Background: an optimization exercise with open tools, aiming at small area. Do not read the settings as production practice.
Only simulation tests tie the RTL to the original design; equivalence was not proved.
The series may have gaps, and a smaller design here may also do less where the tests do not look.

==> flow/design.v <==
module delta_mod #(
    parameter DATA_WIDTH = 11,
    parameter STEP_SIZE = 4,
    parameter MAX_VAL = 2047,
    parameter MIN_VAL = 0
)(
    input  logic clk,
    input  logic rst_n,
    input  logic [DATA_WIDTH-1:0] ecg_in,
    output logic [1:0] dm_spike_out,          
    output logic [DATA_WIDTH-1:0] signal
);
    logic init;
    logic last_cycle_spiked;
    logic [11:0] diff;    
    logic unused0;
    rca #(.W(12)) u_diff (
        .a({1'b0, ecg_in}), .b(~{1'b0, signal}), .cin(1'b1), .s(diff), .cout(unused0)
    );
    logic lt4, up, down;
    assign lt4  = ~|signal[10:2];
    assign up   = !diff[11] && ((|diff[10:3]) || (diff[2] && (diff[1] || diff[0])));
    assign down = lt4 || (diff[11] && (!(&diff[10:3]) || !diff[2]));
    logic [8:0] step_hi;
    logic unused1;
    rca #(.W(9)) u_step (
        .a(signal[10:2]), .b({9{~up}}), .cin(up), .s(step_hi), .cout(unused1)
    );
    logic [10:0] next_up, next_down;
    assign next_up   = (&signal[10:2]) ? 11'h7ff : {step_hi, signal[1:0]};
    assign next_down = lt4 ? 11'h000 : {step_hi, signal[1:0]};
    always_ff @(posedge clk or negedge rst_n) begin
        if (!rst_n) begin
            signal <= '0;
            dm_spike_out <= 2'b00;
            init <= 1'b0;
            last_cycle_spiked <= 1'b0;
        end else begin
            dm_spike_out <= 2'b00;
            if (!init) begin
                signal <= ecg_in;
                init <= 1'b1;
            end else if (last_cycle_spiked) begin
                last_cycle_spiked <= 1'b0;
            end else if (up) begin
                dm_spike_out[0] <= 1'b1;
                last_cycle_spiked <= 1'b1;
                signal <= next_up;
            end else if (down) begin
                dm_spike_out[1] <= 1'b1;
                last_cycle_spiked <= 1'b1;
                signal <= next_down;
            end
        end
    end
endmodule
module aer_input2 (
    input  logic       clk,
    input  logic       rst_n,
    input  logic       step_rst,
    input  logic [1:0] spike_vec,
    output logic [1:0] serviced,
    output logic       busy
);
    logic [1:0] pending;
    assign pending = spike_vec & ~serviced;
    assign busy    = |pending;
    always_ff @(posedge clk or negedge rst_n) begin
        if (!rst_n)
            serviced <= '0;
        else if (step_rst)
            serviced <= '0;
        else begin
            serviced[0] <= serviced[0] | pending[0];
            serviced[1] <= serviced[1] | (pending[1] & ~pending[0]);
        end
    end
endmodule
module aer_hidden_busy (
    input  logic        clk,
    input  logic        rst_n,
    input  logic        step_rst,
    input  logic [23:0] spike_vec,    
    output logic        busy
);
    logic [3:0] served;    
    always_ff @(posedge clk or negedge rst_n) begin
        if (!rst_n)
            served <= '0;
        else if (step_rst)
            served <= '0;
        else if (!served[3])
            served <= served + 4'd1;
    end
    logic [3:0] cnt [3];
    generate
        for (genvar l = 0; l < 3; l++) begin : pc
            popcount8 u_pc (.v(spike_vec[8*l +: 8]), .n(cnt[l]));
        end
    endgenerate
    assign busy = (cnt[0] > served) | (cnt[1] > served) | (cnt[2] > served);
endmodule
module synapse_sum_L1 (
    input  logic [2:0] sel,
    input  logic [7:0] spikes,
    output logic signed [10:0] sum
);
    logic [5:0] w0, g0;
    always_comb begin
        case (sel)
            3'd0: w0 = 6'h14;
            3'd1: w0 = 6'h20;
            3'd2: w0 = 6'h18;
            3'd3: w0 = 6'hc;
            3'd4: w0 = 6'h24;
            3'd5: w0 = 6'h1c;
            3'd6: w0 = 6'h1a;
            3'd7: w0 = 6'h8;
            default: w0 = '0;
        endcase
    end
    assign g0 = spikes[0] ? w0 : '0;
    logic [6:0] w1, g1;
    always_comb begin
        case (sel)
            3'd0: w1 = 7'h74;
            3'd1: w1 = 7'h28;
            3'd2: w1 = 7'h10;
            3'd3: w1 = 7'h1c;
            3'd4: w1 = 7'h18;
            3'd5: w1 = 7'h8;
            3'd6: w1 = 7'h33;
            3'd7: w1 = 7'h20;
            default: w1 = '0;
        endcase
    end
    assign g1 = spikes[1] ? w1 : '0;
    logic [5:0] w2, g2;
    always_comb begin
        case (sel)
            3'd0: w2 = 6'h1c;
            3'd1: w2 = 6'h8;
            3'd2: w2 = 6'h30;
            3'd3: w2 = 6'h14;
            3'd4: w2 = 6'h4;
            3'd5: w2 = 6'h34;
            3'd6: w2 = 6'h2a;
            3'd7: w2 = 6'h14;
            default: w2 = '0;
        endcase
    end
    assign g2 = spikes[2] ? w2 : '0;
    logic [6:0] w3, g3;
    always_comb begin
        case (sel)
            3'd0: w3 = 7'h4;
            3'd1: w3 = 7'h14;
            3'd2: w3 = 7'h20;
            3'd3: w3 = 7'h58;
            3'd4: w3 = 7'h2c;
            3'd5: w3 = 7'h10;
            3'd6: w3 = 7'h1c;
            3'd7: w3 = 7'h18;
            default: w3 = '0;
        endcase
    end
    assign g3 = spikes[3] ? w3 : '0;
    logic [6:0] w4, g4;
    always_comb begin
        case (sel)
            3'd0: w4 = 7'h24;
            3'd1: w4 = 7'hc;
            3'd2: w4 = 7'h8;
            3'd3: w4 = 7'h38;
            3'd4: w4 = 7'h14;
            3'd5: w4 = 7'h18;
            3'd6: w4 = 7'h28;
            3'd7: w4 = 7'h74;
            default: w4 = '0;
        endcase
    end
    assign g4 = spikes[4] ? w4 : '0;
    logic [6:0] w5, g5;
    always_comb begin
        case (sel)
            3'd0: w5 = 7'h10;
            3'd1: w5 = 7'h1c;
            3'd2: w5 = 7'h24;
            3'd3: w5 = 7'h10;
            3'd4: w5 = 7'hc;
            3'd5: w5 = 7'h54;
            3'd6: w5 = 7'h9;
            3'd7: w5 = 7'h30;
            default: w5 = '0;
        endcase
    end
    assign g5 = spikes[5] ? w5 : '0;
    logic [5:0] w6, g6;
    always_comb begin
        case (sel)
            3'd0: w6 = 6'h8;
            3'd1: w6 = 6'h2c;
            3'd2: w6 = 6'hc;
            3'd3: w6 = 6'h4;
            3'd4: w6 = 6'h20;
            3'd5: w6 = 6'h14;
            3'd6: w6 = 6'h37;
            3'd7: w6 = 6'h1c;
            default: w6 = '0;
        endcase
    end
    assign g6 = spikes[6] ? w6 : '0;
    logic [6:0] w7, g7;
    always_comb begin
        case (sel)
            3'd0: w7 = 7'h18;
            3'd1: w7 = 7'h4;
            3'd2: w7 = 7'h18;
            3'd3: w7 = 7'h20;
            3'd4: w7 = 7'h8;
            3'd5: w7 = 7'h28;
            3'd6: w7 = 7'ha;
            3'd7: w7 = 7'h70;
            default: w7 = '0;
        endcase
    end
    assign g7 = spikes[7] ? w7 : '0;
    logic t_1;
    logic t_2;
    logic t_3;
    logic t_4;
    logic t_5;
    logic t_6;
    logic t_7;
    logic t_8;
    logic t_9;
    logic t_10;
    logic t_11;
    logic t_12;
    logic t_13;
    logic t_14;
    logic t_15;
    logic t_16;
    logic t_17;
    logic t_18;
    logic t_19;
    logic t_20;
    logic t_21;
    logic t_22;
    logic t_23;
    logic t_24;
    logic t_25;
    logic t_26;
    logic t_27;
    logic t_28;
    logic t_29;
    logic t_30;
    logic t_31;
    logic t_32;
    logic t_33;
    logic t_34;
    logic t_35;
    logic t_36;
    logic t_37;
    logic t_38;
    logic t_39;
    logic t_40;
    logic t_41;
    logic t_42;
    logic t_43;
    logic t_44;
    logic t_45;
    logic t_46;
    logic t_47;
    logic t_48;
    logic t_49;
    logic t_50;
    logic t_51;
    logic t_52;
    logic t_53;
    logic t_54;
    logic t_55;
    logic t_56;
    logic t_57;
    logic t_58;
    logic t_59;
    logic t_60;
    logic t_61;
    logic t_62;
    logic t_63;
    logic t_64;
    logic t_65;
    logic t_66;
    logic t_67;
    logic t_68;
    logic t_69;
    logic t_70;
    logic t_71;
    logic t_72;
    logic t_73;
    logic t_74;
    logic t_75;
    logic t_76;
    logic t_77;
    logic t_78;
    logic t_79;
    logic t_80;
    logic t_81;
    logic t_82;
    logic t_83;
    logic t_84;
    logic t_85;
    logic t_86;
    logic t_87;
    logic t_88;
    assign t_1 = g0[2] ^ g1[2] ^ g2[2];
    assign t_2 = (g0[2] & g1[2]) | (g0[2] & g2[2]) | (g1[2] & g2[2]);
    assign t_3 = g0[3] ^ g1[3] ^ g2[3];
    assign t_4 = (g0[3] & g1[3]) | (g0[3] & g2[3]) | (g1[3] & g2[3]);
    assign t_5 = g3[3] ^ g4[3];
    assign t_6 = g3[3] & g4[3];
    assign t_7 = g0[4] ^ g1[4] ^ g2[4];
    assign t_8 = (g0[4] & g1[4]) | (g0[4] & g2[4]) | (g1[4] & g2[4]);
    assign t_9 = g3[4] ^ g4[4] ^ g5[4];
    assign t_10 = (g3[4] & g4[4]) | (g3[4] & g5[4]) | (g4[4] & g5[4]);
    assign t_11 = g0[5] ^ g1[5] ^ g2[5];
    assign t_12 = (g0[5] & g1[5]) | (g0[5] & g2[5]) | (g1[5] & g2[5]);
    assign t_13 = g3[5] ^ g4[5] ^ g5[5];
    assign t_14 = (g3[5] & g4[5]) | (g3[5] & g5[5]) | (g4[5] & g5[5]);
    assign t_15 = ~g1[6] ^ ~g3[6] ^ ~g4[6];
    assign t_16 = (~g1[6] & ~g3[6]) | (~g1[6] & ~g4[6]) | (~g3[6] & ~g4[6]);
    assign t_17 = g0[1] ^ g1[1];
    assign t_18 = g0[1] & g1[1];
    assign t_19 = t_1 ^ g3[2] ^ g4[2];
    assign t_20 = (t_1 & g3[2]) | (t_1 & g4[2]) | (g3[2] & g4[2]);
    assign t_21 = g5[2] ^ g6[2];
    assign t_22 = g5[2] & g6[2];
    assign t_23 = t_2 ^ t_3 ^ t_5;
    assign t_24 = (t_2 & t_3) | (t_2 & t_5) | (t_3 & t_5);
    assign t_25 = g5[3] ^ g6[3] ^ g7[3];
    assign t_26 = (g5[3] & g6[3]) | (g5[3] & g7[3]) | (g6[3] & g7[3]);
    assign t_27 = t_4 ^ t_6 ^ t_7;
    assign t_28 = (t_4 & t_6) | (t_4 & t_7) | (t_6 & t_7);
    assign t_29 = t_9 ^ g6[4] ^ g7[4];
    assign t_30 = (t_9 & g6[4]) | (t_9 & g7[4]) | (g6[4] & g7[4]);
    assign t_31 = t_8 ^ t_10 ^ t_11;
    assign t_32 = (t_8 & t_10) | (t_8 & t_11) | (t_10 & t_11);
    assign t_33 = t_13 ^ g6[5] ^ g7[5];
    assign t_34 = (t_13 & g6[5]) | (t_13 & g7[5]) | (g6[5] & g7[5]);
    assign t_35 = t_12 ^ t_14 ^ t_15;
    assign t_36 = (t_12 & t_14) | (t_12 & t_15) | (t_14 & t_15);
    assign t_37 = ~g5[6] ^ ~g7[6] ^ 1'b1;
    assign t_38 = (~g5[6] & ~g7[6]) | (~g5[6] & 1'b1) | (~g7[6] & 1'b1);
    assign t_39 = t_17 ^ g2[1];
    assign t_40 = t_17 & g2[1];
    assign t_41 = t_18 ^ t_19 ^ t_21;
    assign t_42 = (t_18 & t_19) | (t_18 & t_21) | (t_19 & t_21);
    assign t_43 = t_20 ^ t_22 ^ t_23;
    assign t_44 = (t_20 & t_22) | (t_20 & t_23) | (t_22 & t_23);
    assign t_45 = t_24 ^ t_26 ^ t_27;
    assign t_46 = (t_24 & t_26) | (t_24 & t_27) | (t_26 & t_27);
    assign t_47 = t_28 ^ t_30 ^ t_31;
    assign t_48 = (t_28 & t_30) | (t_28 & t_31) | (t_30 & t_31);
    assign t_49 = t_32 ^ t_34 ^ t_35;
    assign t_50 = (t_32 & t_34) | (t_32 & t_35) | (t_34 & t_35);
    assign t_51 = t_36 ^ t_38 ^ t_16;
    assign t_52 = (t_36 & t_38) | (t_36 & t_16) | (t_38 & t_16);
    assign t_53 = g1[0] ^ g5[0];
    assign t_54 = g1[0] & g5[0];
    assign t_55 = t_39 ^ g6[1] ^ g7[1];
    assign t_56 = (t_39 & g6[1]) | (t_39 & g7[1]) | (g6[1] & g7[1]);
    assign t_57 = t_40 ^ t_41 ^ g7[2];
    assign t_58 = (t_40 & t_41) | (t_40 & g7[2]) | (t_41 & g7[2]);
    assign t_59 = t_42 ^ t_43 ^ t_25;
    assign t_60 = (t_42 & t_43) | (t_42 & t_25) | (t_43 & t_25);
    assign t_61 = t_44 ^ t_45 ^ t_29;
    assign t_62 = (t_44 & t_45) | (t_44 & t_29) | (t_45 & t_29);
    assign t_63 = t_46 ^ t_47 ^ t_33;
    assign t_64 = (t_46 & t_47) | (t_46 & t_33) | (t_47 & t_33);
    assign t_65 = t_48 ^ t_49 ^ t_37;
    assign t_66 = (t_48 & t_49) | (t_48 & t_37) | (t_49 & t_37);
    assign t_67 = t_50 ^ t_51 ^ 1'b1;
    assign t_68 = (t_50 & t_51) | (t_50 & 1'b1) | (t_51 & 1'b1);
    assign t_69 = t_53 ^ g6[0];
    assign t_70 = t_53 & g6[0];
    assign t_71 = t_54 ^ t_55 ^ t_70;
    assign t_72 = (t_54 & t_55) | (t_54 & t_70) | (t_55 & t_70);
    assign t_73 = t_56 ^ t_57 ^ t_72;
    assign t_74 = (t_56 & t_57) | (t_56 & t_72) | (t_57 & t_72);
    assign t_75 = t_58 ^ t_59 ^ t_74;
    assign t_76 = (t_58 & t_59) | (t_58 & t_74) | (t_59 & t_74);
    assign t_77 = t_60 ^ t_61 ^ t_76;
    assign t_78 = (t_60 & t_61) | (t_60 & t_76) | (t_61 & t_76);
    assign t_79 = t_62 ^ t_63 ^ t_78;
    assign t_80 = (t_62 & t_63) | (t_62 & t_78) | (t_63 & t_78);
    assign t_81 = t_64 ^ t_65 ^ t_80;
    assign t_82 = (t_64 & t_65) | (t_64 & t_80) | (t_65 & t_80);
    assign t_83 = t_66 ^ t_67 ^ t_82;
    assign t_84 = (t_66 & t_67) | (t_66 & t_82) | (t_67 & t_82);
    assign t_85 = t_68 ^ t_52 ^ t_84;
    assign t_86 = (t_68 & t_52) | (t_68 & t_84) | (t_52 & t_84);
    assign t_87 = 1'b1 ^ t_86;
    assign t_88 = 1'b1 & t_86;
    assign sum = {t_87, t_85, t_83, t_81, t_79, t_77, t_75, t_73, t_71, t_69, 1'b0};
endmodule
module synapse_sum_L2 (
    input  logic [2:0] sel,
    input  logic [7:0] spikes,
    output logic signed [10:0] sum
);
    logic [3:0] w0, g0;
    always_comb begin
        case (sel)
            3'd0: w0 = 4'h8;
            3'd1: w0 = 4'h5;
            3'd2: w0 = 4'h3;
            3'd3: w0 = 4'h6;
            3'd4: w0 = 4'ha;
            3'd5: w0 = 4'h1;
            3'd6: w0 = 4'h7;
            3'd7: w0 = 4'h4;
            default: w0 = '0;
        endcase
    end
    assign g0 = spikes[0] ? w0 : '0;
    logic [4:0] w1, g1;
    always_comb begin
        case (sel)
            3'd0: w1 = 5'h1c;
            3'd1: w1 = 5'h9;
            3'd2: w1 = 5'h7;
            3'd3: w1 = 5'h4;
            3'd4: w1 = 5'h2;
            3'd5: w1 = 5'h6;
            3'd6: w1 = 5'h8;
            3'd7: w1 = 5'h5;
            default: w1 = '0;
        endcase
    end
    assign g1 = spikes[1] ? w1 : '0;
    logic [3:0] w2, g2;
    always_comb begin
        case (sel)
            3'd0: w2 = 4'h6;
            3'd1: w2 = 4'h1;
            3'd2: w2 = 4'hb;
            3'd3: w2 = 4'hc;
            3'd4: w2 = 4'h4;
            3'd5: w2 = 4'h8;
            3'd6: w2 = 4'h2;
            3'd7: w2 = 4'h6;
            default: w2 = '0;
        endcase
    end
    assign g2 = spikes[2] ? w2 : '0;
    logic [4:0] w3, g3;
    always_comb begin
        case (sel)
            3'd0: w3 = 5'h2;
            3'd1: w3 = 5'h8;
            3'd2: w3 = 5'h5;
            3'd3: w3 = 5'h3;
            3'd4: w3 = 5'h9;
            3'd5: w3 = 5'h19;
            3'd6: w3 = 5'h4;
            3'd7: w3 = 5'h3;
            default: w3 = '0;
        endcase
    end
    assign g3 = spikes[3] ? w3 : '0;
    logic [4:0] w4, g4;
    always_comb begin
        case (sel)
            3'd0: w4 = 5'h7;
            3'd1: w4 = 5'h4;
            3'd2: w4 = 5'h1;
            3'd3: w4 = 5'h7;
            3'd4: w4 = 5'h6;
            3'd5: w4 = 5'hb;
            3'd6: w4 = 5'h3;
            3'd7: w4 = 5'h1e;
            default: w4 = '0;
        endcase
    end
    assign g4 = spikes[4] ? w4 : '0;
    logic [4:0] w5, g5;
    always_comb begin
        case (sel)
            3'd0: w5 = 5'h3;
            3'd1: w5 = 5'h6;
            3'd2: w5 = 5'h8;
            3'd3: w5 = 5'h16;
            3'd4: w5 = 5'h5;
            3'd5: w5 = 5'h3;
            3'd6: w5 = 5'h5;
            3'd7: w5 = 5'hb;
            default: w5 = '0;
        endcase
    end
    assign g5 = spikes[5] ? w5 : '0;
    logic [4:0] w6, g6;
    always_comb begin
        case (sel)
            3'd0: w6 = 5'h1;
            3'd1: w6 = 5'ha;
            3'd2: w6 = 5'h2;
            3'd3: w6 = 5'h1;
            3'd4: w6 = 5'h7;
            3'd5: w6 = 5'h4;
            3'd6: w6 = 5'h17;
            3'd7: w6 = 5'h8;
            default: w6 = '0;
        endcase
    end
    assign g6 = spikes[6] ? w6 : '0;
    logic [4:0] w7, g7;
    always_comb begin
        case (sel)
            3'd0: w7 = 5'h5;
            3'd1: w7 = 5'h3;
            3'd2: w7 = 5'h9;
            3'd3: w7 = 5'h8;
            3'd4: w7 = 5'h3;
            3'd5: w7 = 5'h2;
            3'd6: w7 = 5'hd;
            3'd7: w7 = 5'h19;
            default: w7 = '0;
        endcase
    end
    assign g7 = spikes[7] ? w7 : '0;
    logic t_1;
    logic t_2;
    logic t_3;
    logic t_4;
    logic t_5;
    logic t_6;
    logic t_7;
    logic t_8;
    logic t_9;
    logic t_10;
    logic t_11;
    logic t_12;
    logic t_13;
    logic t_14;
    logic t_15;
    logic t_16;
    logic t_17;
    logic t_18;
    logic t_19;
    logic t_20;
    logic t_21;
    logic t_22;
    logic t_23;
    logic t_24;
    logic t_25;
    logic t_26;
    logic t_27;
    logic t_28;
    logic t_29;
    logic t_30;
    logic t_31;
    logic t_32;
    logic t_33;
    logic t_34;
    logic t_35;
    logic t_36;
    logic t_37;
    logic t_38;
    logic t_39;
    logic t_40;
    logic t_41;
    logic t_42;
    logic t_43;
    logic t_44;
    logic t_45;
    logic t_46;
    logic t_47;
    logic t_48;
    logic t_49;
    logic t_50;
    logic t_51;
    logic t_52;
    logic t_53;
    logic t_54;
    logic t_55;
    logic t_56;
    logic t_57;
    logic t_58;
    logic t_59;
    logic t_60;
    logic t_61;
    logic t_62;
    logic t_63;
    logic t_64;
    logic t_65;
    logic t_66;
    logic t_67;
    logic t_68;
    logic t_69;
    logic t_70;
    logic t_71;
    logic t_72;
    logic t_73;
    logic t_74;
    assign t_1 = g0[0] ^ g1[0] ^ g2[0];
    assign t_2 = (g0[0] & g1[0]) | (g0[0] & g2[0]) | (g1[0] & g2[0]);
    assign t_3 = g0[1] ^ g1[1] ^ g2[1];
    assign t_4 = (g0[1] & g1[1]) | (g0[1] & g2[1]) | (g1[1] & g2[1]);
    assign t_5 = g3[1] ^ g4[1];
    assign t_6 = g3[1] & g4[1];
    assign t_7 = g0[2] ^ g1[2] ^ g2[2];
    assign t_8 = (g0[2] & g1[2]) | (g0[2] & g2[2]) | (g1[2] & g2[2]);
    assign t_9 = g3[2] ^ g4[2] ^ g5[2];
    assign t_10 = (g3[2] & g4[2]) | (g3[2] & g5[2]) | (g4[2] & g5[2]);
    assign t_11 = g0[3] ^ g1[3] ^ g2[3];
    assign t_12 = (g0[3] & g1[3]) | (g0[3] & g2[3]) | (g1[3] & g2[3]);
    assign t_13 = g3[3] ^ g4[3] ^ g5[3];
    assign t_14 = (g3[3] & g4[3]) | (g3[3] & g5[3]) | (g4[3] & g5[3]);
    assign t_15 = ~g1[4] ^ ~g3[4] ^ ~g4[4];
    assign t_16 = (~g1[4] & ~g3[4]) | (~g1[4] & ~g4[4]) | (~g3[4] & ~g4[4]);
    assign t_17 = t_1 ^ g3[0] ^ g4[0];
    assign t_18 = (t_1 & g3[0]) | (t_1 & g4[0]) | (g3[0] & g4[0]);
    assign t_19 = t_2 ^ t_3 ^ t_5;
    assign t_20 = (t_2 & t_3) | (t_2 & t_5) | (t_3 & t_5);
    assign t_21 = g5[1] ^ g6[1];
    assign t_22 = g5[1] & g6[1];
    assign t_23 = t_4 ^ t_6 ^ t_7;
    assign t_24 = (t_4 & t_6) | (t_4 & t_7) | (t_6 & t_7);
    assign t_25 = t_9 ^ g6[2] ^ g7[2];
    assign t_26 = (t_9 & g6[2]) | (t_9 & g7[2]) | (g6[2] & g7[2]);
    assign t_27 = t_8 ^ t_10 ^ t_11;
    assign t_28 = (t_8 & t_10) | (t_8 & t_11) | (t_10 & t_11);
    assign t_29 = t_13 ^ g6[3] ^ g7[3];
    assign t_30 = (t_13 & g6[3]) | (t_13 & g7[3]) | (g6[3] & g7[3]);
    assign t_31 = t_12 ^ t_14 ^ t_15;
    assign t_32 = (t_12 & t_14) | (t_12 & t_15) | (t_14 & t_15);
    assign t_33 = ~g5[4] ^ ~g6[4] ^ ~g7[4];
    assign t_34 = (~g5[4] & ~g6[4]) | (~g5[4] & ~g7[4]) | (~g6[4] & ~g7[4]);
    assign t_35 = t_17 ^ g5[0];
    assign t_36 = t_17 & g5[0];
    assign t_37 = t_18 ^ t_19 ^ t_21;
    assign t_38 = (t_18 & t_19) | (t_18 & t_21) | (t_19 & t_21);
    assign t_39 = t_20 ^ t_22 ^ t_23;
    assign t_40 = (t_20 & t_22) | (t_20 & t_23) | (t_22 & t_23);
    assign t_41 = t_24 ^ t_26 ^ t_27;
    assign t_42 = (t_24 & t_26) | (t_24 & t_27) | (t_26 & t_27);
    assign t_43 = t_28 ^ t_30 ^ t_31;
    assign t_44 = (t_28 & t_30) | (t_28 & t_31) | (t_30 & t_31);
    assign t_45 = t_32 ^ t_34 ^ t_16;
    assign t_46 = (t_32 & t_34) | (t_32 & t_16) | (t_34 & t_16);
    assign t_47 = t_35 ^ g6[0];
    assign t_48 = t_35 & g6[0];
    assign t_49 = t_36 ^ t_37 ^ g7[1];
    assign t_50 = (t_36 & t_37) | (t_36 & g7[1]) | (t_37 & g7[1]);
    assign t_51 = t_38 ^ t_39 ^ t_25;
    assign t_52 = (t_38 & t_39) | (t_38 & t_25) | (t_39 & t_25);
    assign t_53 = t_40 ^ t_41 ^ t_29;
    assign t_54 = (t_40 & t_41) | (t_40 & t_29) | (t_41 & t_29);
    assign t_55 = t_42 ^ t_43 ^ t_33;
    assign t_56 = (t_42 & t_43) | (t_42 & t_33) | (t_43 & t_33);
    assign t_57 = t_44 ^ t_45 ^ 1'b1;
    assign t_58 = (t_44 & t_45) | (t_44 & 1'b1) | (t_45 & 1'b1);
    assign t_59 = t_47 ^ g7[0];
    assign t_60 = t_47 & g7[0];
    assign t_61 = t_48 ^ t_49 ^ t_60;
    assign t_62 = (t_48 & t_49) | (t_48 & t_60) | (t_49 & t_60);
    assign t_63 = t_50 ^ t_51 ^ t_62;
    assign t_64 = (t_50 & t_51) | (t_50 & t_62) | (t_51 & t_62);
    assign t_65 = t_52 ^ t_53 ^ t_64;
    assign t_66 = (t_52 & t_53) | (t_52 & t_64) | (t_53 & t_64);
    assign t_67 = t_54 ^ t_55 ^ t_66;
    assign t_68 = (t_54 & t_55) | (t_54 & t_66) | (t_55 & t_66);
    assign t_69 = t_56 ^ t_57 ^ t_68;
    assign t_70 = (t_56 & t_57) | (t_56 & t_68) | (t_57 & t_68);
    assign t_71 = t_58 ^ t_46 ^ t_70;
    assign t_72 = (t_58 & t_46) | (t_58 & t_70) | (t_46 & t_70);
    assign t_73 = 1'b1 ^ t_72;
    assign t_74 = 1'b1 & t_72;
    assign sum = {t_73, t_71, t_69, t_67, t_65, t_63, t_61, t_59, 3'b0};
endmodule
module synapse_sum_L3 (
    input  logic [2:0] sel,
    input  logic [7:0] spikes,
    output logic signed [10:0] sum
);
    logic [3:0] w0, g0;
    always_comb begin
        case (sel)
            3'd0: w0 = 4'hb;
            3'd1: w0 = 4'h9;
            3'd2: w0 = 4'h4;
            3'd3: w0 = 4'h2;
            3'd4: w0 = 4'h7;
            3'd5: w0 = 4'h8;
            3'd6: w0 = 4'h2;
            3'd7: w0 = 4'h6;
            default: w0 = '0;
        endcase
    end
    assign g0 = spikes[0] ? w0 : '0;
    logic [4:0] w1, g1;
    always_comb begin
        case (sel)
            3'd0: w1 = 5'h1b;
            3'd1: w1 = 5'h3;
            3'd2: w1 = 5'ha;
            3'd3: w1 = 5'h6;
            3'd4: w1 = 5'h3;
            3'd5: w1 = 5'h4;
            3'd6: w1 = 5'h7;
            3'd7: w1 = 5'h1;
            default: w1 = '0;
        endcase
    end
    assign g1 = spikes[1] ? w1 : '0;
    logic [3:0] w2, g2;
    always_comb begin
        case (sel)
            3'd0: w2 = 4'h3;
            3'd1: w2 = 4'h8;
            3'd2: w2 = 4'h7;
            3'd3: w2 = 4'h9;
            3'd4: w2 = 4'h6;
            3'd5: w2 = 4'h5;
            3'd6: w2 = 4'h4;
            3'd7: w2 = 4'h3;
            default: w2 = '0;
        endcase
    end
    assign g2 = spikes[2] ? w2 : '0;
    logic [4:0] w3, g3;
    always_comb begin
        case (sel)
            3'd0: w3 = 5'h7;
            3'd1: w3 = 5'h1;
            3'd2: w3 = 5'h2;
            3'd3: w3 = 5'h1b;
            3'd4: w3 = 5'ha;
            3'd5: w3 = 5'h9;
            3'd6: w3 = 5'h6;
            3'd7: w3 = 5'h8;
            default: w3 = '0;
        endcase
    end
    assign g3 = spikes[3] ? w3 : '0;
    logic [4:0] w4, g4;
    always_comb begin
        case (sel)
            3'd0: w4 = 5'h2;
            3'd1: w4 = 5'h5;
            3'd2: w4 = 5'h8;
            3'd3: w4 = 5'h3;
            3'd4: w4 = 5'h4;
            3'd5: w4 = 5'h6;
            3'd6: w4 = 5'h8;
            3'd7: w4 = 5'h19;
            default: w4 = '0;
        endcase
    end
    assign g4 = spikes[4] ? w4 : '0;
    logic [4:0] w5, g5;
    always_comb begin
        case (sel)
            3'd0: w5 = 5'h6;
            3'd1: w5 = 5'h7;
            3'd2: w5 = 5'h5;
            3'd3: w5 = 5'hc;
            3'd4: w5 = 5'h1;
            3'd5: w5 = 5'h1e;
            3'd6: w5 = 5'h1;
            3'd7: w5 = 5'ha;
            default: w5 = '0;
        endcase
    end
    assign g5 = spikes[5] ? w5 : '0;
    logic [4:0] w6, g6;
    always_comb begin
        case (sel)
            3'd0: w6 = 5'h4;
            3'd1: w6 = 5'hc;
            3'd2: w6 = 5'h1;
            3'd3: w6 = 5'h7;
            3'd4: w6 = 5'h5;
            3'd5: w6 = 5'h3;
            3'd6: w6 = 5'h15;
            3'd7: w6 = 5'h5;
            default: w6 = '0;
        endcase
    end
    assign g6 = spikes[6] ? w6 : '0;
    logic [4:0] w7, g7;
    always_comb begin
        case (sel)
            3'd0: w7 = 5'h1;
            3'd1: w7 = 5'h6;
            3'd2: w7 = 5'h3;
            3'd3: w7 = 5'h4;
            3'd4: w7 = 5'h8;
            3'd5: w7 = 5'hb;
            3'd6: w7 = 5'h9;
            3'd7: w7 = 5'h1e;
            default: w7 = '0;
        endcase
    end
    assign g7 = spikes[7] ? w7 : '0;
    logic t_1;
    logic t_2;
    logic t_3;
    logic t_4;
    logic t_5;
    logic t_6;
    logic t_7;
    logic t_8;
    logic t_9;
    logic t_10;
    logic t_11;
    logic t_12;
    logic t_13;
    logic t_14;
    logic t_15;
    logic t_16;
    logic t_17;
    logic t_18;
    logic t_19;
    logic t_20;
    logic t_21;
    logic t_22;
    logic t_23;
    logic t_24;
    logic t_25;
    logic t_26;
    logic t_27;
    logic t_28;
    logic t_29;
    logic t_30;
    logic t_31;
    logic t_32;
    logic t_33;
    logic t_34;
    logic t_35;
    logic t_36;
    logic t_37;
    logic t_38;
    logic t_39;
    logic t_40;
    logic t_41;
    logic t_42;
    logic t_43;
    logic t_44;
    logic t_45;
    logic t_46;
    logic t_47;
    logic t_48;
    logic t_49;
    logic t_50;
    logic t_51;
    logic t_52;
    logic t_53;
    logic t_54;
    logic t_55;
    logic t_56;
    logic t_57;
    logic t_58;
    logic t_59;
    logic t_60;
    logic t_61;
    logic t_62;
    logic t_63;
    logic t_64;
    logic t_65;
    logic t_66;
    logic t_67;
    logic t_68;
    logic t_69;
    logic t_70;
    logic t_71;
    logic t_72;
    logic t_73;
    logic t_74;
    assign t_1 = g0[0] ^ g1[0] ^ g2[0];
    assign t_2 = (g0[0] & g1[0]) | (g0[0] & g2[0]) | (g1[0] & g2[0]);
    assign t_3 = g0[1] ^ g1[1] ^ g2[1];
    assign t_4 = (g0[1] & g1[1]) | (g0[1] & g2[1]) | (g1[1] & g2[1]);
    assign t_5 = g3[1] ^ g4[1];
    assign t_6 = g3[1] & g4[1];
    assign t_7 = g0[2] ^ g1[2] ^ g2[2];
    assign t_8 = (g0[2] & g1[2]) | (g0[2] & g2[2]) | (g1[2] & g2[2]);
    assign t_9 = g3[2] ^ g4[2] ^ g5[2];
    assign t_10 = (g3[2] & g4[2]) | (g3[2] & g5[2]) | (g4[2] & g5[2]);
    assign t_11 = g0[3] ^ g1[3] ^ g2[3];
    assign t_12 = (g0[3] & g1[3]) | (g0[3] & g2[3]) | (g1[3] & g2[3]);
    assign t_13 = g3[3] ^ g4[3] ^ g5[3];
    assign t_14 = (g3[3] & g4[3]) | (g3[3] & g5[3]) | (g4[3] & g5[3]);
    assign t_15 = ~g1[4] ^ ~g3[4] ^ ~g4[4];
    assign t_16 = (~g1[4] & ~g3[4]) | (~g1[4] & ~g4[4]) | (~g3[4] & ~g4[4]);
    assign t_17 = t_1 ^ g3[0] ^ g4[0];
    assign t_18 = (t_1 & g3[0]) | (t_1 & g4[0]) | (g3[0] & g4[0]);
    assign t_19 = t_2 ^ t_3 ^ t_5;
    assign t_20 = (t_2 & t_3) | (t_2 & t_5) | (t_3 & t_5);
    assign t_21 = g5[1] ^ g6[1];
    assign t_22 = g5[1] & g6[1];
    assign t_23 = t_4 ^ t_6 ^ t_7;
    assign t_24 = (t_4 & t_6) | (t_4 & t_7) | (t_6 & t_7);
    assign t_25 = t_9 ^ g6[2] ^ g7[2];
    assign t_26 = (t_9 & g6[2]) | (t_9 & g7[2]) | (g6[2] & g7[2]);
    assign t_27 = t_8 ^ t_10 ^ t_11;
    assign t_28 = (t_8 & t_10) | (t_8 & t_11) | (t_10 & t_11);
    assign t_29 = t_13 ^ g6[3] ^ g7[3];
    assign t_30 = (t_13 & g6[3]) | (t_13 & g7[3]) | (g6[3] & g7[3]);
    assign t_31 = t_12 ^ t_14 ^ t_15;
    assign t_32 = (t_12 & t_14) | (t_12 & t_15) | (t_14 & t_15);
    assign t_33 = ~g5[4] ^ ~g6[4] ^ ~g7[4];
    assign t_34 = (~g5[4] & ~g6[4]) | (~g5[4] & ~g7[4]) | (~g6[4] & ~g7[4]);
    assign t_35 = t_17 ^ g5[0];
    assign t_36 = t_17 & g5[0];
    assign t_37 = t_18 ^ t_19 ^ t_21;
    assign t_38 = (t_18 & t_19) | (t_18 & t_21) | (t_19 & t_21);
    assign t_39 = t_20 ^ t_22 ^ t_23;
    assign t_40 = (t_20 & t_22) | (t_20 & t_23) | (t_22 & t_23);
    assign t_41 = t_24 ^ t_26 ^ t_27;
    assign t_42 = (t_24 & t_26) | (t_24 & t_27) | (t_26 & t_27);
    assign t_43 = t_28 ^ t_30 ^ t_31;
    assign t_44 = (t_28 & t_30) | (t_28 & t_31) | (t_30 & t_31);
    assign t_45 = t_32 ^ t_34 ^ t_16;
    assign t_46 = (t_32 & t_34) | (t_32 & t_16) | (t_34 & t_16);
    assign t_47 = t_35 ^ g6[0];
    assign t_48 = t_35 & g6[0];
    assign t_49 = t_36 ^ t_37 ^ g7[1];
    assign t_50 = (t_36 & t_37) | (t_36 & g7[1]) | (t_37 & g7[1]);
    assign t_51 = t_38 ^ t_39 ^ t_25;
    assign t_52 = (t_38 & t_39) | (t_38 & t_25) | (t_39 & t_25);
    assign t_53 = t_40 ^ t_41 ^ t_29;
    assign t_54 = (t_40 & t_41) | (t_40 & t_29) | (t_41 & t_29);
    assign t_55 = t_42 ^ t_43 ^ t_33;
    assign t_56 = (t_42 & t_43) | (t_42 & t_33) | (t_43 & t_33);
    assign t_57 = t_44 ^ t_45 ^ 1'b1;
    assign t_58 = (t_44 & t_45) | (t_44 & 1'b1) | (t_45 & 1'b1);
    assign t_59 = t_47 ^ g7[0];
    assign t_60 = t_47 & g7[0];
    assign t_61 = t_48 ^ t_49 ^ t_60;
    assign t_62 = (t_48 & t_49) | (t_48 & t_60) | (t_49 & t_60);
    assign t_63 = t_50 ^ t_51 ^ t_62;
    assign t_64 = (t_50 & t_51) | (t_50 & t_62) | (t_51 & t_62);
    assign t_65 = t_52 ^ t_53 ^ t_64;
    assign t_66 = (t_52 & t_53) | (t_52 & t_64) | (t_53 & t_64);
    assign t_67 = t_54 ^ t_55 ^ t_66;
    assign t_68 = (t_54 & t_55) | (t_54 & t_66) | (t_55 & t_66);
    assign t_69 = t_56 ^ t_57 ^ t_68;
    assign t_70 = (t_56 & t_57) | (t_56 & t_68) | (t_57 & t_68);
    assign t_71 = t_58 ^ t_46 ^ t_70;
    assign t_72 = (t_58 & t_46) | (t_58 & t_70) | (t_46 & t_70);
    assign t_73 = 1'b1 ^ t_72;
    assign t_74 = 1'b1 & t_72;
    assign sum = {t_73, t_71, t_69, t_67, t_65, t_63, t_61, t_59, 3'b0};
endmodule
module mac_step (
    input  logic [14:0] z,
    input  logic [15:0] w,
    input  logic [33:0] s_in,
    input  logic [33:17] c_in,
    input  logic cm_in,
    output logic [33:0] s_out,
    output logic [33:17] c_out,
    output logic cm_out
);
    logic m_1;
    logic m_2;
    logic m_3;
    logic m_4;
    logic m_5;
    logic m_6;
    logic m_7;
    logic m_8;
    logic m_9;
    logic m_10;
    logic m_11;
    logic m_12;
    logic m_13;
    logic m_14;
    logic m_15;
    logic m_16;
    logic m_17;
    logic m_18;
    logic m_19;
    logic m_20;
    logic m_21;
    logic m_22;
    logic m_23;
    logic m_24;
    logic m_25;
    logic m_26;
    logic m_27;
    logic m_28;
    logic m_29;
    logic m_30;
    logic m_31;
    logic m_32;
    logic m_33;
    logic m_34;
    logic m_35;
    logic m_36;
    logic m_37;
    logic m_38;
    logic m_39;
    logic m_40;
    logic m_41;
    logic m_42;
    logic m_43;
    logic m_44;
    logic m_45;
    logic m_46;
    logic m_47;
    logic m_48;
    logic m_49;
    logic m_50;
    logic m_51;
    logic m_52;
    logic m_53;
    logic m_54;
    logic m_55;
    logic m_56;
    logic m_57;
    logic m_58;
    logic m_59;
    logic m_60;
    logic m_61;
    logic m_62;
    logic m_63;
    logic m_64;
    logic m_65;
    logic m_66;
    logic m_67;
    logic m_68;
    logic m_69;
    logic m_70;
    logic m_71;
    logic m_72;
    logic m_73;
    logic m_74;
    logic m_75;
    logic m_76;
    logic m_77;
    logic m_78;
    logic m_79;
    logic m_80;
    logic m_81;
    logic m_82;
    logic m_83;
    logic m_84;
    logic m_85;
    logic m_86;
    logic m_87;
    logic m_88;
    logic m_89;
    logic m_90;
    logic m_91;
    logic m_92;
    logic m_93;
    logic m_94;
    logic m_95;
    logic m_96;
    logic m_97;
    logic m_98;
    logic m_99;
    logic m_100;
    logic m_101;
    logic m_102;
    logic m_103;
    logic m_104;
    logic m_105;
    logic m_106;
    logic m_107;
    logic m_108;
    logic m_109;
    logic m_110;
    logic m_111;
    logic m_112;
    logic m_113;
    logic m_114;
    logic m_115;
    logic m_116;
    logic m_117;
    logic m_118;
    logic m_119;
    logic m_120;
    logic m_121;
    logic m_122;
    logic m_123;
    logic m_124;
    logic m_125;
    logic m_126;
    logic m_127;
    logic m_128;
    logic m_129;
    logic m_130;
    logic m_131;
    logic m_132;
    logic m_133;
    logic m_134;
    logic m_135;
    logic m_136;
    logic m_137;
    logic m_138;
    logic m_139;
    logic m_140;
    logic m_141;
    logic m_142;
    logic m_143;
    logic m_144;
    logic m_145;
    logic m_146;
    logic m_147;
    logic m_148;
    logic m_149;
    logic m_150;
    logic m_151;
    logic m_152;
    logic m_153;
    logic m_154;
    logic m_155;
    logic m_156;
    logic m_157;
    logic m_158;
    logic m_159;
    logic m_160;
    logic m_161;
    logic m_162;
    logic m_163;
    logic m_164;
    logic m_165;
    logic m_166;
    logic m_167;
    logic m_168;
    logic m_169;
    logic m_170;
    logic m_171;
    logic m_172;
    logic m_173;
    logic m_174;
    logic m_175;
    logic m_176;
    logic m_177;
    logic m_178;
    logic m_179;
    logic m_180;
    logic m_181;
    logic m_182;
    logic m_183;
    logic m_184;
    logic m_185;
    logic m_186;
    logic m_187;
    logic m_188;
    logic m_189;
    logic m_190;
    logic m_191;
    logic m_192;
    logic m_193;
    logic m_194;
    logic m_195;
    logic m_196;
    logic m_197;
    logic m_198;
    logic m_199;
    logic m_200;
    logic m_201;
    logic m_202;
    logic m_203;
    logic m_204;
    logic m_205;
    logic m_206;
    logic m_207;
    logic m_208;
    logic m_209;
    logic m_210;
    logic m_211;
    logic m_212;
    logic m_213;
    logic m_214;
    logic m_215;
    logic m_216;
    logic m_217;
    logic m_218;
    logic m_219;
    logic m_220;
    logic m_221;
    logic m_222;
    logic m_223;
    logic m_224;
    logic m_225;
    logic m_226;
    logic m_227;
    logic m_228;
    logic m_229;
    logic m_230;
    logic m_231;
    logic m_232;
    logic m_233;
    logic m_234;
    logic m_235;
    logic m_236;
    logic m_237;
    logic m_238;
    logic m_239;
    logic m_240;
    logic m_241;
    logic m_242;
    logic m_243;
    logic m_244;
    logic m_245;
    logic m_246;
    logic m_247;
    logic m_248;
    logic m_249;
    logic m_250;
    logic m_251;
    logic m_252;
    logic m_253;
    logic m_254;
    logic m_255;
    logic m_256;
    logic m_257;
    logic m_258;
    logic m_259;
    logic m_260;
    logic m_261;
    logic m_262;
    logic m_263;
    logic m_264;
    logic m_265;
    logic m_266;
    logic m_267;
    logic m_268;
    logic m_269;
    logic m_270;
    logic m_271;
    logic m_272;
    logic m_273;
    logic m_274;
    logic m_275;
    logic m_276;
    logic m_277;
    logic m_278;
    logic m_279;
    logic m_280;
    logic m_281;
    logic m_282;
    logic m_283;
    logic m_284;
    logic m_285;
    logic m_286;
    logic m_287;
    logic m_288;
    logic m_289;
    logic m_290;
    logic m_291;
    logic m_292;
    logic m_293;
    logic m_294;
    logic m_295;
    logic m_296;
    logic m_297;
    logic m_298;
    logic m_299;
    logic m_300;
    logic m_301;
    logic m_302;
    logic m_303;
    logic m_304;
    logic m_305;
    logic m_306;
    logic m_307;
    logic m_308;
    logic m_309;
    logic m_310;
    logic m_311;
    logic m_312;
    logic m_313;
    logic m_314;
    logic m_315;
    logic m_316;
    logic m_317;
    logic m_318;
    logic m_319;
    logic m_320;
    logic m_321;
    logic m_322;
    logic m_323;
    logic m_324;
    logic m_325;
    logic m_326;
    logic m_327;
    logic m_328;
    logic m_329;
    logic m_330;
    logic m_331;
    logic m_332;
    logic m_333;
    logic m_334;
    logic m_335;
    logic m_336;
    logic m_337;
    logic m_338;
    logic m_339;
    logic m_340;
    logic m_341;
    logic m_342;
    logic m_343;
    logic m_344;
    logic m_345;
    logic m_346;
    logic m_347;
    logic m_348;
    logic m_349;
    logic m_350;
    logic m_351;
    logic m_352;
    logic m_353;
    logic m_354;
    logic m_355;
    logic m_356;
    logic m_357;
    logic m_358;
    logic m_359;
    logic m_360;
    logic m_361;
    logic m_362;
    logic m_363;
    logic m_364;
    logic m_365;
    logic m_366;
    logic m_367;
    logic m_368;
    logic m_369;
    logic m_370;
    logic m_371;
    logic m_372;
    logic m_373;
    logic m_374;
    logic m_375;
    logic m_376;
    logic m_377;
    logic m_378;
    logic m_379;
    logic m_380;
    logic m_381;
    logic m_382;
    logic m_383;
    logic m_384;
    logic m_385;
    logic m_386;
    logic m_387;
    logic m_388;
    logic m_389;
    logic m_390;
    logic m_391;
    logic m_392;
    logic m_393;
    logic m_394;
    logic m_395;
    logic m_396;
    logic m_397;
    logic m_398;
    logic m_399;
    logic m_400;
    logic m_401;
    logic m_402;
    logic m_403;
    logic m_404;
    logic m_405;
    logic m_406;
    logic m_407;
    logic m_408;
    logic m_409;
    logic m_410;
    logic m_411;
    logic m_412;
    logic m_413;
    logic m_414;
    logic m_415;
    logic m_416;
    logic m_417;
    logic m_418;
    logic m_419;
    logic m_420;
    logic m_421;
    logic m_422;
    logic m_423;
    logic m_424;
    logic m_425;
    logic m_426;
    logic m_427;
    logic m_428;
    logic m_429;
    logic m_430;
    logic m_431;
    logic m_432;
    logic m_433;
    logic m_434;
    logic m_435;
    logic m_436;
    logic m_437;
    logic m_438;
    logic m_439;
    logic m_440;
    logic m_441;
    logic m_442;
    logic m_443;
    logic m_444;
    logic m_445;
    logic m_446;
    logic m_447;
    logic m_448;
    logic m_449;
    logic m_450;
    logic m_451;
    logic m_452;
    logic m_453;
    logic m_454;
    logic m_455;
    logic m_456;
    logic m_457;
    logic m_458;
    logic m_459;
    logic m_460;
    logic m_461;
    logic m_462;
    logic m_463;
    logic m_464;
    logic m_465;
    logic m_466;
    logic m_467;
    logic m_468;
    logic m_469;
    logic m_470;
    logic m_471;
    logic m_472;
    logic m_473;
    logic m_474;
    logic m_475;
    logic m_476;
    logic m_477;
    logic m_478;
    logic m_479;
    logic m_480;
    logic m_481;
    logic m_482;
    logic m_483;
    logic m_484;
    logic m_485;
    logic m_486;
    logic m_487;
    logic m_488;
    logic m_489;
    logic m_490;
    logic m_491;
    logic m_492;
    logic m_493;
    logic m_494;
    logic m_495;
    logic m_496;
    logic m_497;
    logic m_498;
    logic m_499;
    logic m_500;
    logic m_501;
    logic m_502;
    logic m_503;
    logic m_504;
    logic m_505;
    logic m_506;
    logic m_507;
    logic m_508;
    logic m_509;
    logic m_510;
    logic m_511;
    logic m_512;
    logic m_513;
    logic m_514;
    logic m_515;
    logic m_516;
    assign m_1 = (z[12] & w[0]) ^ (z[11] & w[1]);
    assign m_2 = (z[12] & w[0]) & (z[11] & w[1]);
    assign m_3 = (z[13] & w[0]) ^ (z[12] & w[1]) ^ (z[11] & w[2]);
    assign m_4 = ((z[13] & w[0]) & (z[12] & w[1])) | ((z[13] & w[0]) & (z[11] & w[2])) | ((z[12] & w[1]) & (z[11] & w[2]));
    assign m_5 = (z[10] & w[3]) ^ (z[9] & w[4]);
    assign m_6 = (z[10] & w[3]) & (z[9] & w[4]);
    assign m_7 = (z[14] & w[0]) ^ (z[13] & w[1]) ^ (z[12] & w[2]);
    assign m_8 = ((z[14] & w[0]) & (z[13] & w[1])) | ((z[14] & w[0]) & (z[12] & w[2])) | ((z[13] & w[1]) & (z[12] & w[2]));
    assign m_9 = (z[11] & w[3]) ^ (z[10] & w[4]) ^ (z[9] & w[5]);
    assign m_10 = ((z[11] & w[3]) & (z[10] & w[4])) | ((z[11] & w[3]) & (z[9] & w[5])) | ((z[10] & w[4]) & (z[9] & w[5]));
    assign m_11 = (z[8] & w[6]) ^ (z[7] & w[7]);
    assign m_12 = (z[8] & w[6]) & (z[7] & w[7]);
    assign m_13 = (z[14] & w[1]) ^ (z[13] & w[2]) ^ (z[12] & w[3]);
    assign m_14 = ((z[14] & w[1]) & (z[13] & w[2])) | ((z[14] & w[1]) & (z[12] & w[3])) | ((z[13] & w[2]) & (z[12] & w[3]));
    assign m_15 = (z[11] & w[4]) ^ (z[10] & w[5]) ^ (z[9] & w[6]);
    assign m_16 = ((z[11] & w[4]) & (z[10] & w[5])) | ((z[11] & w[4]) & (z[9] & w[6])) | ((z[10] & w[5]) & (z[9] & w[6]));
    assign m_17 = (z[8] & w[7]) ^ (z[7] & w[8]) ^ (z[6] & w[9]);
    assign m_18 = ((z[8] & w[7]) & (z[7] & w[8])) | ((z[8] & w[7]) & (z[6] & w[9])) | ((z[7] & w[8]) & (z[6] & w[9]));
    assign m_19 = (z[14] & w[2]) ^ (z[13] & w[3]) ^ (z[12] & w[4]);
    assign m_20 = ((z[14] & w[2]) & (z[13] & w[3])) | ((z[14] & w[2]) & (z[12] & w[4])) | ((z[13] & w[3]) & (z[12] & w[4]));
    assign m_21 = (z[11] & w[5]) ^ (z[10] & w[6]) ^ (z[9] & w[7]);
    assign m_22 = ((z[11] & w[5]) & (z[10] & w[6])) | ((z[11] & w[5]) & (z[9] & w[7])) | ((z[10] & w[6]) & (z[9] & w[7]));
    assign m_23 = (z[8] & w[8]) ^ (z[7] & w[9]);
    assign m_24 = (z[8] & w[8]) & (z[7] & w[9]);
    assign m_25 = (z[14] & w[3]) ^ (z[13] & w[4]) ^ (z[12] & w[5]);
    assign m_26 = ((z[14] & w[3]) & (z[13] & w[4])) | ((z[14] & w[3]) & (z[12] & w[5])) | ((z[13] & w[4]) & (z[12] & w[5]));
    assign m_27 = (z[11] & w[6]) ^ (z[10] & w[7]) ^ (z[9] & w[8]);
    assign m_28 = ((z[11] & w[6]) & (z[10] & w[7])) | ((z[11] & w[6]) & (z[9] & w[8])) | ((z[10] & w[7]) & (z[9] & w[8]));
    assign m_29 = (z[8] & w[9]) ^ (z[7] & w[10]) ^ (z[6] & w[11]);
    assign m_30 = ((z[8] & w[9]) & (z[7] & w[10])) | ((z[8] & w[9]) & (z[6] & w[11])) | ((z[7] & w[10]) & (z[6] & w[11]));
    assign m_31 = (z[14] & w[4]) ^ (z[13] & w[5]) ^ (z[12] & w[6]);
    assign m_32 = ((z[14] & w[4]) & (z[13] & w[5])) | ((z[14] & w[4]) & (z[12] & w[6])) | ((z[13] & w[5]) & (z[12] & w[6]));
    assign m_33 = (z[11] & w[7]) ^ (z[10] & w[8]) ^ (z[9] & w[9]);
    assign m_34 = ((z[11] & w[7]) & (z[10] & w[8])) | ((z[11] & w[7]) & (z[9] & w[9])) | ((z[10] & w[8]) & (z[9] & w[9]));
    assign m_35 = (z[14] & w[5]) ^ (z[13] & w[6]) ^ (z[12] & w[7]);
    assign m_36 = ((z[14] & w[5]) & (z[13] & w[6])) | ((z[14] & w[5]) & (z[12] & w[7])) | ((z[13] & w[6]) & (z[12] & w[7]));
    assign m_37 = (z[8] & w[0]) ^ (z[7] & w[1]);
    assign m_38 = (z[8] & w[0]) & (z[7] & w[1]);
    assign m_39 = (z[9] & w[0]) ^ (z[8] & w[1]) ^ (z[7] & w[2]);
    assign m_40 = ((z[9] & w[0]) & (z[8] & w[1])) | ((z[9] & w[0]) & (z[7] & w[2])) | ((z[8] & w[1]) & (z[7] & w[2]));
    assign m_41 = (z[6] & w[3]) ^ (z[5] & w[4]);
    assign m_42 = (z[6] & w[3]) & (z[5] & w[4]);
    assign m_43 = (z[10] & w[0]) ^ (z[9] & w[1]) ^ (z[8] & w[2]);
    assign m_44 = ((z[10] & w[0]) & (z[9] & w[1])) | ((z[10] & w[0]) & (z[8] & w[2])) | ((z[9] & w[1]) & (z[8] & w[2]));
    assign m_45 = (z[7] & w[3]) ^ (z[6] & w[4]) ^ (z[5] & w[5]);
    assign m_46 = ((z[7] & w[3]) & (z[6] & w[4])) | ((z[7] & w[3]) & (z[5] & w[5])) | ((z[6] & w[4]) & (z[5] & w[5]));
    assign m_47 = (z[4] & w[6]) ^ (z[3] & w[7]);
    assign m_48 = (z[4] & w[6]) & (z[3] & w[7]);
    assign m_49 = (z[11] & w[0]) ^ (z[10] & w[1]) ^ (z[9] & w[2]);
    assign m_50 = ((z[11] & w[0]) & (z[10] & w[1])) | ((z[11] & w[0]) & (z[9] & w[2])) | ((z[10] & w[1]) & (z[9] & w[2]));
    assign m_51 = (z[8] & w[3]) ^ (z[7] & w[4]) ^ (z[6] & w[5]);
    assign m_52 = ((z[8] & w[3]) & (z[7] & w[4])) | ((z[8] & w[3]) & (z[6] & w[5])) | ((z[7] & w[4]) & (z[6] & w[5]));
    assign m_53 = (z[5] & w[6]) ^ (z[4] & w[7]) ^ (z[3] & w[8]);
    assign m_54 = ((z[5] & w[6]) & (z[4] & w[7])) | ((z[5] & w[6]) & (z[3] & w[8])) | ((z[4] & w[7]) & (z[3] & w[8]));
    assign m_55 = (z[2] & w[9]) ^ (z[1] & w[10]);
    assign m_56 = (z[2] & w[9]) & (z[1] & w[10]);
    assign m_57 = m_1 ^ (z[10] & w[2]) ^ (z[9] & w[3]);
    assign m_58 = (m_1 & (z[10] & w[2])) | (m_1 & (z[9] & w[3])) | ((z[10] & w[2]) & (z[9] & w[3]));
    assign m_59 = (z[8] & w[4]) ^ (z[7] & w[5]) ^ (z[6] & w[6]);
    assign m_60 = ((z[8] & w[4]) & (z[7] & w[5])) | ((z[8] & w[4]) & (z[6] & w[6])) | ((z[7] & w[5]) & (z[6] & w[6]));
    assign m_61 = (z[5] & w[7]) ^ (z[4] & w[8]) ^ (z[3] & w[9]);
    assign m_62 = ((z[5] & w[7]) & (z[4] & w[8])) | ((z[5] & w[7]) & (z[3] & w[9])) | ((z[4] & w[8]) & (z[3] & w[9]));
    assign m_63 = (z[2] & w[10]) ^ (z[1] & w[11]) ^ (z[0] & w[12]);
    assign m_64 = ((z[2] & w[10]) & (z[1] & w[11])) | ((z[2] & w[10]) & (z[0] & w[12])) | ((z[1] & w[11]) & (z[0] & w[12]));
    assign m_65 = m_2 ^ m_3 ^ m_5;
    assign m_66 = (m_2 & m_3) | (m_2 & m_5) | (m_3 & m_5);
    assign m_67 = (z[8] & w[5]) ^ (z[7] & w[6]) ^ (z[6] & w[7]);
    assign m_68 = ((z[8] & w[5]) & (z[7] & w[6])) | ((z[8] & w[5]) & (z[6] & w[7])) | ((z[7] & w[6]) & (z[6] & w[7]));
    assign m_69 = (z[5] & w[8]) ^ (z[4] & w[9]) ^ (z[3] & w[10]);
    assign m_70 = ((z[5] & w[8]) & (z[4] & w[9])) | ((z[5] & w[8]) & (z[3] & w[10])) | ((z[4] & w[9]) & (z[3] & w[10]));
    assign m_71 = (z[2] & w[11]) ^ (z[1] & w[12]) ^ (z[0] & w[13]);
    assign m_72 = ((z[2] & w[11]) & (z[1] & w[12])) | ((z[2] & w[11]) & (z[0] & w[13])) | ((z[1] & w[12]) & (z[0] & w[13]));
    assign m_73 = m_4 ^ m_6 ^ m_7;
    assign m_74 = (m_4 & m_6) | (m_4 & m_7) | (m_6 & m_7);
    assign m_75 = m_9 ^ m_11 ^ (z[6] & w[8]);
    assign m_76 = (m_9 & m_11) | (m_9 & (z[6] & w[8])) | (m_11 & (z[6] & w[8]));
    assign m_77 = (z[5] & w[9]) ^ (z[4] & w[10]) ^ (z[3] & w[11]);
    assign m_78 = ((z[5] & w[9]) & (z[4] & w[10])) | ((z[5] & w[9]) & (z[3] & w[11])) | ((z[4] & w[10]) & (z[3] & w[11]));
    assign m_79 = (z[2] & w[12]) ^ (z[1] & w[13]) ^ (z[0] & w[14]);
    assign m_80 = ((z[2] & w[12]) & (z[1] & w[13])) | ((z[2] & w[12]) & (z[0] & w[14])) | ((z[1] & w[13]) & (z[0] & w[14]));
    assign m_81 = m_8 ^ m_10 ^ m_12;
    assign m_82 = (m_8 & m_10) | (m_8 & m_12) | (m_10 & m_12);
    assign m_83 = m_13 ^ m_15 ^ m_17;
    assign m_84 = (m_13 & m_15) | (m_13 & m_17) | (m_15 & m_17);
    assign m_85 = (z[5] & w[10]) ^ (z[4] & w[11]) ^ (z[3] & w[12]);
    assign m_86 = ((z[5] & w[10]) & (z[4] & w[11])) | ((z[5] & w[10]) & (z[3] & w[12])) | ((z[4] & w[11]) & (z[3] & w[12]));
    assign m_87 = (z[2] & w[13]) ^ (z[1] & w[14]) ^ ~(z[0] & w[15]);
    assign m_88 = ((z[2] & w[13]) & (z[1] & w[14])) | ((z[2] & w[13]) & ~(z[0] & w[15])) | ((z[1] & w[14]) & ~(z[0] & w[15]));
    assign m_89 = m_14 ^ m_16 ^ m_18;
    assign m_90 = (m_14 & m_16) | (m_14 & m_18) | (m_16 & m_18);
    assign m_91 = m_19 ^ m_21 ^ m_23;
    assign m_92 = (m_19 & m_21) | (m_19 & m_23) | (m_21 & m_23);
    assign m_93 = (z[6] & w[10]) ^ (z[5] & w[11]) ^ (z[4] & w[12]);
    assign m_94 = ((z[6] & w[10]) & (z[5] & w[11])) | ((z[6] & w[10]) & (z[4] & w[12])) | ((z[5] & w[11]) & (z[4] & w[12]));
    assign m_95 = (z[3] & w[13]) ^ (z[2] & w[14]) ^ ~(z[1] & w[15]);
    assign m_96 = ((z[3] & w[13]) & (z[2] & w[14])) | ((z[3] & w[13]) & ~(z[1] & w[15])) | ((z[2] & w[14]) & ~(z[1] & w[15]));
    assign m_97 = m_20 ^ m_22 ^ m_24;
    assign m_98 = (m_20 & m_22) | (m_20 & m_24) | (m_22 & m_24);
    assign m_99 = m_25 ^ m_27 ^ m_29;
    assign m_100 = (m_25 & m_27) | (m_25 & m_29) | (m_27 & m_29);
    assign m_101 = (z[5] & w[12]) ^ (z[4] & w[13]) ^ (z[3] & w[14]);
    assign m_102 = ((z[5] & w[12]) & (z[4] & w[13])) | ((z[5] & w[12]) & (z[3] & w[14])) | ((z[4] & w[13]) & (z[3] & w[14]));
    assign m_103 = ~(z[2] & w[15]) ^ s_in[17] ^ c_in[17];
    assign m_104 = (~(z[2] & w[15]) & s_in[17]) | (~(z[2] & w[15]) & c_in[17]) | (s_in[17] & c_in[17]);
    assign m_105 = m_26 ^ m_28 ^ m_30;
    assign m_106 = (m_26 & m_28) | (m_26 & m_30) | (m_28 & m_30);
    assign m_107 = m_31 ^ m_33 ^ (z[8] & w[10]);
    assign m_108 = (m_31 & m_33) | (m_31 & (z[8] & w[10])) | (m_33 & (z[8] & w[10]));
    assign m_109 = (z[7] & w[11]) ^ (z[6] & w[12]) ^ (z[5] & w[13]);
    assign m_110 = ((z[7] & w[11]) & (z[6] & w[12])) | ((z[7] & w[11]) & (z[5] & w[13])) | ((z[6] & w[12]) & (z[5] & w[13]));
    assign m_111 = (z[4] & w[14]) ^ ~(z[3] & w[15]) ^ s_in[18];
    assign m_112 = ((z[4] & w[14]) & ~(z[3] & w[15])) | ((z[4] & w[14]) & s_in[18]) | (~(z[3] & w[15]) & s_in[18]);
    assign m_113 = m_32 ^ m_34 ^ m_35;
    assign m_114 = (m_32 & m_34) | (m_32 & m_35) | (m_34 & m_35);
    assign m_115 = (z[11] & w[8]) ^ (z[10] & w[9]) ^ (z[9] & w[10]);
    assign m_116 = ((z[11] & w[8]) & (z[10] & w[9])) | ((z[11] & w[8]) & (z[9] & w[10])) | ((z[10] & w[9]) & (z[9] & w[10]));
    assign m_117 = (z[8] & w[11]) ^ (z[7] & w[12]) ^ (z[6] & w[13]);
    assign m_118 = ((z[8] & w[11]) & (z[7] & w[12])) | ((z[8] & w[11]) & (z[6] & w[13])) | ((z[7] & w[12]) & (z[6] & w[13]));
    assign m_119 = (z[5] & w[14]) ^ ~(z[4] & w[15]) ^ s_in[19];
    assign m_120 = ((z[5] & w[14]) & ~(z[4] & w[15])) | ((z[5] & w[14]) & s_in[19]) | (~(z[4] & w[15]) & s_in[19]);
    assign m_121 = m_36 ^ (z[14] & w[6]) ^ (z[13] & w[7]);
    assign m_122 = (m_36 & (z[14] & w[6])) | (m_36 & (z[13] & w[7])) | ((z[14] & w[6]) & (z[13] & w[7]));
    assign m_123 = (z[12] & w[8]) ^ (z[11] & w[9]) ^ (z[10] & w[10]);
    assign m_124 = ((z[12] & w[8]) & (z[11] & w[9])) | ((z[12] & w[8]) & (z[10] & w[10])) | ((z[11] & w[9]) & (z[10] & w[10]));
    assign m_125 = (z[9] & w[11]) ^ (z[8] & w[12]) ^ (z[7] & w[13]);
    assign m_126 = ((z[9] & w[11]) & (z[8] & w[12])) | ((z[9] & w[11]) & (z[7] & w[13])) | ((z[8] & w[12]) & (z[7] & w[13]));
    assign m_127 = (z[6] & w[14]) ^ ~(z[5] & w[15]) ^ s_in[20];
    assign m_128 = ((z[6] & w[14]) & ~(z[5] & w[15])) | ((z[6] & w[14]) & s_in[20]) | (~(z[5] & w[15]) & s_in[20]);
    assign m_129 = (z[14] & w[7]) ^ (z[13] & w[8]) ^ (z[12] & w[9]);
    assign m_130 = ((z[14] & w[7]) & (z[13] & w[8])) | ((z[14] & w[7]) & (z[12] & w[9])) | ((z[13] & w[8]) & (z[12] & w[9]));
    assign m_131 = (z[11] & w[10]) ^ (z[10] & w[11]) ^ (z[9] & w[12]);
    assign m_132 = ((z[11] & w[10]) & (z[10] & w[11])) | ((z[11] & w[10]) & (z[9] & w[12])) | ((z[10] & w[11]) & (z[9] & w[12]));
    assign m_133 = (z[8] & w[13]) ^ (z[7] & w[14]) ^ ~(z[6] & w[15]);
    assign m_134 = ((z[8] & w[13]) & (z[7] & w[14])) | ((z[8] & w[13]) & ~(z[6] & w[15])) | ((z[7] & w[14]) & ~(z[6] & w[15]));
    assign m_135 = (z[14] & w[8]) ^ (z[13] & w[9]) ^ (z[12] & w[10]);
    assign m_136 = ((z[14] & w[8]) & (z[13] & w[9])) | ((z[14] & w[8]) & (z[12] & w[10])) | ((z[13] & w[9]) & (z[12] & w[10]));
    assign m_137 = (z[11] & w[11]) ^ (z[10] & w[12]) ^ (z[9] & w[13]);
    assign m_138 = ((z[11] & w[11]) & (z[10] & w[12])) | ((z[11] & w[11]) & (z[9] & w[13])) | ((z[10] & w[12]) & (z[9] & w[13]));
    assign m_139 = (z[14] & w[9]) ^ (z[13] & w[10]) ^ (z[12] & w[11]);
    assign m_140 = ((z[14] & w[9]) & (z[13] & w[10])) | ((z[14] & w[9]) & (z[12] & w[11])) | ((z[13] & w[10]) & (z[12] & w[11]));
    assign m_141 = (z[5] & w[0]) ^ (z[4] & w[1]);
    assign m_142 = (z[5] & w[0]) & (z[4] & w[1]);
    assign m_143 = (z[6] & w[0]) ^ (z[5] & w[1]) ^ (z[4] & w[2]);
    assign m_144 = ((z[6] & w[0]) & (z[5] & w[1])) | ((z[6] & w[0]) & (z[4] & w[2])) | ((z[5] & w[1]) & (z[4] & w[2]));
    assign m_145 = (z[3] & w[3]) ^ (z[2] & w[4]);
    assign m_146 = (z[3] & w[3]) & (z[2] & w[4]);
    assign m_147 = (z[7] & w[0]) ^ (z[6] & w[1]) ^ (z[5] & w[2]);
    assign m_148 = ((z[7] & w[0]) & (z[6] & w[1])) | ((z[7] & w[0]) & (z[5] & w[2])) | ((z[6] & w[1]) & (z[5] & w[2]));
    assign m_149 = (z[4] & w[3]) ^ (z[3] & w[4]) ^ (z[2] & w[5]);
    assign m_150 = ((z[4] & w[3]) & (z[3] & w[4])) | ((z[4] & w[3]) & (z[2] & w[5])) | ((z[3] & w[4]) & (z[2] & w[5]));
    assign m_151 = (z[1] & w[6]) ^ (z[0] & w[7]);
    assign m_152 = (z[1] & w[6]) & (z[0] & w[7]);
    assign m_153 = m_37 ^ (z[6] & w[2]) ^ (z[5] & w[3]);
    assign m_154 = (m_37 & (z[6] & w[2])) | (m_37 & (z[5] & w[3])) | ((z[6] & w[2]) & (z[5] & w[3]));
    assign m_155 = (z[4] & w[4]) ^ (z[3] & w[5]) ^ (z[2] & w[6]);
    assign m_156 = ((z[4] & w[4]) & (z[3] & w[5])) | ((z[4] & w[4]) & (z[2] & w[6])) | ((z[3] & w[5]) & (z[2] & w[6]));
    assign m_157 = (z[1] & w[7]) ^ (z[0] & w[8]) ^ s_in[8];
    assign m_158 = ((z[1] & w[7]) & (z[0] & w[8])) | ((z[1] & w[7]) & s_in[8]) | ((z[0] & w[8]) & s_in[8]);
    assign m_159 = m_38 ^ m_39 ^ m_41;
    assign m_160 = (m_38 & m_39) | (m_38 & m_41) | (m_39 & m_41);
    assign m_161 = (z[4] & w[5]) ^ (z[3] & w[6]) ^ (z[2] & w[7]);
    assign m_162 = ((z[4] & w[5]) & (z[3] & w[6])) | ((z[4] & w[5]) & (z[2] & w[7])) | ((z[3] & w[6]) & (z[2] & w[7]));
    assign m_163 = (z[1] & w[8]) ^ (z[0] & w[9]) ^ s_in[9];
    assign m_164 = ((z[1] & w[8]) & (z[0] & w[9])) | ((z[1] & w[8]) & s_in[9]) | ((z[0] & w[9]) & s_in[9]);
    assign m_165 = m_40 ^ m_42 ^ m_43;
    assign m_166 = (m_40 & m_42) | (m_40 & m_43) | (m_42 & m_43);
    assign m_167 = m_45 ^ m_47 ^ (z[2] & w[8]);
    assign m_168 = (m_45 & m_47) | (m_45 & (z[2] & w[8])) | (m_47 & (z[2] & w[8]));
    assign m_169 = (z[1] & w[9]) ^ (z[0] & w[10]) ^ s_in[10];
    assign m_170 = ((z[1] & w[9]) & (z[0] & w[10])) | ((z[1] & w[9]) & s_in[10]) | ((z[0] & w[10]) & s_in[10]);
    assign m_171 = m_44 ^ m_46 ^ m_48;
    assign m_172 = (m_44 & m_46) | (m_44 & m_48) | (m_46 & m_48);
    assign m_173 = m_49 ^ m_51 ^ m_53;
    assign m_174 = (m_49 & m_51) | (m_49 & m_53) | (m_51 & m_53);
    assign m_175 = m_55 ^ (z[0] & w[11]) ^ s_in[11];
    assign m_176 = (m_55 & (z[0] & w[11])) | (m_55 & s_in[11]) | ((z[0] & w[11]) & s_in[11]);
    assign m_177 = m_50 ^ m_52 ^ m_54;
    assign m_178 = (m_50 & m_52) | (m_50 & m_54) | (m_52 & m_54);
    assign m_179 = m_56 ^ m_57 ^ m_59;
    assign m_180 = (m_56 & m_57) | (m_56 & m_59) | (m_57 & m_59);
    assign m_181 = m_61 ^ m_63 ^ s_in[12];
    assign m_182 = (m_61 & m_63) | (m_61 & s_in[12]) | (m_63 & s_in[12]);
    assign m_183 = m_58 ^ m_60 ^ m_62;
    assign m_184 = (m_58 & m_60) | (m_58 & m_62) | (m_60 & m_62);
    assign m_185 = m_64 ^ m_65 ^ m_67;
    assign m_186 = (m_64 & m_65) | (m_64 & m_67) | (m_65 & m_67);
    assign m_187 = m_69 ^ m_71 ^ s_in[13];
    assign m_188 = (m_69 & m_71) | (m_69 & s_in[13]) | (m_71 & s_in[13]);
    assign m_189 = m_66 ^ m_68 ^ m_70;
    assign m_190 = (m_66 & m_68) | (m_66 & m_70) | (m_68 & m_70);
    assign m_191 = m_72 ^ m_73 ^ m_75;
    assign m_192 = (m_72 & m_73) | (m_72 & m_75) | (m_73 & m_75);
    assign m_193 = m_77 ^ m_79 ^ s_in[14];
    assign m_194 = (m_77 & m_79) | (m_77 & s_in[14]) | (m_79 & s_in[14]);
    assign m_195 = m_74 ^ m_76 ^ m_78;
    assign m_196 = (m_74 & m_76) | (m_74 & m_78) | (m_76 & m_78);
    assign m_197 = m_80 ^ m_81 ^ m_83;
    assign m_198 = (m_80 & m_81) | (m_80 & m_83) | (m_81 & m_83);
    assign m_199 = m_85 ^ m_87 ^ s_in[15];
    assign m_200 = (m_85 & m_87) | (m_85 & s_in[15]) | (m_87 & s_in[15]);
    assign m_201 = m_82 ^ m_84 ^ m_86;
    assign m_202 = (m_82 & m_84) | (m_82 & m_86) | (m_84 & m_86);
    assign m_203 = m_88 ^ m_89 ^ m_91;
    assign m_204 = (m_88 & m_89) | (m_88 & m_91) | (m_89 & m_91);
    assign m_205 = m_93 ^ m_95 ^ s_in[16];
    assign m_206 = (m_93 & m_95) | (m_93 & s_in[16]) | (m_95 & s_in[16]);
    assign m_207 = m_90 ^ m_92 ^ m_94;
    assign m_208 = (m_90 & m_92) | (m_90 & m_94) | (m_92 & m_94);
    assign m_209 = m_96 ^ m_97 ^ m_99;
    assign m_210 = (m_96 & m_97) | (m_96 & m_99) | (m_97 & m_99);
    assign m_211 = m_101 ^ m_103 ^ cm_in;
    assign m_212 = (m_101 & m_103) | (m_101 & cm_in) | (m_103 & cm_in);
    assign m_213 = m_98 ^ m_100 ^ m_102;
    assign m_214 = (m_98 & m_100) | (m_98 & m_102) | (m_100 & m_102);
    assign m_215 = m_104 ^ m_105 ^ m_107;
    assign m_216 = (m_104 & m_105) | (m_104 & m_107) | (m_105 & m_107);
    assign m_217 = m_109 ^ m_111 ^ c_in[18];
    assign m_218 = (m_109 & m_111) | (m_109 & c_in[18]) | (m_111 & c_in[18]);
    assign m_219 = m_106 ^ m_108 ^ m_110;
    assign m_220 = (m_106 & m_108) | (m_106 & m_110) | (m_108 & m_110);
    assign m_221 = m_112 ^ m_113 ^ m_115;
    assign m_222 = (m_112 & m_113) | (m_112 & m_115) | (m_113 & m_115);
    assign m_223 = m_117 ^ m_119 ^ c_in[19];
    assign m_224 = (m_117 & m_119) | (m_117 & c_in[19]) | (m_119 & c_in[19]);
    assign m_225 = m_114 ^ m_116 ^ m_118;
    assign m_226 = (m_114 & m_116) | (m_114 & m_118) | (m_116 & m_118);
    assign m_227 = m_120 ^ m_121 ^ m_123;
    assign m_228 = (m_120 & m_121) | (m_120 & m_123) | (m_121 & m_123);
    assign m_229 = m_125 ^ m_127 ^ c_in[20];
    assign m_230 = (m_125 & m_127) | (m_125 & c_in[20]) | (m_127 & c_in[20]);
    assign m_231 = m_122 ^ m_124 ^ m_126;
    assign m_232 = (m_122 & m_124) | (m_122 & m_126) | (m_124 & m_126);
    assign m_233 = m_128 ^ m_129 ^ m_131;
    assign m_234 = (m_128 & m_129) | (m_128 & m_131) | (m_129 & m_131);
    assign m_235 = m_133 ^ s_in[21] ^ c_in[21];
    assign m_236 = (m_133 & s_in[21]) | (m_133 & c_in[21]) | (s_in[21] & c_in[21]);
    assign m_237 = m_130 ^ m_132 ^ m_134;
    assign m_238 = (m_130 & m_132) | (m_130 & m_134) | (m_132 & m_134);
    assign m_239 = m_135 ^ m_137 ^ (z[8] & w[14]);
    assign m_240 = (m_135 & m_137) | (m_135 & (z[8] & w[14])) | (m_137 & (z[8] & w[14]));
    assign m_241 = ~(z[7] & w[15]) ^ s_in[22] ^ c_in[22];
    assign m_242 = (~(z[7] & w[15]) & s_in[22]) | (~(z[7] & w[15]) & c_in[22]) | (s_in[22] & c_in[22]);
    assign m_243 = m_136 ^ m_138 ^ m_139;
    assign m_244 = (m_136 & m_138) | (m_136 & m_139) | (m_138 & m_139);
    assign m_245 = (z[11] & w[12]) ^ (z[10] & w[13]) ^ (z[9] & w[14]);
    assign m_246 = ((z[11] & w[12]) & (z[10] & w[13])) | ((z[11] & w[12]) & (z[9] & w[14])) | ((z[10] & w[13]) & (z[9] & w[14]));
    assign m_247 = ~(z[8] & w[15]) ^ s_in[23] ^ c_in[23];
    assign m_248 = (~(z[8] & w[15]) & s_in[23]) | (~(z[8] & w[15]) & c_in[23]) | (s_in[23] & c_in[23]);
    assign m_249 = m_140 ^ (z[14] & w[10]) ^ (z[13] & w[11]);
    assign m_250 = (m_140 & (z[14] & w[10])) | (m_140 & (z[13] & w[11])) | ((z[14] & w[10]) & (z[13] & w[11]));
    assign m_251 = (z[12] & w[12]) ^ (z[11] & w[13]) ^ (z[10] & w[14]);
    assign m_252 = ((z[12] & w[12]) & (z[11] & w[13])) | ((z[12] & w[12]) & (z[10] & w[14])) | ((z[11] & w[13]) & (z[10] & w[14]));
    assign m_253 = ~(z[9] & w[15]) ^ s_in[24] ^ c_in[24];
    assign m_254 = (~(z[9] & w[15]) & s_in[24]) | (~(z[9] & w[15]) & c_in[24]) | (s_in[24] & c_in[24]);
    assign m_255 = (z[14] & w[11]) ^ (z[13] & w[12]) ^ (z[12] & w[13]);
    assign m_256 = ((z[14] & w[11]) & (z[13] & w[12])) | ((z[14] & w[11]) & (z[12] & w[13])) | ((z[13] & w[12]) & (z[12] & w[13]));
    assign m_257 = (z[11] & w[14]) ^ ~(z[10] & w[15]) ^ s_in[25];
    assign m_258 = ((z[11] & w[14]) & ~(z[10] & w[15])) | ((z[11] & w[14]) & s_in[25]) | (~(z[10] & w[15]) & s_in[25]);
    assign m_259 = (z[14] & w[12]) ^ (z[13] & w[13]) ^ (z[12] & w[14]);
    assign m_260 = ((z[14] & w[12]) & (z[13] & w[13])) | ((z[14] & w[12]) & (z[12] & w[14])) | ((z[13] & w[13]) & (z[12] & w[14]));
    assign m_261 = (z[3] & w[0]) ^ (z[2] & w[1]);
    assign m_262 = (z[3] & w[0]) & (z[2] & w[1]);
    assign m_263 = (z[4] & w[0]) ^ (z[3] & w[1]) ^ (z[2] & w[2]);
    assign m_264 = ((z[4] & w[0]) & (z[3] & w[1])) | ((z[4] & w[0]) & (z[2] & w[2])) | ((z[3] & w[1]) & (z[2] & w[2]));
    assign m_265 = (z[1] & w[3]) ^ (z[0] & w[4]);
    assign m_266 = (z[1] & w[3]) & (z[0] & w[4]);
    assign m_267 = m_141 ^ (z[3] & w[2]) ^ (z[2] & w[3]);
    assign m_268 = (m_141 & (z[3] & w[2])) | (m_141 & (z[2] & w[3])) | ((z[3] & w[2]) & (z[2] & w[3]));
    assign m_269 = (z[1] & w[4]) ^ (z[0] & w[5]) ^ s_in[5];
    assign m_270 = ((z[1] & w[4]) & (z[0] & w[5])) | ((z[1] & w[4]) & s_in[5]) | ((z[0] & w[5]) & s_in[5]);
    assign m_271 = m_142 ^ m_143 ^ m_145;
    assign m_272 = (m_142 & m_143) | (m_142 & m_145) | (m_143 & m_145);
    assign m_273 = (z[1] & w[5]) ^ (z[0] & w[6]) ^ s_in[6];
    assign m_274 = ((z[1] & w[5]) & (z[0] & w[6])) | ((z[1] & w[5]) & s_in[6]) | ((z[0] & w[6]) & s_in[6]);
    assign m_275 = m_144 ^ m_146 ^ m_147;
    assign m_276 = (m_144 & m_146) | (m_144 & m_147) | (m_146 & m_147);
    assign m_277 = m_149 ^ m_151 ^ s_in[7];
    assign m_278 = (m_149 & m_151) | (m_149 & s_in[7]) | (m_151 & s_in[7]);
    assign m_279 = m_148 ^ m_150 ^ m_152;
    assign m_280 = (m_148 & m_150) | (m_148 & m_152) | (m_150 & m_152);
    assign m_281 = m_153 ^ m_155 ^ m_157;
    assign m_282 = (m_153 & m_155) | (m_153 & m_157) | (m_155 & m_157);
    assign m_283 = m_154 ^ m_156 ^ m_158;
    assign m_284 = (m_154 & m_156) | (m_154 & m_158) | (m_156 & m_158);
    assign m_285 = m_159 ^ m_161 ^ m_163;
    assign m_286 = (m_159 & m_161) | (m_159 & m_163) | (m_161 & m_163);
    assign m_287 = m_160 ^ m_162 ^ m_164;
    assign m_288 = (m_160 & m_162) | (m_160 & m_164) | (m_162 & m_164);
    assign m_289 = m_165 ^ m_167 ^ m_169;
    assign m_290 = (m_165 & m_167) | (m_165 & m_169) | (m_167 & m_169);
    assign m_291 = m_166 ^ m_168 ^ m_170;
    assign m_292 = (m_166 & m_168) | (m_166 & m_170) | (m_168 & m_170);
    assign m_293 = m_171 ^ m_173 ^ m_175;
    assign m_294 = (m_171 & m_173) | (m_171 & m_175) | (m_173 & m_175);
    assign m_295 = m_172 ^ m_174 ^ m_176;
    assign m_296 = (m_172 & m_174) | (m_172 & m_176) | (m_174 & m_176);
    assign m_297 = m_177 ^ m_179 ^ m_181;
    assign m_298 = (m_177 & m_179) | (m_177 & m_181) | (m_179 & m_181);
    assign m_299 = m_178 ^ m_180 ^ m_182;
    assign m_300 = (m_178 & m_180) | (m_178 & m_182) | (m_180 & m_182);
    assign m_301 = m_183 ^ m_185 ^ m_187;
    assign m_302 = (m_183 & m_185) | (m_183 & m_187) | (m_185 & m_187);
    assign m_303 = m_184 ^ m_186 ^ m_188;
    assign m_304 = (m_184 & m_186) | (m_184 & m_188) | (m_186 & m_188);
    assign m_305 = m_189 ^ m_191 ^ m_193;
    assign m_306 = (m_189 & m_191) | (m_189 & m_193) | (m_191 & m_193);
    assign m_307 = m_190 ^ m_192 ^ m_194;
    assign m_308 = (m_190 & m_192) | (m_190 & m_194) | (m_192 & m_194);
    assign m_309 = m_195 ^ m_197 ^ m_199;
    assign m_310 = (m_195 & m_197) | (m_195 & m_199) | (m_197 & m_199);
    assign m_311 = m_196 ^ m_198 ^ m_200;
    assign m_312 = (m_196 & m_198) | (m_196 & m_200) | (m_198 & m_200);
    assign m_313 = m_201 ^ m_203 ^ m_205;
    assign m_314 = (m_201 & m_203) | (m_201 & m_205) | (m_203 & m_205);
    assign m_315 = m_202 ^ m_204 ^ m_206;
    assign m_316 = (m_202 & m_204) | (m_202 & m_206) | (m_204 & m_206);
    assign m_317 = m_207 ^ m_209 ^ m_211;
    assign m_318 = (m_207 & m_209) | (m_207 & m_211) | (m_209 & m_211);
    assign m_319 = m_208 ^ m_210 ^ m_212;
    assign m_320 = (m_208 & m_210) | (m_208 & m_212) | (m_210 & m_212);
    assign m_321 = m_213 ^ m_215 ^ m_217;
    assign m_322 = (m_213 & m_215) | (m_213 & m_217) | (m_215 & m_217);
    assign m_323 = m_214 ^ m_216 ^ m_218;
    assign m_324 = (m_214 & m_216) | (m_214 & m_218) | (m_216 & m_218);
    assign m_325 = m_219 ^ m_221 ^ m_223;
    assign m_326 = (m_219 & m_221) | (m_219 & m_223) | (m_221 & m_223);
    assign m_327 = m_220 ^ m_222 ^ m_224;
    assign m_328 = (m_220 & m_222) | (m_220 & m_224) | (m_222 & m_224);
    assign m_329 = m_225 ^ m_227 ^ m_229;
    assign m_330 = (m_225 & m_227) | (m_225 & m_229) | (m_227 & m_229);
    assign m_331 = m_226 ^ m_228 ^ m_230;
    assign m_332 = (m_226 & m_228) | (m_226 & m_230) | (m_228 & m_230);
    assign m_333 = m_231 ^ m_233 ^ m_235;
    assign m_334 = (m_231 & m_233) | (m_231 & m_235) | (m_233 & m_235);
    assign m_335 = m_232 ^ m_234 ^ m_236;
    assign m_336 = (m_232 & m_234) | (m_232 & m_236) | (m_234 & m_236);
    assign m_337 = m_237 ^ m_239 ^ m_241;
    assign m_338 = (m_237 & m_239) | (m_237 & m_241) | (m_239 & m_241);
    assign m_339 = m_238 ^ m_240 ^ m_242;
    assign m_340 = (m_238 & m_240) | (m_238 & m_242) | (m_240 & m_242);
    assign m_341 = m_243 ^ m_245 ^ m_247;
    assign m_342 = (m_243 & m_245) | (m_243 & m_247) | (m_245 & m_247);
    assign m_343 = m_244 ^ m_246 ^ m_248;
    assign m_344 = (m_244 & m_246) | (m_244 & m_248) | (m_246 & m_248);
    assign m_345 = m_249 ^ m_251 ^ m_253;
    assign m_346 = (m_249 & m_251) | (m_249 & m_253) | (m_251 & m_253);
    assign m_347 = m_250 ^ m_252 ^ m_254;
    assign m_348 = (m_250 & m_252) | (m_250 & m_254) | (m_252 & m_254);
    assign m_349 = m_255 ^ m_257 ^ c_in[25];
    assign m_350 = (m_255 & m_257) | (m_255 & c_in[25]) | (m_257 & c_in[25]);
    assign m_351 = m_256 ^ m_258 ^ m_259;
    assign m_352 = (m_256 & m_258) | (m_256 & m_259) | (m_258 & m_259);
    assign m_353 = ~(z[11] & w[15]) ^ s_in[26] ^ c_in[26];
    assign m_354 = (~(z[11] & w[15]) & s_in[26]) | (~(z[11] & w[15]) & c_in[26]) | (s_in[26] & c_in[26]);
    assign m_355 = m_260 ^ (z[14] & w[13]) ^ (z[13] & w[14]);
    assign m_356 = (m_260 & (z[14] & w[13])) | (m_260 & (z[13] & w[14])) | ((z[14] & w[13]) & (z[13] & w[14]));
    assign m_357 = ~(z[12] & w[15]) ^ s_in[27] ^ c_in[27];
    assign m_358 = (~(z[12] & w[15]) & s_in[27]) | (~(z[12] & w[15]) & c_in[27]) | (s_in[27] & c_in[27]);
    assign m_359 = (z[14] & w[14]) ^ ~(z[13] & w[15]) ^ s_in[28];
    assign m_360 = ((z[14] & w[14]) & ~(z[13] & w[15])) | ((z[14] & w[14]) & s_in[28]) | (~(z[13] & w[15]) & s_in[28]);
    assign m_361 = (z[2] & w[0]) ^ (z[1] & w[1]);
    assign m_362 = (z[2] & w[0]) & (z[1] & w[1]);
    assign m_363 = m_261 ^ (z[1] & w[2]) ^ (z[0] & w[3]);
    assign m_364 = (m_261 & (z[1] & w[2])) | (m_261 & (z[0] & w[3])) | ((z[1] & w[2]) & (z[0] & w[3]));
    assign m_365 = m_262 ^ m_263 ^ m_265;
    assign m_366 = (m_262 & m_263) | (m_262 & m_265) | (m_263 & m_265);
    assign m_367 = m_264 ^ m_266 ^ m_267;
    assign m_368 = (m_264 & m_266) | (m_264 & m_267) | (m_266 & m_267);
    assign m_369 = m_268 ^ m_270 ^ m_271;
    assign m_370 = (m_268 & m_270) | (m_268 & m_271) | (m_270 & m_271);
    assign m_371 = m_272 ^ m_274 ^ m_275;
    assign m_372 = (m_272 & m_274) | (m_272 & m_275) | (m_274 & m_275);
    assign m_373 = m_276 ^ m_278 ^ m_279;
    assign m_374 = (m_276 & m_278) | (m_276 & m_279) | (m_278 & m_279);
    assign m_375 = m_280 ^ m_282 ^ m_283;
    assign m_376 = (m_280 & m_282) | (m_280 & m_283) | (m_282 & m_283);
    assign m_377 = m_284 ^ m_286 ^ m_287;
    assign m_378 = (m_284 & m_286) | (m_284 & m_287) | (m_286 & m_287);
    assign m_379 = m_288 ^ m_290 ^ m_291;
    assign m_380 = (m_288 & m_290) | (m_288 & m_291) | (m_290 & m_291);
    assign m_381 = m_292 ^ m_294 ^ m_295;
    assign m_382 = (m_292 & m_294) | (m_292 & m_295) | (m_294 & m_295);
    assign m_383 = m_296 ^ m_298 ^ m_299;
    assign m_384 = (m_296 & m_298) | (m_296 & m_299) | (m_298 & m_299);
    assign m_385 = m_300 ^ m_302 ^ m_303;
    assign m_386 = (m_300 & m_302) | (m_300 & m_303) | (m_302 & m_303);
    assign m_387 = m_304 ^ m_306 ^ m_307;
    assign m_388 = (m_304 & m_306) | (m_304 & m_307) | (m_306 & m_307);
    assign m_389 = m_308 ^ m_310 ^ m_311;
    assign m_390 = (m_308 & m_310) | (m_308 & m_311) | (m_310 & m_311);
    assign m_391 = m_312 ^ m_314 ^ m_315;
    assign m_392 = (m_312 & m_314) | (m_312 & m_315) | (m_314 & m_315);
    assign m_393 = m_316 ^ m_318 ^ m_319;
    assign m_394 = (m_316 & m_318) | (m_316 & m_319) | (m_318 & m_319);
    assign m_395 = m_320 ^ m_322 ^ m_323;
    assign m_396 = (m_320 & m_322) | (m_320 & m_323) | (m_322 & m_323);
    assign m_397 = m_324 ^ m_326 ^ m_327;
    assign m_398 = (m_324 & m_326) | (m_324 & m_327) | (m_326 & m_327);
    assign m_399 = m_328 ^ m_330 ^ m_331;
    assign m_400 = (m_328 & m_330) | (m_328 & m_331) | (m_330 & m_331);
    assign m_401 = m_332 ^ m_334 ^ m_335;
    assign m_402 = (m_332 & m_334) | (m_332 & m_335) | (m_334 & m_335);
    assign m_403 = m_336 ^ m_338 ^ m_339;
    assign m_404 = (m_336 & m_338) | (m_336 & m_339) | (m_338 & m_339);
    assign m_405 = m_340 ^ m_342 ^ m_343;
    assign m_406 = (m_340 & m_342) | (m_340 & m_343) | (m_342 & m_343);
    assign m_407 = m_344 ^ m_346 ^ m_347;
    assign m_408 = (m_344 & m_346) | (m_344 & m_347) | (m_346 & m_347);
    assign m_409 = m_348 ^ m_350 ^ m_351;
    assign m_410 = (m_348 & m_350) | (m_348 & m_351) | (m_350 & m_351);
    assign m_411 = m_352 ^ m_354 ^ m_355;
    assign m_412 = (m_352 & m_354) | (m_352 & m_355) | (m_354 & m_355);
    assign m_413 = m_356 ^ m_358 ^ m_359;
    assign m_414 = (m_356 & m_358) | (m_356 & m_359) | (m_358 & m_359);
    assign m_415 = m_360 ^ ~(z[14] & w[15]) ^ s_in[29];
    assign m_416 = (m_360 & ~(z[14] & w[15])) | (m_360 & s_in[29]) | (~(z[14] & w[15]) & s_in[29]);
    assign m_417 = (z[1] & w[0]) ^ (z[0] & w[1]);
    assign m_418 = (z[1] & w[0]) & (z[0] & w[1]);
    assign m_419 = m_361 ^ (z[0] & w[2]) ^ s_in[2];
    assign m_420 = (m_361 & (z[0] & w[2])) | (m_361 & s_in[2]) | ((z[0] & w[2]) & s_in[2]);
    assign m_421 = m_362 ^ m_363 ^ s_in[3];
    assign m_422 = (m_362 & m_363) | (m_362 & s_in[3]) | (m_363 & s_in[3]);
    assign m_423 = m_364 ^ m_365 ^ s_in[4];
    assign m_424 = (m_364 & m_365) | (m_364 & s_in[4]) | (m_365 & s_in[4]);
    assign m_425 = m_366 ^ m_367 ^ m_269;
    assign m_426 = (m_366 & m_367) | (m_366 & m_269) | (m_367 & m_269);
    assign m_427 = m_368 ^ m_369 ^ m_273;
    assign m_428 = (m_368 & m_369) | (m_368 & m_273) | (m_369 & m_273);
    assign m_429 = m_370 ^ m_371 ^ m_277;
    assign m_430 = (m_370 & m_371) | (m_370 & m_277) | (m_371 & m_277);
    assign m_431 = m_372 ^ m_373 ^ m_281;
    assign m_432 = (m_372 & m_373) | (m_372 & m_281) | (m_373 & m_281);
    assign m_433 = m_374 ^ m_375 ^ m_285;
    assign m_434 = (m_374 & m_375) | (m_374 & m_285) | (m_375 & m_285);
    assign m_435 = m_376 ^ m_377 ^ m_289;
    assign m_436 = (m_376 & m_377) | (m_376 & m_289) | (m_377 & m_289);
    assign m_437 = m_378 ^ m_379 ^ m_293;
    assign m_438 = (m_378 & m_379) | (m_378 & m_293) | (m_379 & m_293);
    assign m_439 = m_380 ^ m_381 ^ m_297;
    assign m_440 = (m_380 & m_381) | (m_380 & m_297) | (m_381 & m_297);
    assign m_441 = m_382 ^ m_383 ^ m_301;
    assign m_442 = (m_382 & m_383) | (m_382 & m_301) | (m_383 & m_301);
    assign m_443 = m_384 ^ m_385 ^ m_305;
    assign m_444 = (m_384 & m_385) | (m_384 & m_305) | (m_385 & m_305);
    assign m_445 = m_386 ^ m_387 ^ m_309;
    assign m_446 = (m_386 & m_387) | (m_386 & m_309) | (m_387 & m_309);
    assign m_447 = m_388 ^ m_389 ^ m_313;
    assign m_448 = (m_388 & m_389) | (m_388 & m_313) | (m_389 & m_313);
    assign m_449 = m_390 ^ m_391 ^ m_317;
    assign m_450 = (m_390 & m_391) | (m_390 & m_317) | (m_391 & m_317);
    assign m_451 = m_392 ^ m_393 ^ m_321;
    assign m_452 = (m_392 & m_393) | (m_392 & m_321) | (m_393 & m_321);
    assign m_453 = m_394 ^ m_395 ^ m_325;
    assign m_454 = (m_394 & m_395) | (m_394 & m_325) | (m_395 & m_325);
    assign m_455 = m_396 ^ m_397 ^ m_329;
    assign m_456 = (m_396 & m_397) | (m_396 & m_329) | (m_397 & m_329);
    assign m_457 = m_398 ^ m_399 ^ m_333;
    assign m_458 = (m_398 & m_399) | (m_398 & m_333) | (m_399 & m_333);
    assign m_459 = m_400 ^ m_401 ^ m_337;
    assign m_460 = (m_400 & m_401) | (m_400 & m_337) | (m_401 & m_337);
    assign m_461 = m_402 ^ m_403 ^ m_341;
    assign m_462 = (m_402 & m_403) | (m_402 & m_341) | (m_403 & m_341);
    assign m_463 = m_404 ^ m_405 ^ m_345;
    assign m_464 = (m_404 & m_405) | (m_404 & m_345) | (m_405 & m_345);
    assign m_465 = m_406 ^ m_407 ^ m_349;
    assign m_466 = (m_406 & m_407) | (m_406 & m_349) | (m_407 & m_349);
    assign m_467 = m_408 ^ m_409 ^ m_353;
    assign m_468 = (m_408 & m_409) | (m_408 & m_353) | (m_409 & m_353);
    assign m_469 = m_410 ^ m_411 ^ m_357;
    assign m_470 = (m_410 & m_411) | (m_410 & m_357) | (m_411 & m_357);
    assign m_471 = m_412 ^ m_413 ^ c_in[28];
    assign m_472 = (m_412 & m_413) | (m_412 & c_in[28]) | (m_413 & c_in[28]);
    assign m_473 = m_414 ^ m_415 ^ c_in[29];
    assign m_474 = (m_414 & m_415) | (m_414 & c_in[29]) | (m_415 & c_in[29]);
    assign m_475 = m_416 ^ s_in[30] ^ c_in[30];
    assign m_476 = (m_416 & s_in[30]) | (m_416 & c_in[30]) | (s_in[30] & c_in[30]);
    assign m_477 = s_in[31] ^ c_in[31];
    assign m_478 = s_in[31] & c_in[31];
    assign m_479 = s_in[32] ^ c_in[32];
    assign m_480 = s_in[32] & c_in[32];
    assign m_481 = s_in[33] ^ c_in[33];
    assign m_482 = s_in[33] & c_in[33];
    assign m_483 = (z[0] & w[0]) ^ s_in[0];
    assign m_484 = (z[0] & w[0]) & s_in[0];
    assign m_485 = m_417 ^ s_in[1] ^ m_484;
    assign m_486 = (m_417 & s_in[1]) | (m_417 & m_484) | (s_in[1] & m_484);
    assign m_487 = m_418 ^ m_419 ^ m_486;
    assign m_488 = (m_418 & m_419) | (m_418 & m_486) | (m_419 & m_486);
    assign m_489 = m_420 ^ m_421 ^ m_488;
    assign m_490 = (m_420 & m_421) | (m_420 & m_488) | (m_421 & m_488);
    assign m_491 = m_422 ^ m_423 ^ m_490;
    assign m_492 = (m_422 & m_423) | (m_422 & m_490) | (m_423 & m_490);
    assign m_493 = m_424 ^ m_425 ^ m_492;
    assign m_494 = (m_424 & m_425) | (m_424 & m_492) | (m_425 & m_492);
    assign m_495 = m_426 ^ m_427 ^ m_494;
    assign m_496 = (m_426 & m_427) | (m_426 & m_494) | (m_427 & m_494);
    assign m_497 = m_428 ^ m_429 ^ m_496;
    assign m_498 = (m_428 & m_429) | (m_428 & m_496) | (m_429 & m_496);
    assign m_499 = m_430 ^ m_431 ^ m_498;
    assign m_500 = (m_430 & m_431) | (m_430 & m_498) | (m_431 & m_498);
    assign m_501 = m_432 ^ m_433 ^ m_500;
    assign m_502 = (m_432 & m_433) | (m_432 & m_500) | (m_433 & m_500);
    assign m_503 = m_434 ^ m_435 ^ m_502;
    assign m_504 = (m_434 & m_435) | (m_434 & m_502) | (m_435 & m_502);
    assign m_505 = m_436 ^ m_437 ^ m_504;
    assign m_506 = (m_436 & m_437) | (m_436 & m_504) | (m_437 & m_504);
    assign m_507 = m_438 ^ m_439 ^ m_506;
    assign m_508 = (m_438 & m_439) | (m_438 & m_506) | (m_439 & m_506);
    assign m_509 = m_440 ^ m_441 ^ m_508;
    assign m_510 = (m_440 & m_441) | (m_440 & m_508) | (m_441 & m_508);
    assign m_511 = m_442 ^ m_443 ^ m_510;
    assign m_512 = (m_442 & m_443) | (m_442 & m_510) | (m_443 & m_510);
    assign m_513 = m_444 ^ m_445 ^ m_512;
    assign m_514 = (m_444 & m_445) | (m_444 & m_512) | (m_445 & m_512);
    assign m_515 = m_446 ^ m_447 ^ m_514;
    assign m_516 = (m_446 & m_447) | (m_446 & m_514) | (m_447 & m_514);
    assign s_out[0] = m_483;
    assign s_out[1] = m_485;
    assign s_out[2] = m_487;
    assign s_out[3] = m_489;
    assign s_out[4] = m_491;
    assign s_out[5] = m_493;
    assign s_out[6] = m_495;
    assign s_out[7] = m_497;
    assign s_out[8] = m_499;
    assign s_out[9] = m_501;
    assign s_out[10] = m_503;
    assign s_out[11] = m_505;
    assign s_out[12] = m_507;
    assign s_out[13] = m_509;
    assign s_out[14] = m_511;
    assign s_out[15] = m_513;
    assign s_out[16] = m_515;
    assign cm_out = m_516;
    assign s_out[17] = m_448;
    assign c_out[17] = m_449;
    assign s_out[18] = m_450;
    assign c_out[18] = m_451;
    assign s_out[19] = m_452;
    assign c_out[19] = m_453;
    assign s_out[20] = m_454;
    assign c_out[20] = m_455;
    assign s_out[21] = m_456;
    assign c_out[21] = m_457;
    assign s_out[22] = m_458;
    assign c_out[22] = m_459;
    assign s_out[23] = m_460;
    assign c_out[23] = m_461;
    assign s_out[24] = m_462;
    assign c_out[24] = m_463;
    assign s_out[25] = m_464;
    assign c_out[25] = m_465;
    assign s_out[26] = m_466;
    assign c_out[26] = m_467;
    assign s_out[27] = m_468;
    assign c_out[27] = m_469;
    assign s_out[28] = m_470;
    assign c_out[28] = m_471;
    assign s_out[29] = m_472;
    assign c_out[29] = m_473;
    assign s_out[30] = m_474;
    assign c_out[30] = m_475;
    assign s_out[31] = m_476;
    assign c_out[31] = m_477;
    assign s_out[32] = m_478;
    assign c_out[32] = m_479;
    assign s_out[33] = m_480;
    assign c_out[33] = m_481;
endmodule
module popcount8 (
    input  logic [7:0] v,
    output logic [3:0] n
);
    logic p_1;
    logic p_2;
    logic p_3;
    logic p_4;
    logic p_5;
    logic p_6;
    logic p_7;
    logic p_8;
    logic p_9;
    logic p_10;
    logic p_11;
    logic p_12;
    logic p_13;
    logic p_14;
    logic p_15;
    logic p_16;
    assign p_1 = v[0] ^ v[1] ^ v[2];
    assign p_2 = (v[0] & v[1]) | (v[0] & v[2]) | (v[1] & v[2]);
    assign p_3 = p_1 ^ v[3] ^ v[4];
    assign p_4 = (p_1 & v[3]) | (p_1 & v[4]) | (v[3] & v[4]);
    assign p_5 = p_3 ^ v[5];
    assign p_6 = p_3 & v[5];
    assign p_7 = p_5 ^ v[6];
    assign p_8 = p_5 & v[6];
    assign p_9 = p_6 ^ p_4 ^ p_2;
    assign p_10 = (p_6 & p_4) | (p_6 & p_2) | (p_4 & p_2);
    assign p_11 = p_7 ^ v[7];
    assign p_12 = p_7 & v[7];
    assign p_13 = p_8 ^ p_9 ^ p_12;
    assign p_14 = (p_8 & p_9) | (p_8 & p_12) | (p_9 & p_12);
    assign p_15 = p_10 ^ p_14;
    assign p_16 = p_10 & p_14;
    assign n = {p_16, p_15, p_13, p_11};
endmodule
module rca #(
    parameter int W = 8
)(
    input  logic [W-1:0] a,
    input  logic [W-1:0] b,
    input  logic         cin,
    output logic [W-1:0] s,
    output logic         cout
);
    logic [W:0] c;
    assign c[0] = cin;
    generate
        for (genvar i = 0; i < W; i++) begin : bit_
            assign s[i]   = a[i] ^ b[i] ^ c[i];
            assign c[i+1] = (a[i] & b[i]) | (a[i] & c[i]) | (b[i] & c[i]);
        end
    endgenerate
    assign cout = c[W];
endmodule
module lif_decay (
    input  logic signed [15:0] v,
    output logic signed [15:0] d
);
    logic unused;
    rca #(.W(16)) u_add (
        .a(v), .b(~{{8{v[15]}}, v[15:8]}), .cin(~(|v[7:0])), .s(d), .cout(unused)
    );
endmodule
module lif_addsat #(
    parameter int I_WIDTH = 11
)(
    input  logic signed [15:0]        d,
    input  logic signed [I_WIDTH-1:0] cur,
    output logic signed [15:0]        v_next,
    output logic                      spike
);
    logic [11:0] r;
    logic unused;
    rca #(.W(12)) u_add (
        .a({{3{d[15]}}, d[15:7]}), .b(12'($signed(cur))), .cin(1'b0), .s(r), .cout(unused)
    );
    logic [6:0] lo;
    logic minsat;
    assign lo = d[6:0];
    assign spike  = (!r[11] && (|r[10:8])) || (r[11:8] == 4'h0 && (&r[7:0]) && (&lo));
    assign minsat = (r[11] && !(&r[10:8])) || (r[11:8] == 4'hf && r[7:0] == 8'h00 && lo == 7'h00);
    assign v_next = spike  ? 16'shc000 :
                    minsat ? 16'sh8000 : {r[8:0], lo};
endmodule
module lif_spike_ge (
    input  logic signed [15:0] d,
    input  logic [7:0]         q_hi,     
    output logic               spike
);
    logic [8:0] c;
    assign c[0] = &d[6:0];
    generate
        for (genvar i = 0; i < 8; i++) begin : bit_
            assign c[i+1] = (d[7+i] & ~q_hi[i]) | (d[7+i] & c[i]) | (~q_hi[i] & c[i]);
        end
    endgenerate
    assign spike = !d[15] && c[8];
endmodule
module lpf_unit (
    input  logic        clk,
    input  logic        rst_n,
    input  logic        spike_in,
    output logic [14:0] y
);
    logic [7:0] lo;
    logic       co;
    rca #(.W(8)) u_lo (
        .a(y[7:0]), .b({1'b1, ~y[14:8]}), .cin(~(|y[7:0])), .s(lo), .cout(co)
    );
    logic inc, dec, ov;
    assign inc = spike_in & co;
    assign dec = ~spike_in & ~co;
    logic [6:0] hi;
    logic unused;
    rca #(.W(7)) u_hi (
        .a(y[14:8]), .b({7{dec}}), .cin(inc), .s(hi), .cout(unused)
    );
    assign ov = inc & (&y[14:8]);    
    always_ff @(posedge clk or negedge rst_n) begin
        if (!rst_n)
            y <= '0;
        else
            y <= {hi, lo} | {15{ov}};
    end
endmodule
module output_decoder #(
    parameter logic signed [31:0] THRESHOLD = 32'h0001_0000
)(
    input  logic               clk,
    input  logic               rst_n,
    input  logic [7:0]         lpf_spike,      
    input  logic               weight_en,
    input  logic [2:0]         weight_addr,
    input  logic signed [15:0] weight_data,
    input  logic               start,
    output logic               done,
    output logic signed [31:0] prediction,
    output logic               match
);
    logic [14:0] z [8];
    genvar i;
    generate
        for (i = 0; i < 8; i++) begin : bank
            lpf_unit lpf_inst (.clk(clk), .rst_n(rst_n), .spike_in(lpf_spike[i]), .y(z[i]));
        end
    endgenerate
    logic signed [15:0] weights [8];
    always_ff @(posedge clk) begin
        if (weight_en)
            weights[weight_addr] <= weight_data;
    end
    logic [3:0] dc;
    logic idle;
    assign idle = (dc == 4'd0) || (dc == 4'd10);
    assign done = (dc == 4'd10);
    always_ff @(posedge clk or negedge rst_n) begin
        if (!rst_n)
            dc <= 4'd0;
        else if (idle)
            dc <= start ? 4'd1 : 4'd0;
        else if (dc == 4'd9)
            dc <= 4'd10;
        else
            dc <= dc + 4'd1;
    end
    logic [2:0] ptr;
    assign ptr = dc[2:0] - 3'd1;
    localparam logic [33:0] ACC_INIT = 34'h2_0004_0000;    
    logic [33:0]  s_acc, s_nx;
    logic [33:17] c_acc, c_nx;
    logic         cm, cm_nx;
    mac_step u_mac (
        .z(z[ptr]), .w(weights[ptr]),
        .s_in(s_acc), .c_in(c_acc), .cm_in(cm),
        .s_out(s_nx), .c_out(c_nx), .cm_out(cm_nx)
    );
    always_ff @(posedge clk) begin
        if (idle) begin
            s_acc <= ACC_INIT;
            c_acc <= '0;
            cm    <= 1'b0;
        end else begin
            s_acc <= s_nx;
            c_acc <= c_nx;
            cm    <= cm_nx;
        end
    end
    logic [33:17] acc_hi;
    logic unused;
    rca #(.W(17)) u_final (
        .a(s_acc[33:17]), .b(c_acc), .cin(cm), .s(acc_hi), .cout(unused)
    );
    logic [31:0] val_sat;
    always_comb begin
        if (acc_hi[33:31] != 3'b000 && acc_hi[33:31] != 3'b111)
            val_sat = acc_hi[33] ? 32'h8000_0000 : 32'h7FFF_FFFF;
        else
            val_sat = {acc_hi[31:17], s_acc[16:0]};
    end
    always_ff @(posedge clk or negedge rst_n) begin
        if (!rst_n)
            prediction <= '0;
        else if (dc == 4'd9)
            prediction <= val_sat;
    end
    assign match = !prediction[31] &&
                   ((|prediction[30:17]) || (prediction[16] && (|prediction[15:0])));
endmodule
module snn_top #(
    parameter int ECG_WIDTH          = 11,   
    parameter int DM_STEP_SIZE       = 4,    
    parameter int NUM_HIDDEN_LAYERS  = 4,
    parameter int NEURONS_PER_LAYER  = 8,
    parameter int NEURON_WIDTH       = 16,   
    parameter int NEURON_FRAC_WIDTH  = 8,    
    parameter int CURRENT_WIDTH      = 16,
    parameter int CURRENT_FRAC_WIDTH = 1,
    parameter int WEIGHT_WIDTH       = 8,
    parameter int NUM_TIMESTEPS      = 10,   
    parameter logic signed [31:0] MATCH_THRESHOLD = 32'h0001_0000
)(
    input  logic                                        clk,
    input  logic                                        rst_n,
    input  logic [ECG_WIDTH-1:0]                        ecg_in,
    input  logic                                        inference_start,
    output logic                                        inference_done,
    output logic                                        match,
    output logic [1:0]                                  dm_spike_raster,  
    output logic [NUM_HIDDEN_LAYERS*NEURONS_PER_LAYER-1:0] spike_raster,
    output logic signed [31:0]                          prediction,
    input  logic                                        weight_en,
    input  logic [$clog2(NEURONS_PER_LAYER)-1:0]        weight_addr,
    input  logic signed [NEURON_WIDTH-1:0]              weight_data
);
    localparam logic [127:0] INPUT_WEIGHTS_FLAT = {
        8'sd86,  -8'sd128,  
        -8'sd16,  8'sd112,  
        8'sd104,  8'sd70,   
        8'sd112, -8'sd88,   
        -8'sd86,  8'sd92,   
        8'sd80,   8'sd98,   
        8'sd74,   8'sd120,  
        -8'sd94,  8'sd96    
    };
    localparam logic [511:0] L1_WEIGHTS = {
        -8'sd32,  8'sd56,  8'sd96, -8'sd24,  8'sd48,  8'sd40,  8'sd64,  8'sd16,   
         8'sd20,  8'sd110, 8'sd18,  8'sd80,  8'sd56,  8'sd84,  8'sd102, 8'sd52,   
         8'sd80,  8'sd40, -8'sd88,  8'sd48,  8'sd32,  8'sd104, 8'sd16,  8'sd56,   
         8'sd16,  8'sd64,  8'sd24,  8'sd40,  8'sd88,  8'sd8,   8'sd48,  8'sd72,   
         8'sd64,  8'sd8,   8'sd32,  8'sd112, -8'sd80, 8'sd40,  8'sd56,  8'sd24,   
         8'sd48,  8'sd24,  8'sd72,  8'sd16,  8'sd64,  8'sd96,  8'sd32,  8'sd48,   
         8'sd8,   8'sd88,  8'sd56,  8'sd24,  8'sd40,  8'sd16,  8'sd80,  8'sd64,   
         8'sd48,  8'sd16,  8'sd32,  8'sd72,  8'sd8,   8'sd56, -8'sd24,  8'sd40    
    };
    localparam logic [511:0] L2_WEIGHTS = {
        -8'sd56,  8'sd64,  8'sd88, -8'sd16,  8'sd24,  8'sd48,  8'sd40,  8'sd32,   
         8'sd104, -8'sd72, 8'sd40,  8'sd24,  8'sd32,  8'sd16,  8'sd64,  8'sd56,   
         8'sd16,  8'sd32,  8'sd24,  8'sd88, -8'sd56, 8'sd64,  8'sd48,  8'sd8,    
         8'sd24,  8'sd56,  8'sd40,  8'sd48,  8'sd72,  8'sd32,  8'sd16,  8'sd80,   
         8'sd64,  8'sd8,  -8'sd80,  8'sd56,  8'sd24,  8'sd96,  8'sd32,  8'sd48,   
         8'sd72,  8'sd16,  8'sd64,  8'sd8,   8'sd40,  8'sd88,  8'sd56,  8'sd24,   
         8'sd24,  8'sd80,  8'sd48,  8'sd32,  8'sd64,  8'sd8,   8'sd72,  8'sd40,   
         8'sd40,  8'sd8,   8'sd24,  8'sd56,  8'sd16,  8'sd48, -8'sd32,  8'sd64    
    };
    localparam logic [511:0] L3_WEIGHTS = {
        -8'sd16,  8'sd40,  8'sd80, -8'sd56,  8'sd64,  8'sd24,  8'sd8,   8'sd48,   
         8'sd72, -8'sd88,  8'sd8,   8'sd64,  8'sd48,  8'sd32,  8'sd56,  8'sd16,   
         8'sd88,  8'sd24, -8'sd16,  8'sd48,  8'sd72,  8'sd40,  8'sd32,  8'sd64,   
         8'sd64,  8'sd40,  8'sd8,   8'sd32,  8'sd80,  8'sd48,  8'sd24,  8'sd56,   
         8'sd32,  8'sd56,  8'sd96,  8'sd24, -8'sd40, 8'sd72,  8'sd48,  8'sd16,   
         8'sd24,  8'sd8,   8'sd40,  8'sd64,  8'sd16,  8'sd56,  8'sd80,  8'sd32,   
         8'sd48,  8'sd96,  8'sd56,  8'sd40,  8'sd8,   8'sd64,  8'sd24,  8'sd72,   
         8'sd8,   8'sd32,  8'sd48,  8'sd16,  8'sd56,  8'sd24, -8'sd40,  8'sd88    
    };
    localparam logic [1535:0] HIDDEN_WEIGHTS_FLAT = {L3_WEIGHTS, L2_WEIGHTS, L1_WEIGHTS};
    localparam int NEURON_ADDR_WIDTH = $clog2(NEURONS_PER_LAYER);
    typedef enum logic [2:0] {
        S_IDLE, S_SAMPLE, S_PROCESS, S_UPDATE, S_OUTPUT, S_DONE
    } fsm_state_t;
    fsm_state_t state, state_next;
    logic [$clog2(NUM_TIMESTEPS)-1:0] timestep, timestep_next;
    logic neuron_en, timestep_rst, output_start;
    logic output_done, output_done_seen;
    logic all_aer_done;
    logic [1:0]           dm_spikes;
    logic [ECG_WIDTH-1:0] dm_reconstructed;
    delta_mod #(
        .DATA_WIDTH(ECG_WIDTH),
        .STEP_SIZE(DM_STEP_SIZE),
        .MAX_VAL((1 << ECG_WIDTH) - 1),
        .MIN_VAL(0)
    ) u_delta_mod (
        .clk        (clk),
        .rst_n      (rst_n),
        .ecg_in     (ecg_in),
        .dm_spike_out(dm_spikes),
        .signal     (dm_reconstructed)
    );
    assign dm_spike_raster = dm_spikes;
    logic [1:0] in_serviced;
    logic       in_busy, hid_busy;
    aer_input2 u_input_aer (
        .clk(clk), .rst_n(rst_n), .step_rst(timestep_rst),
        .spike_vec(dm_spikes), .serviced(in_serviced), .busy(in_busy)
    );
    logic [31:0] spk;    
    assign spike_raster = spk;
    aer_hidden_busy u_hidden_aer (
        .clk(clk), .rst_n(rst_n), .step_rst(timestep_rst),
        .spike_vec(spk[23:0]), .busy(hid_busy)
    );
    assign all_aer_done = !in_busy && !hid_busy;
    logic [2:0] ph;
    logic [3:0] ucnt;      
    logic       zmode;     
    logic       pass;
    assign pass = !ucnt[3];
    always_ff @(posedge clk or negedge rst_n) begin
        if (!rst_n) begin
            ph    <= '0;
            ucnt  <= '0;
            zmode <= 1'b1;
        end else begin
            ph <= ph + 3'd1;
            if (neuron_en)
                ucnt <= '0;
            else if (pass)
                ucnt <= ucnt + 4'd1;
            if (ucnt == 4'd7)
                zmode <= 1'b0;
        end
    end
    logic signed [15:0] ring [NUM_HIDDEN_LAYERS][NEURONS_PER_LAYER];
    logic signed [15:0] head [NUM_HIDDEN_LAYERS];
    logic signed [15:0] upd  [NUM_HIDDEN_LAYERS];
    generate
        for (genvar L = 0; L < NUM_HIDDEN_LAYERS; L++) begin : gen_ring
            assign head[L] = zmode ? 16'sd0 : ring[L][0];
            always_ff @(posedge clk) begin
                for (int i = 0; i < NEURONS_PER_LAYER-1; i++)
                    ring[L][i] <= ring[L][i+1];
                ring[L][NEURONS_PER_LAYER-1] <= pass ? upd[L] : ring[L][0];
            end
        end
    endgenerate
    logic [1:0] s_lat;      
    always_ff @(posedge clk or negedge rst_n) begin
        if (!rst_n)
            s_lat <= '0;
        else if (neuron_en)
            s_lat <= in_serviced;
    end
    logic signed [10:0] itab [4][NEURONS_PER_LAYER];
    logic [7:0]         qtab [4][NEURONS_PER_LAYER];
    generate
        for (genvar n = 0; n < NEURONS_PER_LAYER; n++) begin : gen_l0_tab
            localparam int W0 = $signed(INPUT_WEIGHTS_FLAT[16*n +: 8]);
            localparam int W1 = $signed(INPUT_WEIGHTS_FLAT[16*n + 8 +: 8]);
            assign itab[0][n] = 11'sd0;
            assign itab[1][n] = 11'(W0);
            assign itab[2][n] = 11'(W1);
            assign itab[3][n] = 11'(W0 + W1);
            for (genvar c = 0; c < 4; c++) begin : gen_q
                localparam int IC = (c == 0) ? 0 : (c == 1) ? W0 : (c == 2) ? W1 : W0 + W1;
                assign qtab[c][n] = (IC > 0) ? 8'(255 - IC) : 8'd255;
            end
        end
    endgenerate
    logic signed [15:0] l0_v;
    logic l0_unused_spike;
    lif_addsat #(.I_WIDTH(11)) u_l0_add (
        .d(head[0]), .cur(itab[s_lat][ph]), .v_next(l0_v), .spike(l0_unused_spike)
    );
    lif_decay u_l0_decay (.v(l0_v), .d(upd[0]));
    logic [3:0] l0_test;
    logic [3:0] l0_cand [NEURONS_PER_LAYER];
    assign l0_test[0] = 1'b0;
    generate
        for (genvar c = 1; c < 4; c++) begin : gen_l0_test
            lif_spike_ge u_test (.d(upd[0]), .q_hi(qtab[c][ph]), .spike(l0_test[c]));
        end
        for (genvar n = 0; n < NEURONS_PER_LAYER; n++) begin : gen_l0_cand
            localparam int W0 = $signed(INPUT_WEIGHTS_FLAT[16*n +: 8]);
            localparam int W1 = $signed(INPUT_WEIGHTS_FLAT[16*n + 8 +: 8]);
            assign l0_cand[n][0] = 1'b0;
            for (genvar c = 1; c < 4; c++) begin : gen_c
                localparam int IC = (c == 1) ? W0 : (c == 2) ? W1 : W0 + W1;
                if (IC > 0) begin : g_reg
                    always_ff @(posedge clk) begin
                        if (pass && ph == 3'(n))
                            l0_cand[n][c] <= l0_test[c];
                    end
                end else begin : g_zero
                    assign l0_cand[n][c] = 1'b0;
                end
            end
        end
    endgenerate
    logic [NEURONS_PER_LAYER-1:0] hid_next [1:NUM_HIDDEN_LAYERS-1];
    logic signed [10:0] hid_cur [1:NUM_HIDDEN_LAYERS-1];
    synapse_sum_L1 u_sum1 (.sel(ph), .spikes(spk[7:0]),   .sum(hid_cur[1]));
    synapse_sum_L2 u_sum2 (.sel(ph), .spikes(spk[15:8]),  .sum(hid_cur[2]));
    synapse_sum_L3 u_sum3 (.sel(ph), .spikes(spk[23:16]), .sum(hid_cur[3]));
    generate
        for (genvar L = 1; L < NUM_HIDDEN_LAYERS; L++) begin : gen_hidden
            logic sp;
            logic signed [15:0] d;
            lif_decay u_decay (.v(head[L]), .d(d));
            lif_addsat #(.I_WIDTH(11)) u_add (.d(d), .cur(hid_cur[L]), .v_next(upd[L]), .spike(sp));
            always_ff @(posedge clk) begin
                if (pass)
                    hid_next[L][ph] <= sp;
            end
        end
    endgenerate
    always_ff @(posedge clk or negedge rst_n) begin
        if (!rst_n)
            spk <= '0;
        else if (neuron_en) begin
            for (int n = 0; n < NEURONS_PER_LAYER; n++)
                spk[n] <= l0_cand[n][in_serviced];
            spk[31:8] <= {hid_next[3], hid_next[2], hid_next[1]};
        end
    end
    logic [7:0] spk_old;
    always_ff @(posedge clk or negedge rst_n) begin
        if (!rst_n)
            spk_old <= '0;
        else if (neuron_en)
            spk_old <= spk[31:24];
    end
    logic [7:0] lpf_spike;
    always_comb begin
        for (int k = 0; k < 8; k++)
            lpf_spike[k] = (ucnt > 4'(k)) ? spk[24+k] : spk_old[k];
    end
    output_decoder #(
        .THRESHOLD(MATCH_THRESHOLD)
    ) u_output_decoder (
        .clk        (clk),
        .rst_n      (rst_n),
        .lpf_spike  (lpf_spike),
        .weight_en  (weight_en),
        .weight_addr(weight_addr),
        .weight_data(weight_data),
        .start      (output_start),
        .done       (output_done),
        .prediction (prediction),
        .match      (match)
    );
    always_comb begin
        state_next     = state;
        timestep_next  = timestep;
        neuron_en      = 1'b0;
        timestep_rst   = 1'b0;
        output_start   = 1'b0;
        inference_done = 1'b0;
        case (state)
            S_IDLE:
                if (inference_start) begin
                    timestep_next = '0;
                    state_next    = S_SAMPLE;
                end
            S_SAMPLE: begin
                timestep_rst = 1'b1;
                output_start = 1'b1;
                state_next   = S_PROCESS;
            end
            S_PROCESS:
                if (all_aer_done && (output_done || output_done_seen)) state_next = S_UPDATE;
            S_UPDATE: begin
                neuron_en     = 1'b1;
                timestep_next = timestep + 1;
                if (timestep + 1 >= NUM_TIMESTEPS)
                    state_next = S_OUTPUT;
                else
                    state_next = S_SAMPLE;
            end
            S_OUTPUT: begin
                output_start = 1'b1;
                if (output_done) state_next = S_DONE;
            end
            S_DONE: begin
                inference_done = 1'b1;
                state_next     = S_IDLE;
            end
            default: state_next = S_IDLE;
        endcase
    end
    always_ff @(posedge clk or negedge rst_n) begin
        if (!rst_n) begin
            state    <= S_IDLE;
            timestep <= '0;
            output_done_seen <= 1'b0;
        end else begin
            state    <= state_next;
            timestep <= timestep_next;
            if (state == S_SAMPLE)
                output_done_seen <= 1'b0;
            else if (state == S_PROCESS && output_done)
                output_done_seen <= 1'b1;
        end
    end
endmodule
==> flow/run.sh <==
#!/bin/bash
# synth_recipe.tcl (not shown) runs the flow's synth.tcl, then flattens the netlist and writes it again
# the make line also repeats each setting of config.mk as NAME=value (left out here)
make -C /OpenROAD-flow-scripts/flow DESIGN_CONFIG=/design/flow/config.mk WORK_HOME=/design/flow/orfs CLKGATE_MAP_FILE= SYNTH_SCRIPT=/design/flow/synth_recipe.tcl finish
==> flow/config.mk <==
export PLATFORM = sky130hd
export DESIGN_NAME = snn_top
export DESIGN_NICKNAME = snn_top
export VERILOG_FILES = /design/flow/design.v
export SDC_FILE = /design/flow/constraint.sdc
export NUM_CORES = 4
export LEC_CHECK = 0
export CAP_MARGIN = 20
export CORE_MARGIN = 2
export CORE_UTILIZATION = 40
export PLACE_DENSITY = 0.6
export SLEW_MARGIN = 20
==> flow/constraint.sdc <==
create_clock -name core_clock -period 14.0 [get_ports {clk}]
set_input_delay 2.8000 -clock core_clock [delete_from_list [all_inputs] [get_ports {clk}]]
set_output_delay 2.8000 -clock core_clock [all_outputs]
set_load 0.01 [all_outputs]
Run 1, placed standard cells:
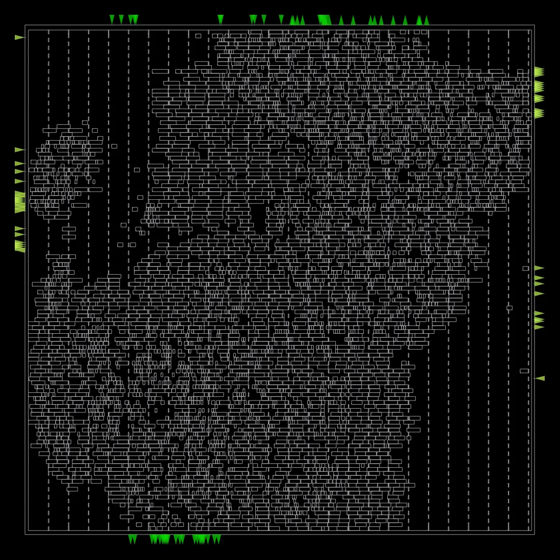
utilization after layout: 45.65%
well tap count: 1612
FP Rows: 127
Core ar.: 0.1200 mm^2

Run 1, final layout:
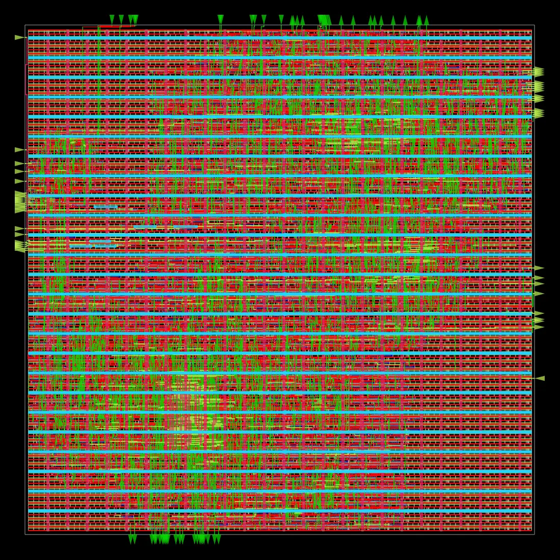
chip height: 351.7 um
die width: 351.7 um
fin cells: 5935
Post-Route WL: 108300 um
Die ar.: 0.1237 mm^2

==> summary.txt, run 1 <==
Final Hold Fails -> 0
CP Capture Type -> flop
Root buf cell -> clkbuf_16
Design Area, Final -> 0.05477 mm^2
Max-cap violations -> 0
Worst path slowest cell -> dfrtp_1
FF+latch count, synth -> 969
Crit path max-delay family -> adder cells
Post-synthesis compound-gate area fraction -> 5.427%
Total gr overflow -> 0
CP most frequent cell -> fa_1
GRT Overall Usage -> 18.25%
Slew Limit Fails -> 0
Slew HR -> 32.30%
Signal buffers share of area -> 2.636%
Multi-input gate area -> 0.02311 mm^2
Initial antenna violation count -> 7
Clkbuf count -> 128
Sink Count -> 969
Post-CTS Setup Bufs -> 0
CP required -> 14560 ps
First-pass GRT wire length -> 175100 um
Dpl ws -> 822.7 ps
Nets -> 4960
Worst path bufs/invs -> 11
CTS Buf Count -> 101
DR top layer -> met5
Commonest non-fill, non-tap cell in the layout -> inv_1
ANT nets after route -> 0
Multi-input combinational area share -> 42.19%
Commonest cells after routing, fill and taps aside -> inv_1 (617), fa_1 (572), dfxtp_1 (564)
Status -> timing/DRC/antenna clean
Cts repair resizes -> 0
Final Critical Period -> 13280 ps
Clk buf depth -> 3
CP Max Fanout -> 23
Multi-input gates -> 2389
Via count -> 29090
Run 1, clock wires, drivers and flops:
Scale: 1.5 px per um.
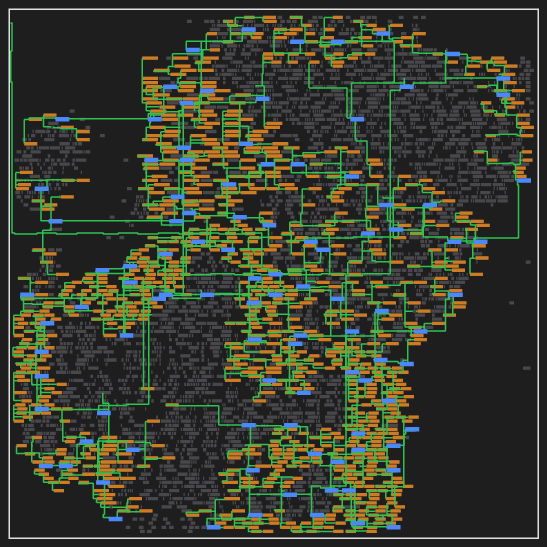
clock wires -> green  # length 11800 um
clock drivers -> blue  # count 101
flip-flops -> orange  # count 969
flops lie = all over the die
Worst-Skew Late Latency: 720 ps

Run 1, signal metal coverage by tile:
Scale: 1 px per um. 35 x 35 tiles, from black (low) to pale yellow (high), scaled to the fullest tile. Values are wire area over tile area, all layers added.
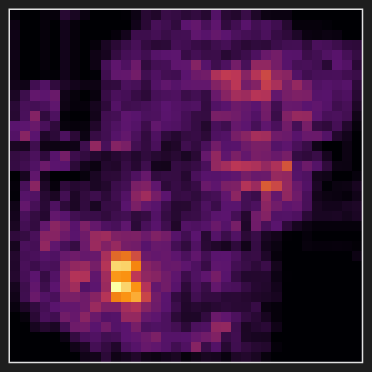
nearly empty tiles = 19%
fullest tile = 0.82
tiles over half the peak = 1.7%
mean over tiles = 0.14
emptiest ninth of the die = bottom right

## run 1: final timing paths
path                              from  slack, ps                                 endpoint  cells after the start
setup / recovery                 ph[0]        720                            l0_cand[1][3]                     47
hold / removal             ring[9][15]        310                              ring[8][15]                      0
setup reg to reg                 ph[0]        720                            l0_cand[1][3]                     47
hold reg to reg            ring[9][15]        310                              ring[8][15]                      0
max in group asynchronous        rst_n      10160                    u_delta_mod.signal[7]                      2
min in group asynchronous        rst_n       2150  u_output_decoder.bank[4].lpf_inst.y[12]                      1
## run 1: sequential cells by signal (all words and copies together), names as in the netlist, 2 cells and up
| signal | cells |
|---|---|
| hid_next | 24 |
| l0_cand | 18 |
| ph | 3 |
| ring | 512 |
| s_lat | 2 |
| spk | 32 |
| spk_old | 8 |
| state | 3 |
| timestep | 4 |
| u_delta_mod.dm_spike_out | 2 |
| u_delta_mod.signal | 11 |
| u_hidden_aer.served | 4 |
| u_input_aer.serviced | 2 |
| u_output_decoder.bank.lpf_inst.y | 120 |
| u_output_decoder.c_acc | 17 |
| u_output_decoder.dc | 4 |
| u_output_decoder.prediction | 32 |
| u_output_decoder.s_acc | 34 |
| u_output_decoder.weights | 128 |
| ucnt | 4 |
==> inputs of run 2 (changes only) <==
--- a/flow/config.mk
+++ b/flow/config.mk
@@ -9,4 +9,6 @@
 export CORE_MARGIN = 2
 export CORE_UTILIZATION = 40
+export CTS_BUF_LIST = sky130_fd_sc_hd__clkbuf_4 sky130_fd_sc_hd__clkbuf_8
+export CTS_CLUSTER_SIZE = 30
 export PLACE_DENSITY = 0.6
 export SLEW_MARGIN = 20
==> run 2 against run 1 <==
Wire length rose by 1.3%. Cell count rose by 1.8%. Worst hold slack got worse by 19 ps. Design area grew 0.14%. Fmax barely moved. Register-to-register slack about the same. Worst setup slack better by 7.6 ps. Sequential cell count did not move. Critical path depth rose by 1.
==> summary.txt, run 2 <==
Status -> timing/DRC/antenna clean (unchanged)
Final Critical Period -> 13270 ps (was 13280 ps)
GRT Overall Usage -> 18.52% (was 18.25%)
Final Hold Fails -> 0 (unchanged)
Max-cap violations -> 0 (unchanged)
Hold Path Origin -> ring[13][11] (was ring[9][15])
Worst-Skew Late Latency -> 840 ps (was 720 ps)
Flip-flop count of the largest register after layout -> 512 (unchanged)
Reg2reg setup slack -> 730 ps (was 720 ps)
Commonest cells after routing, fill and taps aside -> inv_1 (617), fa_1 (572), dfxtp_1 (564) (unchanged)
Via count -> 29370 (was 29090)
Reg2reg path depth -> 48 (was 47)
Slew Limit Fails -> 0 (unchanged)
Die width -> 351.7 um (unchanged)
DR top layer -> met5 (unchanged)
Initial antenna violation count -> 8 (was 7)
FP Rows -> 127 (unchanged)
CP required -> 14690 ps (was 14560 ps)
Die ar. -> 0.1237 mm^2 (unchanged)
Commonest non-fill, non-tap cell in the layout -> inv_1 (unchanged)
ANT nets after route -> 0 (unchanged)
Slew HR -> 32.19% (was 32.30%)
Worst path slowest cell -> dfrtp_1 (unchanged)
Worst reg2reg endpoint -> l0_cand[6][3] (was l0_cand[1][3])
FF+latch count, synth -> 969 (unchanged)
Cts repair resizes -> 0 (unchanged)
-- run 2: worst max path at each step --
stage | endpoint | slack, ps | cells past startpoint
3_5_place_dp | l0_cand[5][3] | 820 | 48
2_1_floorplan | l0_cand[0][3] | 1610 | 47
5_1_grt | l0_cand[5][2] | 9 | 46
6_report | l0_cand[6][3] | 730 | 48
3_3_place_gp | l0_cand[5][3] | 1070 | 48
4_1_cts | l0_cand[0][3] | 790 | 48
-- run 2: final cells by class --
| class | count | area [um^2] | share of cell area (%) |
|---|---|---|---|
| sequential | 969 | 22280 | 40.63 |
| clock inverter | 61 | 735.7 | 1.341 |
| timing repair buffer | 158 | 1444 | 2.633 |
| multi-input combinational | 2389 | 23110 | 42.13 |
| antenna | 3 | 7.507 | 0.01369 |
| clock buffer | 235 | 2934 | 5.350 |
| tap | 1612 | 2017 | 3.678 |
| inverter | 617 | 2316 | 4.223 |
-- run 2: worst max-delay path: cells and delay by family, from the launching register on --
kind            cells  cell delay [ps]
buf+inv            11             1140
simple gates        6             1260
flops               1              670
compound gates      5              840
fa+ha+maj          26             9200
Run 2, port wiring:
Scale: 1.5 px per um.
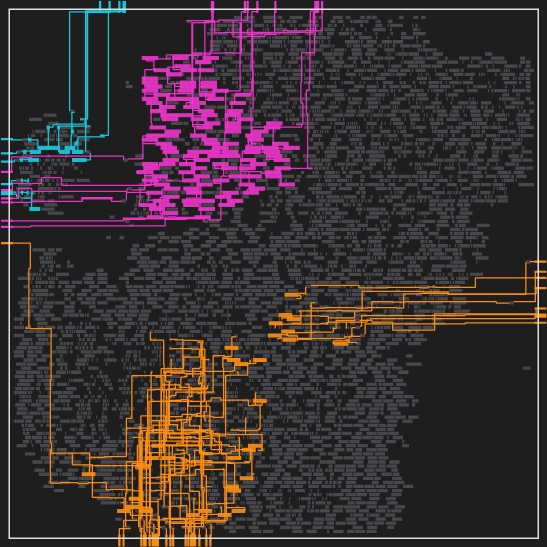
weight_data -> magenta  # bits 16, direction input, edge 10 top, 6 left, end cells 128, buffers 16, wire 2770 um
spike_raster -> orange  # bits 32, direction output, edge 23 bottom, 8 right, 1 left, end cells 32, buffers 33, wire 6560 um
ecg_in -> cyan  # bits 11, direction input, edge 6 left, 5 top, end cells 22, buffers 11, wire 742 um

Run 2, placed standard cells:
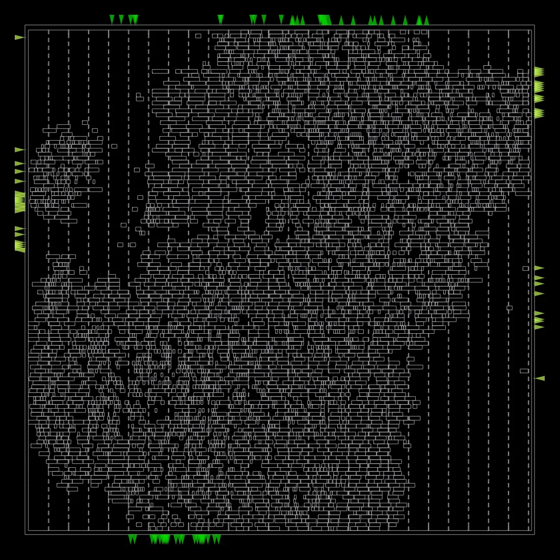
# fillers: 11070
register share of the cell area: 40.63%

Run 2, clock wires, drivers and flops:
Scale: 1.5 px per um.
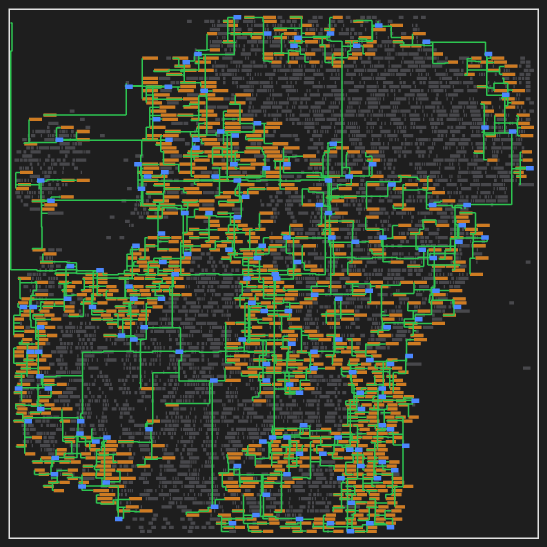
flip-flops -> orange  # count 969
clock drivers -> blue  # count 160
clock wires -> green  # length 13000 um
routed clock nets = 161
flops lie = all over the die
skew final: 45.44 ps

Run 2, final layout:
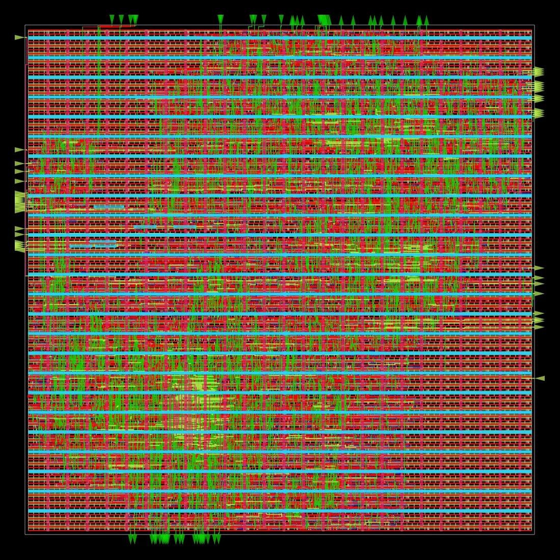
Post-Route WL: 109700 um
utilization after layout: 45.72%
I/O Pins: 102
fin cells: 6044
Design Area, Final: 0.05485 mm^2

==> inputs of run 3 (changes only) <==
==> flow/config.mk (replaced) <==
export PLATFORM = sky130hd
export DESIGN_NAME = snn_top
export DESIGN_NICKNAME = snn_top
export VERILOG_FILES = /design/flow/design.v
export SDC_FILE = /design/flow/constraint.sdc
export NUM_CORES = 4
export LEC_CHECK = 0
export CAP_MARGIN = 20
export CORE_MARGIN = 2
export CORE_UTILIZATION = 55
export CTS_BUF_LIST = sky130_fd_sc_hd__clkbuf_16
export CTS_CLUSTER_DIAMETER = 60
export CTS_CLUSTER_SIZE = 24
export PLACE_DENSITY = 0.7
export SLEW_MARGIN = 20
==> run 3 against run 2 <==
Die area is 27% lower. Sequential share of layout area is 1.2 points higher. Non-clock buffer count is 6 lower. Worst hold slack better by 17 ps. Synthesized cell count stayed put. Via count is 0.98% lower. Fmax is 0.74% higher. Utilization is 16 points higher. Worst setup slack better by 98 ps. Clock skew is 15 ps lower.
==> summary.txt, run 3 <==
Status -> timing/DRC/antenna clean (unchanged)
First-pass GRT wire length -> 168100 um (was 177300 um)
Hold Path Origin -> ring[23][14] (was ring[13][11])
Chip height -> 300.5 um (was 351.7 um)
Nets -> 4928 (was 5019)
Design Area, Final -> 0.05332 mm^2 (was 0.05485 mm^2)
FF+latch count, synth -> 969 (unchanged)
Total gr overflow -> 0 (unchanged)
Initial antenna violation count -> 3 (was 8)
Commonest non-fill, non-tap cell in the layout -> inv_1 (unchanged)
ANT nets after route -> 0 (unchanged)
Dpl ws -> 636.1 ps (was 822.7 ps)
CP most frequent cell -> fa_1 (unchanged)
Commonest cells after routing, fill and taps aside -> inv_1 (625), fa_1 (572), dfxtp_1 (564) (was inv_1 (617), fa_1 (572), dfxtp_1 (564))
Die width -> 300.5 um (was 351.7 um)
Biggest regs -> ring: 512 flops, u_output_decoder.weights: 128 flops, u_output_decoder.bank.lpf_inst.y: 120 flops (unchanged)
Worst Hold Endpoint -> ring[22][14] (was ring[12][11])
Die ar. -> 0.09029 mm^2 (was 0.1237 mm^2)
Reg2reg start -> ph[1] (was ph[0])
DR top layer -> met5 (unchanged)
Reg2reg setup slack -> 830 ps (was 730 ps)
-- run 3: cell type report --
type | count | area [um^2]
fillers | 6893 | 33570
repair buffers | 152 | 1403
clock buffers | 78 | 1952
well taps | 1155 | 1445
multi-input cells | 2389 | 23110
inverters | 617 | 2316
flip-flops and latches | 969 | 22280
clock inverters | 57 | 807.0
diodes | 1 | 2.502
-- run 3: cell families (layout without fill, tap and decap cells) --
logic type,count (synthesis),after routing
simple gates,1173,1173
other cells,1,2
buf+inv,756,904
flops,969,969
fa+ha+maj,694,694
xor+xnor,34,34
compound gates,379,379
mux,108,108
-- run 3: critical path, delay by kind of cell, from the launching register on --
kind	cells	cell delay [ps]
buffers and inverters	10	810
and+or+nand+nor	6	1240
AOI/OAI and AO/OA	5	1200
DFF	1	710
adders and majority gates	25	9050
-- run 3: timing repair --
action,4_1_cts,5_1_grt
setup endpoints to repair,0,6
hold endpoints to repair,0,0
resized for setup,0,1
Run 3, a small window of the routed layout:
Window x 65 to 85, y 65 to 85 um. Cells in grey, sequential cells in the stronger grey; small squares are vias.
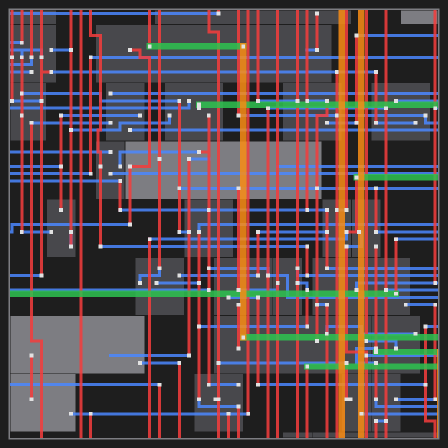
metal 1 -> blue
metal 4 -> orange
metal 2 -> red
metal 3 -> green
netlist names of flops here include = ph (1), spk (1)
cells with their middle in the window = 22
sequential cells in the window = 2
most frequent = nand2_1 (6), nand2b_1 (3), a21boi_0 (3)

Run 3, signal metal coverage by tile:
Scale: 1 px per um. 30 x 30 tiles, from black (low) to pale yellow (high), scaled to the fullest tile. Values are wire area over tile area, all layers added.
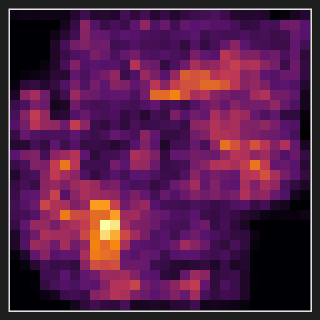
Post-Route WL: 102900 um
GRT Overall Usage: 23.84%
via count: 29090

Run 3, port wiring:
Scale: 2 px per um.
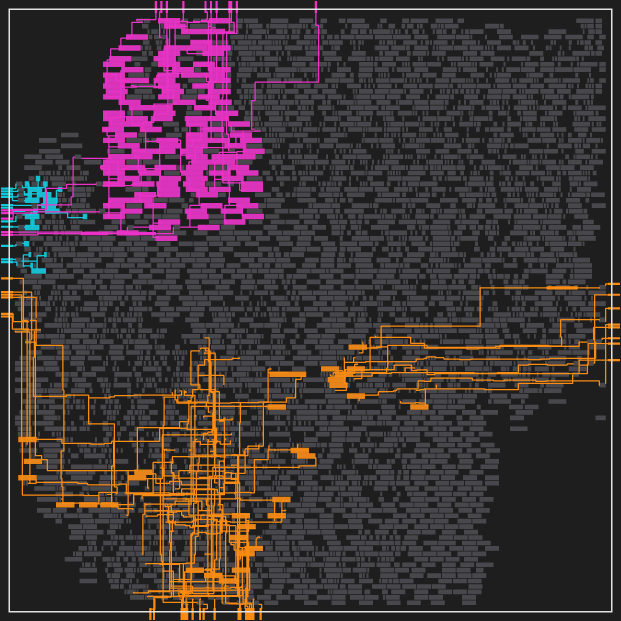
spike_raster -> orange  # bits 32, direction output, edge 18 bottom, 8 right, 6 left, end cells 32, buffers 32, wire 6310 um
ecg_in -> cyan  # bits 11, direction input, edge left, end cells 22, buffers 11, wire 200 um
weight_data -> magenta  # bits 16, direction input, edge 11 top, 5 left, end cells 128, buffers 16, wire 1930 um

Run 3, placed standard cells:
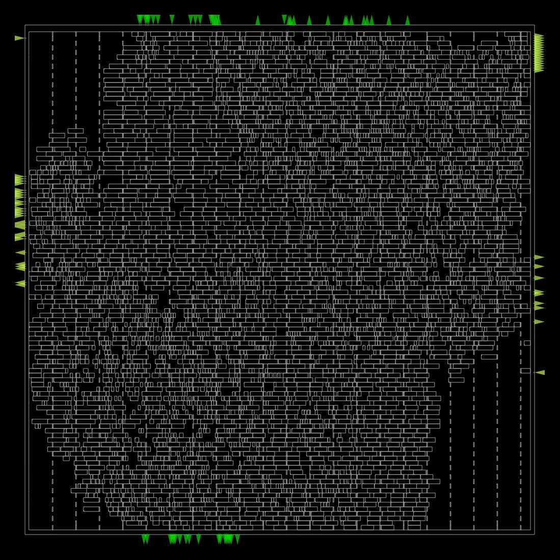
register share of the cell area: 41.80%
fin cells: 5418
flip-flop and latch count: 969

==> inputs of run 4 (changes only) <==
--- a/flow/config.mk
+++ b/flow/config.mk
@@ -9,7 +9,7 @@
 export CORE_MARGIN = 2
 export CORE_UTILIZATION = 55
-export CTS_BUF_LIST = sky130_fd_sc_hd__clkbuf_16
-export CTS_CLUSTER_DIAMETER = 60
-export CTS_CLUSTER_SIZE = 24
+export CTS_BUF_LIST = sky130_fd_sc_hd__clkbuf_8
+export CTS_CLUSTER_DIAMETER = 50
+export CTS_CLUSTER_SIZE = 14
 export PLACE_DENSITY = 0.7
 export SLEW_MARGIN = 20
Run 4, a small window of the routed layout:
Window x 65 to 85, y 65 to 85 um. Cells in grey, sequential cells in the stronger grey; small squares are vias.
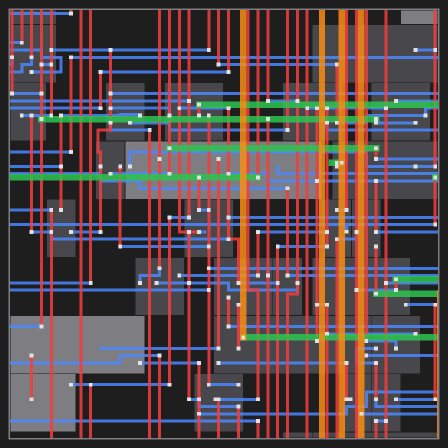

Run 4, signal metal coverage by tile:
Scale: 1 px per um. 30 x 30 tiles, from black (low) to pale yellow (high), scaled to the fullest tile. Values are wire area over tile area, all layers added.
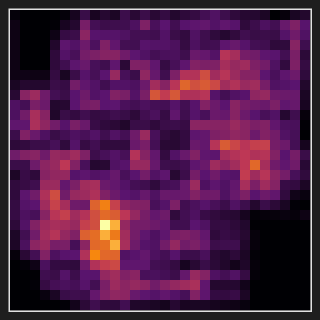
tiles over half the peak = 4.7%
mean over tiles = 0.18
nearly empty tiles = 12%

Run 4, port wiring:
Scale: 2 px per um.
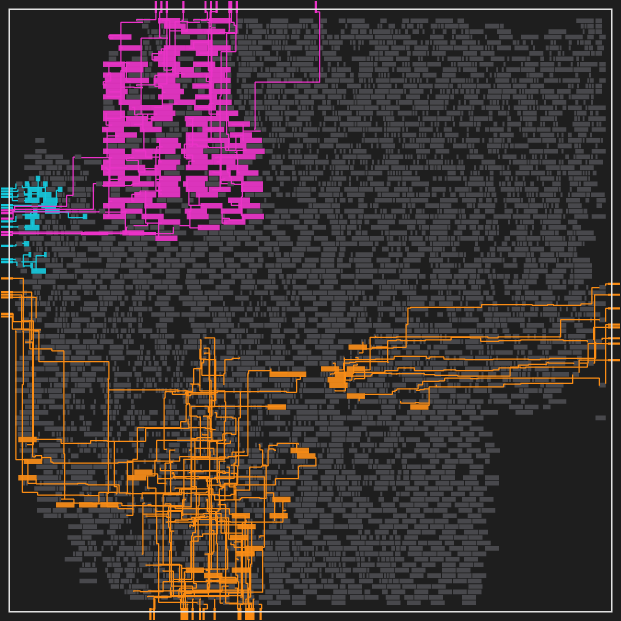
port bufs: 101

Run 4, placed standard cells:
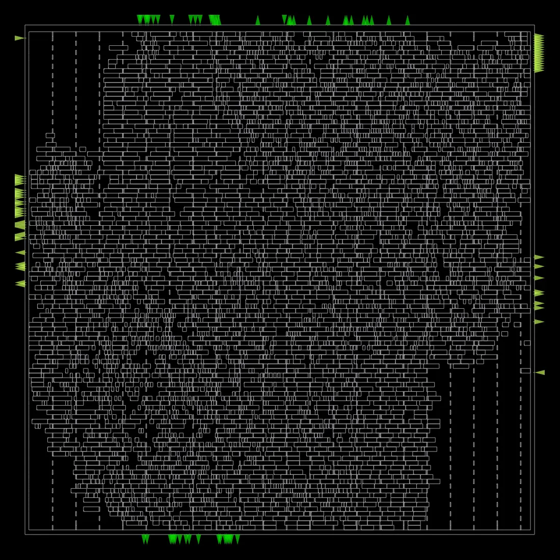
FP Rows: 108
register share of the cell area: 42.27%
fin cells: 5468
utilization after layout: 60.68%

==> run 4 against run 3 <==
Die area is the same. Design area fell by 1.1%. Worst setup slack lost 14 ps. Utilization decreased by 0.68 points. Count of clock-buffer cells in the layout up 30. Cell count rose by 0.92%. Clock skew rose by 17 ps. Non-clock buffer count stayed put. Global-route usage about the same. Critical path depth is the same. Sequential cell count did not move. Highest routed layer unchanged.
==> summary.txt, run 4 <==
Flip-flop count of the largest register after layout -> 512 (unchanged)
Worst path slowest cell -> dfrtp_1 (unchanged)
Hold path depth -> 0 (unchanged)
Multi-input gates -> 2389 (unchanged)
Hold Path Origin -> ring[9][2] (was ring[23][14])
Commonest non-fill, non-tap cell in the layout -> inv_1 (unchanged)
Commonest cells after routing, fill and taps aside -> inv_1 (639), fa_1 (572), dfxtp_1 (564) (was inv_1 (625), fa_1 (572), dfxtp_1 (564))
Initial antenna violation count -> 3 (unchanged)
Core ar. -> 0.08689 mm^2 (unchanged)
Dpl ws -> 636.1 ps (unchanged)
Nets -> 4956 (was 4928)
CP most frequent cell -> fa_1 (unchanged)
Reg2reg setup slack -> 810 ps (was 830 ps)
Reg2reg path depth -> 46 (unchanged)
Slew Limit Fails -> 0 (unchanged)
Chip height -> 300.5 um (unchanged)
Max-cap violations -> 0 (unchanged)
Clk buf depth -> 3 (unchanged)
Post-Route WL -> 102600 um (was 102900 um)
ANT nets after route -> 0 (unchanged)
FF+latch count, synth -> 969 (unchanged)
Worst-Skew Late Latency -> 790 ps (was 650 ps)
Max-area cell class -> multi-input gates (unchanged)
Well tap count -> 1155 (unchanged)
Total gr overflow -> 0 (unchanged)
Worst Hold Endpoint -> ring[8][2] (was ring[22][14])
Multi-input combinational area share -> 43.83% (was 43.34%)
Clkbuf count -> 108 (was 78)
CP Max Fanout -> 18 (unchanged)
Flip-flop and latch count -> 969 (unchanged)
Post-synthesis compound-gate area fraction -> 5.427% (unchanged)
Inverters -> 617 (unchanged)
Cts repair resizes -> 0 (unchanged)
Non-clk bufs -> 152 (unchanged)
CP required -> 14630 ps (was 14500 ps)
Signal buffers share of area -> 2.660% (was 2.631%)
Multi-input gate area -> 0.02311 mm^2 (unchanged)
Root buf cell -> clkbuf_8 (was clkbuf_16)
Reg2reg start -> ph[1] (unchanged)
Worst reg2reg endpoint -> l0_cand[3][3] (unchanged)
Storage cell area -> 0.02228 mm^2 (unchanged)
Final Hold Fails -> 0 (unchanged)
Status -> timing/DRC/antenna clean (unchanged)
==> run 4: cell counts after synthesis <==
No cell type changed its count.
==> run 4: critical path: cells and delay by family (launching register included) <==
kind / cells / cell delay (ps)
and+or+nand+nor: 6 / 1260
adders and majority gates: 25 / 9060
DFF: 1 / 700
AOI/OAI and AO/OA: 5 / 1200
buffers and inverters: 10 / 800
==> run 4: worst max path at each step <==
stage	start	end	slack, ps	cells after the start
floorplan	ph[1]	l0_cand[0][3]	1610	47
global placement	ph[1]	l0_cand[2][1]	1040	45
detailed placement	ph[1]	l0_cand[5][1]	640	45
CTS	ph[1]	l0_cand[0][1]	660	45
global route	ph[1]	l0_cand[3][3]	80	46
finish	ph[1]	l0_cand[3][3]	810	46
==> run 4: per-stage QoR <==
step	util [%]	hold WS, ps	area (um^2)
after floorplan	-	309.6	48340
after global placement	58.17	309.6	50550
after detailed placement	58.17	312.1	50550
after CTS	60.66	300.6	52710
after global routing	60.68	314.7	52720
final	60.68	314.3	52720
==> run 5: too many edits to list; what changed since run 4 <==
flow/design.v: 2557 -> 2984 lines; modules unchanged: 10
  lif_hidden_L1: new, 434 lines
  lif_hidden_L2: new, 418 lines
  lif_hidden_L3: new, 418 lines
  lif_sat: new, 11 lines
  lpf_unit: edited, 27 -> 27 lines
  snn_top: edited, 296 -> 295 lines
  removed: synapse_sum_L1, synapse_sum_L2, synapse_sum_L3
==> module snn_top as of run 5 <==
module snn_top #(
    parameter int ECG_WIDTH          = 11,   
    parameter int DM_STEP_SIZE       = 4,    
    parameter int NUM_HIDDEN_LAYERS  = 4,
    parameter int NEURONS_PER_LAYER  = 8,
    parameter int NEURON_WIDTH       = 16,   
    parameter int NEURON_FRAC_WIDTH  = 8,    
    parameter int CURRENT_WIDTH      = 16,
    parameter int CURRENT_FRAC_WIDTH = 1,
    parameter int WEIGHT_WIDTH       = 8,
    parameter int NUM_TIMESTEPS      = 10,   
    parameter logic signed [31:0] MATCH_THRESHOLD = 32'h0001_0000
)(
    input  logic                                        clk,
    input  logic                                        rst_n,
    input  logic [ECG_WIDTH-1:0]                        ecg_in,
    input  logic                                        inference_start,
    output logic                                        inference_done,
    output logic                                        match,
    output logic [1:0]                                  dm_spike_raster,  
    output logic [NUM_HIDDEN_LAYERS*NEURONS_PER_LAYER-1:0] spike_raster,
    output logic signed [31:0]                          prediction,
    input  logic                                        weight_en,
    input  logic [$clog2(NEURONS_PER_LAYER)-1:0]        weight_addr,
    input  logic signed [NEURON_WIDTH-1:0]              weight_data
);
    localparam logic [127:0] INPUT_WEIGHTS_FLAT = {
        8'sd86,  -8'sd128,  
        -8'sd16,  8'sd112,  
        8'sd104,  8'sd70,   
        8'sd112, -8'sd88,   
        -8'sd86,  8'sd92,   
        8'sd80,   8'sd98,   
        8'sd74,   8'sd120,  
        -8'sd94,  8'sd96    
    };
    localparam logic [511:0] L1_WEIGHTS = {
        -8'sd32,  8'sd56,  8'sd96, -8'sd24,  8'sd48,  8'sd40,  8'sd64,  8'sd16,   
         8'sd20,  8'sd110, 8'sd18,  8'sd80,  8'sd56,  8'sd84,  8'sd102, 8'sd52,   
         8'sd80,  8'sd40, -8'sd88,  8'sd48,  8'sd32,  8'sd104, 8'sd16,  8'sd56,   
         8'sd16,  8'sd64,  8'sd24,  8'sd40,  8'sd88,  8'sd8,   8'sd48,  8'sd72,   
         8'sd64,  8'sd8,   8'sd32,  8'sd112, -8'sd80, 8'sd40,  8'sd56,  8'sd24,   
         8'sd48,  8'sd24,  8'sd72,  8'sd16,  8'sd64,  8'sd96,  8'sd32,  8'sd48,   
         8'sd8,   8'sd88,  8'sd56,  8'sd24,  8'sd40,  8'sd16,  8'sd80,  8'sd64,   
         8'sd48,  8'sd16,  8'sd32,  8'sd72,  8'sd8,   8'sd56, -8'sd24,  8'sd40    
    };
    localparam logic [511:0] L2_WEIGHTS = {
        -8'sd56,  8'sd64,  8'sd88, -8'sd16,  8'sd24,  8'sd48,  8'sd40,  8'sd32,   
         8'sd104, -8'sd72, 8'sd40,  8'sd24,  8'sd32,  8'sd16,  8'sd64,  8'sd56,   
         8'sd16,  8'sd32,  8'sd24,  8'sd88, -8'sd56, 8'sd64,  8'sd48,  8'sd8,    
         8'sd24,  8'sd56,  8'sd40,  8'sd48,  8'sd72,  8'sd32,  8'sd16,  8'sd80,   
         8'sd64,  8'sd8,  -8'sd80,  8'sd56,  8'sd24,  8'sd96,  8'sd32,  8'sd48,   
         8'sd72,  8'sd16,  8'sd64,  8'sd8,   8'sd40,  8'sd88,  8'sd56,  8'sd24,   
         8'sd24,  8'sd80,  8'sd48,  8'sd32,  8'sd64,  8'sd8,   8'sd72,  8'sd40,   
         8'sd40,  8'sd8,   8'sd24,  8'sd56,  8'sd16,  8'sd48, -8'sd32,  8'sd64    
    };
    localparam logic [511:0] L3_WEIGHTS = {
        -8'sd16,  8'sd40,  8'sd80, -8'sd56,  8'sd64,  8'sd24,  8'sd8,   8'sd48,   
         8'sd72, -8'sd88,  8'sd8,   8'sd64,  8'sd48,  8'sd32,  8'sd56,  8'sd16,   
         8'sd88,  8'sd24, -8'sd16,  8'sd48,  8'sd72,  8'sd40,  8'sd32,  8'sd64,   
         8'sd64,  8'sd40,  8'sd8,   8'sd32,  8'sd80,  8'sd48,  8'sd24,  8'sd56,   
         8'sd32,  8'sd56,  8'sd96,  8'sd24, -8'sd40, 8'sd72,  8'sd48,  8'sd16,   
         8'sd24,  8'sd8,   8'sd40,  8'sd64,  8'sd16,  8'sd56,  8'sd80,  8'sd32,   
         8'sd48,  8'sd96,  8'sd56,  8'sd40,  8'sd8,   8'sd64,  8'sd24,  8'sd72,   
         8'sd8,   8'sd32,  8'sd48,  8'sd16,  8'sd56,  8'sd24, -8'sd40,  8'sd88    
    };
    localparam logic [1535:0] HIDDEN_WEIGHTS_FLAT = {L3_WEIGHTS, L2_WEIGHTS, L1_WEIGHTS};
    localparam int NEURON_ADDR_WIDTH = $clog2(NEURONS_PER_LAYER);
    typedef enum logic [2:0] {
        S_IDLE, S_SAMPLE, S_PROCESS, S_UPDATE, S_OUTPUT, S_DONE
    } fsm_state_t;
    fsm_state_t state, state_next;
    logic [$clog2(NUM_TIMESTEPS)-1:0] timestep, timestep_next;
    logic neuron_en, timestep_rst, output_start;
    logic output_done, output_done_seen;
    logic all_aer_done;
    logic [1:0]           dm_spikes;
    logic [ECG_WIDTH-1:0] dm_reconstructed;
    delta_mod #(
        .DATA_WIDTH(ECG_WIDTH),
        .STEP_SIZE(DM_STEP_SIZE),
        .MAX_VAL((1 << ECG_WIDTH) - 1),
        .MIN_VAL(0)
    ) u_delta_mod (
        .clk        (clk),
        .rst_n      (rst_n),
        .ecg_in     (ecg_in),
        .dm_spike_out(dm_spikes),
        .signal     (dm_reconstructed)
    );
    assign dm_spike_raster = dm_spikes;
    logic [1:0] in_serviced;
    logic       in_busy, hid_busy;
    aer_input2 u_input_aer (
        .clk(clk), .rst_n(rst_n), .step_rst(timestep_rst),
        .spike_vec(dm_spikes), .serviced(in_serviced), .busy(in_busy)
    );
    logic [31:0] spk;    
    assign spike_raster = spk;
    aer_hidden_busy u_hidden_aer (
        .clk(clk), .rst_n(rst_n), .step_rst(timestep_rst),
        .spike_vec(spk[23:0]), .busy(hid_busy)
    );
    assign all_aer_done = !in_busy && !hid_busy;
    logic [2:0] ph;
    logic [3:0] ucnt;      
    logic       zmode;     
    logic       pass;
    assign pass = !ucnt[3];
    always_ff @(posedge clk or negedge rst_n) begin
        if (!rst_n) begin
            ph    <= '0;
            ucnt  <= '0;
            zmode <= 1'b1;
        end else begin
            ph <= ph + 3'd1;
            if (neuron_en)
                ucnt <= '0;
            else if (pass)
                ucnt <= ucnt + 4'd1;
            if (ucnt == 4'd7)
                zmode <= 1'b0;
        end
    end
    logic signed [15:0] ring [NUM_HIDDEN_LAYERS][NEURONS_PER_LAYER];
    logic signed [15:0] head [NUM_HIDDEN_LAYERS];
    logic signed [15:0] upd  [NUM_HIDDEN_LAYERS];
    generate
        for (genvar L = 0; L < NUM_HIDDEN_LAYERS; L++) begin : gen_ring
            assign head[L] = ring[L][0];
            always_ff @(posedge clk) begin
                for (int i = 0; i < NEURONS_PER_LAYER-1; i++)
                    ring[L][i] <= ring[L][i+1];
                ring[L][NEURONS_PER_LAYER-1] <= !pass ? ring[L][0] :
                                                zmode ? 16'sd0 : upd[L];
            end
        end
    endgenerate
    logic [1:0] s_lat;      
    always_ff @(posedge clk or negedge rst_n) begin
        if (!rst_n)
            s_lat <= '0;
        else if (neuron_en)
            s_lat <= in_serviced;
    end
    logic signed [10:0] itab [4][NEURONS_PER_LAYER];
    logic [7:0]         qtab [4][NEURONS_PER_LAYER];
    generate
        for (genvar n = 0; n < NEURONS_PER_LAYER; n++) begin : gen_l0_tab
            localparam int W0 = $signed(INPUT_WEIGHTS_FLAT[16*n +: 8]);
            localparam int W1 = $signed(INPUT_WEIGHTS_FLAT[16*n + 8 +: 8]);
            assign itab[0][n] = 11'sd0;
            assign itab[1][n] = 11'(W0);
            assign itab[2][n] = 11'(W1);
            assign itab[3][n] = 11'(W0 + W1);
            for (genvar c = 0; c < 4; c++) begin : gen_q
                localparam int IC = (c == 0) ? 0 : (c == 1) ? W0 : (c == 2) ? W1 : W0 + W1;
                assign qtab[c][n] = (IC > 0) ? 8'(255 - IC) : 8'd255;
            end
        end
    endgenerate
    logic signed [15:0] l0_v;
    logic l0_unused_spike;
    lif_addsat #(.I_WIDTH(11)) u_l0_add (
        .d(head[0]), .cur(itab[s_lat][ph]), .v_next(l0_v), .spike(l0_unused_spike)
    );
    lif_decay u_l0_decay (.v(l0_v), .d(upd[0]));
    logic [3:0] l0_test;
    logic [3:0] l0_cand [NEURONS_PER_LAYER];
    assign l0_test[0] = 1'b0;
    generate
        for (genvar c = 1; c < 4; c++) begin : gen_l0_test
            lif_spike_ge u_test (.d(upd[0]), .q_hi(qtab[c][ph]), .spike(l0_test[c]));
        end
        for (genvar n = 0; n < NEURONS_PER_LAYER; n++) begin : gen_l0_cand
            localparam int W0 = $signed(INPUT_WEIGHTS_FLAT[16*n +: 8]);
            localparam int W1 = $signed(INPUT_WEIGHTS_FLAT[16*n + 8 +: 8]);
            assign l0_cand[n][0] = 1'b0;
            for (genvar c = 1; c < 4; c++) begin : gen_c
                localparam int IC = (c == 1) ? W0 : (c == 2) ? W1 : W0 + W1;
                if (IC > 0) begin : g_reg
                    always_ff @(posedge clk) begin
                        if (pass && ph == 3'(n))
                            l0_cand[n][c] <= l0_test[c] & ~zmode;
                    end
                end else begin : g_zero
                    assign l0_cand[n][c] = 1'b0;
                end
            end
        end
    endgenerate
    logic [NEURONS_PER_LAYER-1:0] hid_next [1:NUM_HIDDEN_LAYERS-1];
    logic [18:0] hid_p [1:NUM_HIDDEN_LAYERS-1];
    lif_hidden_L1 u_lif1 (.v(head[1]), .sel(ph), .spikes(spk[7:0]),   .p(hid_p[1]));
    lif_hidden_L2 u_lif2 (.v(head[2]), .sel(ph), .spikes(spk[15:8]),  .p(hid_p[2]));
    lif_hidden_L3 u_lif3 (.v(head[3]), .sel(ph), .spikes(spk[23:16]), .p(hid_p[3]));
    generate
        for (genvar L = 1; L < NUM_HIDDEN_LAYERS; L++) begin : gen_hidden
            logic sp;
            lif_sat u_sat (.p(hid_p[L]), .v_next(upd[L]), .spike(sp));
            always_ff @(posedge clk) begin
                if (pass)
                    hid_next[L][ph] <= sp & ~zmode;
            end
        end
    endgenerate
    always_ff @(posedge clk or negedge rst_n) begin
        if (!rst_n)
            spk <= '0;
        else if (neuron_en) begin
            for (int n = 0; n < NEURONS_PER_LAYER; n++)
                spk[n] <= l0_cand[n][in_serviced];
            spk[31:8] <= {hid_next[3], hid_next[2], hid_next[1]};
        end
    end
    logic [7:0] spk_old;
    always_ff @(posedge clk or negedge rst_n) begin
        if (!rst_n)
            spk_old <= '0;
        else if (neuron_en)
            spk_old <= spk[31:24];
    end
    logic [7:0] lpf_spike;
    always_comb begin
        for (int k = 0; k < 8; k++)
            lpf_spike[k] = (ucnt > 4'(k)) ? spk[24+k] : spk_old[k];
    end
    output_decoder #(
        .THRESHOLD(MATCH_THRESHOLD)
    ) u_output_decoder (
        .clk        (clk),
        .rst_n      (rst_n),
        .lpf_spike  (lpf_spike),
        .weight_en  (weight_en),
        .weight_addr(weight_addr),
        .weight_data(weight_data),
        .start      (output_start),
        .done       (output_done),
        .prediction (prediction),
        .match      (match)
    );
    always_comb begin
        state_next     = state;
        timestep_next  = timestep;
        neuron_en      = 1'b0;
        timestep_rst   = 1'b0;
        output_start   = 1'b0;
        inference_done = 1'b0;
        case (state)
            S_IDLE:
                if (inference_start) begin
                    timestep_next = '0;
                    state_next    = S_SAMPLE;
                end
            S_SAMPLE: begin
                timestep_rst = 1'b1;
                output_start = 1'b1;
                state_next   = S_PROCESS;
            end
            S_PROCESS:
                if (all_aer_done && (output_done || output_done_seen)) state_next = S_UPDATE;
            S_UPDATE: begin
                neuron_en     = 1'b1;
                timestep_next = timestep + 1;
                if (timestep + 1 >= NUM_TIMESTEPS)
                    state_next = S_OUTPUT;
                else
                    state_next = S_SAMPLE;
            end
            S_OUTPUT: begin
                output_start = 1'b1;
                if (output_done) state_next = S_DONE;
            end
            S_DONE: begin
                inference_done = 1'b1;
                state_next     = S_IDLE;
            end
            default: state_next = S_IDLE;
        endcase
    end
    always_ff @(posedge clk or negedge rst_n) begin
        if (!rst_n) begin
            state    <= S_IDLE;
            timestep <= '0;
            output_done_seen <= 1'b0;
        end else begin
            state    <= state_next;
            timestep <= timestep_next;
            if (state == S_SAMPLE)
                output_done_seen <= 1'b0;
            else if (state == S_PROCESS && output_done)
                output_done_seen <= 1'b1;
        end
    end
endmodule
==> module lif_sat as of run 5 <==
module lif_sat (
    input  logic [18:0]        p,
    output logic signed [15:0] v_next,
    output logic               spike
);
    logic minsat;
    assign spike  = !p[18] && ((|p[17:15]) || (&p[14:0]));
    assign minsat = p[18] && (!(&p[17:15]) || !(|p[14:0]));
    assign v_next = spike  ? 16'shc000 :
                    minsat ? 16'sh8000 : p[15:0];
endmodule
==> module lpf_unit as of run 5 <==
module lpf_unit (
    input  logic        clk,
    input  logic        rst_n,
    input  logic        spike_in,
    output logic [14:0] y
);
    logic [7:0] lo;
    logic       co;
    rca #(.W(8)) u_lo (
        .a(y[7:0]), .b({1'b1, ~y[14:8]}), .cin(~(|y[7:0])), .s(lo), .cout(co)
    );
    logic inc, dec, ov;
    assign ov  = spike_in & co & (&y[14:8]);
    assign inc = spike_in & co & ~(&y[14:8]);
    assign dec = ~spike_in & ~co;
    logic [6:0] hi;
    logic unused;
    rca #(.W(7)) u_hi (
        .a(y[14:8]), .b({7{dec}}), .cin(inc), .s(hi), .cout(unused)
    );
    always_ff @(posedge clk or negedge rst_n) begin
        if (!rst_n)
            y <= '0;
        else
            y <= {hi, lo | {8{ov}}};
    end
endmodule
--- a/flow/config.mk
+++ b/flow/config.mk
@@ -9,7 +9,7 @@
 export CORE_MARGIN = 2
 export CORE_UTILIZATION = 55
-export CTS_BUF_LIST = sky130_fd_sc_hd__clkbuf_8
-export CTS_CLUSTER_DIAMETER = 50
-export CTS_CLUSTER_SIZE = 14
+export CTS_BUF_LIST = sky130_fd_sc_hd__clkbuf_4
+export CTS_CLUSTER_DIAMETER = 40
+export CTS_CLUSTER_SIZE = 10
 export PLACE_DENSITY = 0.7
 export SLEW_MARGIN = 20
==> run 5 against run 4 <==
Still clean. Clock skew up 24 ps. Register-to-register slack better by 300 ps. Sequential cell count unchanged. Critical path depth down 6. Critical path type unchanged.
==> summary.txt, run 5 <==
Die width -> 299.2 um (was 300.5 um)
Root buf cell -> clkbuf_4 (was clkbuf_8)
Worst-Skew Late Latency -> 1080 ps (was 790 ps)
CP Max Fanout -> 22 (was 18)
Hold path depth -> 0 (unchanged)
# fillers -> 6968 (was 7014)
Nets -> 5011 (was 4956)
CP most frequent cell -> fa_1 (unchanged)
WHS -> 288.2 ps (was 314.3 ps)
Worst reg2reg endpoint -> l0_cand[5][3] (was l0_cand[3][3])
Crit path max-delay family -> adder cells (unchanged)
Worst path bufs/invs -> 6 (was 10)
Initial antenna violation count -> 5 (was 3)
CP required -> 14690 ps (was 14630 ps)
Commonest non-fill, non-tap cell in the layout -> inv_1 (unchanged)
Reg2reg path depth -> 40 (was 46)
FP Rows -> 108 (unchanged)
Skew final -> 70.77 ps (was 46.63 ps)
CP Depth -> 40 (was 46)
Die ar. -> 0.08952 mm^2 (was 0.09029 mm^2)
Reg with most FFs -> ring (unchanged)
Sink Count -> 969 (unchanged)
DR top layer -> met5 (unchanged)
Reg2reg setup slack -> 1120 ps (was 810 ps)
Cts repair resizes -> 0 (unchanged)
Final Hold Fails -> 0 (unchanged)
Total gr overflow -> 0 (unchanged)
Worst path slowest cell -> dfrtp_1 (unchanged)
Worst Hold Endpoint -> ring[5][15] (was ring[8][2])
Worst setup path endpoint -> l0_cand[5][3] (was l0_cand[3][3])
Status -> timing/DRC/antenna clean (unchanged)
CP Capture Type -> flop (unchanged)
Reg2reg start -> ph[0] (was ph[1])
Slew Limit Fails -> 0 (unchanged)
Dpl cell area -> 0.05020 mm^2 (was 0.05055 mm^2)
Via count -> 29650 (was 29230)
Hold Path Origin -> ring[6][15] (was ring[9][2])
run 5: changes by cell type in the layout (fill, tap and decap cells not counted), moves of 24 or more:
cell	delta
clkbuf_4	+170
ha_1	+42
inv_1	+44
nor2_1	+24
nor2b_1	-39
clkbuf_8	-108
nand2b_1	-47
run 5: final cells by class:
class	instances	area, um^2	area share (%)
well taps	1155	1445	2.774
repair buffers	146	1354	2.599
clock inverters	63	585.6	1.124
flip-flops and latches	969	22280	42.77
diodes	10	25.02	0.04804
inverters	685	2571	4.936
clock buffers	170	1276	2.450
multi-input cells	2325	22550	43.30
run 5: logic make-up (layout without fill, tap and decap cells):
logic type | count (synthesis) | after routing | share of synthesized area (%)
AOI/OAI and AO/OA | 418 | 418 | 5.962
other | 1 | 11 | 0.007824
buffers and inverters | 817 | 1064 | 6.552
xor gates and xnor gates | 37 | 37 | 0.7153
and+or+nand+nor | 1078 | 1078 | 10.54
DFF | 969 | 969 | 46.48
muxes | 76 | 76 | 2.475
adders and majority gates | 715 | 715 | 27.27
run 5: worst register-to-register path, delay by kind of cell, from the launching register on:
kind,cells,cell delay [ps]
simple gates,5,1230
fa+ha+maj,22,7650
compound gates,7,2150
buf+inv,6,610
flops,1,910
Run 5, final layout:
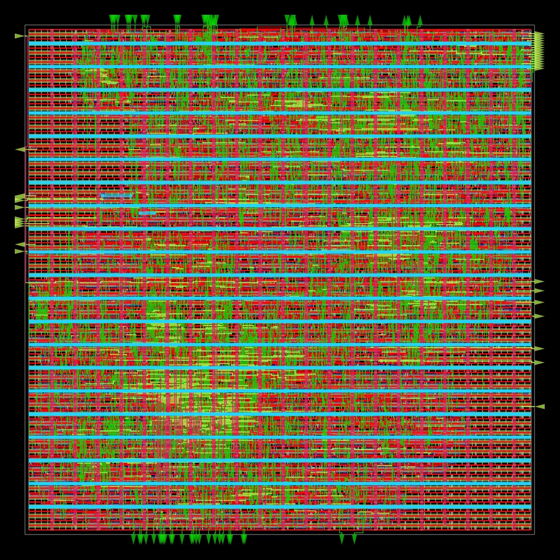
utilization after layout: 60.14%
Design Area, Final: 0.05209 mm^2

Run 5, port wiring:
Scale: 2 px per um.
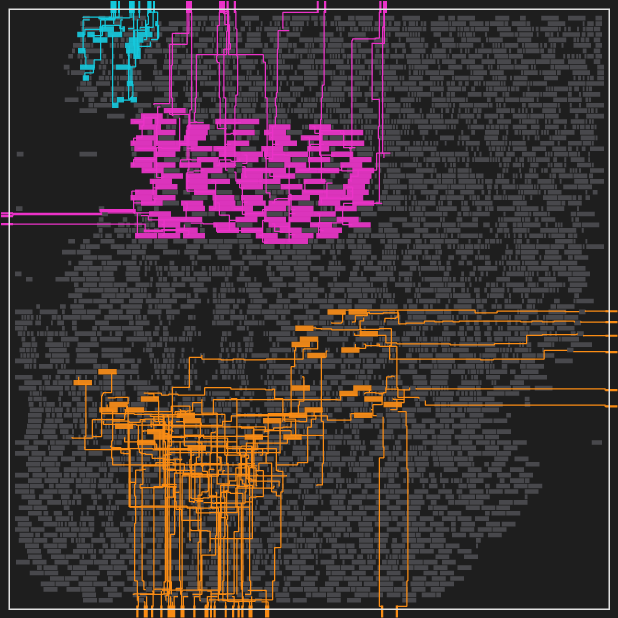
spike_raster -> orange  # bits 32, direction output, edge 26 bottom, 6 right, end cells 32, buffers 32, wire 6310 um
ecg_in -> cyan  # bits 11, direction input, edge top, end cells 21, buffers 11, wire 440 um
weight_data -> magenta  # bits 16, direction input, edge 13 top, 3 left, end cells 128, buffers 16, wire 2340 um

Run 5, placed standard cells:
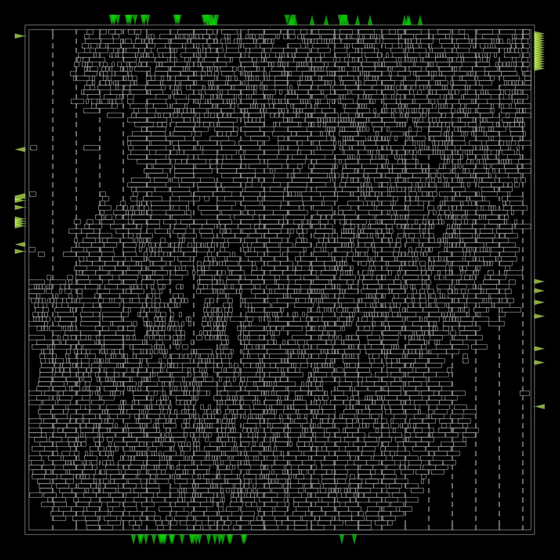
register share of the cell area: 42.77%
well tap count: 1155
Core ar.: 0.08662 mm^2
fin cells: 5523

Run 5, signal metal coverage by tile:
Scale: 1 px per um. 30 x 30 tiles, from black (low) to pale yellow (high), scaled to the fullest tile. Values are wire area over tile area, all layers added.
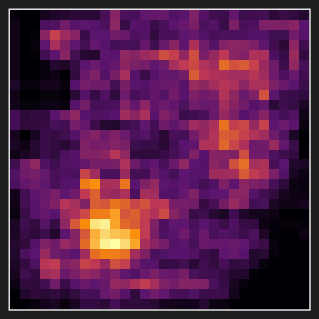
nearly empty tiles = 9.2%
emptiest ninth of the die = bottom right
densest ninth of the die = bottom middle
fullest tile = 0.74
mean over tiles = 0.19
tiles over half the peak = 8.8%

==> inputs of run 6 (changes only) <==
--- a/flow/config.mk
+++ b/flow/config.mk
@@ -9,7 +9,7 @@
 export CORE_MARGIN = 2
 export CORE_UTILIZATION = 55
-export CTS_BUF_LIST = sky130_fd_sc_hd__clkbuf_4
-export CTS_CLUSTER_DIAMETER = 40
-export CTS_CLUSTER_SIZE = 10
+export CTS_BUF_LIST = sky130_fd_sc_hd__clkbuf_8
+export CTS_CLUSTER_DIAMETER = 60
+export CTS_CLUSTER_SIZE = 18
 export PLACE_DENSITY = 0.7
 export SLEW_MARGIN = 20
Run 6, clock wires, drivers and flops:
Scale: 2 px per um.
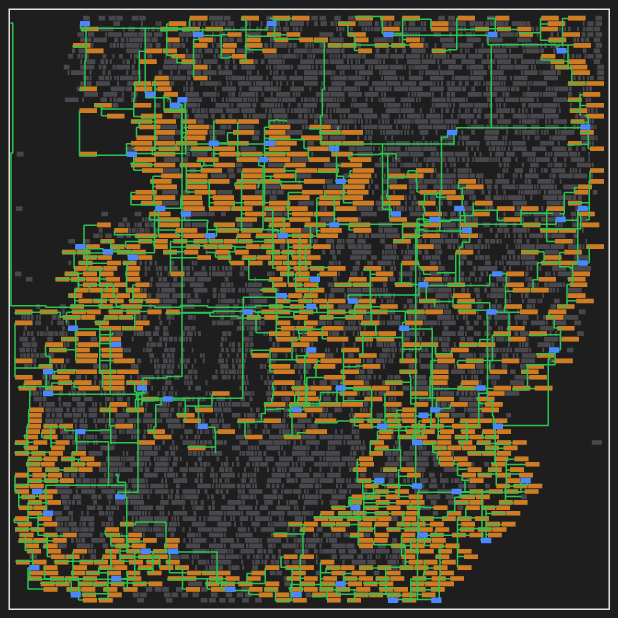
clock drivers -> blue  # count 79
flip-flops -> orange  # count 969
clock wires -> green  # length 10500 um
flops lie = all over the die
Worst-Skew Late Latency: 760 ps
skew final: 49.45 ps

Run 6, a small window of the routed layout:
Window x 65 to 85, y 65 to 85 um. Cells in grey, sequential cells in the stronger grey; small squares are vias.
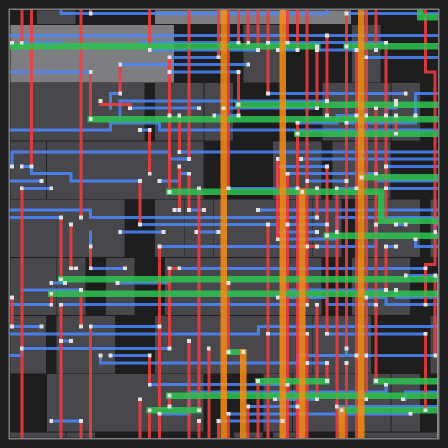
metal 2 -> red
metal 1 -> blue
metal 3 -> green
metal 4 -> orange
most frequent = inv_1 (7), fa_1 (6), a21boi_0 (5)
sequential cells in the window = 1
netlist names of flops here include = spk (1)
cells with their middle in the window = 31

==> run 6 against run 5 <==
Still clean on timing, DRC and antenna. Via count fell by 1.4%. Clock skew is 21 ps lower. Synthesized area stayed put. Sequential share of layout area up 0.20 points. Worst hold slack improved by 20 ps. Non-clock buffer count is the same. Count of clock-buffer cells in the layout decreased by 89. Cell count shrank 1.9%. Critical path depth is the same.
==> summary.txt, run 6 <==
CP most frequent cell -> fa_1 (unchanged)
Crit. Startpoint -> ph[0] (unchanged)
Reg with most FFs -> ring (unchanged)
Commonest cells after routing, fill and taps aside -> inv_1 (698), dfxtp_1 (564), fa_1 (551) (was inv_1 (683), dfxtp_1 (564), fa_1 (551))
FF+latch count, synth -> 969 (unchanged)
Multi-input gate area -> 0.02255 mm^2 (unchanged)
Nets -> 4951 (was 5011)
Biggest regs -> ring: 512 flops, u_output_decoder.weights: 128 flops, u_output_decoder.bank.lpf_inst.y: 120 flops (unchanged)
Clk buf depth -> 3 (unchanged)
First-pass GRT wire length -> 167600 um (was 169800 um)
Port bufs -> 101 (unchanged)
Status -> timing/DRC/antenna clean (unchanged)
Root buf cell -> clkbuf_8 (was clkbuf_4)
Cts repair resizes -> 0 (unchanged)
Sink Count -> 969 (unchanged)
CTS Buf Count -> 79 (was 139)
Core ar. -> 0.08662 mm^2 (unchanged)
Slew HR -> 25.37% (was 24.91%)
ANT nets after route -> 0 (unchanged)
Worst path bufs/invs -> 6 (unchanged)
Commonest non-fill, non-tap cell in the layout -> inv_1 (unchanged)
Flip-flop count of the largest register after layout -> 512 (unchanged)
CP required -> 14400 ps (was 14690 ps)
WHS -> 308.3 ps (was 288.2 ps)
Worst path slowest cell -> dfrtp_1 (unchanged)
CP Capture Type -> flop (unchanged)
Reg2reg path depth -> 40 (unchanged)
Die ar. -> 0.08952 mm^2 (unchanged)
Slew Limit Fails -> 0 (unchanged)
Post-CTS Setup Bufs -> 0 (unchanged)
CP Depth -> 40 (unchanged)
Reg2reg setup slack -> 1230 ps (was 1120 ps)
Total gr overflow -> 0 (unchanged)
GRT Overall Usage -> 24.04% (was 24.40%)
Final Critical Period -> 12770 ps (was 12880 ps)
# fillers -> 6970 (was 6968)
Run 6, signal metal coverage by tile:
Scale: 1 px per um. 30 x 30 tiles, from black (low) to pale yellow (high), scaled to the fullest tile. Values are wire area over tile area, all layers added.
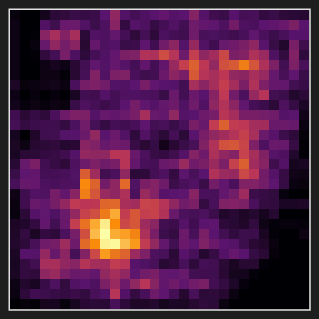
Post-Route WL: 103300 um
via count: 29240

Run 6, final layout:
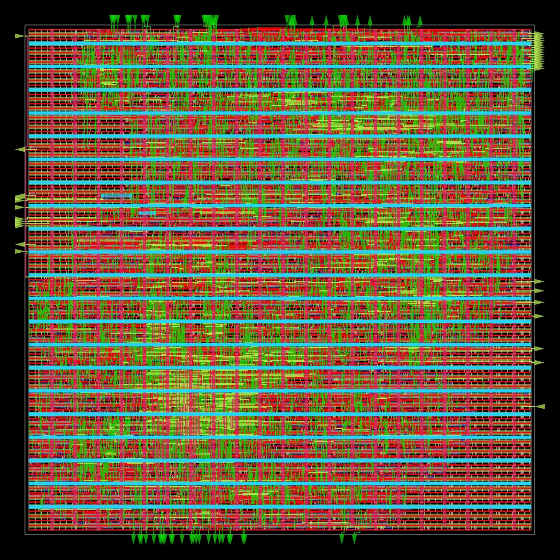
Design Area, Final: 0.05185 mm^2
die width: 299.2 um
utilization after layout: 59.86%
chip height: 299.2 um

## run 6: logic make-up after synthesis
group / synth area share, %
compound gates: 5.962
xor+xnor: 0.7153
fa+ha+maj: 27.27
buf+inv: 6.552
flops: 46.48
mux: 2.475
other cells: 0.007824
simple gates: 10.54
## run 6: routing by layer
layer,wire length (um),track usage [%],share of wire (%)
met4,3460,8.690,3.3
met2,46290,36.52,45
met3,8118,4.842,7.9
met5,24,0,0.023
met1,45400,34.61,44
## run 6: final cells by class
class / count / share of cell area (%)
clock buffers: 81 / 2.150
diodes: 3 / 0.01448
well taps: 1155 / 2.787
repair buffers: 146 / 2.611
clock inverters: 53 / 1.004
multi-input cells: 2325 / 43.50
inverters: 685 / 4.959
flip-flops and latches: 969 / 42.97
## run 6: worst min-delay path by stage
stage                    to  slack (ps)  cells past startpoint          from
4_1_cts        ring[10][15]         320                      0  ring[11][15]
5_1_grt          ring[6][9]         320                      0    ring[7][9]
3_3_place_gp     ring[0][4]         310                      0    ring[1][4]
2_1_floorplan    ring[0][0]         310                      0    ring[1][0]
6_report       ring[16][11]         310                      0  ring[17][11]
3_5_place_dp     ring[8][2]         310                      0    ring[9][2]
==> inputs of run 7 (changes only) <==
--- a/flow/config.mk
+++ b/flow/config.mk
@@ -10,6 +10,6 @@
 export CORE_UTILIZATION = 55
 export CTS_BUF_LIST = sky130_fd_sc_hd__clkbuf_8
-export CTS_CLUSTER_DIAMETER = 60
-export CTS_CLUSTER_SIZE = 18
+export CTS_CLUSTER_DIAMETER = 70
+export CTS_CLUSTER_SIZE = 16
 export PLACE_DENSITY = 0.7
 export SLEW_MARGIN = 20
Run 7, port wiring:
Scale: 2 px per um.
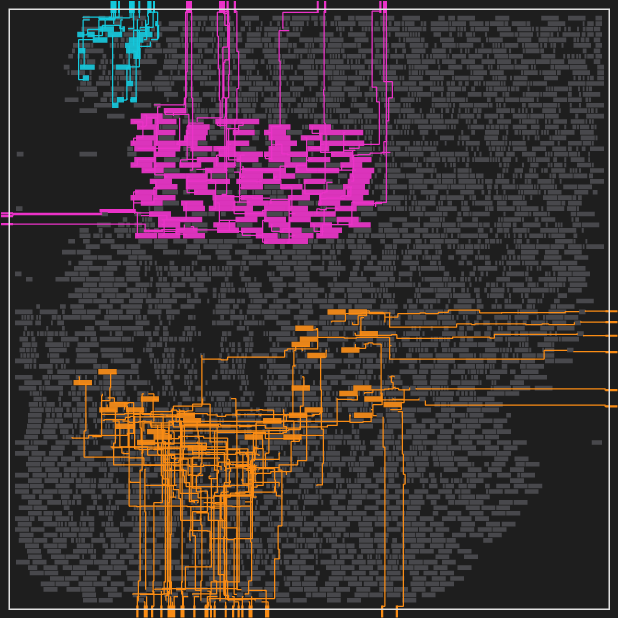

Run 7, clock wires, drivers and flops:
Scale: 2 px per um.
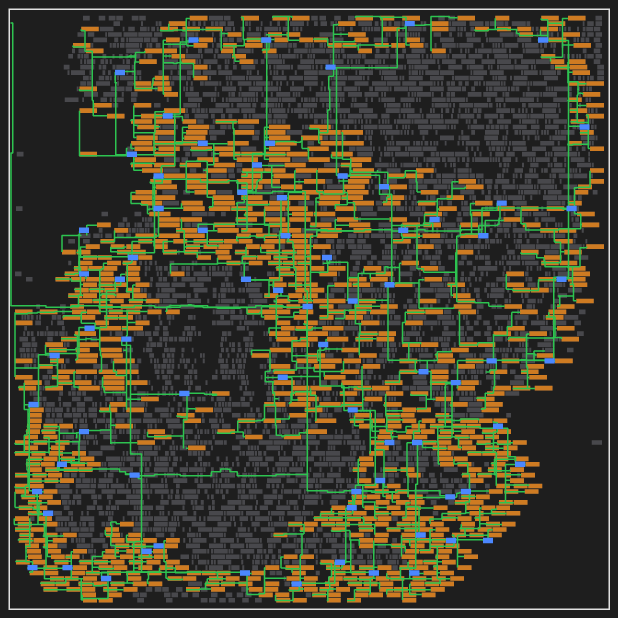
Worst-Skew Late Latency: 750 ps
skew final: 51.21 ps

==> run 7 against run 6 <==
Critical endpoint unchanged. Worst hold slack lost 15 ps. Design area shrank 0.63%. Largest cell class unchanged. Sequential cell count is the same. Fmax shrank 0.72%. Via count shrank 0.26%.
==> summary.txt, run 7 <==
Via count -> 29170 (was 29240)
GR Util met1 -> 34.46% (was 34.61%)
# fillers -> 6990 (was 6970)
Layer with the highest usage -> met2 (unchanged)
CTS Buf Count -> 75 (was 79)
Commonest cells after routing, fill and taps aside -> inv_1 (708), dfxtp_1 (564), fa_1 (551) (was inv_1 (698), dfxtp_1 (564), fa_1 (551))
Flip-flop count of the largest register after layout -> 512 (unchanged)
Status -> timing/DRC/antenna clean (unchanged)
Max-cap violations -> 0 (unchanged)
Reg2reg path depth -> 40 (unchanged)
Sink Count -> 969 (unchanged)
Biggest regs -> ring: 512 flops, u_output_decoder.weights: 128 flops, u_output_decoder.bank.lpf_inst.y: 120 flops (unchanged)
ANT nets after route -> 0 (unchanged)
Nets -> 4947 (was 4951)
Final Critical Period -> 12860 ps (was 12770 ps)
Chip height -> 299.2 um (unchanged)
Initial antenna violation count -> 6 (unchanged)
Met1 Wirelength -> 45550 um (was 45400 um)
DR top layer -> met5 (unchanged)
Final Hold Fails -> 0 (unchanged)
Commonest non-fill, non-tap cell in the layout -> inv_1 (unchanged)
First-pass GRT wire length -> 167300 um (was 167600 um)
CP Max Fanout -> 22 (unchanged)
Reg with most FFs -> ring (unchanged)
Dpl ws -> 1367 ps (unchanged)
Global Route met3 Usage -> 5.045% (was 4.842%)
Worst Hold Endpoint -> ring[0][1] (was ring[16][11])
FF+latch count, synth -> 969 (unchanged)
Cts repair resizes -> 0 (unchanged)
Hold Path Origin -> ring[1][1] (was ring[17][11])
Met2 routed WL -> 46190 um (was 46290 um)
I/O Pins -> 102 (unchanged)
Core ar. -> 0.08662 mm^2 (unchanged)
Die width -> 299.2 um (unchanged)
Total gr overflow -> 0 (unchanged)
Design Area, Final -> 0.05152 mm^2 (was 0.05185 mm^2)
Adder-cell area share of the yosys netlist -> 27.27% (unchanged)
Multiplexer share of the synthesized area -> 2.475% (unchanged)
Simple-gate share of the synthesized area -> 10.54% (unchanged)
Run 7, signal metal coverage by tile:
Scale: 1 px per um. 30 x 30 tiles, from black (low) to pale yellow (high), scaled to the fullest tile. Values are wire area over tile area, all layers added.
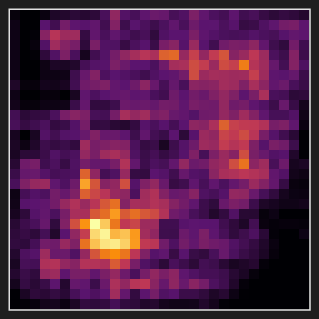
nearly empty tiles = 9.2%
emptiest ninth of the die = bottom right
tiles over half the peak = 7.1%
densest ninth of the die = bottom middle
fullest tile = 0.76
mean over tiles = 0.19

Run 7, a small window of the routed layout:
Window x 65 to 85, y 65 to 85 um. Cells in grey, sequential cells in the stronger grey; small squares are vias.
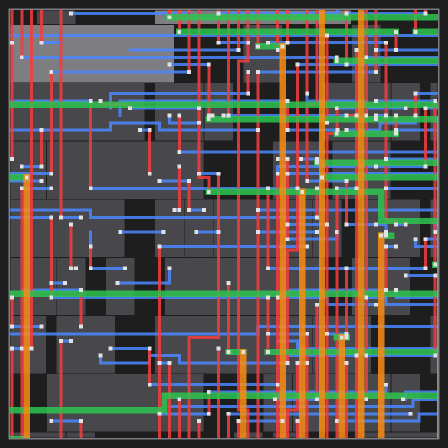
metal 1 -> blue
metal 4 -> orange
metal 3 -> green
metal 2 -> red
sequential cells in the window = 1
most frequent = inv_1 (7), fa_1 (6), a21boi_0 (5)
netlist names of flops here include = spk (1)
cells with their middle in the window = 31

[run 7: cell count changes in the layout (fill, tap and decap cells not counted)]
cell / delta
inv_1: +10
inv_8: -8
inv_6: -6
clkinv_8: -5
bufinv_16: -3
clkinv_2: +2
clkinv_4: -2
inv_12: -2
clkbuf_8: -1
clkinv_1: +1
clkinvlp_4: +1
diode_2: -1
inv_4: -1
[run 7: final cells by class]
type                       count  share of cell area (%)
inverter                     685                   4.991
tap                         1155                   2.805
multi-input combinational   2325                   43.78
timing repair buffer         146                   2.628
antenna                        2                0.009714
sequential                   969                   43.25
clock inverter                40                  0.4056
clock buffer                  80                   2.137
[run 7: how the worst max path moves through the flow]
stage	endpoint	slack [ps]	start
final	l0_cand[3][3]	1140	ph[0]
after global routing	l0_cand[3][1]	390	ph[0]
after CTS	l0_cand[3][3]	1300	ph[0]
after detailed placement	l0_cand[0][3]	1370	ph[0]
after global placement	l0_cand[6][3]	1710	ph[0]
after floorplan	l0_cand[0][3]	2770	ph[1]
[run 7: critical path: cells and delay by family (launching register included)]
kind	cells	cell delay (ps)
adders and majority gates	22	7610
AOI/OAI and AO/OA	7	2150
and+or+nand+nor	5	1220
DFF	1	890
buffers and inverters	6	630
==> inputs of run 8 (changes only) <==
==> flow/flow/run.sh (new file) <==
#!/bin/bash
# Layout: the standard flow (standard.sh, the standard synthesis included),
# with one change: the input and output port buffers are the smallest buffer
# cell (buf_1) rather than the delay buffer the flow picks by default.
set -euo pipefail
export BUFFER_PORTS_ARGS="-buffer_cell sky130_fd_sc_hd__buf_1"
bash standard.sh > standard_flow.log 2>&1
==> flow/standard.sh (new file) <==
#!/bin/bash
# synth_recipe.tcl (not shown) runs the flow's synth.tcl, then flattens the netlist and writes it again
# the make line also repeats each setting of config.mk as NAME=value (left out here)
make -C /OpenROAD-flow-scripts/flow DESIGN_CONFIG=/design/flow/config.mk WORK_HOME=/design/flow/orfs CLKGATE_MAP_FILE= SYNTH_SCRIPT=/design/flow/synth_recipe.tcl "${@:-finish}"
removed: flow/run.sh
==> run 8 against run 7 <==
Largest cell class unchanged. Still clean on timing, DRC and antenna. Global-route usage grew 0.080 points. Fmax grew 1.9%. Critical path depth is the same. Cell count grew 0.11%.
==> summary.txt, run 8 <==
DR top layer -> met5 (unchanged)
Status -> timing/DRC/antenna clean (unchanged)
ANT nets after route -> 0 (unchanged)
Core ar. -> 0.08662 mm^2 (unchanged)
Max-cap violations -> 0 (unchanged)
Dpl cell area -> 0.04955 mm^2 (was 0.05020 mm^2)
Die width -> 299.2 um (unchanged)
Flip-flop count of the largest register after layout -> 512 (unchanged)
Reg2reg start -> ph[0] (unchanged)
Port bufs -> 101 (unchanged)
Worst path bufs/invs -> 6 (unchanged)
I/O Pins -> 102 (unchanged)
Initial antenna violation count -> 7 (was 6)
Die ar. -> 0.08952 mm^2 (unchanged)
Commonest cells after routing, fill and taps aside -> inv_1 (711), dfxtp_1 (564), fa_1 (551) (was inv_1 (708), dfxtp_1 (564), fa_1 (551))
CP most frequent cell -> fa_1 (unchanged)
First-pass GRT wire length -> 168900 um (was 167300 um)
Final Critical Period -> 12610 ps (was 12860 ps)
Worst setup path endpoint -> l0_cand[3][3] (unchanged)
Chip height -> 299.2 um (unchanged)
Sink Count -> 969 (unchanged)
WHS -> 304.1 ps (was 293.3 ps)
FF+latch count, synth -> 969 (unchanged)
Post-CTS Setup Bufs -> 0 (unchanged)
CP Max Fanout -> 22 (unchanged)
Final Hold Fails -> 0 (unchanged)
Clk buf depth -> 3 (unchanged)
Total gr overflow -> 0 (unchanged)
Crit. Startpoint -> ph[0] (unchanged)
FP Rows -> 108 (unchanged)
CP Capture Type -> flop (unchanged)
DR WL met3 -> 7301 um (was 7621 um)
M2 GR Usage -> 36.59% (was 36.68%)
-- run 8: kinds of logic (layout without fill, tap and decap cells) --
family	count (synthesis)	in the layout	synth area share, %
xor gates and xnor gates	37	37	0.7153
and+or+nand+nor	1078	1078	10.54
AOI/OAI and AO/OA	418	418	5.962
other	1	3	0.007824
buffers and inverters	817	957	6.552
muxes	76	76	2.475
DFF	969	969	46.48
adders and majority gates	715	715	27.27
-- run 8: layout make-up --
| class | instances | area (um^2) | area share [%] |
|---|---|---|---|
| diodes | 2 | 5.005 | 0.009810 |
| repair buffers | 145 | 725.7 | 1.422 |
| flip-flops and latches | 969 | 22280 | 43.67 |
| clock inverters | 47 | 335.3 | 0.6573 |
| well taps | 1155 | 1445 | 2.833 |
| inverters | 685 | 2571 | 5.040 |
| clock buffers | 80 | 1101 | 2.158 |
| multi-input cells | 2325 | 22550 | 44.21 |
Run 8, signal metal coverage by tile:
Scale: 1 px per um. 30 x 30 tiles, from black (low) to pale yellow (high), scaled to the fullest tile. Values are wire area over tile area, all layers added.
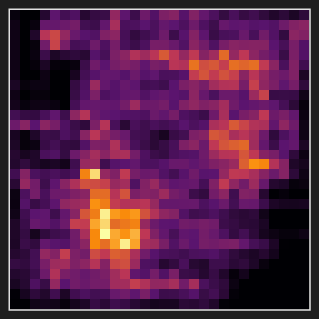
post-DR wirelength/cell: 18.99 um
Post-Route WL: 102700 um
GRT Overall Usage: 24.06%
via count: 29110

Run 8, placed standard cells:
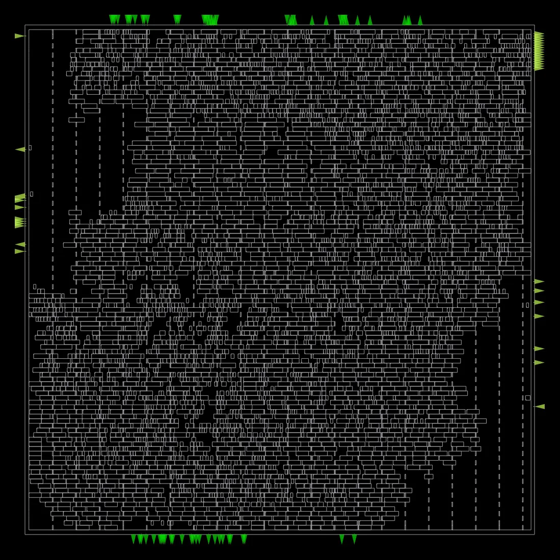
fin cells: 5408
register share of the cell area: 43.67%
# fillers: 7103
utilization after layout: 58.90%

Run 8, port wiring:
Scale: 2 px per um.
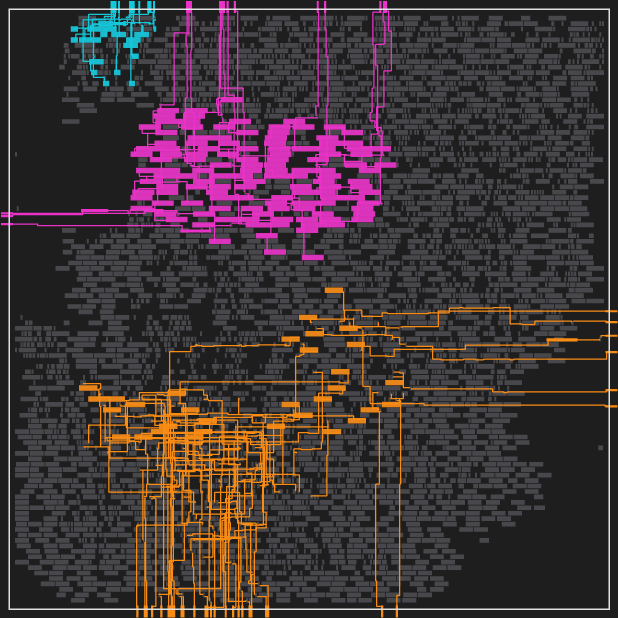
weight_data -> magenta  # bits 16, direction input, edge 13 top, 3 left, end cells 128, buffers 16, wire 2390 um
spike_raster -> orange  # bits 32, direction output, edge 26 bottom, 6 right, end cells 32, buffers 32, wire 6420 um
ecg_in -> cyan  # bits 11, direction input, edge top, end cells 21, buffers 11, wire 380 um

Run 8, a small window of the routed layout:
Window x 65 to 85, y 65 to 85 um. Cells in grey, sequential cells in the stronger grey; small squares are vias.
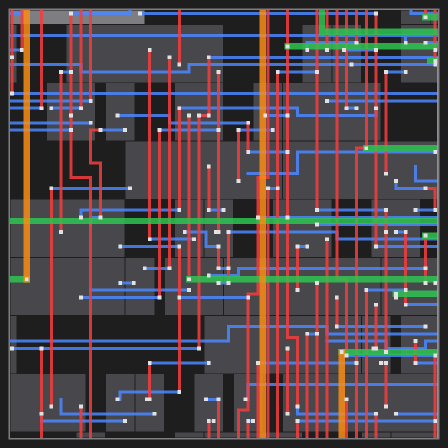
metal 2 -> red
metal 3 -> green
metal 4 -> orange
metal 1 -> blue
cells with their middle in the window = 29
most frequent = inv_1 (11), fa_1 (8), a21boi_0 (4)
sequential cells in the window = 0

==> inputs of run 9 (changes only) <==
==> flow/flow/run.sh (replaced) <==
#!/bin/bash
# Layout: the standard flow (standard.sh), with two changes:
#  - after the standard synthesis, flow/polarity.py chooses the polarity of
#    each full-adder cell so that fewer inverters are needed between adders
#    (combinational cells only; every register is left as synthesized);
#  - the input and output port buffers are the smallest buffer cell (buf_1)
#    rather than the delay buffer the flow picks by default.
# Each step writes its full output to its own log file in this folder.
set -euo pipefail
export BUFFER_PORTS_ARGS="-buffer_cell sky130_fd_sc_hd__buf_1"
R=orfs/results/sky130hd/snn_top/base
bash standard.sh synth > standard_synth.log 2>&1
cp "$R/1_2_yosys.v" 1_2_yosys.standard.v
python3 flow/polarity.py 1_2_yosys.standard.v "$R/1_2_yosys.v" > polarity.log 2>&1
touch "$R/1_2_yosys.v"
bash standard.sh > standard_flow.log 2>&1
==> flow/flow/polarity.py (new file) <==
#!/usr/bin/env python3
"""Polarity optimisation of full-adder cells in a mapped sky130 netlist.

A full adder is self-dual: FA(~a, ~b, ~c) = (~sum, ~cout). Synthesis leaves
many inverters between adder cells; choosing, for each full adder, whether it
works on true or complemented signals lets most of them go. Every inverter
(except those driving output ports) is removed, each adder is given a
polarity, and one inverter is added for each signal whose other polarity is
still needed. Only combinational cells change; flip-flops keep their cells,
names and connections' logic values.

usage: polarity.py in.v out.v
"""
import re
import sys

OUT_PINS = {"X", "Y", "Q", "Q_N", "SUM", "COUT", "HI", "LO"}


def is_inv(t):
    return re.match(r"sky130_fd_sc_hd__(inv|clkinv)_\d+$", t) is not None


def is_fa(t):
    return re.match(r"sky130_fd_sc_hd__fa_\d+$", t) is not None


def is_const(n):
    return re.match(r"^1'[bh][01]$", n) is not None


def const_not(n):
    return "1'b1" if n.endswith("0") else "1'b0"


def main():
    src = open(sys.argv[1]).read()
    m = re.search(r"^(module\s.*?;\n)(.*?)(^endmodule)", src, re.S | re.M)
    head, body = m.group(1), m.group(2)
    cell_re = re.compile(r"^  (sky130_fd_sc_hd__\w+)\s+(\S+)\s*\((.*?)\);\n", re.S | re.M)
    decls = []
    cells = []
    pos = 0
    for cm in cell_re.finditer(body):
        pre = body[pos:cm.start()]
        decls.append(pre)
        pins = [(p, n.strip()) for p, n in re.findall(r"\.(\w+)\(([^()]*)\)", cm.group(3))]
        cells.append([cm.group(1), cm.group(2), pins])
        pos = cm.end()
    tail = body[pos:]
    decl_text = "".join(decls) + tail
    assert "assign" not in decl_text, "assign statements not supported"

    outputs = set()
    for om in re.finditer(r"^\s*output\s+(\[(\d+):(\d+)\]\s+)?(\S+);", head + decl_text, re.M):
        name = om.group(4)
        if om.group(1):
            hi, lo = int(om.group(2)), int(om.group(3))
            for i in range(min(hi, lo), max(hi, lo) + 1):
                outputs.add(f"{name}[{i}]")
        else:
            outputs.add(name)

    driver = {}
    for ci, (t, name, pins) in enumerate(cells):
        for p, n in pins:
            if p in OUT_PINS and n:
                driver[n] = (ci, p)

    # inverters kept as ordinary cells: those driving output ports
    removable = set()
    for ci, (t, name, pins) in enumerate(cells):
        if is_inv(t):
            y = dict(pins)["Y"]
            if y not in outputs:
                removable.add(ci)

    memo = {}

    def root(n):
        if is_const(n):
            return (n, 0)
        if n in memo:
            return memo[n]
        d = driver.get(n)
        if d is not None and d[0] in removable:
            a = dict(cells[d[0]][2])["A"]
            r, p = root(a)
            res = (r, p ^ 1)
        else:
            res = (n, 0)
        memo[n] = res
        return res

    fa_ids = [ci for ci, c in enumerate(cells) if is_fa(c[0])]
    flip = {ci: 0 for ci in fa_ids}
    # FAs driving output ports keep their polarity
    fixed = set()
    for ci in fa_ids:
        for p, n in cells[ci][2]:
            if p in OUT_PINS and n in outputs:
                fixed.add(ci)

    # demand counts: dem[r] = [count true, count complement]
    dem = {}
    uses = []   # (ci, pin index, root, pol)
    for ci, (t, name, pins) in enumerate(cells):
        if ci in removable:
            continue
        for k, (p, n) in enumerate(pins):
            if p in OUT_PINS or not n:
                continue
            r, pol = root(n)
            uses.append((ci, k, r, pol))
    for n in outputs:
        pass  # output port nets are driven directly (never renamed)

    fa_in = {ci: [] for ci in fa_ids}
    for (ci, k, r, pol) in uses:
        if ci in flip:
            fa_in[ci].append((r, pol))
    for (ci, k, r, pol) in uses:
        eff = pol ^ flip.get(ci, 0)
        dem.setdefault(r, [0, 0])[eff] += 1

    def natural(r):
        d = driver.get(r)
        if d is not None and d[0] in flip:
            return flip[d[0]]
        return 0

    def cost(r):
        if is_const(r):
            return 0
        dd = dem.get(r, [0, 0])
        return 1 if dd[natural(r) ^ 1] > 0 else 0

    fa_out = {}
    for ci in fa_ids:
        fa_out[ci] = [n for p, n in cells[ci][2] if p in OUT_PINS and n]

    def delta(ci):
        ins = fa_in[ci]
        outs = fa_out[ci]
        touched = set(r for r, _ in ins) | set(outs)
        before = sum(cost(r) for r in touched)
        f = flip[ci]
        for r, pol in ins:
            dem[r][pol ^ f] -= 1
            dem[r][pol ^ f ^ 1] += 1
        flip[ci] ^= 1
        after = sum(cost(r) for r in touched)
        # undo
        flip[ci] ^= 1
        for r, pol in ins:
            dem[r][pol ^ f ^ 1] -= 1
            dem[r][pol ^ f] += 1
        return after - before

    def do_flip(ci):
        f = flip[ci]
        for r, pol in fa_in[ci]:
            dem[r][pol ^ f] -= 1
            dem[r][pol ^ f ^ 1] += 1
        flip[ci] ^= 1

    roots = set(dem) | set(n for ci in fa_ids for n in fa_out[ci])
    start = sum(cost(r) for r in roots)
    improved = True
    passes = 0
    while improved and passes < 50:
        improved = False
        passes += 1
        for ci in fa_ids:
            if ci in fixed:
                continue
            if delta(ci) < 0:
                do_flip(ci)
                improved = True
    end = sum(cost(r) for r in roots)
    print(f"polarity: {len(removable)} inverters before, {end} after "
          f"({sum(flip.values())} of {len(fa_ids)} adders flipped; {start} without flips)",
          file=sys.stderr)

    # ---- rebuild
    new_wires = []
    new_cells = []
    comp_net = {}   # root -> complement net name
    true_net = {}   # root -> true net name
    cnt = [0]

    def fresh():
        cnt[0] += 1
        w = f"_pol{cnt[0]}_"
        new_wires.append(w)
        return w

    for r in roots:
        if is_const(r):
            true_net[r] = r
            comp_net[r] = const_not(r)
            continue
        dd = dem.get(r, [0, 0])
        if natural(r) == 0:
            true_net[r] = r
            if dd[1] > 0:
                c = fresh()
                comp_net[r] = c
                new_cells.append((r, c))
        else:
            c = fresh()
            comp_net[r] = c
            if dd[0] > 0:
                true_net[r] = r
                new_cells.append((c, r))

    # rewire
    for (ci, k, r, pol) in uses:
        eff = pol ^ flip.get(ci, 0)
        if r not in true_net:   # root with no flip involvement (not in roots)
            true_net[r] = r
        if eff == 0:
            net = true_net[r]
        else:
            if r not in comp_net:
                if is_const(r):
                    comp_net[r] = const_not(r)
                else:
                    c = fresh()
                    comp_net[r] = c
                    new_cells.append((r, c))
            net = comp_net[r]
        p, _ = cells[ci][2][k]
        cells[ci][2][k] = (p, net)
    for ci in fa_ids:
        if flip[ci]:
            pins = cells[ci][2]
            for k, (p, n) in enumerate(pins):
                if p in OUT_PINS and n:
                    pins[k] = (p, comp_net[n])

    def v(n):
        return n + " " if n.startswith("\\") else n

    out = [head]
    out.append(decl_text.rstrip("\n") + "\n" if decl_text.strip() else "")
    for w in new_wires:
        out.append(f"  wire {w};\n")
    for ci, (t, name, pins) in enumerate(cells):
        if ci in removable:
            continue
        pl = ",\n".join(f"    .{p}({v(n)})" for p, n in pins)
        out.append(f"  {t} {name} (\n{pl}\n  );\n")
    for i, (a, y) in enumerate(new_cells):
        out.append(f"  sky130_fd_sc_hd__inv_1 _polinv{i}_ (\n    .A({v(a)}),\n    .Y({v(y)})\n  );\n")
    out.append("endmodule\n")
    open(sys.argv[2], "w").write(src[:m.start()] + "".join(out) + src[m.end():])


main()
Run 9, a small window of the routed layout:
Window x 64 to 84, y 64 to 84 um. Cells in grey, sequential cells in the stronger grey; small squares are vias.
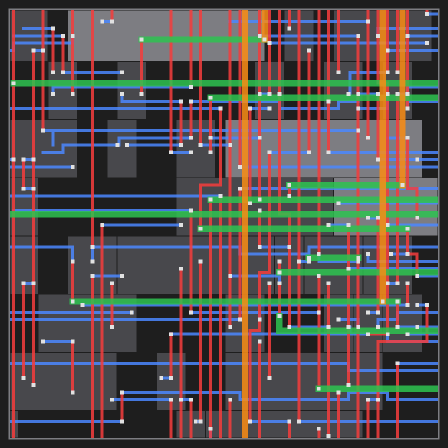
metal 2 -> red
metal 1 -> blue
metal 3 -> green
metal 4 -> orange
netlist names of flops here include = spk (3)
sequential cells in the window = 3
most frequent = nand2_1 (5), fa_1 (4), dfrtp_1 (3)
cells with their middle in the window = 26

Run 9, placed standard cells:
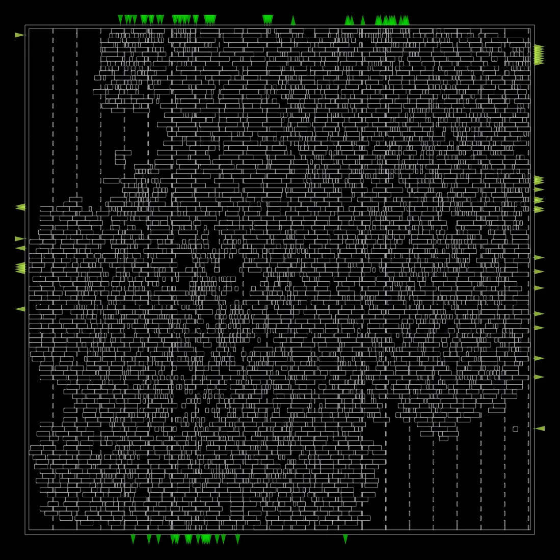
well tap count: 1144
Core ar.: 0.08475 mm^2
utilization after layout: 58.92%

Run 9, port wiring:
Scale: 2 px per um.
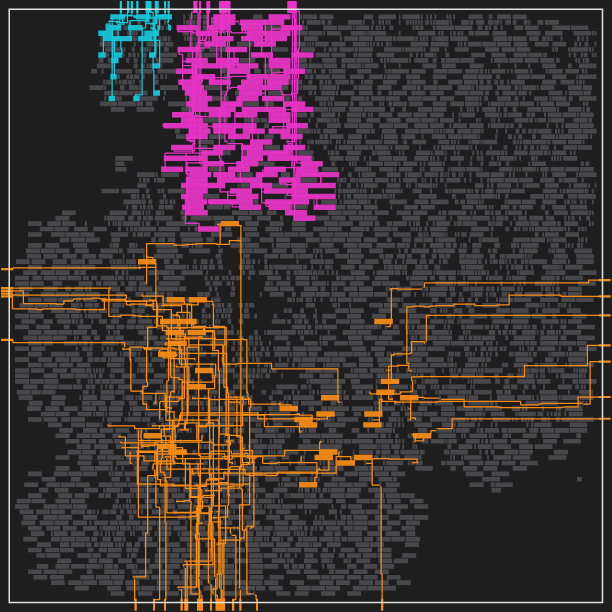

Run 9, clock wires, drivers and flops:
Scale: 2 px per um.
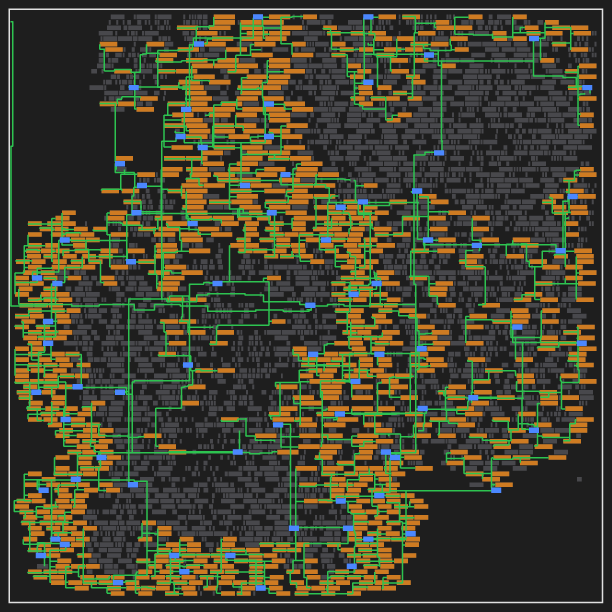
flip-flops -> orange  # count 969
clock drivers -> blue  # count 78
clock wires -> green  # length 10300 um
flops lie = all over the die
skew final: 59.31 ps

==> run 9 against run 8 <==
Still clean on timing, DRC and antenna. Critical path depth increased by 5. Wire length decreased by 0.63%. Non-clock buffer count shrank 1. Register-to-register slack worse by 340 ps. Fmax decreased by 2.6%.
==> summary.txt, run 9 <==
Final Hold Fails -> 0 (unchanged)
CP Max Fanout -> 24 (was 22)
Worst path bufs/invs -> 9 (was 6)
M2 GR Usage -> 38.96% (was 36.59%)
Fin cells -> 5108 (was 5408)
Cts repair resizes -> 0 (unchanged)
ANT nets after route -> 0 (unchanged)
Post-CTS Setup Bufs -> 0 (unchanged)
CP required -> 14380 ps (was 14420 ps)
Port bufs -> 101 (unchanged)
Worst path slowest cell -> dfrtp_1 (unchanged)
WHS -> 284.7 ps (was 304.1 ps)
GRT Overall Usage -> 24.16% (was 24.06%)
First-pass GRT wire length -> 163100 um (was 168900 um)
DR WL met3 -> 6645 um (was 7301 um)
Design Area, Final -> 0.04993 mm^2 (was 0.05102 mm^2)
GR Util met1 -> 33.22% (was 35.37%)
Via count -> 27930 (was 29110)
Slew Limit Fails -> 0 (unchanged)
Post-Route WL -> 102000 um (was 102700 um)
Met2 routed WL -> 48560 um (was 46450 um)
FP Rows -> 107 (was 108)
Commonest non-fill, non-tap cell in the layout -> dfxtp_1 (was inv_1)
Die width -> 295.8 um (was 299.2 um)
Status -> timing/DRC/antenna clean (unchanged)
Sink Count -> 969 (unchanged)
Nets -> 4659 (was 4948)
Chip height -> 295.8 um (was 299.2 um)
run 9: area by class of cell:
type	instances	area [um^2]
fill	6823	34820
timing repair buffer	144	705.7
tap	1144	1431
inverter	396	1486
sequential	969	22280
clock inverter	46	349.1
clock buffer	80	1101
multi-input combinational	2325	22560
antenna	4	10.01
run 9: worst paths after layout:
kind                                    from                                endpoint  slack, ps  cells after the start
worst max register to register         ph[0]                           l0_cand[5][3]       1050                     45
worst min register to register  ring[19][12]                            ring[18][12]        280                      0
worst max-delay path                   ph[0]                           l0_cand[5][3]       1050                     45
max in group asynchronous              rst_n                   u_delta_mod.signal[9]       9630                      3
min in group asynchronous              rst_n  u_output_decoder.bank[7].lpf_inst.y[8]       2150                      1
worst min-delay path            ring[19][12]                            ring[18][12]        280                      0
==> inputs of run 10 (changes only) <==
--- a/flow/config.mk
+++ b/flow/config.mk
@@ -8,8 +8,8 @@
 export CAP_MARGIN = 20
 export CORE_MARGIN = 2
-export CORE_UTILIZATION = 55
+export CORE_UTILIZATION = 65
 export CTS_BUF_LIST = sky130_fd_sc_hd__clkbuf_8
 export CTS_CLUSTER_DIAMETER = 70
 export CTS_CLUSTER_SIZE = 16
-export PLACE_DENSITY = 0.7
+export PLACE_DENSITY = 0.75
 export SLEW_MARGIN = 20
==> run 10 against run 9 <==
Still clean. Via count is 0.93% higher. Count of clock-buffer cells in the layout is 4 lower. Non-clock buffer count is 5 higher. Synthesized area stayed put. Clock skew is 16 ps lower. Synthesized cell count stayed put. Die area is 15% lower. Sequential cell count stayed put. Critical path depth is 7 lower. Sequential share of layout area is 0.28 points higher.
==> summary.txt, run 10 <==
Sink Count -> 969 (unchanged)
Total gr overflow -> 0 (unchanged)
Worst reg2reg endpoint -> l0_cand[1][1] (was l0_cand[5][3])
Slew Limit Fails -> 0 (unchanged)
Post-DR wirelength/cell -> 20.48 um (was 19.98 um)
CP most frequent cell -> fa_1 (unchanged)
Commonest cells after routing, fill and taps aside -> dfxtp_1 (564), fa_1 (551), inv_1 (423) (unchanged)
GR Util met1 -> 40.66% (was 33.22%)
Max-cap violations -> 0 (unchanged)
Status -> timing/DRC/antenna clean (unchanged)
GRT Overall Usage -> 28.41% (was 24.16%)
Multi-input combinational area share -> 45.47% (was 45.19%)
Worst Hold Endpoint -> ring[24][6] (was ring[18][12])
Die width -> 272.5 um (was 295.8 um)
Clock-cell share -> 2.723% (was 2.904%)
Post-CTS Setup Bufs -> 0 (unchanged)
Slew HR -> 29.29% (was 30.46%)
Met2 routed WL -> 46890 um (was 48560 um)
Cts repair resizes -> 0 (unchanged)
Max-area cell class -> multi-input gates (unchanged)
Final Hold Fails -> 0 (unchanged)
Flip-flop count of the largest register after layout -> 512 (unchanged)
Core ar. -> 0.07136 mm^2 (was 0.08475 mm^2)
Hold Path Origin -> ring[25][6] (was ring[19][12])
Dpl cell area -> 0.04825 mm^2 (was 0.04846 mm^2)
Inverters -> 396 (unchanged)
# diodes -> 3 (was 4)
Nets -> 4661 (was 4659)
Multi-input gates -> 2325 (unchanged)
DR top layer -> met4 (was met5)
Signal buffers share of area -> 1.498% (was 1.413%)
Layer with the highest usage -> met2 (unchanged)
CP Capture Type -> flop (unchanged)
Hold path depth -> 0 (unchanged)
Reg2reg path depth -> 38 (was 45)
Design Area, Final -> 0.04962 mm^2 (was 0.04993 mm^2)
Via count -> 28190 (was 27930)
Utilization after layout -> 69.53% (was 58.92%)
Reg with most FFs -> ring (unchanged)
M2 GR Usage -> 44.19% (was 38.96%)
CP required -> 14430 ps (was 14380 ps)
DR WL met3 -> 6968 um (was 6645 um)
Multi-input gate area -> 0.02256 mm^2 (about the same)
Clkbuf count -> 76 (was 80)
Commonest non-fill, non-tap cell in the layout -> dfxtp_1 (unchanged)
==> run 10: metrics by stage <==
step | setup WS (ps)
floorplan | 2765
global route | 577.6
detailed placement | 1422
global placement | 1668
CTS | 1394
finish | 1292
==> run 10: how the worst max path moves through the flow <==
stage	slack, ps	end	depth (start not counted)	start
6_report	1290	l0_cand[1][1]	38	ph[0]
3_3_place_gp	1670	l0_cand[0][3]	40	ph[0]
4_1_cts	1390	l0_cand[5][3]	40	ph[0]
5_1_grt	580	l0_cand[0][1]	38	ph[0]
2_1_floorplan	2770	l0_cand[0][3]	45	ph[1]
3_5_place_dp	1420	l0_cand[1][3]	40	ph[0]
Run 10, clock wires, drivers and flops:
Scale: 2 px per um.
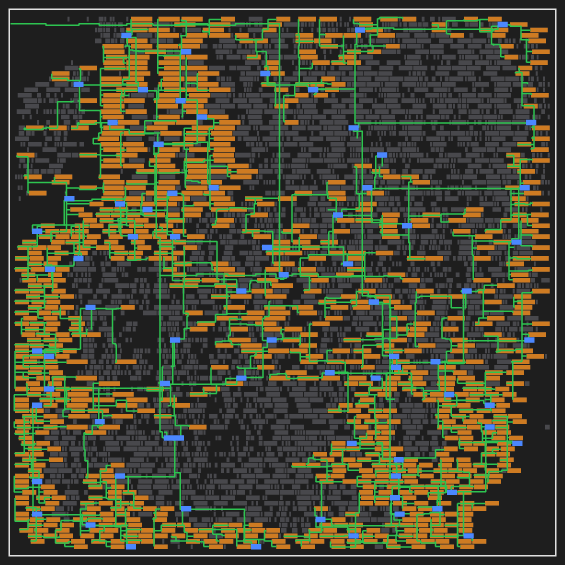
Worst-Skew Late Latency: 720 ps
skew final: 43.42 ps

Run 10, a small window of the routed layout:
Window x 58 to 78, y 58 to 78 um. Cells in grey, sequential cells in the stronger grey; small squares are vias.
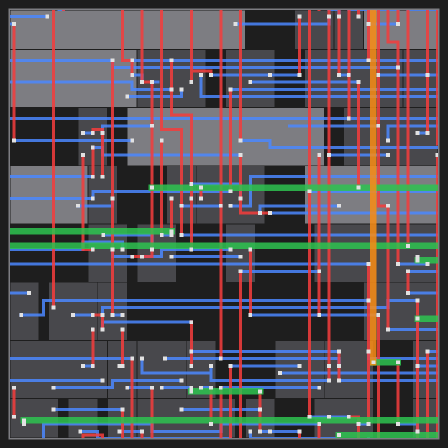
metal 3 -> green
metal 1 -> blue
metal 4 -> orange
metal 2 -> red
cells with their middle in the window = 33
most frequent = nand2_1 (6), ha_1 (4), inv_1 (4)
sequential cells in the window = 4
netlist names of flops here include = l0_cand (2), spk (2)

Run 10, port wiring:
Scale: 2 px per um.
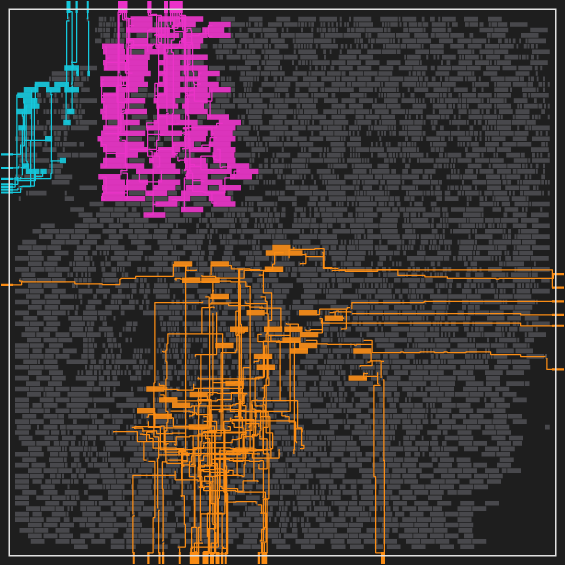

Run 10, final layout:
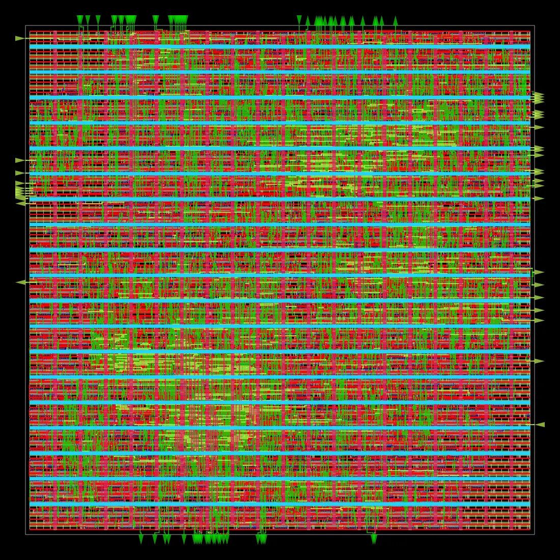
Post-Route WL: 100600 um
chip height: 272.5 um
fin cells: 4914
Die ar.: 0.07423 mm^2
FP Rows: 98

Run 10, signal metal coverage by tile:
Scale: 1.5 px per um. 27 x 27 tiles, from black (low) to pale yellow (high), scaled to the fullest tile. Values are wire area over tile area, all layers added.
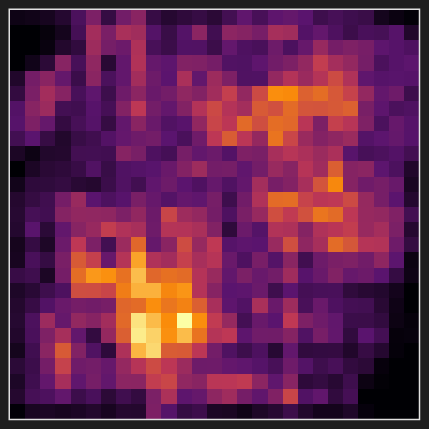

==> inputs of run 11 (changes only) <==
--- a/flow/flow/polarity.py
+++ b/flow/flow/polarity.py
@@ -240,4 +240,40 @@
                     pins[k] = (p, comp_net[n])
 
+    # adders with an unused output: a half adder whose sum is unused is an
+    # AND gate, a full adder whose sum is unused is a majority gate, a half
+    # adder whose carry is unused is an XOR gate
+    loads = {}
+    for ci, (t, name, pins) in enumerate(cells):
+        if ci in removable:
+            continue
+        for p, n in pins:
+            if p not in OUT_PINS and n:
+                loads[n] = loads.get(n, 0) + 1
+    for a, y in new_cells:
+        loads[a] = loads.get(a, 0) + 1
+
+    def unused(n):
+        return (not n) or (loads.get(n, 0) == 0 and n not in outputs)
+
+    nrep = 0
+    for ci, c in enumerate(cells):
+        t, name, pins = c
+        pd = dict(pins)
+        if re.match(r"sky130_fd_sc_hd__ha_\d+$", t):
+            if unused(pd.get("SUM")) and not unused(pd.get("COUT")):
+                c[0] = "sky130_fd_sc_hd__and2_1"
+                c[2] = [("A", pd["A"]), ("B", pd["B"]), ("X", pd["COUT"])]
+                nrep += 1
+            elif unused(pd.get("COUT")) and not unused(pd.get("SUM")):
+                c[0] = "sky130_fd_sc_hd__xor2_1"
+                c[2] = [("A", pd["A"]), ("B", pd["B"]), ("X", pd["SUM"])]
+                nrep += 1
+        elif is_fa(t):
+            if unused(pd.get("SUM")) and not unused(pd.get("COUT")):
+                c[0] = "sky130_fd_sc_hd__maj3_1"
+                c[2] = [("A", pd["A"]), ("B", pd["B"]), ("C", pd["CIN"]), ("X", pd["COUT"])]
+                nrep += 1
+    print(f"polarity: {nrep} adders with an unused output replaced by smaller gates", file=sys.stderr)
+
     def v(n):
         return n + " " if n.startswith("\\") else n
Run 11, signal metal coverage by tile:
Scale: 1.5 px per um. 27 x 27 tiles, from black (low) to pale yellow (high), scaled to the fullest tile. Values are wire area over tile area, all layers added.
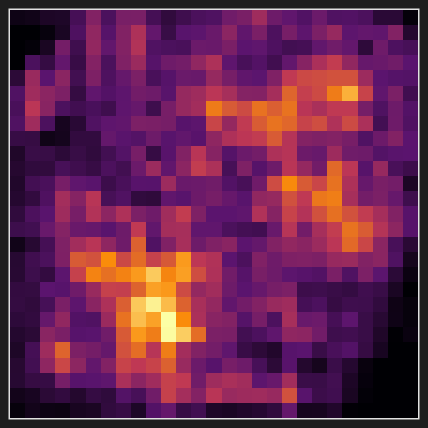
nearly empty tiles = 4.0%
emptiest ninth of the die = bottom right
tiles over half the peak = 14%
mean over tiles = 0.22
fullest tile = 0.72
GRT Overall Usage: 28.66%
Post-Route WL: 101000 um
via count: 28300

Run 11, placed standard cells:
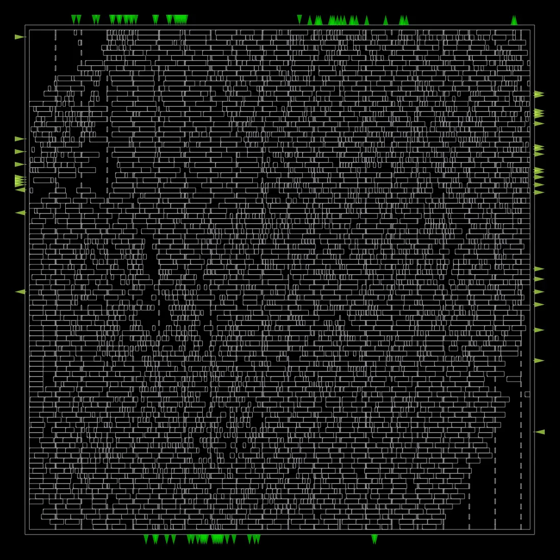
register share of the cell area: 45.10%
well tap count: 950

Run 11, final layout:
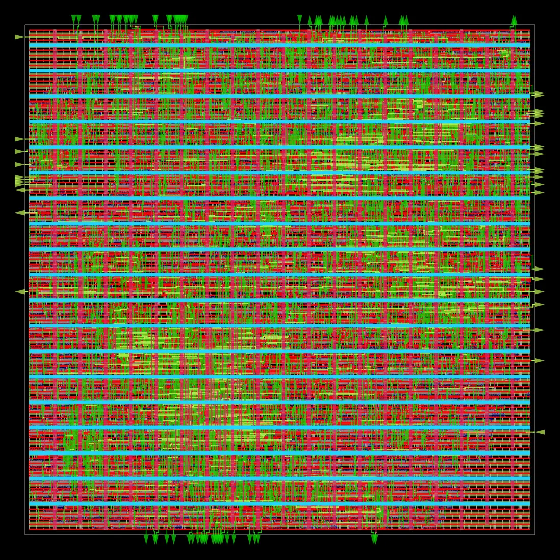
fin cells: 4909
die width: 271.9 um
Die ar.: 0.07395 mm^2
Design Area, Final: 0.04940 mm^2

Run 11, clock wires, drivers and flops:
Scale: 2 px per um.
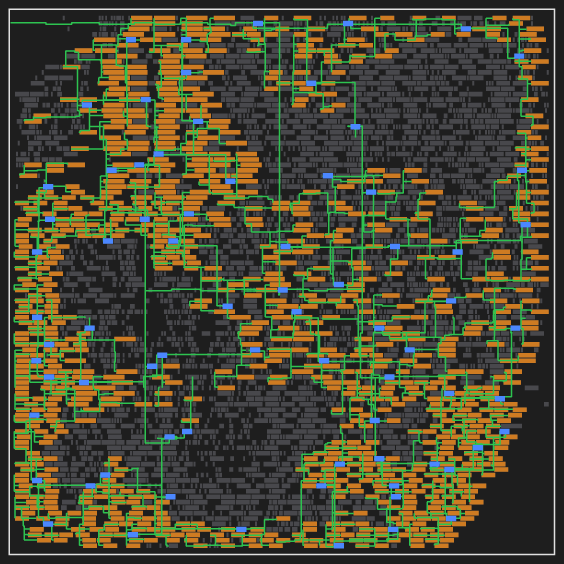
clock wires -> green  # length 9690 um
flip-flops -> orange  # count 969
clock drivers -> blue  # count 74
flops lie = all over the die
routed clock nets = 75

==> run 11 against run 10 <==
Design area decreased by 0.43%. Non-clock buffer count fell by 4. Synthesized area down 0.39%. Critical path depth unchanged. Via count increased by 0.37%. Synthesized cell count stayed put. Critical path type unchanged. Highest routed layer unchanged.
==> summary.txt, run 11 <==
ANT nets after route -> 0 (unchanged)
Max-cap violations -> 0 (unchanged)
CP required -> 14400 ps (was 14430 ps)
Global Route met3 Usage -> 4.646% (was 5.175%)
Status -> timing/DRC/antenna clean (unchanged)
Port bufs -> 101 (unchanged)
Initial antenna violation count -> 3 (unchanged)
I/O Pins -> 102 (unchanged)
Skew final -> 44.20 ps (was 43.42 ps)
Met1 Wirelength -> 43130 um (was 43380 um)
Cts repair resizes -> 0 (unchanged)
DR WL met3 -> 7278 um (was 6968 um)
Clk buf depth -> 3 (unchanged)
Nets -> 4628 (was 4661)
Setup WS post-layout -> 1471 ps (was 1292 ps)
M2 GR Usage -> 44.54% (was 44.19%)
CP most frequent cell -> fa_1 (unchanged)
Flip-flop count of the largest register after layout -> 512 (unchanged)
Layer with the highest usage -> met2 (unchanged)
Root buf cell -> clkbuf_8 (unchanged)
Worst-Skew Late Latency -> 720 ps (about the same)
Final Critical Period -> 12530 ps (was 12710 ps)
# fillers -> 5097 (was 5100)
CTS Buf Count -> 74 (was 75)
Met2 routed WL -> 47300 um (was 46890 um)
WHS -> 302.3 ps (was 311.2 ps)
Utilization after layout -> 69.35% (was 69.53%)
GR Util met1 -> 41.40% (was 40.66%)
Core ar. -> 0.07124 mm^2 (was 0.07136 mm^2)
Total gr overflow -> 0 (unchanged)
Dpl ws -> 1508 ps (was 1422 ps)
Post-CTS Setup Bufs -> 0 (unchanged)
run 11: cell type report:
cell class | instances | area, um^2 | area share (%)
repair buffers | 145 | 725.7 | 1.469
multi-input cells | 2325 | 22380 | 45.31
flip-flops and latches | 969 | 22280 | 45.10
clock buffers | 76 | 1046 | 2.117
well taps | 950 | 1189 | 2.406
diodes | 4 | 10.01 | 0.02026
clock inverters | 44 | 282.8 | 0.5724
inverters | 396 | 1486 | 3.009
run 11: worst max-delay path, delay by kind of cell (launching register included):
| kind | cells | cell delay [ps] |
|---|---|---|
| and+or+nand+nor | 6 | 2300 |
| DFF | 1 | 810 |
| AOI/OAI and AO/OA | 5 | 1690 |
| adders and majority gates | 21 | 6790 |
| buffers and inverters | 6 | 620 |
run 11: path summary, 6_finish.rpt:
check                      slack (ps)                                endpoint  cells past startpoint   startpoint
max                              1470                           l0_cand[0][1]                     38        ph[0]
min reg2reg                       300                             ring[16][9]                      0  ring[17][9]
max reg2reg                      1470                           l0_cand[0][1]                     38        ph[0]
min                               300                             ring[16][9]                      0  ring[17][9]
min in group asynchronous        2130  u_output_decoder.bank[4].lpf_inst.y[0]                      1        rst_n
max in group asynchronous       10610                  u_output_decoder.dc[0]                      2        rst_n
==> inputs of run 12 (changes only) <==
--- a/flow/flow/run.sh
+++ b/flow/flow/run.sh
@@ -9,4 +9,5 @@
 set -euo pipefail
 export BUFFER_PORTS_ARGS="-buffer_cell sky130_fd_sc_hd__buf_1"
+export CTS_ARGS="-sink_clustering_enable -repair_clock_nets -sink_clustering_size 16 -sink_clustering_max_diameter 70 -buf_list sky130_fd_sc_hd__clkbuf_8 -dont_use_dummy_load"
 R=orfs/results/sky130hd/snn_top/base
 bash standard.sh synth > standard_synth.log 2>&1
--- a/flow/config.mk
+++ b/flow/config.mk
@@ -6,5 +6,5 @@
 export NUM_CORES = 4
 export LEC_CHECK = 0
-export CAP_MARGIN = 20
+export CAP_MARGIN = 10
 export CORE_MARGIN = 2
 export CORE_UTILIZATION = 65
@@ -13,3 +13,3 @@
 export CTS_CLUSTER_SIZE = 16
 export PLACE_DENSITY = 0.75
-export SLEW_MARGIN = 20
+export SLEW_MARGIN = 10
Run 12, a small window of the routed layout:
Window x 58 to 78, y 58 to 78 um. Cells in grey, sequential cells in the stronger grey; small squares are vias.
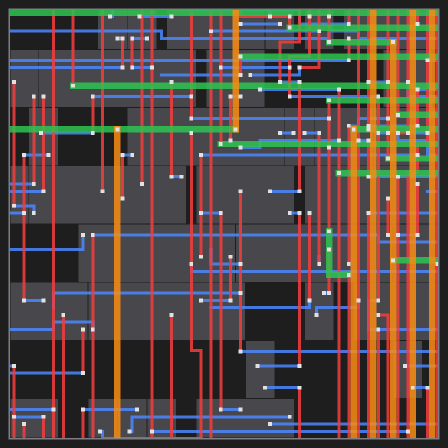
metal 3 -> green
metal 4 -> orange
metal 1 -> blue
metal 2 -> red
cells with their middle in the window = 28
sequential cells in the window = 0
most frequent = fa_1 (9), inv_1 (9), ha_1 (3)

Run 12, port wiring:
Scale: 2 px per um.
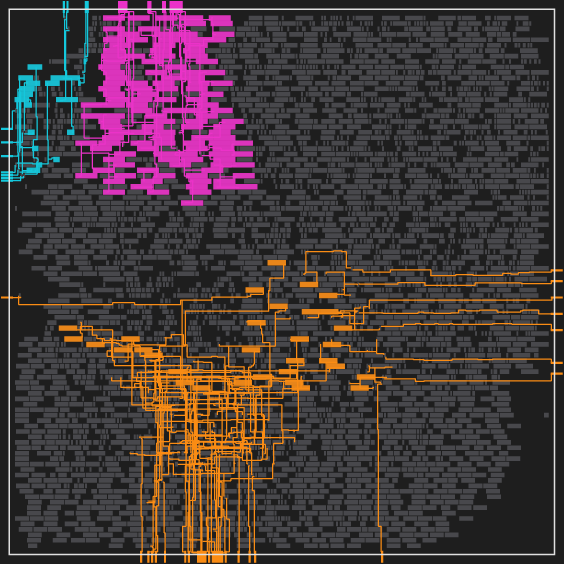
weight_data -> magenta  # bits 16, direction input, edge top, end cells 128, buffers 16, wire 1820 um
spike_raster -> orange  # bits 32, direction output, edge 24 bottom, 7 right, 1 left, end cells 32, buffers 32, wire 6180 um
ecg_in -> cyan  # bits 11, direction input, edge 7 left, 4 top, end cells 21, buffers 11, wire 547 um

Run 12, clock wires, drivers and flops:
Scale: 2 px per um.
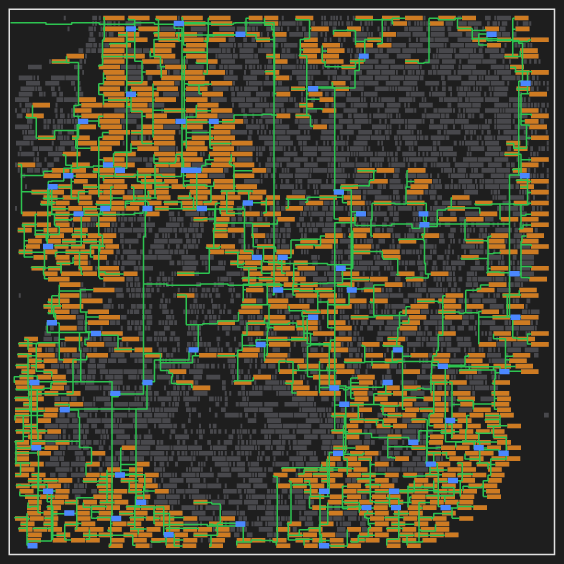
clock drivers -> blue  # count 72
clock wires -> green  # length 9750 um
flip-flops -> orange  # count 969
flops lie = all over the die
skew final: 59.19 ps

Run 12, signal metal coverage by tile:
Scale: 1.5 px per um. 27 x 27 tiles, from black (low) to pale yellow (high), scaled to the fullest tile. Values are wire area over tile area, all layers added.
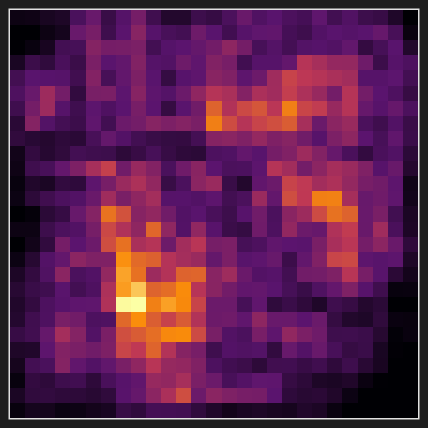
via count: 28160
GRT Overall Usage: 28.70%
Post-Route WL: 101300 um
post-DR wirelength/cell: 20.82 um

==> run 12 against run 11 <==
Largest cell class unchanged. Global-route usage about the same. Sequential share of layout area rose by 0.32 points. Cell count is 0.94% lower. Design area decreased by 0.70%. Sequential cell count unchanged. Fmax decreased by 2.8%. Still clean. Critical path type unchanged.
==> summary.txt, run 12 <==
Status -> timing/DRC/antenna clean (unchanged)
Final Hold Fails -> 0 (unchanged)
Die width -> 271.9 um (unchanged)
Flip-flop count of the largest register after layout -> 512 (unchanged)
CP most frequent cell -> fa_1 (unchanged)
CP Capture Type -> flop (unchanged)
Final Critical Period -> 12890 ps (was 12530 ps)
First-pass GRT wire length -> 164400 um (about the same)
Worst-Skew Late Latency -> 690 ps (was 720 ps)
CP Max Fanout -> 24 (was 22)
GR Util met1 -> 41.86% (was 41.40%)
Commonest cells after routing, fill and taps aside -> dfxtp_1 (564), fa_1 (548), nand2_1 (401) (was dfxtp_1 (564), fa_1 (548), inv_1 (420))
Design Area, Final -> 0.04906 mm^2 (was 0.04940 mm^2)
Commonest non-fill, non-tap cell in the layout -> dfxtp_1 (unchanged)
Fin cells -> 4863 (was 4909)
WHS -> 292.1 ps (was 302.3 ps)
Total gr overflow -> 0 (unchanged)
# fillers -> 5103 (was 5097)
Utilization after layout -> 68.86% (was 69.35%)
Port bufs -> 101 (unchanged)
FP Rows -> 98 (unchanged)
Sink Count -> 969 (unchanged)
Post-CTS Setup Bufs -> 0 (unchanged)
M2 GR Usage -> 44.02% (was 44.54%)
Biggest regs -> ring: 512 flops, u_output_decoder.weights: 128 flops, u_output_decoder.bank.lpf_inst.y: 120 flops (unchanged)
Global Route met3 Usage -> 5.131% (was 4.646%)
Reg with most FFs -> ring (unchanged)
ANT nets after route -> 0 (unchanged)
I/O Pins -> 102 (unchanged)
==> run 12: area by class of cell <==
type                       count  area share [%]
tap                          950           2.423
antenna                        3         0.01530
sequential                   969           45.41
multi-input combinational   2325           45.60
inverter                     396           3.030
timing repair buffer         148           1.500
clock buffer                  72           2.020
==> run 12: metal layers <==
layer	vias to the layer above	routed length [um]
met3	284	7482
li1	12600	-
met2	1125	46330
met5	-	0
met1	14150	43550
met4	0	3907
==> run 12: critical path, delay by kind of cell, from the launching register on <==
kind	cells	cell delay (ps)
flip-flops	1	650
AND/OR/NAND/NOR	5	2130
buffers and inverters	8	770
AO/OA/AOI/OAI	6	1860
adder cells (fa/ha/maj)	23	7170
==> run 12: final timing paths <==
check                      depth (start not counted)                                       to         from  slack (ps)
setup / recovery                                  42                            l0_cand[5][1]        ph[0]        1110
hold / removal                                     0                              ring[26][9]  ring[27][9]         290
setup reg to reg                                  42                            l0_cand[5][1]        ph[0]        1110
hold reg to reg                                    0                              ring[26][9]  ring[27][9]         290
max in group asynchronous                          2  u_output_decoder.bank[0].lpf_inst.y[11]        rst_n       10190
min in group asynchronous                          1  u_output_decoder.bank[4].lpf_inst.y[10]        rst_n        2250
Run 12, placed standard cells:
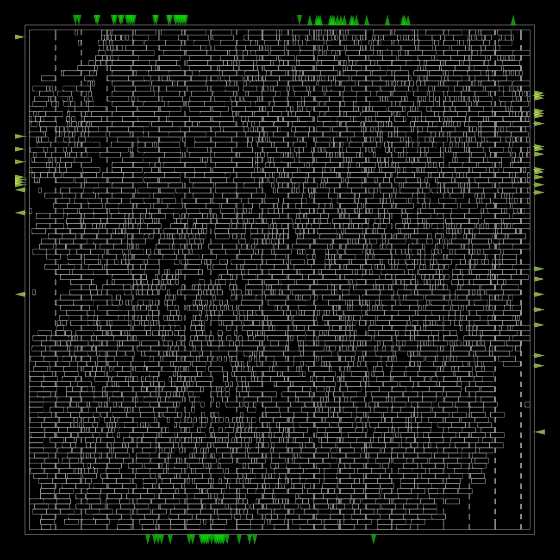

==> inputs of run 13 (changes only) <==
--- a/flow/flow/polarity.py
+++ b/flow/flow/polarity.py
@@ -178,4 +178,33 @@
                 do_flip(ci)
                 improved = True
+    # then a deterministic annealing search, keeping the best assignment
+    import math
+    import random
+    rng = random.Random(1)
+    cur = sum(cost(r) for r in roots)
+    best = cur
+    best_flip = dict(flip)
+    free = [ci for ci in fa_ids if ci not in fixed]
+    steps = 40 * len(free)
+    for it in range(steps):
+        temp = 1.0 * (1 - it / steps) + 0.02
+        ci = free[rng.randrange(len(free))]
+        dlt = delta(ci)
+        if dlt <= 0 or rng.random() < math.exp(-dlt / temp):
+            do_flip(ci)
+            cur += dlt
+            if cur < best:
+                best = cur
+                best_flip = dict(flip)
+    for ci in fa_ids:
+        if flip[ci] != best_flip[ci]:
+            do_flip(ci)
+    improved = True
+    while improved:
+        improved = False
+        for ci in free:
+            if delta(ci) < 0:
+                do_flip(ci)
+                improved = True
     end = sum(cost(r) for r in roots)
     print(f"polarity: {len(removable)} inverters before, {end} after "
Run 13, placed standard cells:
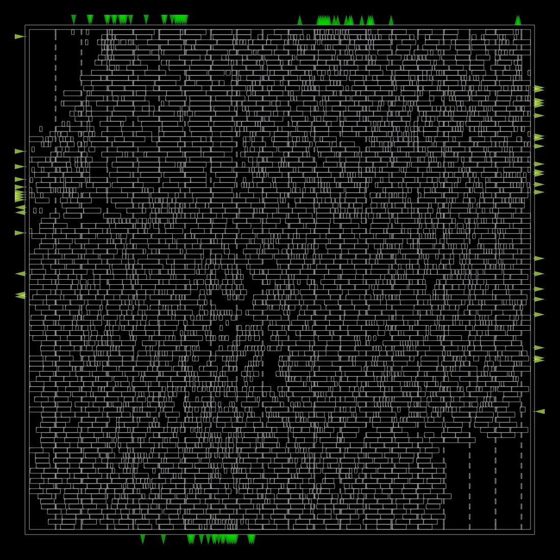
Core ar.: 0.07124 mm^2
fin cells: 4839
register share of the cell area: 45.49%

Run 13, port wiring:
Scale: 2 px per um.
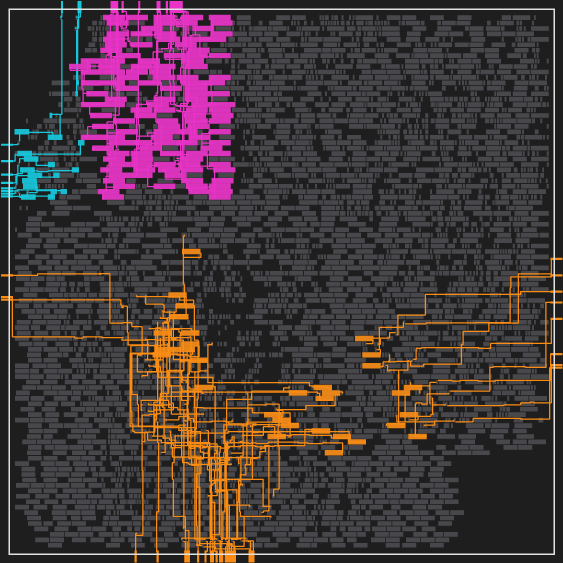
ecg_in -> cyan  # bits 11, direction input, edge 8 left, 3 top, end cells 20, buffers 11, wire 374 um
weight_data -> magenta  # bits 16, direction input, edge top, end cells 128, buffers 16, wire 1750 um
spike_raster -> orange  # bits 32, direction output, edge 21 bottom, 8 right, 3 left, end cells 32, buffers 32, wire 5660 um

Run 13, signal metal coverage by tile:
Scale: 1.5 px per um. 27 x 27 tiles, from black (low) to pale yellow (high), scaled to the fullest tile. Values are wire area over tile area, all layers added.
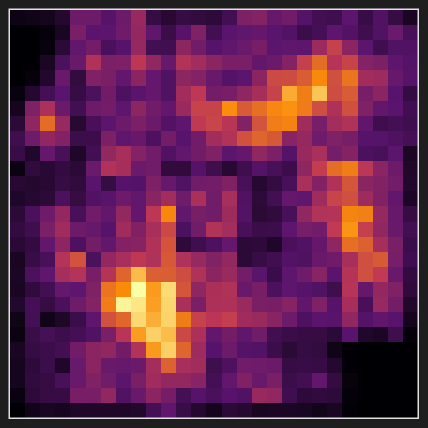
GRT Overall Usage: 28.55%
post-DR wirelength/cell: 20.86 um
Post-Route WL: 100900 um

Run 13, final layout:
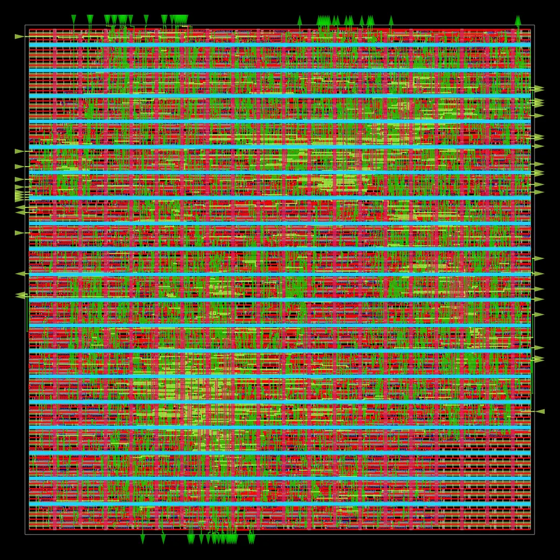
Die ar.: 0.07382 mm^2
chip height: 271.7 um
Design Area, Final: 0.04898 mm^2

==> run 13 against run 12 <==
Critical path type unchanged. Synthesized area decreased by 0.17%. Design area decreased by 0.17%. Die area decreased by 0.17%.
==> summary.txt, run 13 <==
Flip-flop count of the largest register after layout -> 512 (unchanged)
Skew final -> 61.55 ps (was 59.19 ps)
CP required -> 14380 ps (was 14370 ps)
M2 GR Usage -> 45.42% (was 44.02%)
Met2 routed WL -> 47720 um (was 46330 um)
Root buf cell -> clkbuf_8 (unchanged)
Port bufs -> 101 (unchanged)
Status -> timing/DRC/antenna clean (unchanged)
GR Util met1 -> 39.99% (was 41.86%)
Initial antenna violation count -> 2 (was 3)
Worst path slowest cell -> dfrtp_1 (was and2_1)
Slew HR -> 26.04% (was 23.47%)
DR top layer -> met4 (unchanged)
Clk buf depth -> 3 (unchanged)
I/O Pins -> 102 (unchanged)
FP Rows -> 98 (unchanged)
Global Route met3 Usage -> 5.555% (was 5.131%)
CP Capture Type -> flop (unchanged)
Total gr overflow -> 0 (unchanged)
Via count -> 28130 (was 28160)
CP Max Fanout -> 24 (unchanged)
Worst-Skew Late Latency -> 700 ps (was 690 ps)
Utilization after layout -> 68.75% (was 68.86%)
Final Hold Fails -> 0 (unchanged)
Post-CTS Setup Bufs -> 0 (unchanged)
Reg2reg path depth -> 42 (unchanged)
First-pass GRT wire length -> 163200 um (was 164400 um)
==> run 13: final timing paths <==
kind	from	end	slack, ps
setup / recovery	ph[0]	l0_cand[5][3]	1090
hold / removal	ring[6][8]	ring[5][8]	290
setup reg to reg	ph[0]	l0_cand[5][3]	1090
hold reg to reg	ring[6][8]	ring[5][8]	290
max in group asynchronous	rst_n	u_delta_mod.signal[0]	9690
min in group asynchronous	rst_n	u_output_decoder.bank[4].lpf_inst.y[8]	2120
==> run 13: stage by stage <==
step	hold slack (ps)	cell area [um^2]
after floorplan	309.6	46580
after global placement	309.6	47940
after detailed placement	312.1	47940
after CTS	289.2	48970
after global routing	286.6	48980
final	288.2	48980
==> run 13: area by class of cell <==
cell class                 instances  area, um^2
fill                            5135       22260
clock buffer                      75        1032
sequential                       969       22280
tap                              950        1189
timing repair buffer             143       698.2
antenna                            2       5.005
multi-input combinational       2325       22370
inverter                         375        1408
==> inputs of run 14 (changes only) <==
==> flow/flow/run.sh (replaced) <==
#!/bin/bash
# Layout: the standard flow (standard.sh), with these changes:
#  - after the standard synthesis, flow/polarity.py chooses the polarity of
#    each full-adder cell so that fewer inverters are needed between adders,
#    then flow/reabc.sh re-maps the other combinational logic with ABC
#    (combinational cells only; every register is left as synthesized);
#  - the input and output port buffers are the smallest buffer cell (buf_1)
#    rather than the delay buffer the flow picks by default;
#  - clock tree synthesis runs without dummy loads (CTS_ARGS repeats the
#    flow's CTS settings from config.mk and adds -dont_use_dummy_load).
# Each step writes its full output to its own log file in this folder.
set -euo pipefail
export BUFFER_PORTS_ARGS="-buffer_cell sky130_fd_sc_hd__buf_1"
export CTS_ARGS="-sink_clustering_enable -repair_clock_nets -sink_clustering_size 16 -sink_clustering_max_diameter 70 -buf_list sky130_fd_sc_hd__clkbuf_8 -dont_use_dummy_load"
R=orfs/results/sky130hd/snn_top/base
bash standard.sh synth > standard_synth.log 2>&1
cp "$R/1_2_yosys.v" 1_2_yosys.standard.v
python3 flow/polarity.py 1_2_yosys.standard.v 1_2_yosys.polarity.v > polarity.log 2>&1
bash flow/reabc.sh 1_2_yosys.polarity.v "$R/1_2_yosys.v" > reabc.log 2>&1
touch "$R/1_2_yosys.v"
bash standard.sh > standard_flow.log 2>&1
==> flow/flow/reabc.sh (new file) <==
#!/bin/bash
# reabc.sh IN.v OUT.v : re-map the netlist's plain combinational logic with
# ABC (as ORFS's synthesis does, same script, liberty and don't-use cells),
# keeping every flip-flop, tie cell and adder cell (fa/ha) as it is.
# Run after polarity.py, so that ABC can fold the inverters that pass added
# into the surrounding logic.
set -euo pipefail
IN=$1
OUT=$2
P=$FLOW_HOME/platforms/sky130hd
LIB=$P/lib/sky130_fd_sc_hd__tt_025C_1v80.lib
YOSYS=${YOSYS_EXE:-$FLOW_HOME/../tools/install/yosys/bin/yosys}
DONT_USE=""
for c in $(sed -n '/^export DONT_USE_CELLS/,/^$/p' $P/config.mk | tr -d '\\' | tr ' ' '\n' | grep '^sky130_'); do
  DONT_USE="$DONT_USE -dont_use $c"
done
cat > reabc.ys <<EOT
read_liberty -ignore_miss_func $LIB
read_verilog $IN
hierarchy -top snn_top
setattr -mod -set keep_hierarchy 1 sky130_fd_sc_hd__fa_* sky130_fd_sc_hd__ha_* sky130_fd_sc_hd__df* sky130_fd_sc_hd__edf* sky130_fd_sc_hd__conb_1
flatten
opt -purge
abc -script $FLOW_HOME/scripts/abc_speed.script -liberty $LIB $DONT_USE -D 14000
setundef -zero
splitnets
opt_clean -purge
hilomap -singleton -hicell sky130_fd_sc_hd__conb_1 HI -locell sky130_fd_sc_hd__conb_1 LO
insbuf -buf sky130_fd_sc_hd__buf_1 A X
opt_clean -purge
select snn_top
write_verilog -noattr -noexpr -nohex -nodec -selected $OUT
EOT
$YOSYS -s reabc.ys
Run 14, port wiring:
Scale: 2 px per um.
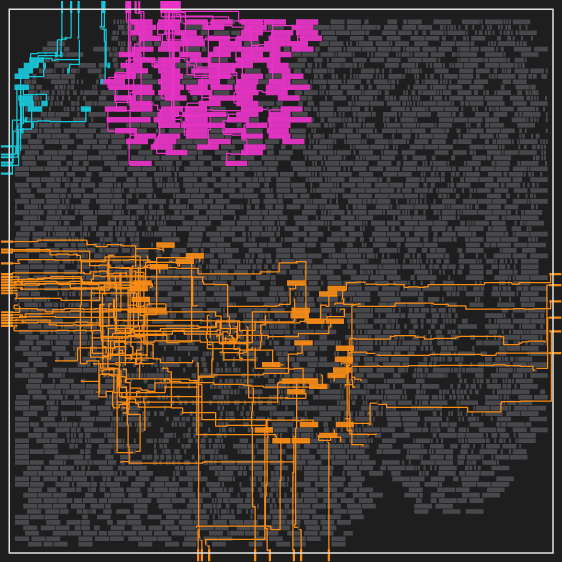
ecg_in -> cyan  # bits 11, direction input, edge 6 left, 5 top, end cells 20, buffers 11, wire 510 um
weight_data -> magenta  # bits 16, direction input, edge top, end cells 128, buffers 16, wire 1670 um
spike_raster -> orange  # bits 32, direction output, edge 18 left, 8 bottom, 6 right, end cells 32, buffers 32, wire 6680 um

Run 14, a small window of the routed layout:
Window x 58 to 78, y 58 to 78 um. Cells in grey, sequential cells in the stronger grey; small squares are vias.
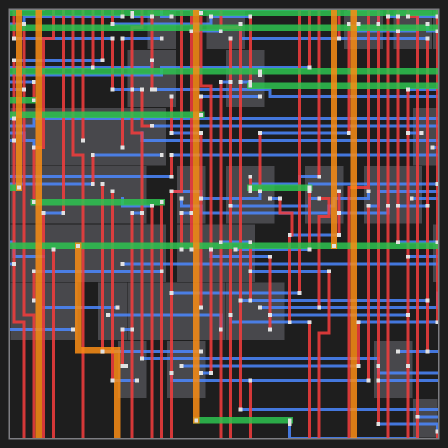

==> run 14 against run 13 <==
Sequential share of layout area increased by 0.14 points. First-iteration DRC count decreased by 12%. Worst setup slack improved by 220 ps. Still clean on timing, DRC and antenna. Via count decreased by 0.93%. Worst hold slack improved by 0.86 ps. Synthesized area decreased by 0.41%. Sequential cell count unchanged. Critical path depth increased by 4. Fmax increased by 1.7%. Count of clock-buffer cells in the layout decreased by 2.
==> summary.txt, run 14 <==
Worst Hold Endpoint -> ring[6][8] (was ring[5][8])
Met2 routed WL -> 47670 um (was 47720 um)
Reg2reg path depth -> 46 (was 42)
Hold Path Origin -> ring[7][8] (was ring[6][8])
Post-CTS Setup Bufs -> 0 (unchanged)
GRT Overall Usage -> 29.20% (was 28.55%)
Post-DR wirelength/cell -> 21.62 um (was 20.86 um)
Met1 Wirelength -> 42730 um (was 42060 um)
Clk buf depth -> 3 (unchanged)
First-pass GRT wire length -> 165300 um (was 163200 um)
Total gr overflow -> 0 (unchanged)
Fin cells -> 4750 (was 4839)
Sink Count -> 969 (unchanged)
Hold path depth -> 0 (unchanged)
CTS Buf Count -> 73 (was 75)
Reg2reg setup slack -> 1310 ps (was 1090 ps)
Chip height -> 271.2 um (was 271.7 um)
CP most frequent cell -> fa_1 (unchanged)
Dpl cell area -> 0.04782 mm^2 (was 0.04794 mm^2)
CP Max Fanout -> 23 (was 24)
Worst setup path endpoint -> l0_cand[4][3] (was l0_cand[5][3])
Status -> timing/DRC/antenna clean (unchanged)
Root buf cell -> clkbuf_8 (unchanged)
Final Critical Period -> 12690 ps (was 12910 ps)
CP required -> 14390 ps (was 14380 ps)
WHS -> 289.0 ps (was 288.2 ps)
Reg2reg start -> ph[0] (unchanged)
CP Capture Type -> flop (unchanged)
Final Hold Fails -> 0 (unchanged)
Die width -> 271.2 um (was 271.7 um)
Biggest regs -> ring: 512 flops, u_output_decoder.weights: 128 flops, u_output_decoder.bank.lpf_inst.y: 120 flops (unchanged)
Run 14, placed standard cells:
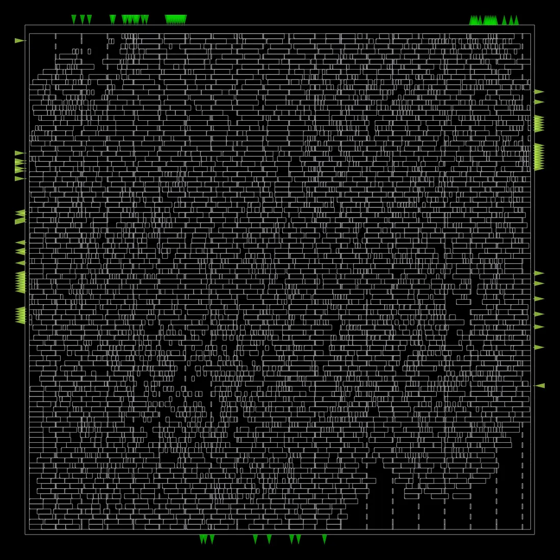
utilization after layout: 69.37%
register share of the cell area: 45.63%
# fillers: 5095

Run 14, signal metal coverage by tile:
Scale: 1.5 px per um. 27 x 27 tiles, from black (low) to pale yellow (high), scaled to the fullest tile. Values are wire area over tile area, all layers added.
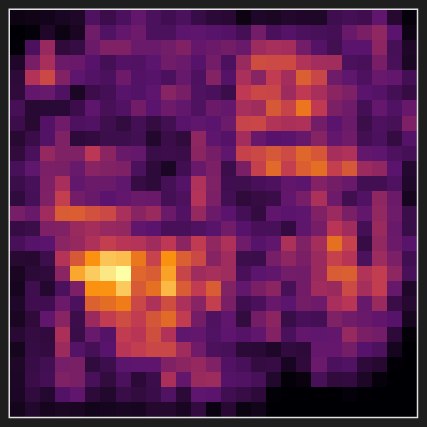
nearly empty tiles = 4.4%
densest ninth of the die = left middle
emptiest ninth of the die = bottom right
fullest tile = 0.82
mean over tiles = 0.23

[run 14: metal layers]
layer,track usage (%),up-vias
met3,6.988,231
met5,0,-
li1,-,12420
met1,40.53,14150
met4,9.991,2
met2,45.88,1066
[run 14: per-stage QoR]
| step | setup slack [ps] |
|---|---|
| 3_5_place_dp | 1507 |
| 2_1_floorplan | 1802 |
| 6_report | 1306 |
| 3_3_place_gp | 1881 |
| 5_1_grt | 756.5 |
| 4_1_cts | 1470 |
[run 14: worst max-delay path, delay by kind of cell (launching register included)]
family                     cells  cell delay (ps)
AOI/OAI and AO/OA              9             2050
adders and majority gates     24             7400
buffers and inverters          9             1280
DFF                            1              800
and+or+nand+nor                4              810
[run 14: cell type report]
type / instances / area (um^2)
fill: 5095 / 21560
tap: 940 / 1176
clock buffer: 73 / 1005
antenna: 1 / 2.502
timing repair buffer: 155 / 800.8
inverter: 281 / 1055
multi-input combinational: 2331 / 22510
sequential: 969 / 22280
==> inputs of run 15 (changes only) <==
--- a/flow/flow/run.sh
+++ b/flow/flow/run.sh
@@ -12,5 +12,5 @@
 set -euo pipefail
 export BUFFER_PORTS_ARGS="-buffer_cell sky130_fd_sc_hd__buf_1"
-export CTS_ARGS="-sink_clustering_enable -repair_clock_nets -sink_clustering_size 16 -sink_clustering_max_diameter 70 -buf_list sky130_fd_sc_hd__clkbuf_8 -dont_use_dummy_load"
+export CTS_ARGS="-sink_clustering_enable -repair_clock_nets -sink_clustering_size 20 -sink_clustering_max_diameter 55 -buf_list sky130_fd_sc_hd__clkbuf_8 -dont_use_dummy_load"
 R=orfs/results/sky130hd/snn_top/base
 bash standard.sh synth > standard_synth.log 2>&1
--- a/flow/config.mk
+++ b/flow/config.mk
@@ -10,6 +10,6 @@
 export CORE_UTILIZATION = 65
 export CTS_BUF_LIST = sky130_fd_sc_hd__clkbuf_8
-export CTS_CLUSTER_DIAMETER = 70
-export CTS_CLUSTER_SIZE = 16
+export CTS_CLUSTER_DIAMETER = 55
+export CTS_CLUSTER_SIZE = 20
 export PLACE_DENSITY = 0.75
 export SLEW_MARGIN = 10
==> run 15 against run 14 <==
Design area up 0.14%. Worst hold slack got worse by 20 ps. Largest cell class unchanged. Synthesized area barely moved. Sequential share of layout area shrank 0.063 points. Wire length rose by 0.32%. Sequential cell count did not move. Critical path depth decreased by 2. Synthesized cell count shrank 0.30%. Critical path type unchanged.
==> summary.txt, run 15 <==
Status -> timing/DRC/antenna clean (unchanged)
Total gr overflow -> 0 (unchanged)
Die width -> 271.0 um (was 271.2 um)
GRT Overall Usage -> 29.15% (was 29.20%)
WHS -> 268.7 ps (was 289.0 ps)
DR top layer -> met4 (was met5)
Commonest non-fill, non-tap cell in the layout -> dfxtp_1 (unchanged)
Dpl cell area -> 0.04785 mm^2 (was 0.04782 mm^2)
Final Critical Period -> 12540 ps (was 12690 ps)
Slew Limit Fails -> 0 (unchanged)
Met1 Wirelength -> 43560 um (was 42730 um)
CP most frequent cell -> fa_1 (unchanged)
M2 GR Usage -> 44.48% (was 45.88%)
Root buf cell -> clkbuf_8 (unchanged)
Worst-Skew Late Latency -> 710 ps (was 700 ps)
Core ar. -> 0.07027 mm^2 (was 0.07039 mm^2)
Reg with most FFs -> ring (unchanged)
Dpl ws -> 1640 ps (was 1507 ps)
Commonest cells after routing, fill and taps aside -> dfxtp_1 (564), fa_1 (548), nand2_1 (404) (was dfxtp_1 (564), fa_1 (548), nand2_1 (402))
Clk buf depth -> 3 (unchanged)
Design Area, Final -> 0.04890 mm^2 (was 0.04883 mm^2)
Worst path slowest cell -> dfrtp_1 (unchanged)
GR Util met1 -> 41.91% (was 40.53%)
Post-DR wirelength/cell -> 21.68 um (was 21.62 um)
Reg2reg setup slack -> 1460 ps (was 1310 ps)
Met2 routed WL -> 46770 um (was 47670 um)
Max-cap violations -> 0 (unchanged)
Fin cells -> 4752 (was 4750)
Via count -> 28010 (was 27870)
ANT nets after route -> 0 (unchanged)
Cts repair resizes -> 0 (unchanged)
Port bufs -> 101 (unchanged)
Crit path max-delay family -> adder cells (unchanged)
Worst path bufs/invs -> 7 (was 9)
Biggest regs -> ring: 512 flops, u_output_decoder.weights: 128 flops, u_output_decoder.bank.lpf_inst.y: 120 flops (unchanged)
Sink Count -> 969 (unchanged)
Flip-flop count of the largest register after layout -> 512 (unchanged)
Nets -> 4530 (was 4528)
Storage cell area -> 0.02228 mm^2 (unchanged)
Global Route met3 Usage -> 6.435% (was 6.988%)
Post-Route WL -> 103000 um (was 102700 um)
Slew HR -> 22.94% (was 24.60%)
Multi-input gate area -> 0.02249 mm^2 (was 0.02251 mm^2)
-- run 15: worst paths after layout --
path | depth (start not counted) | to | startpoint
setup reg to reg | 44 | l0_cand[1][3] | ph[1]
hold / removal | 0 | ring[14][11] | ring[15][11]
hold reg to reg | 0 | ring[14][11] | ring[15][11]
setup / recovery | 44 | l0_cand[1][3] | ph[1]
min in group asynchronous | 1 | u_output_decoder.bank[5].lpf_inst.y[7] | rst_n
max in group asynchronous | 3 | u_delta_mod.signal[10] | rst_n
-- run 15: per-stage QoR --
step / utilization (%)
2_1_floorplan: -
3_3_place_gp: 68.09
3_5_place_dp: 68.09
4_1_cts: 69.58
5_1_grt: 69.59
6_report: 69.59
-- run 15: final cells by class --
cell class	count	share of cell area [%]
repair buffers	165	1.766
flip-flops and latches	969	45.57
diodes	1	0.005118
multi-input cells	2324	45.99
inverters	277	2.126
clock buffers	76	2.139
well taps	940	2.405
Run 15, a small window of the routed layout:
Window x 58 to 78, y 58 to 78 um. Cells in grey, sequential cells in the stronger grey; small squares are vias.
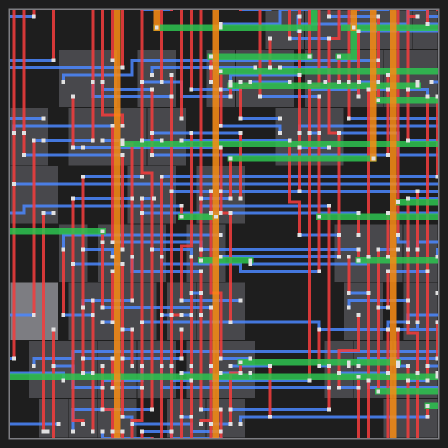
metal 3 -> green
metal 2 -> red
metal 4 -> orange
metal 1 -> blue
most frequent = o21ai_0 (9), nor2_1 (4), a21oi_1 (3)
cells with their middle in the window = 37
sequential cells in the window = 0

Run 15, final layout:
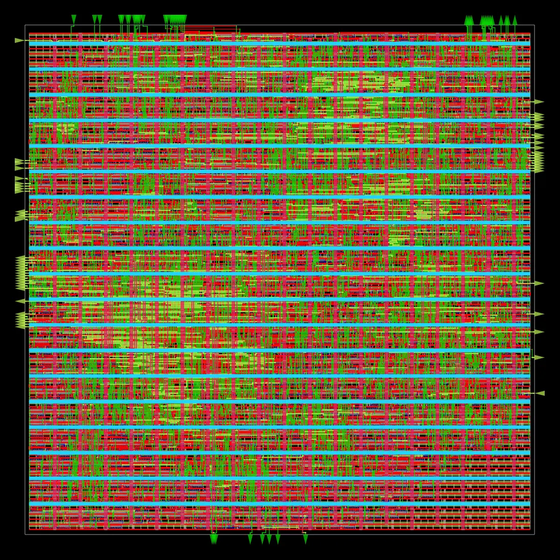
Die ar.: 0.07346 mm^2
chip height: 271.0 um

Run 15, clock wires, drivers and flops:
Scale: 2 px per um.
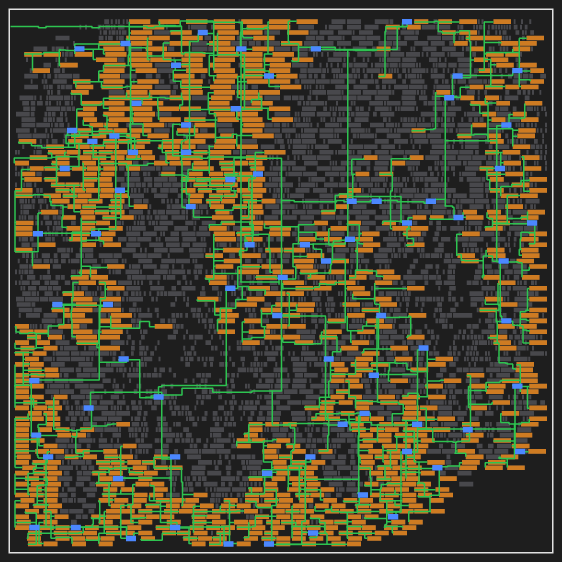
clock wires -> green  # length 9820 um
clock drivers -> blue  # count 76
flip-flops -> orange  # count 969
routed clock nets = 77
flops lie = all over the die

Run 15, placed standard cells:
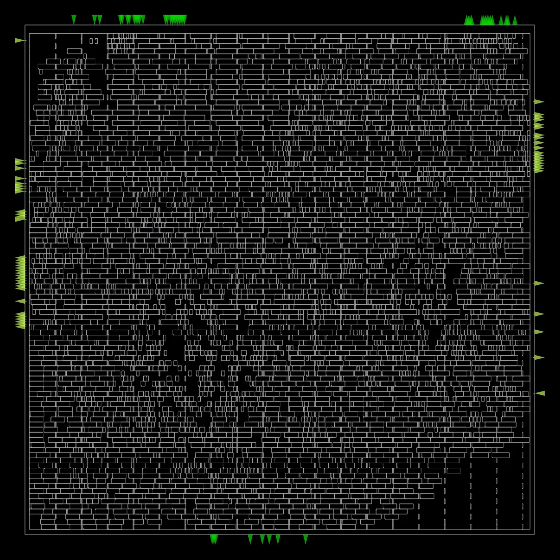
utilization after layout: 69.59%
FP Rows: 97

Run 15, signal metal coverage by tile:
Scale: 1.5 px per um. 27 x 27 tiles, from black (low) to pale yellow (high), scaled to the fullest tile. Values are wire area over tile area, all layers added.
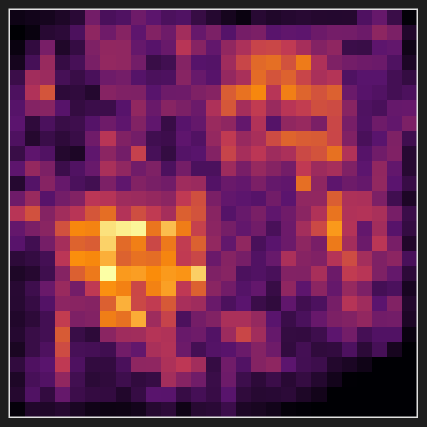

==> inputs of run 16 (changes only) <==
--- a/flow/flow/run.sh
+++ b/flow/flow/run.sh
@@ -12,9 +12,9 @@
 set -euo pipefail
 export BUFFER_PORTS_ARGS="-buffer_cell sky130_fd_sc_hd__buf_1"
-export CTS_ARGS="-sink_clustering_enable -repair_clock_nets -sink_clustering_size 20 -sink_clustering_max_diameter 55 -buf_list sky130_fd_sc_hd__clkbuf_8 -dont_use_dummy_load"
+export CTS_ARGS="-sink_clustering_enable -repair_clock_nets -sink_clustering_size 16 -sink_clustering_max_diameter 70 -buf_list sky130_fd_sc_hd__clkbuf_8 -dont_use_dummy_load"
 R=orfs/results/sky130hd/snn_top/base
 bash standard.sh synth > standard_synth.log 2>&1
 cp "$R/1_2_yosys.v" 1_2_yosys.standard.v
-python3 flow/polarity.py 1_2_yosys.standard.v 1_2_yosys.polarity.v > polarity.log 2>&1
+python3 flow/polarity.py 1_2_yosys.standard.v 1_2_yosys.polarity.v --remap > polarity.log 2>&1
 bash flow/reabc.sh 1_2_yosys.polarity.v "$R/1_2_yosys.v" > reabc.log 2>&1
 touch "$R/1_2_yosys.v"
--- a/flow/flow/polarity.py
+++ b/flow/flow/polarity.py
@@ -10,5 +10,5 @@
 names and connections' logic values.
 
-usage: polarity.py in.v out.v
+usage: polarity.py in.v out.v [--remap]
 """
 import re
@@ -120,7 +120,11 @@
         if ci in flip:
             fa_in[ci].append((r, pol))
+    fa_dem = {}
     for (ci, k, r, pol) in uses:
         eff = pol ^ flip.get(ci, 0)
         dem.setdefault(r, [0, 0])[eff] += 1
+        fa_dem.setdefault(r, [0, 0])
+        if ci in flip:
+            fa_dem[r][eff] += 1
 
     def natural(r):
@@ -130,8 +134,22 @@
         return 0
 
+    remap = "--remap" in sys.argv
+
+    def boxed(r):
+        # driven by a cell the re-mapping keeps (or an input port)
+        d = driver.get(r)
+        if d is None:
+            return True
+        t = cells[d[0]][0]
+        return is_fa(t) or re.match(r"sky130_fd_sc_hd__(df|edf|sdf|dl|conb)", t) is not None
+
     def cost(r):
         if is_const(r):
             return 0
         dd = dem.get(r, [0, 0])
+        if remap:
+            if not boxed(r):
+                return 0
+            dd = fa_dem.get(r, [0, 0])
         return 1 if dd[natural(r) ^ 1] > 0 else 0
 
@@ -149,4 +167,6 @@
             dem[r][pol ^ f] -= 1
             dem[r][pol ^ f ^ 1] += 1
+            fa_dem[r][pol ^ f] -= 1
+            fa_dem[r][pol ^ f ^ 1] += 1
         flip[ci] ^= 1
         after = sum(cost(r) for r in touched)
@@ -156,4 +176,6 @@
             dem[r][pol ^ f ^ 1] -= 1
             dem[r][pol ^ f] += 1
+            fa_dem[r][pol ^ f ^ 1] -= 1
+            fa_dem[r][pol ^ f] += 1
         return after - before
 
@@ -163,4 +185,6 @@
             dem[r][pol ^ f] -= 1
             dem[r][pol ^ f ^ 1] += 1
+            fa_dem[r][pol ^ f] -= 1
+            fa_dem[r][pol ^ f ^ 1] += 1
         flip[ci] ^= 1
 
--- a/flow/flow/reabc.sh
+++ b/flow/flow/reabc.sh
@@ -2,5 +2,6 @@
 # reabc.sh IN.v OUT.v : re-map the netlist's plain combinational logic with
 # ABC (as ORFS's synthesis does, same script, liberty and don't-use cells),
-# keeping every flip-flop, tie cell and adder cell (fa/ha) as it is.
+# keeping every flip-flop, tie cell and full-adder cell as it is (half
+# adders are re-mapped with the logic around them).
 # Run after polarity.py, so that ABC can fold the inverters that pass added
 # into the surrounding logic.
@@ -19,5 +20,5 @@
 read_verilog $IN
 hierarchy -top snn_top
-setattr -mod -set keep_hierarchy 1 sky130_fd_sc_hd__fa_* sky130_fd_sc_hd__ha_* sky130_fd_sc_hd__df* sky130_fd_sc_hd__edf* sky130_fd_sc_hd__conb_1
+setattr -mod -set keep_hierarchy 1 sky130_fd_sc_hd__fa_* sky130_fd_sc_hd__df* sky130_fd_sc_hd__edf* sky130_fd_sc_hd__conb_1
 flatten
 opt -purge
--- a/flow/config.mk
+++ b/flow/config.mk
@@ -8,8 +8,8 @@
 export CAP_MARGIN = 10
 export CORE_MARGIN = 2
-export CORE_UTILIZATION = 65
+export CORE_UTILIZATION = 72
 export CTS_BUF_LIST = sky130_fd_sc_hd__clkbuf_8
-export CTS_CLUSTER_DIAMETER = 55
-export CTS_CLUSTER_SIZE = 20
-export PLACE_DENSITY = 0.75
+export CTS_CLUSTER_DIAMETER = 70
+export CTS_CLUSTER_SIZE = 16
+export PLACE_DENSITY = 0.8
 export SLEW_MARGIN = 10
Run 16, signal metal coverage by tile:
Scale: 1.5 px per um. 26 x 26 tiles, from black (low) to pale yellow (high), scaled to the fullest tile. Values are wire area over tile area, all layers added.
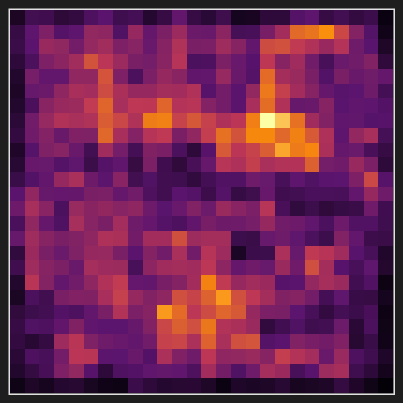
nearly empty tiles = 0.10%
fullest tile = 0.87
densest ninth of the die = bottom middle
emptiest ninth of the die = bottom right
mean over tiles = 0.28
via count: 29160
GRT Overall Usage: 34.55%
post-DR wirelength/cell: 23.79 um
Post-Route WL: 109600 um

Run 16, clock wires, drivers and flops:
Scale: 2 px per um.
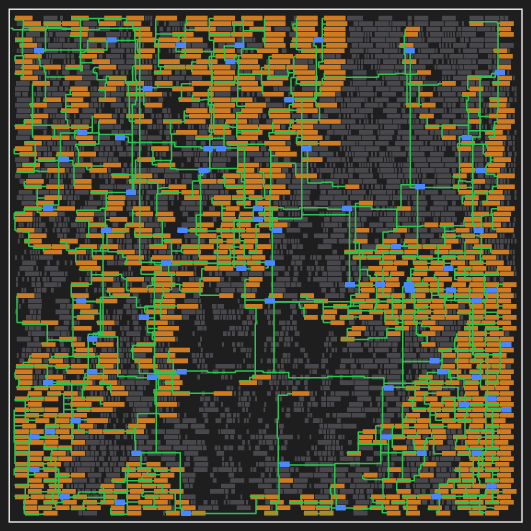
Worst-Skew Late Latency: 730 ps
skew final: 84.88 ps

Run 16, port wiring:
Scale: 2 px per um.
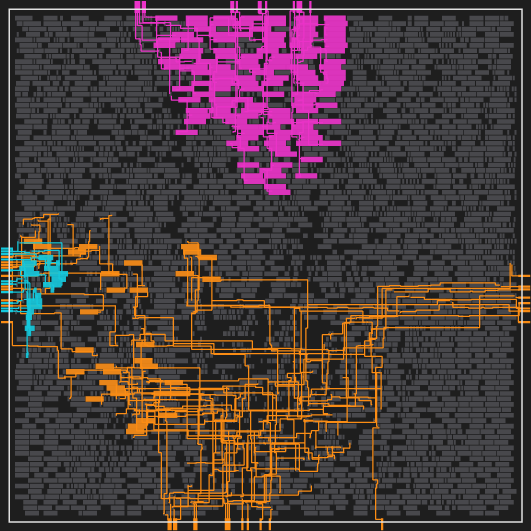
ecg_in -> cyan  # bits 11, direction input, edge left, end cells 23, buffers 11, wire 358 um
spike_raster -> orange  # bits 32, direction output, edge 14 bottom, 10 left, 8 right, end cells 32, buffers 34, wire 6800 um
weight_data -> magenta  # bits 16, direction input, edge top, end cells 128, buffers 16, wire 1620 um

Run 16, placed standard cells:
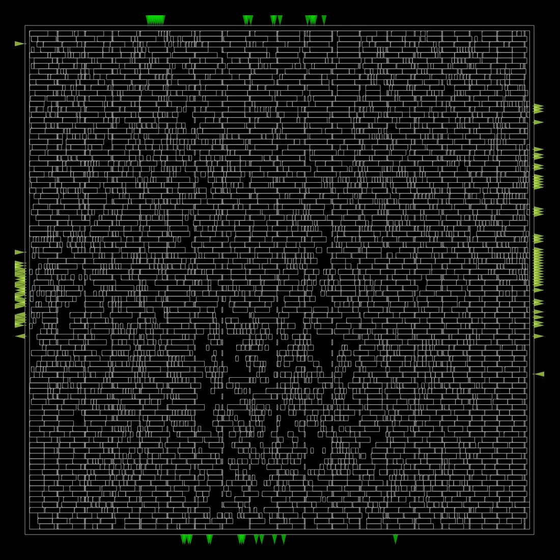
fin cells: 4607
# fillers: 3922
FP Rows: 92

==> run 16 against run 15 <==
Worst hold slack improved by 17 ps. Critical path type unchanged. Global-route usage up 5.4 points. Highest routed layer is now met5. Clock skew is 7.8 ps higher.
==> summary.txt, run 16 <==
Reg2reg path depth -> 36 (was 44)
Nets -> 4343 (was 4530)
Port bufs -> 101 (unchanged)
Core ar. -> 0.06285 mm^2 (was 0.07027 mm^2)
Cts repair resizes -> 0 (unchanged)
Status -> timing/DRC/antenna clean (unchanged)
Flip-flop count of the largest register after layout -> 512 (unchanged)
Commonest cells after routing, fill and taps aside -> dfxtp_1 (564), fa_1 (548), nor2_1 (418) (was dfxtp_1 (564), fa_1 (548), nand2_1 (404))
Worst path slowest cell -> fa_1 (was dfrtp_1)
CP most frequent cell -> fa_1 (unchanged)
Crit path max-delay family -> adder cells (unchanged)
Crit. Startpoint -> ph[2] (was ph[1])
Worst path bufs/invs -> 1 (was 7)
Hold path depth -> 0 (unchanged)
Worst Hold Endpoint -> ring[13][0] (was ring[14][11])
Die width -> 255.7 um (was 271.0 um)
ANT nets after route -> 0 (unchanged)
WHS -> 285.9 ps (was 268.7 ps)
Hold Path Origin -> ring[14][0] (was ring[15][11])
Worst reg2reg endpoint -> l0_cand[0][1] (was l0_cand[1][3])
Reg with most FFs -> ring (unchanged)
Utilization after layout -> 76.18% (was 69.59%)
Post-CTS Setup Bufs -> 0 (unchanged)
-- run 16: cell types whose count changed in the layout (fill, tap and decap cells not counted), sizes merged, moves of 26 or more --
cell and delta:
xnor2 +26, inv -178, xor2 +51, nand2 -39
a21oi +27, ha -135, or2 +26, o21ai +42
nor2 +134
-- run 16: per-layer routing --
metal | vias up | GRT usage (%) | share of wire, %
li1 | 12410 | - | -
met1 | 14840 | 49.88 | 41
met2 | 1598 | 53.74 | 47
met3 | 305 | 7.922 | 9.6
met4 | 4 | 9.844 | 2.9
met5 | - | 0 | 0.021
-- run 16: final cells by class --
cell class / instances / area, um^2 / share of cell area (%)
Tap cell: 846 / 1059 / 2.211
Multi-Input combinational cell: 2467 / 22390 / 46.75
Sequential cell: 969 / 22290 / 46.55
Timing Repair Buffer: 153 / 785.8 / 1.641
Antenna cell: 2 / 5.005 / 0.01045
Inverter: 98 / 367.9 / 0.7683
Clock buffer: 72 / 991.0 / 2.070
-- run 16: through the flow --
stage                     cell area (um^2)  instances
after floorplan                      45600       3687
after global placement               46880       4533
after detailed placement             46880       4533
after global routing                 47880       4607
after CTS                            47870       4605
final                                47880       4607

-- afterwards: timing with drivers on the ports --
Ports are ideal in the flow. The routed layouts listed here were re-timed in OpenROAD.
Step 1 sets driving cells, clkbuf_16 on the clock port and buf_2 on the other inputs (assumed; they add their load-dependent delay and slew).
Step 2 also shifts input and output timing later by t, the mid clock arrival at the registers, as if the neighbouring blocks saw the same clock.
a / b / c = no drivers / after step 1 / after step 2; a / b = the first two.
run | t, ns | setup slack, ns | hold WS [ns] | slew at the worst register clock pin (ns) | worst slew at a driven data input, ns
run 1 | 0.756 | 0.724 / 0.724 / 0.724 | 0.309 / 0.309 / 0.309 | 0.07 / 0.07 | 0.12
run 2 | 0.885 | 0.731 / 0.731 / 0.731 | 0.290 / 0.290 / 0.290 | 0.07 / 0.07 | 0.12
run 3 | 0.702 | 0.829 / 0.829 / 0.829 | 0.307 / 0.307 / 0.307 | 0.09 / 0.09 | 0.09
run 4 | 0.830 | 0.815 / 0.815 / 0.815 | 0.314 / 0.314 / 0.314 | 0.10 / 0.10 | 0.10
run 5 | 1.097 | 1.115 / 1.115 / 1.115 | 0.288 / 0.288 / 0.288 | 0.12 / 0.12 | 0.10
run 6 | 0.798 | 1.234 / 1.234 / 1.234 | 0.308 / 0.308 / 0.308 | 0.11 / 0.11 | 0.11
run 7 | 0.774 | 1.142 / 1.142 / 1.142 | 0.293 / 0.293 / 0.293 | 0.12 / 0.12 | 0.10
run 8 | 0.776 | 1.385 / 1.385 / 1.385 | 0.304 / 0.304 / 0.304 | 0.11 / 0.11 | 0.10
run 9 | 0.784 | 1.048 / 1.048 / 1.048 | 0.285 / 0.285 / 0.285 | 0.11 / 0.11 | 0.09
run 10 | 0.764 | 1.292 / 1.292 / 1.292 | 0.311 / 0.311 / 0.311 | 0.11 / 0.11 | 0.10
run 11 | 0.764 | 1.471 / 1.471 / 1.471 | 0.302 / 0.302 / 0.302 | 0.12 / 0.12 | 0.10
run 12 | 0.723 | 1.115 / 1.115 / 1.115 | 0.292 / 0.292 / 0.292 | 0.11 / 0.11 | 0.09
run 13 | 0.736 | 1.085 / 1.085 / 1.085 | 0.288 / 0.288 / 0.288 | 0.11 / 0.11 | 0.10
run 14 | 0.726 | 1.306 / 1.306 / 1.306 | 0.289 / 0.289 / 0.289 | 0.11 / 0.11 | 0.09
run 15 | 0.738 | 1.462 / 1.462 / 1.462 | 0.269 / 0.269 / 0.269 | 0.12 / 0.12 | 0.08
run 16 | 0.751 | 0.847 / 0.847 / 0.847 | 0.286 / 0.286 / 0.286 | 0.11 / 0.11 | 0.09
After both steps every run listed still meets setup and hold.
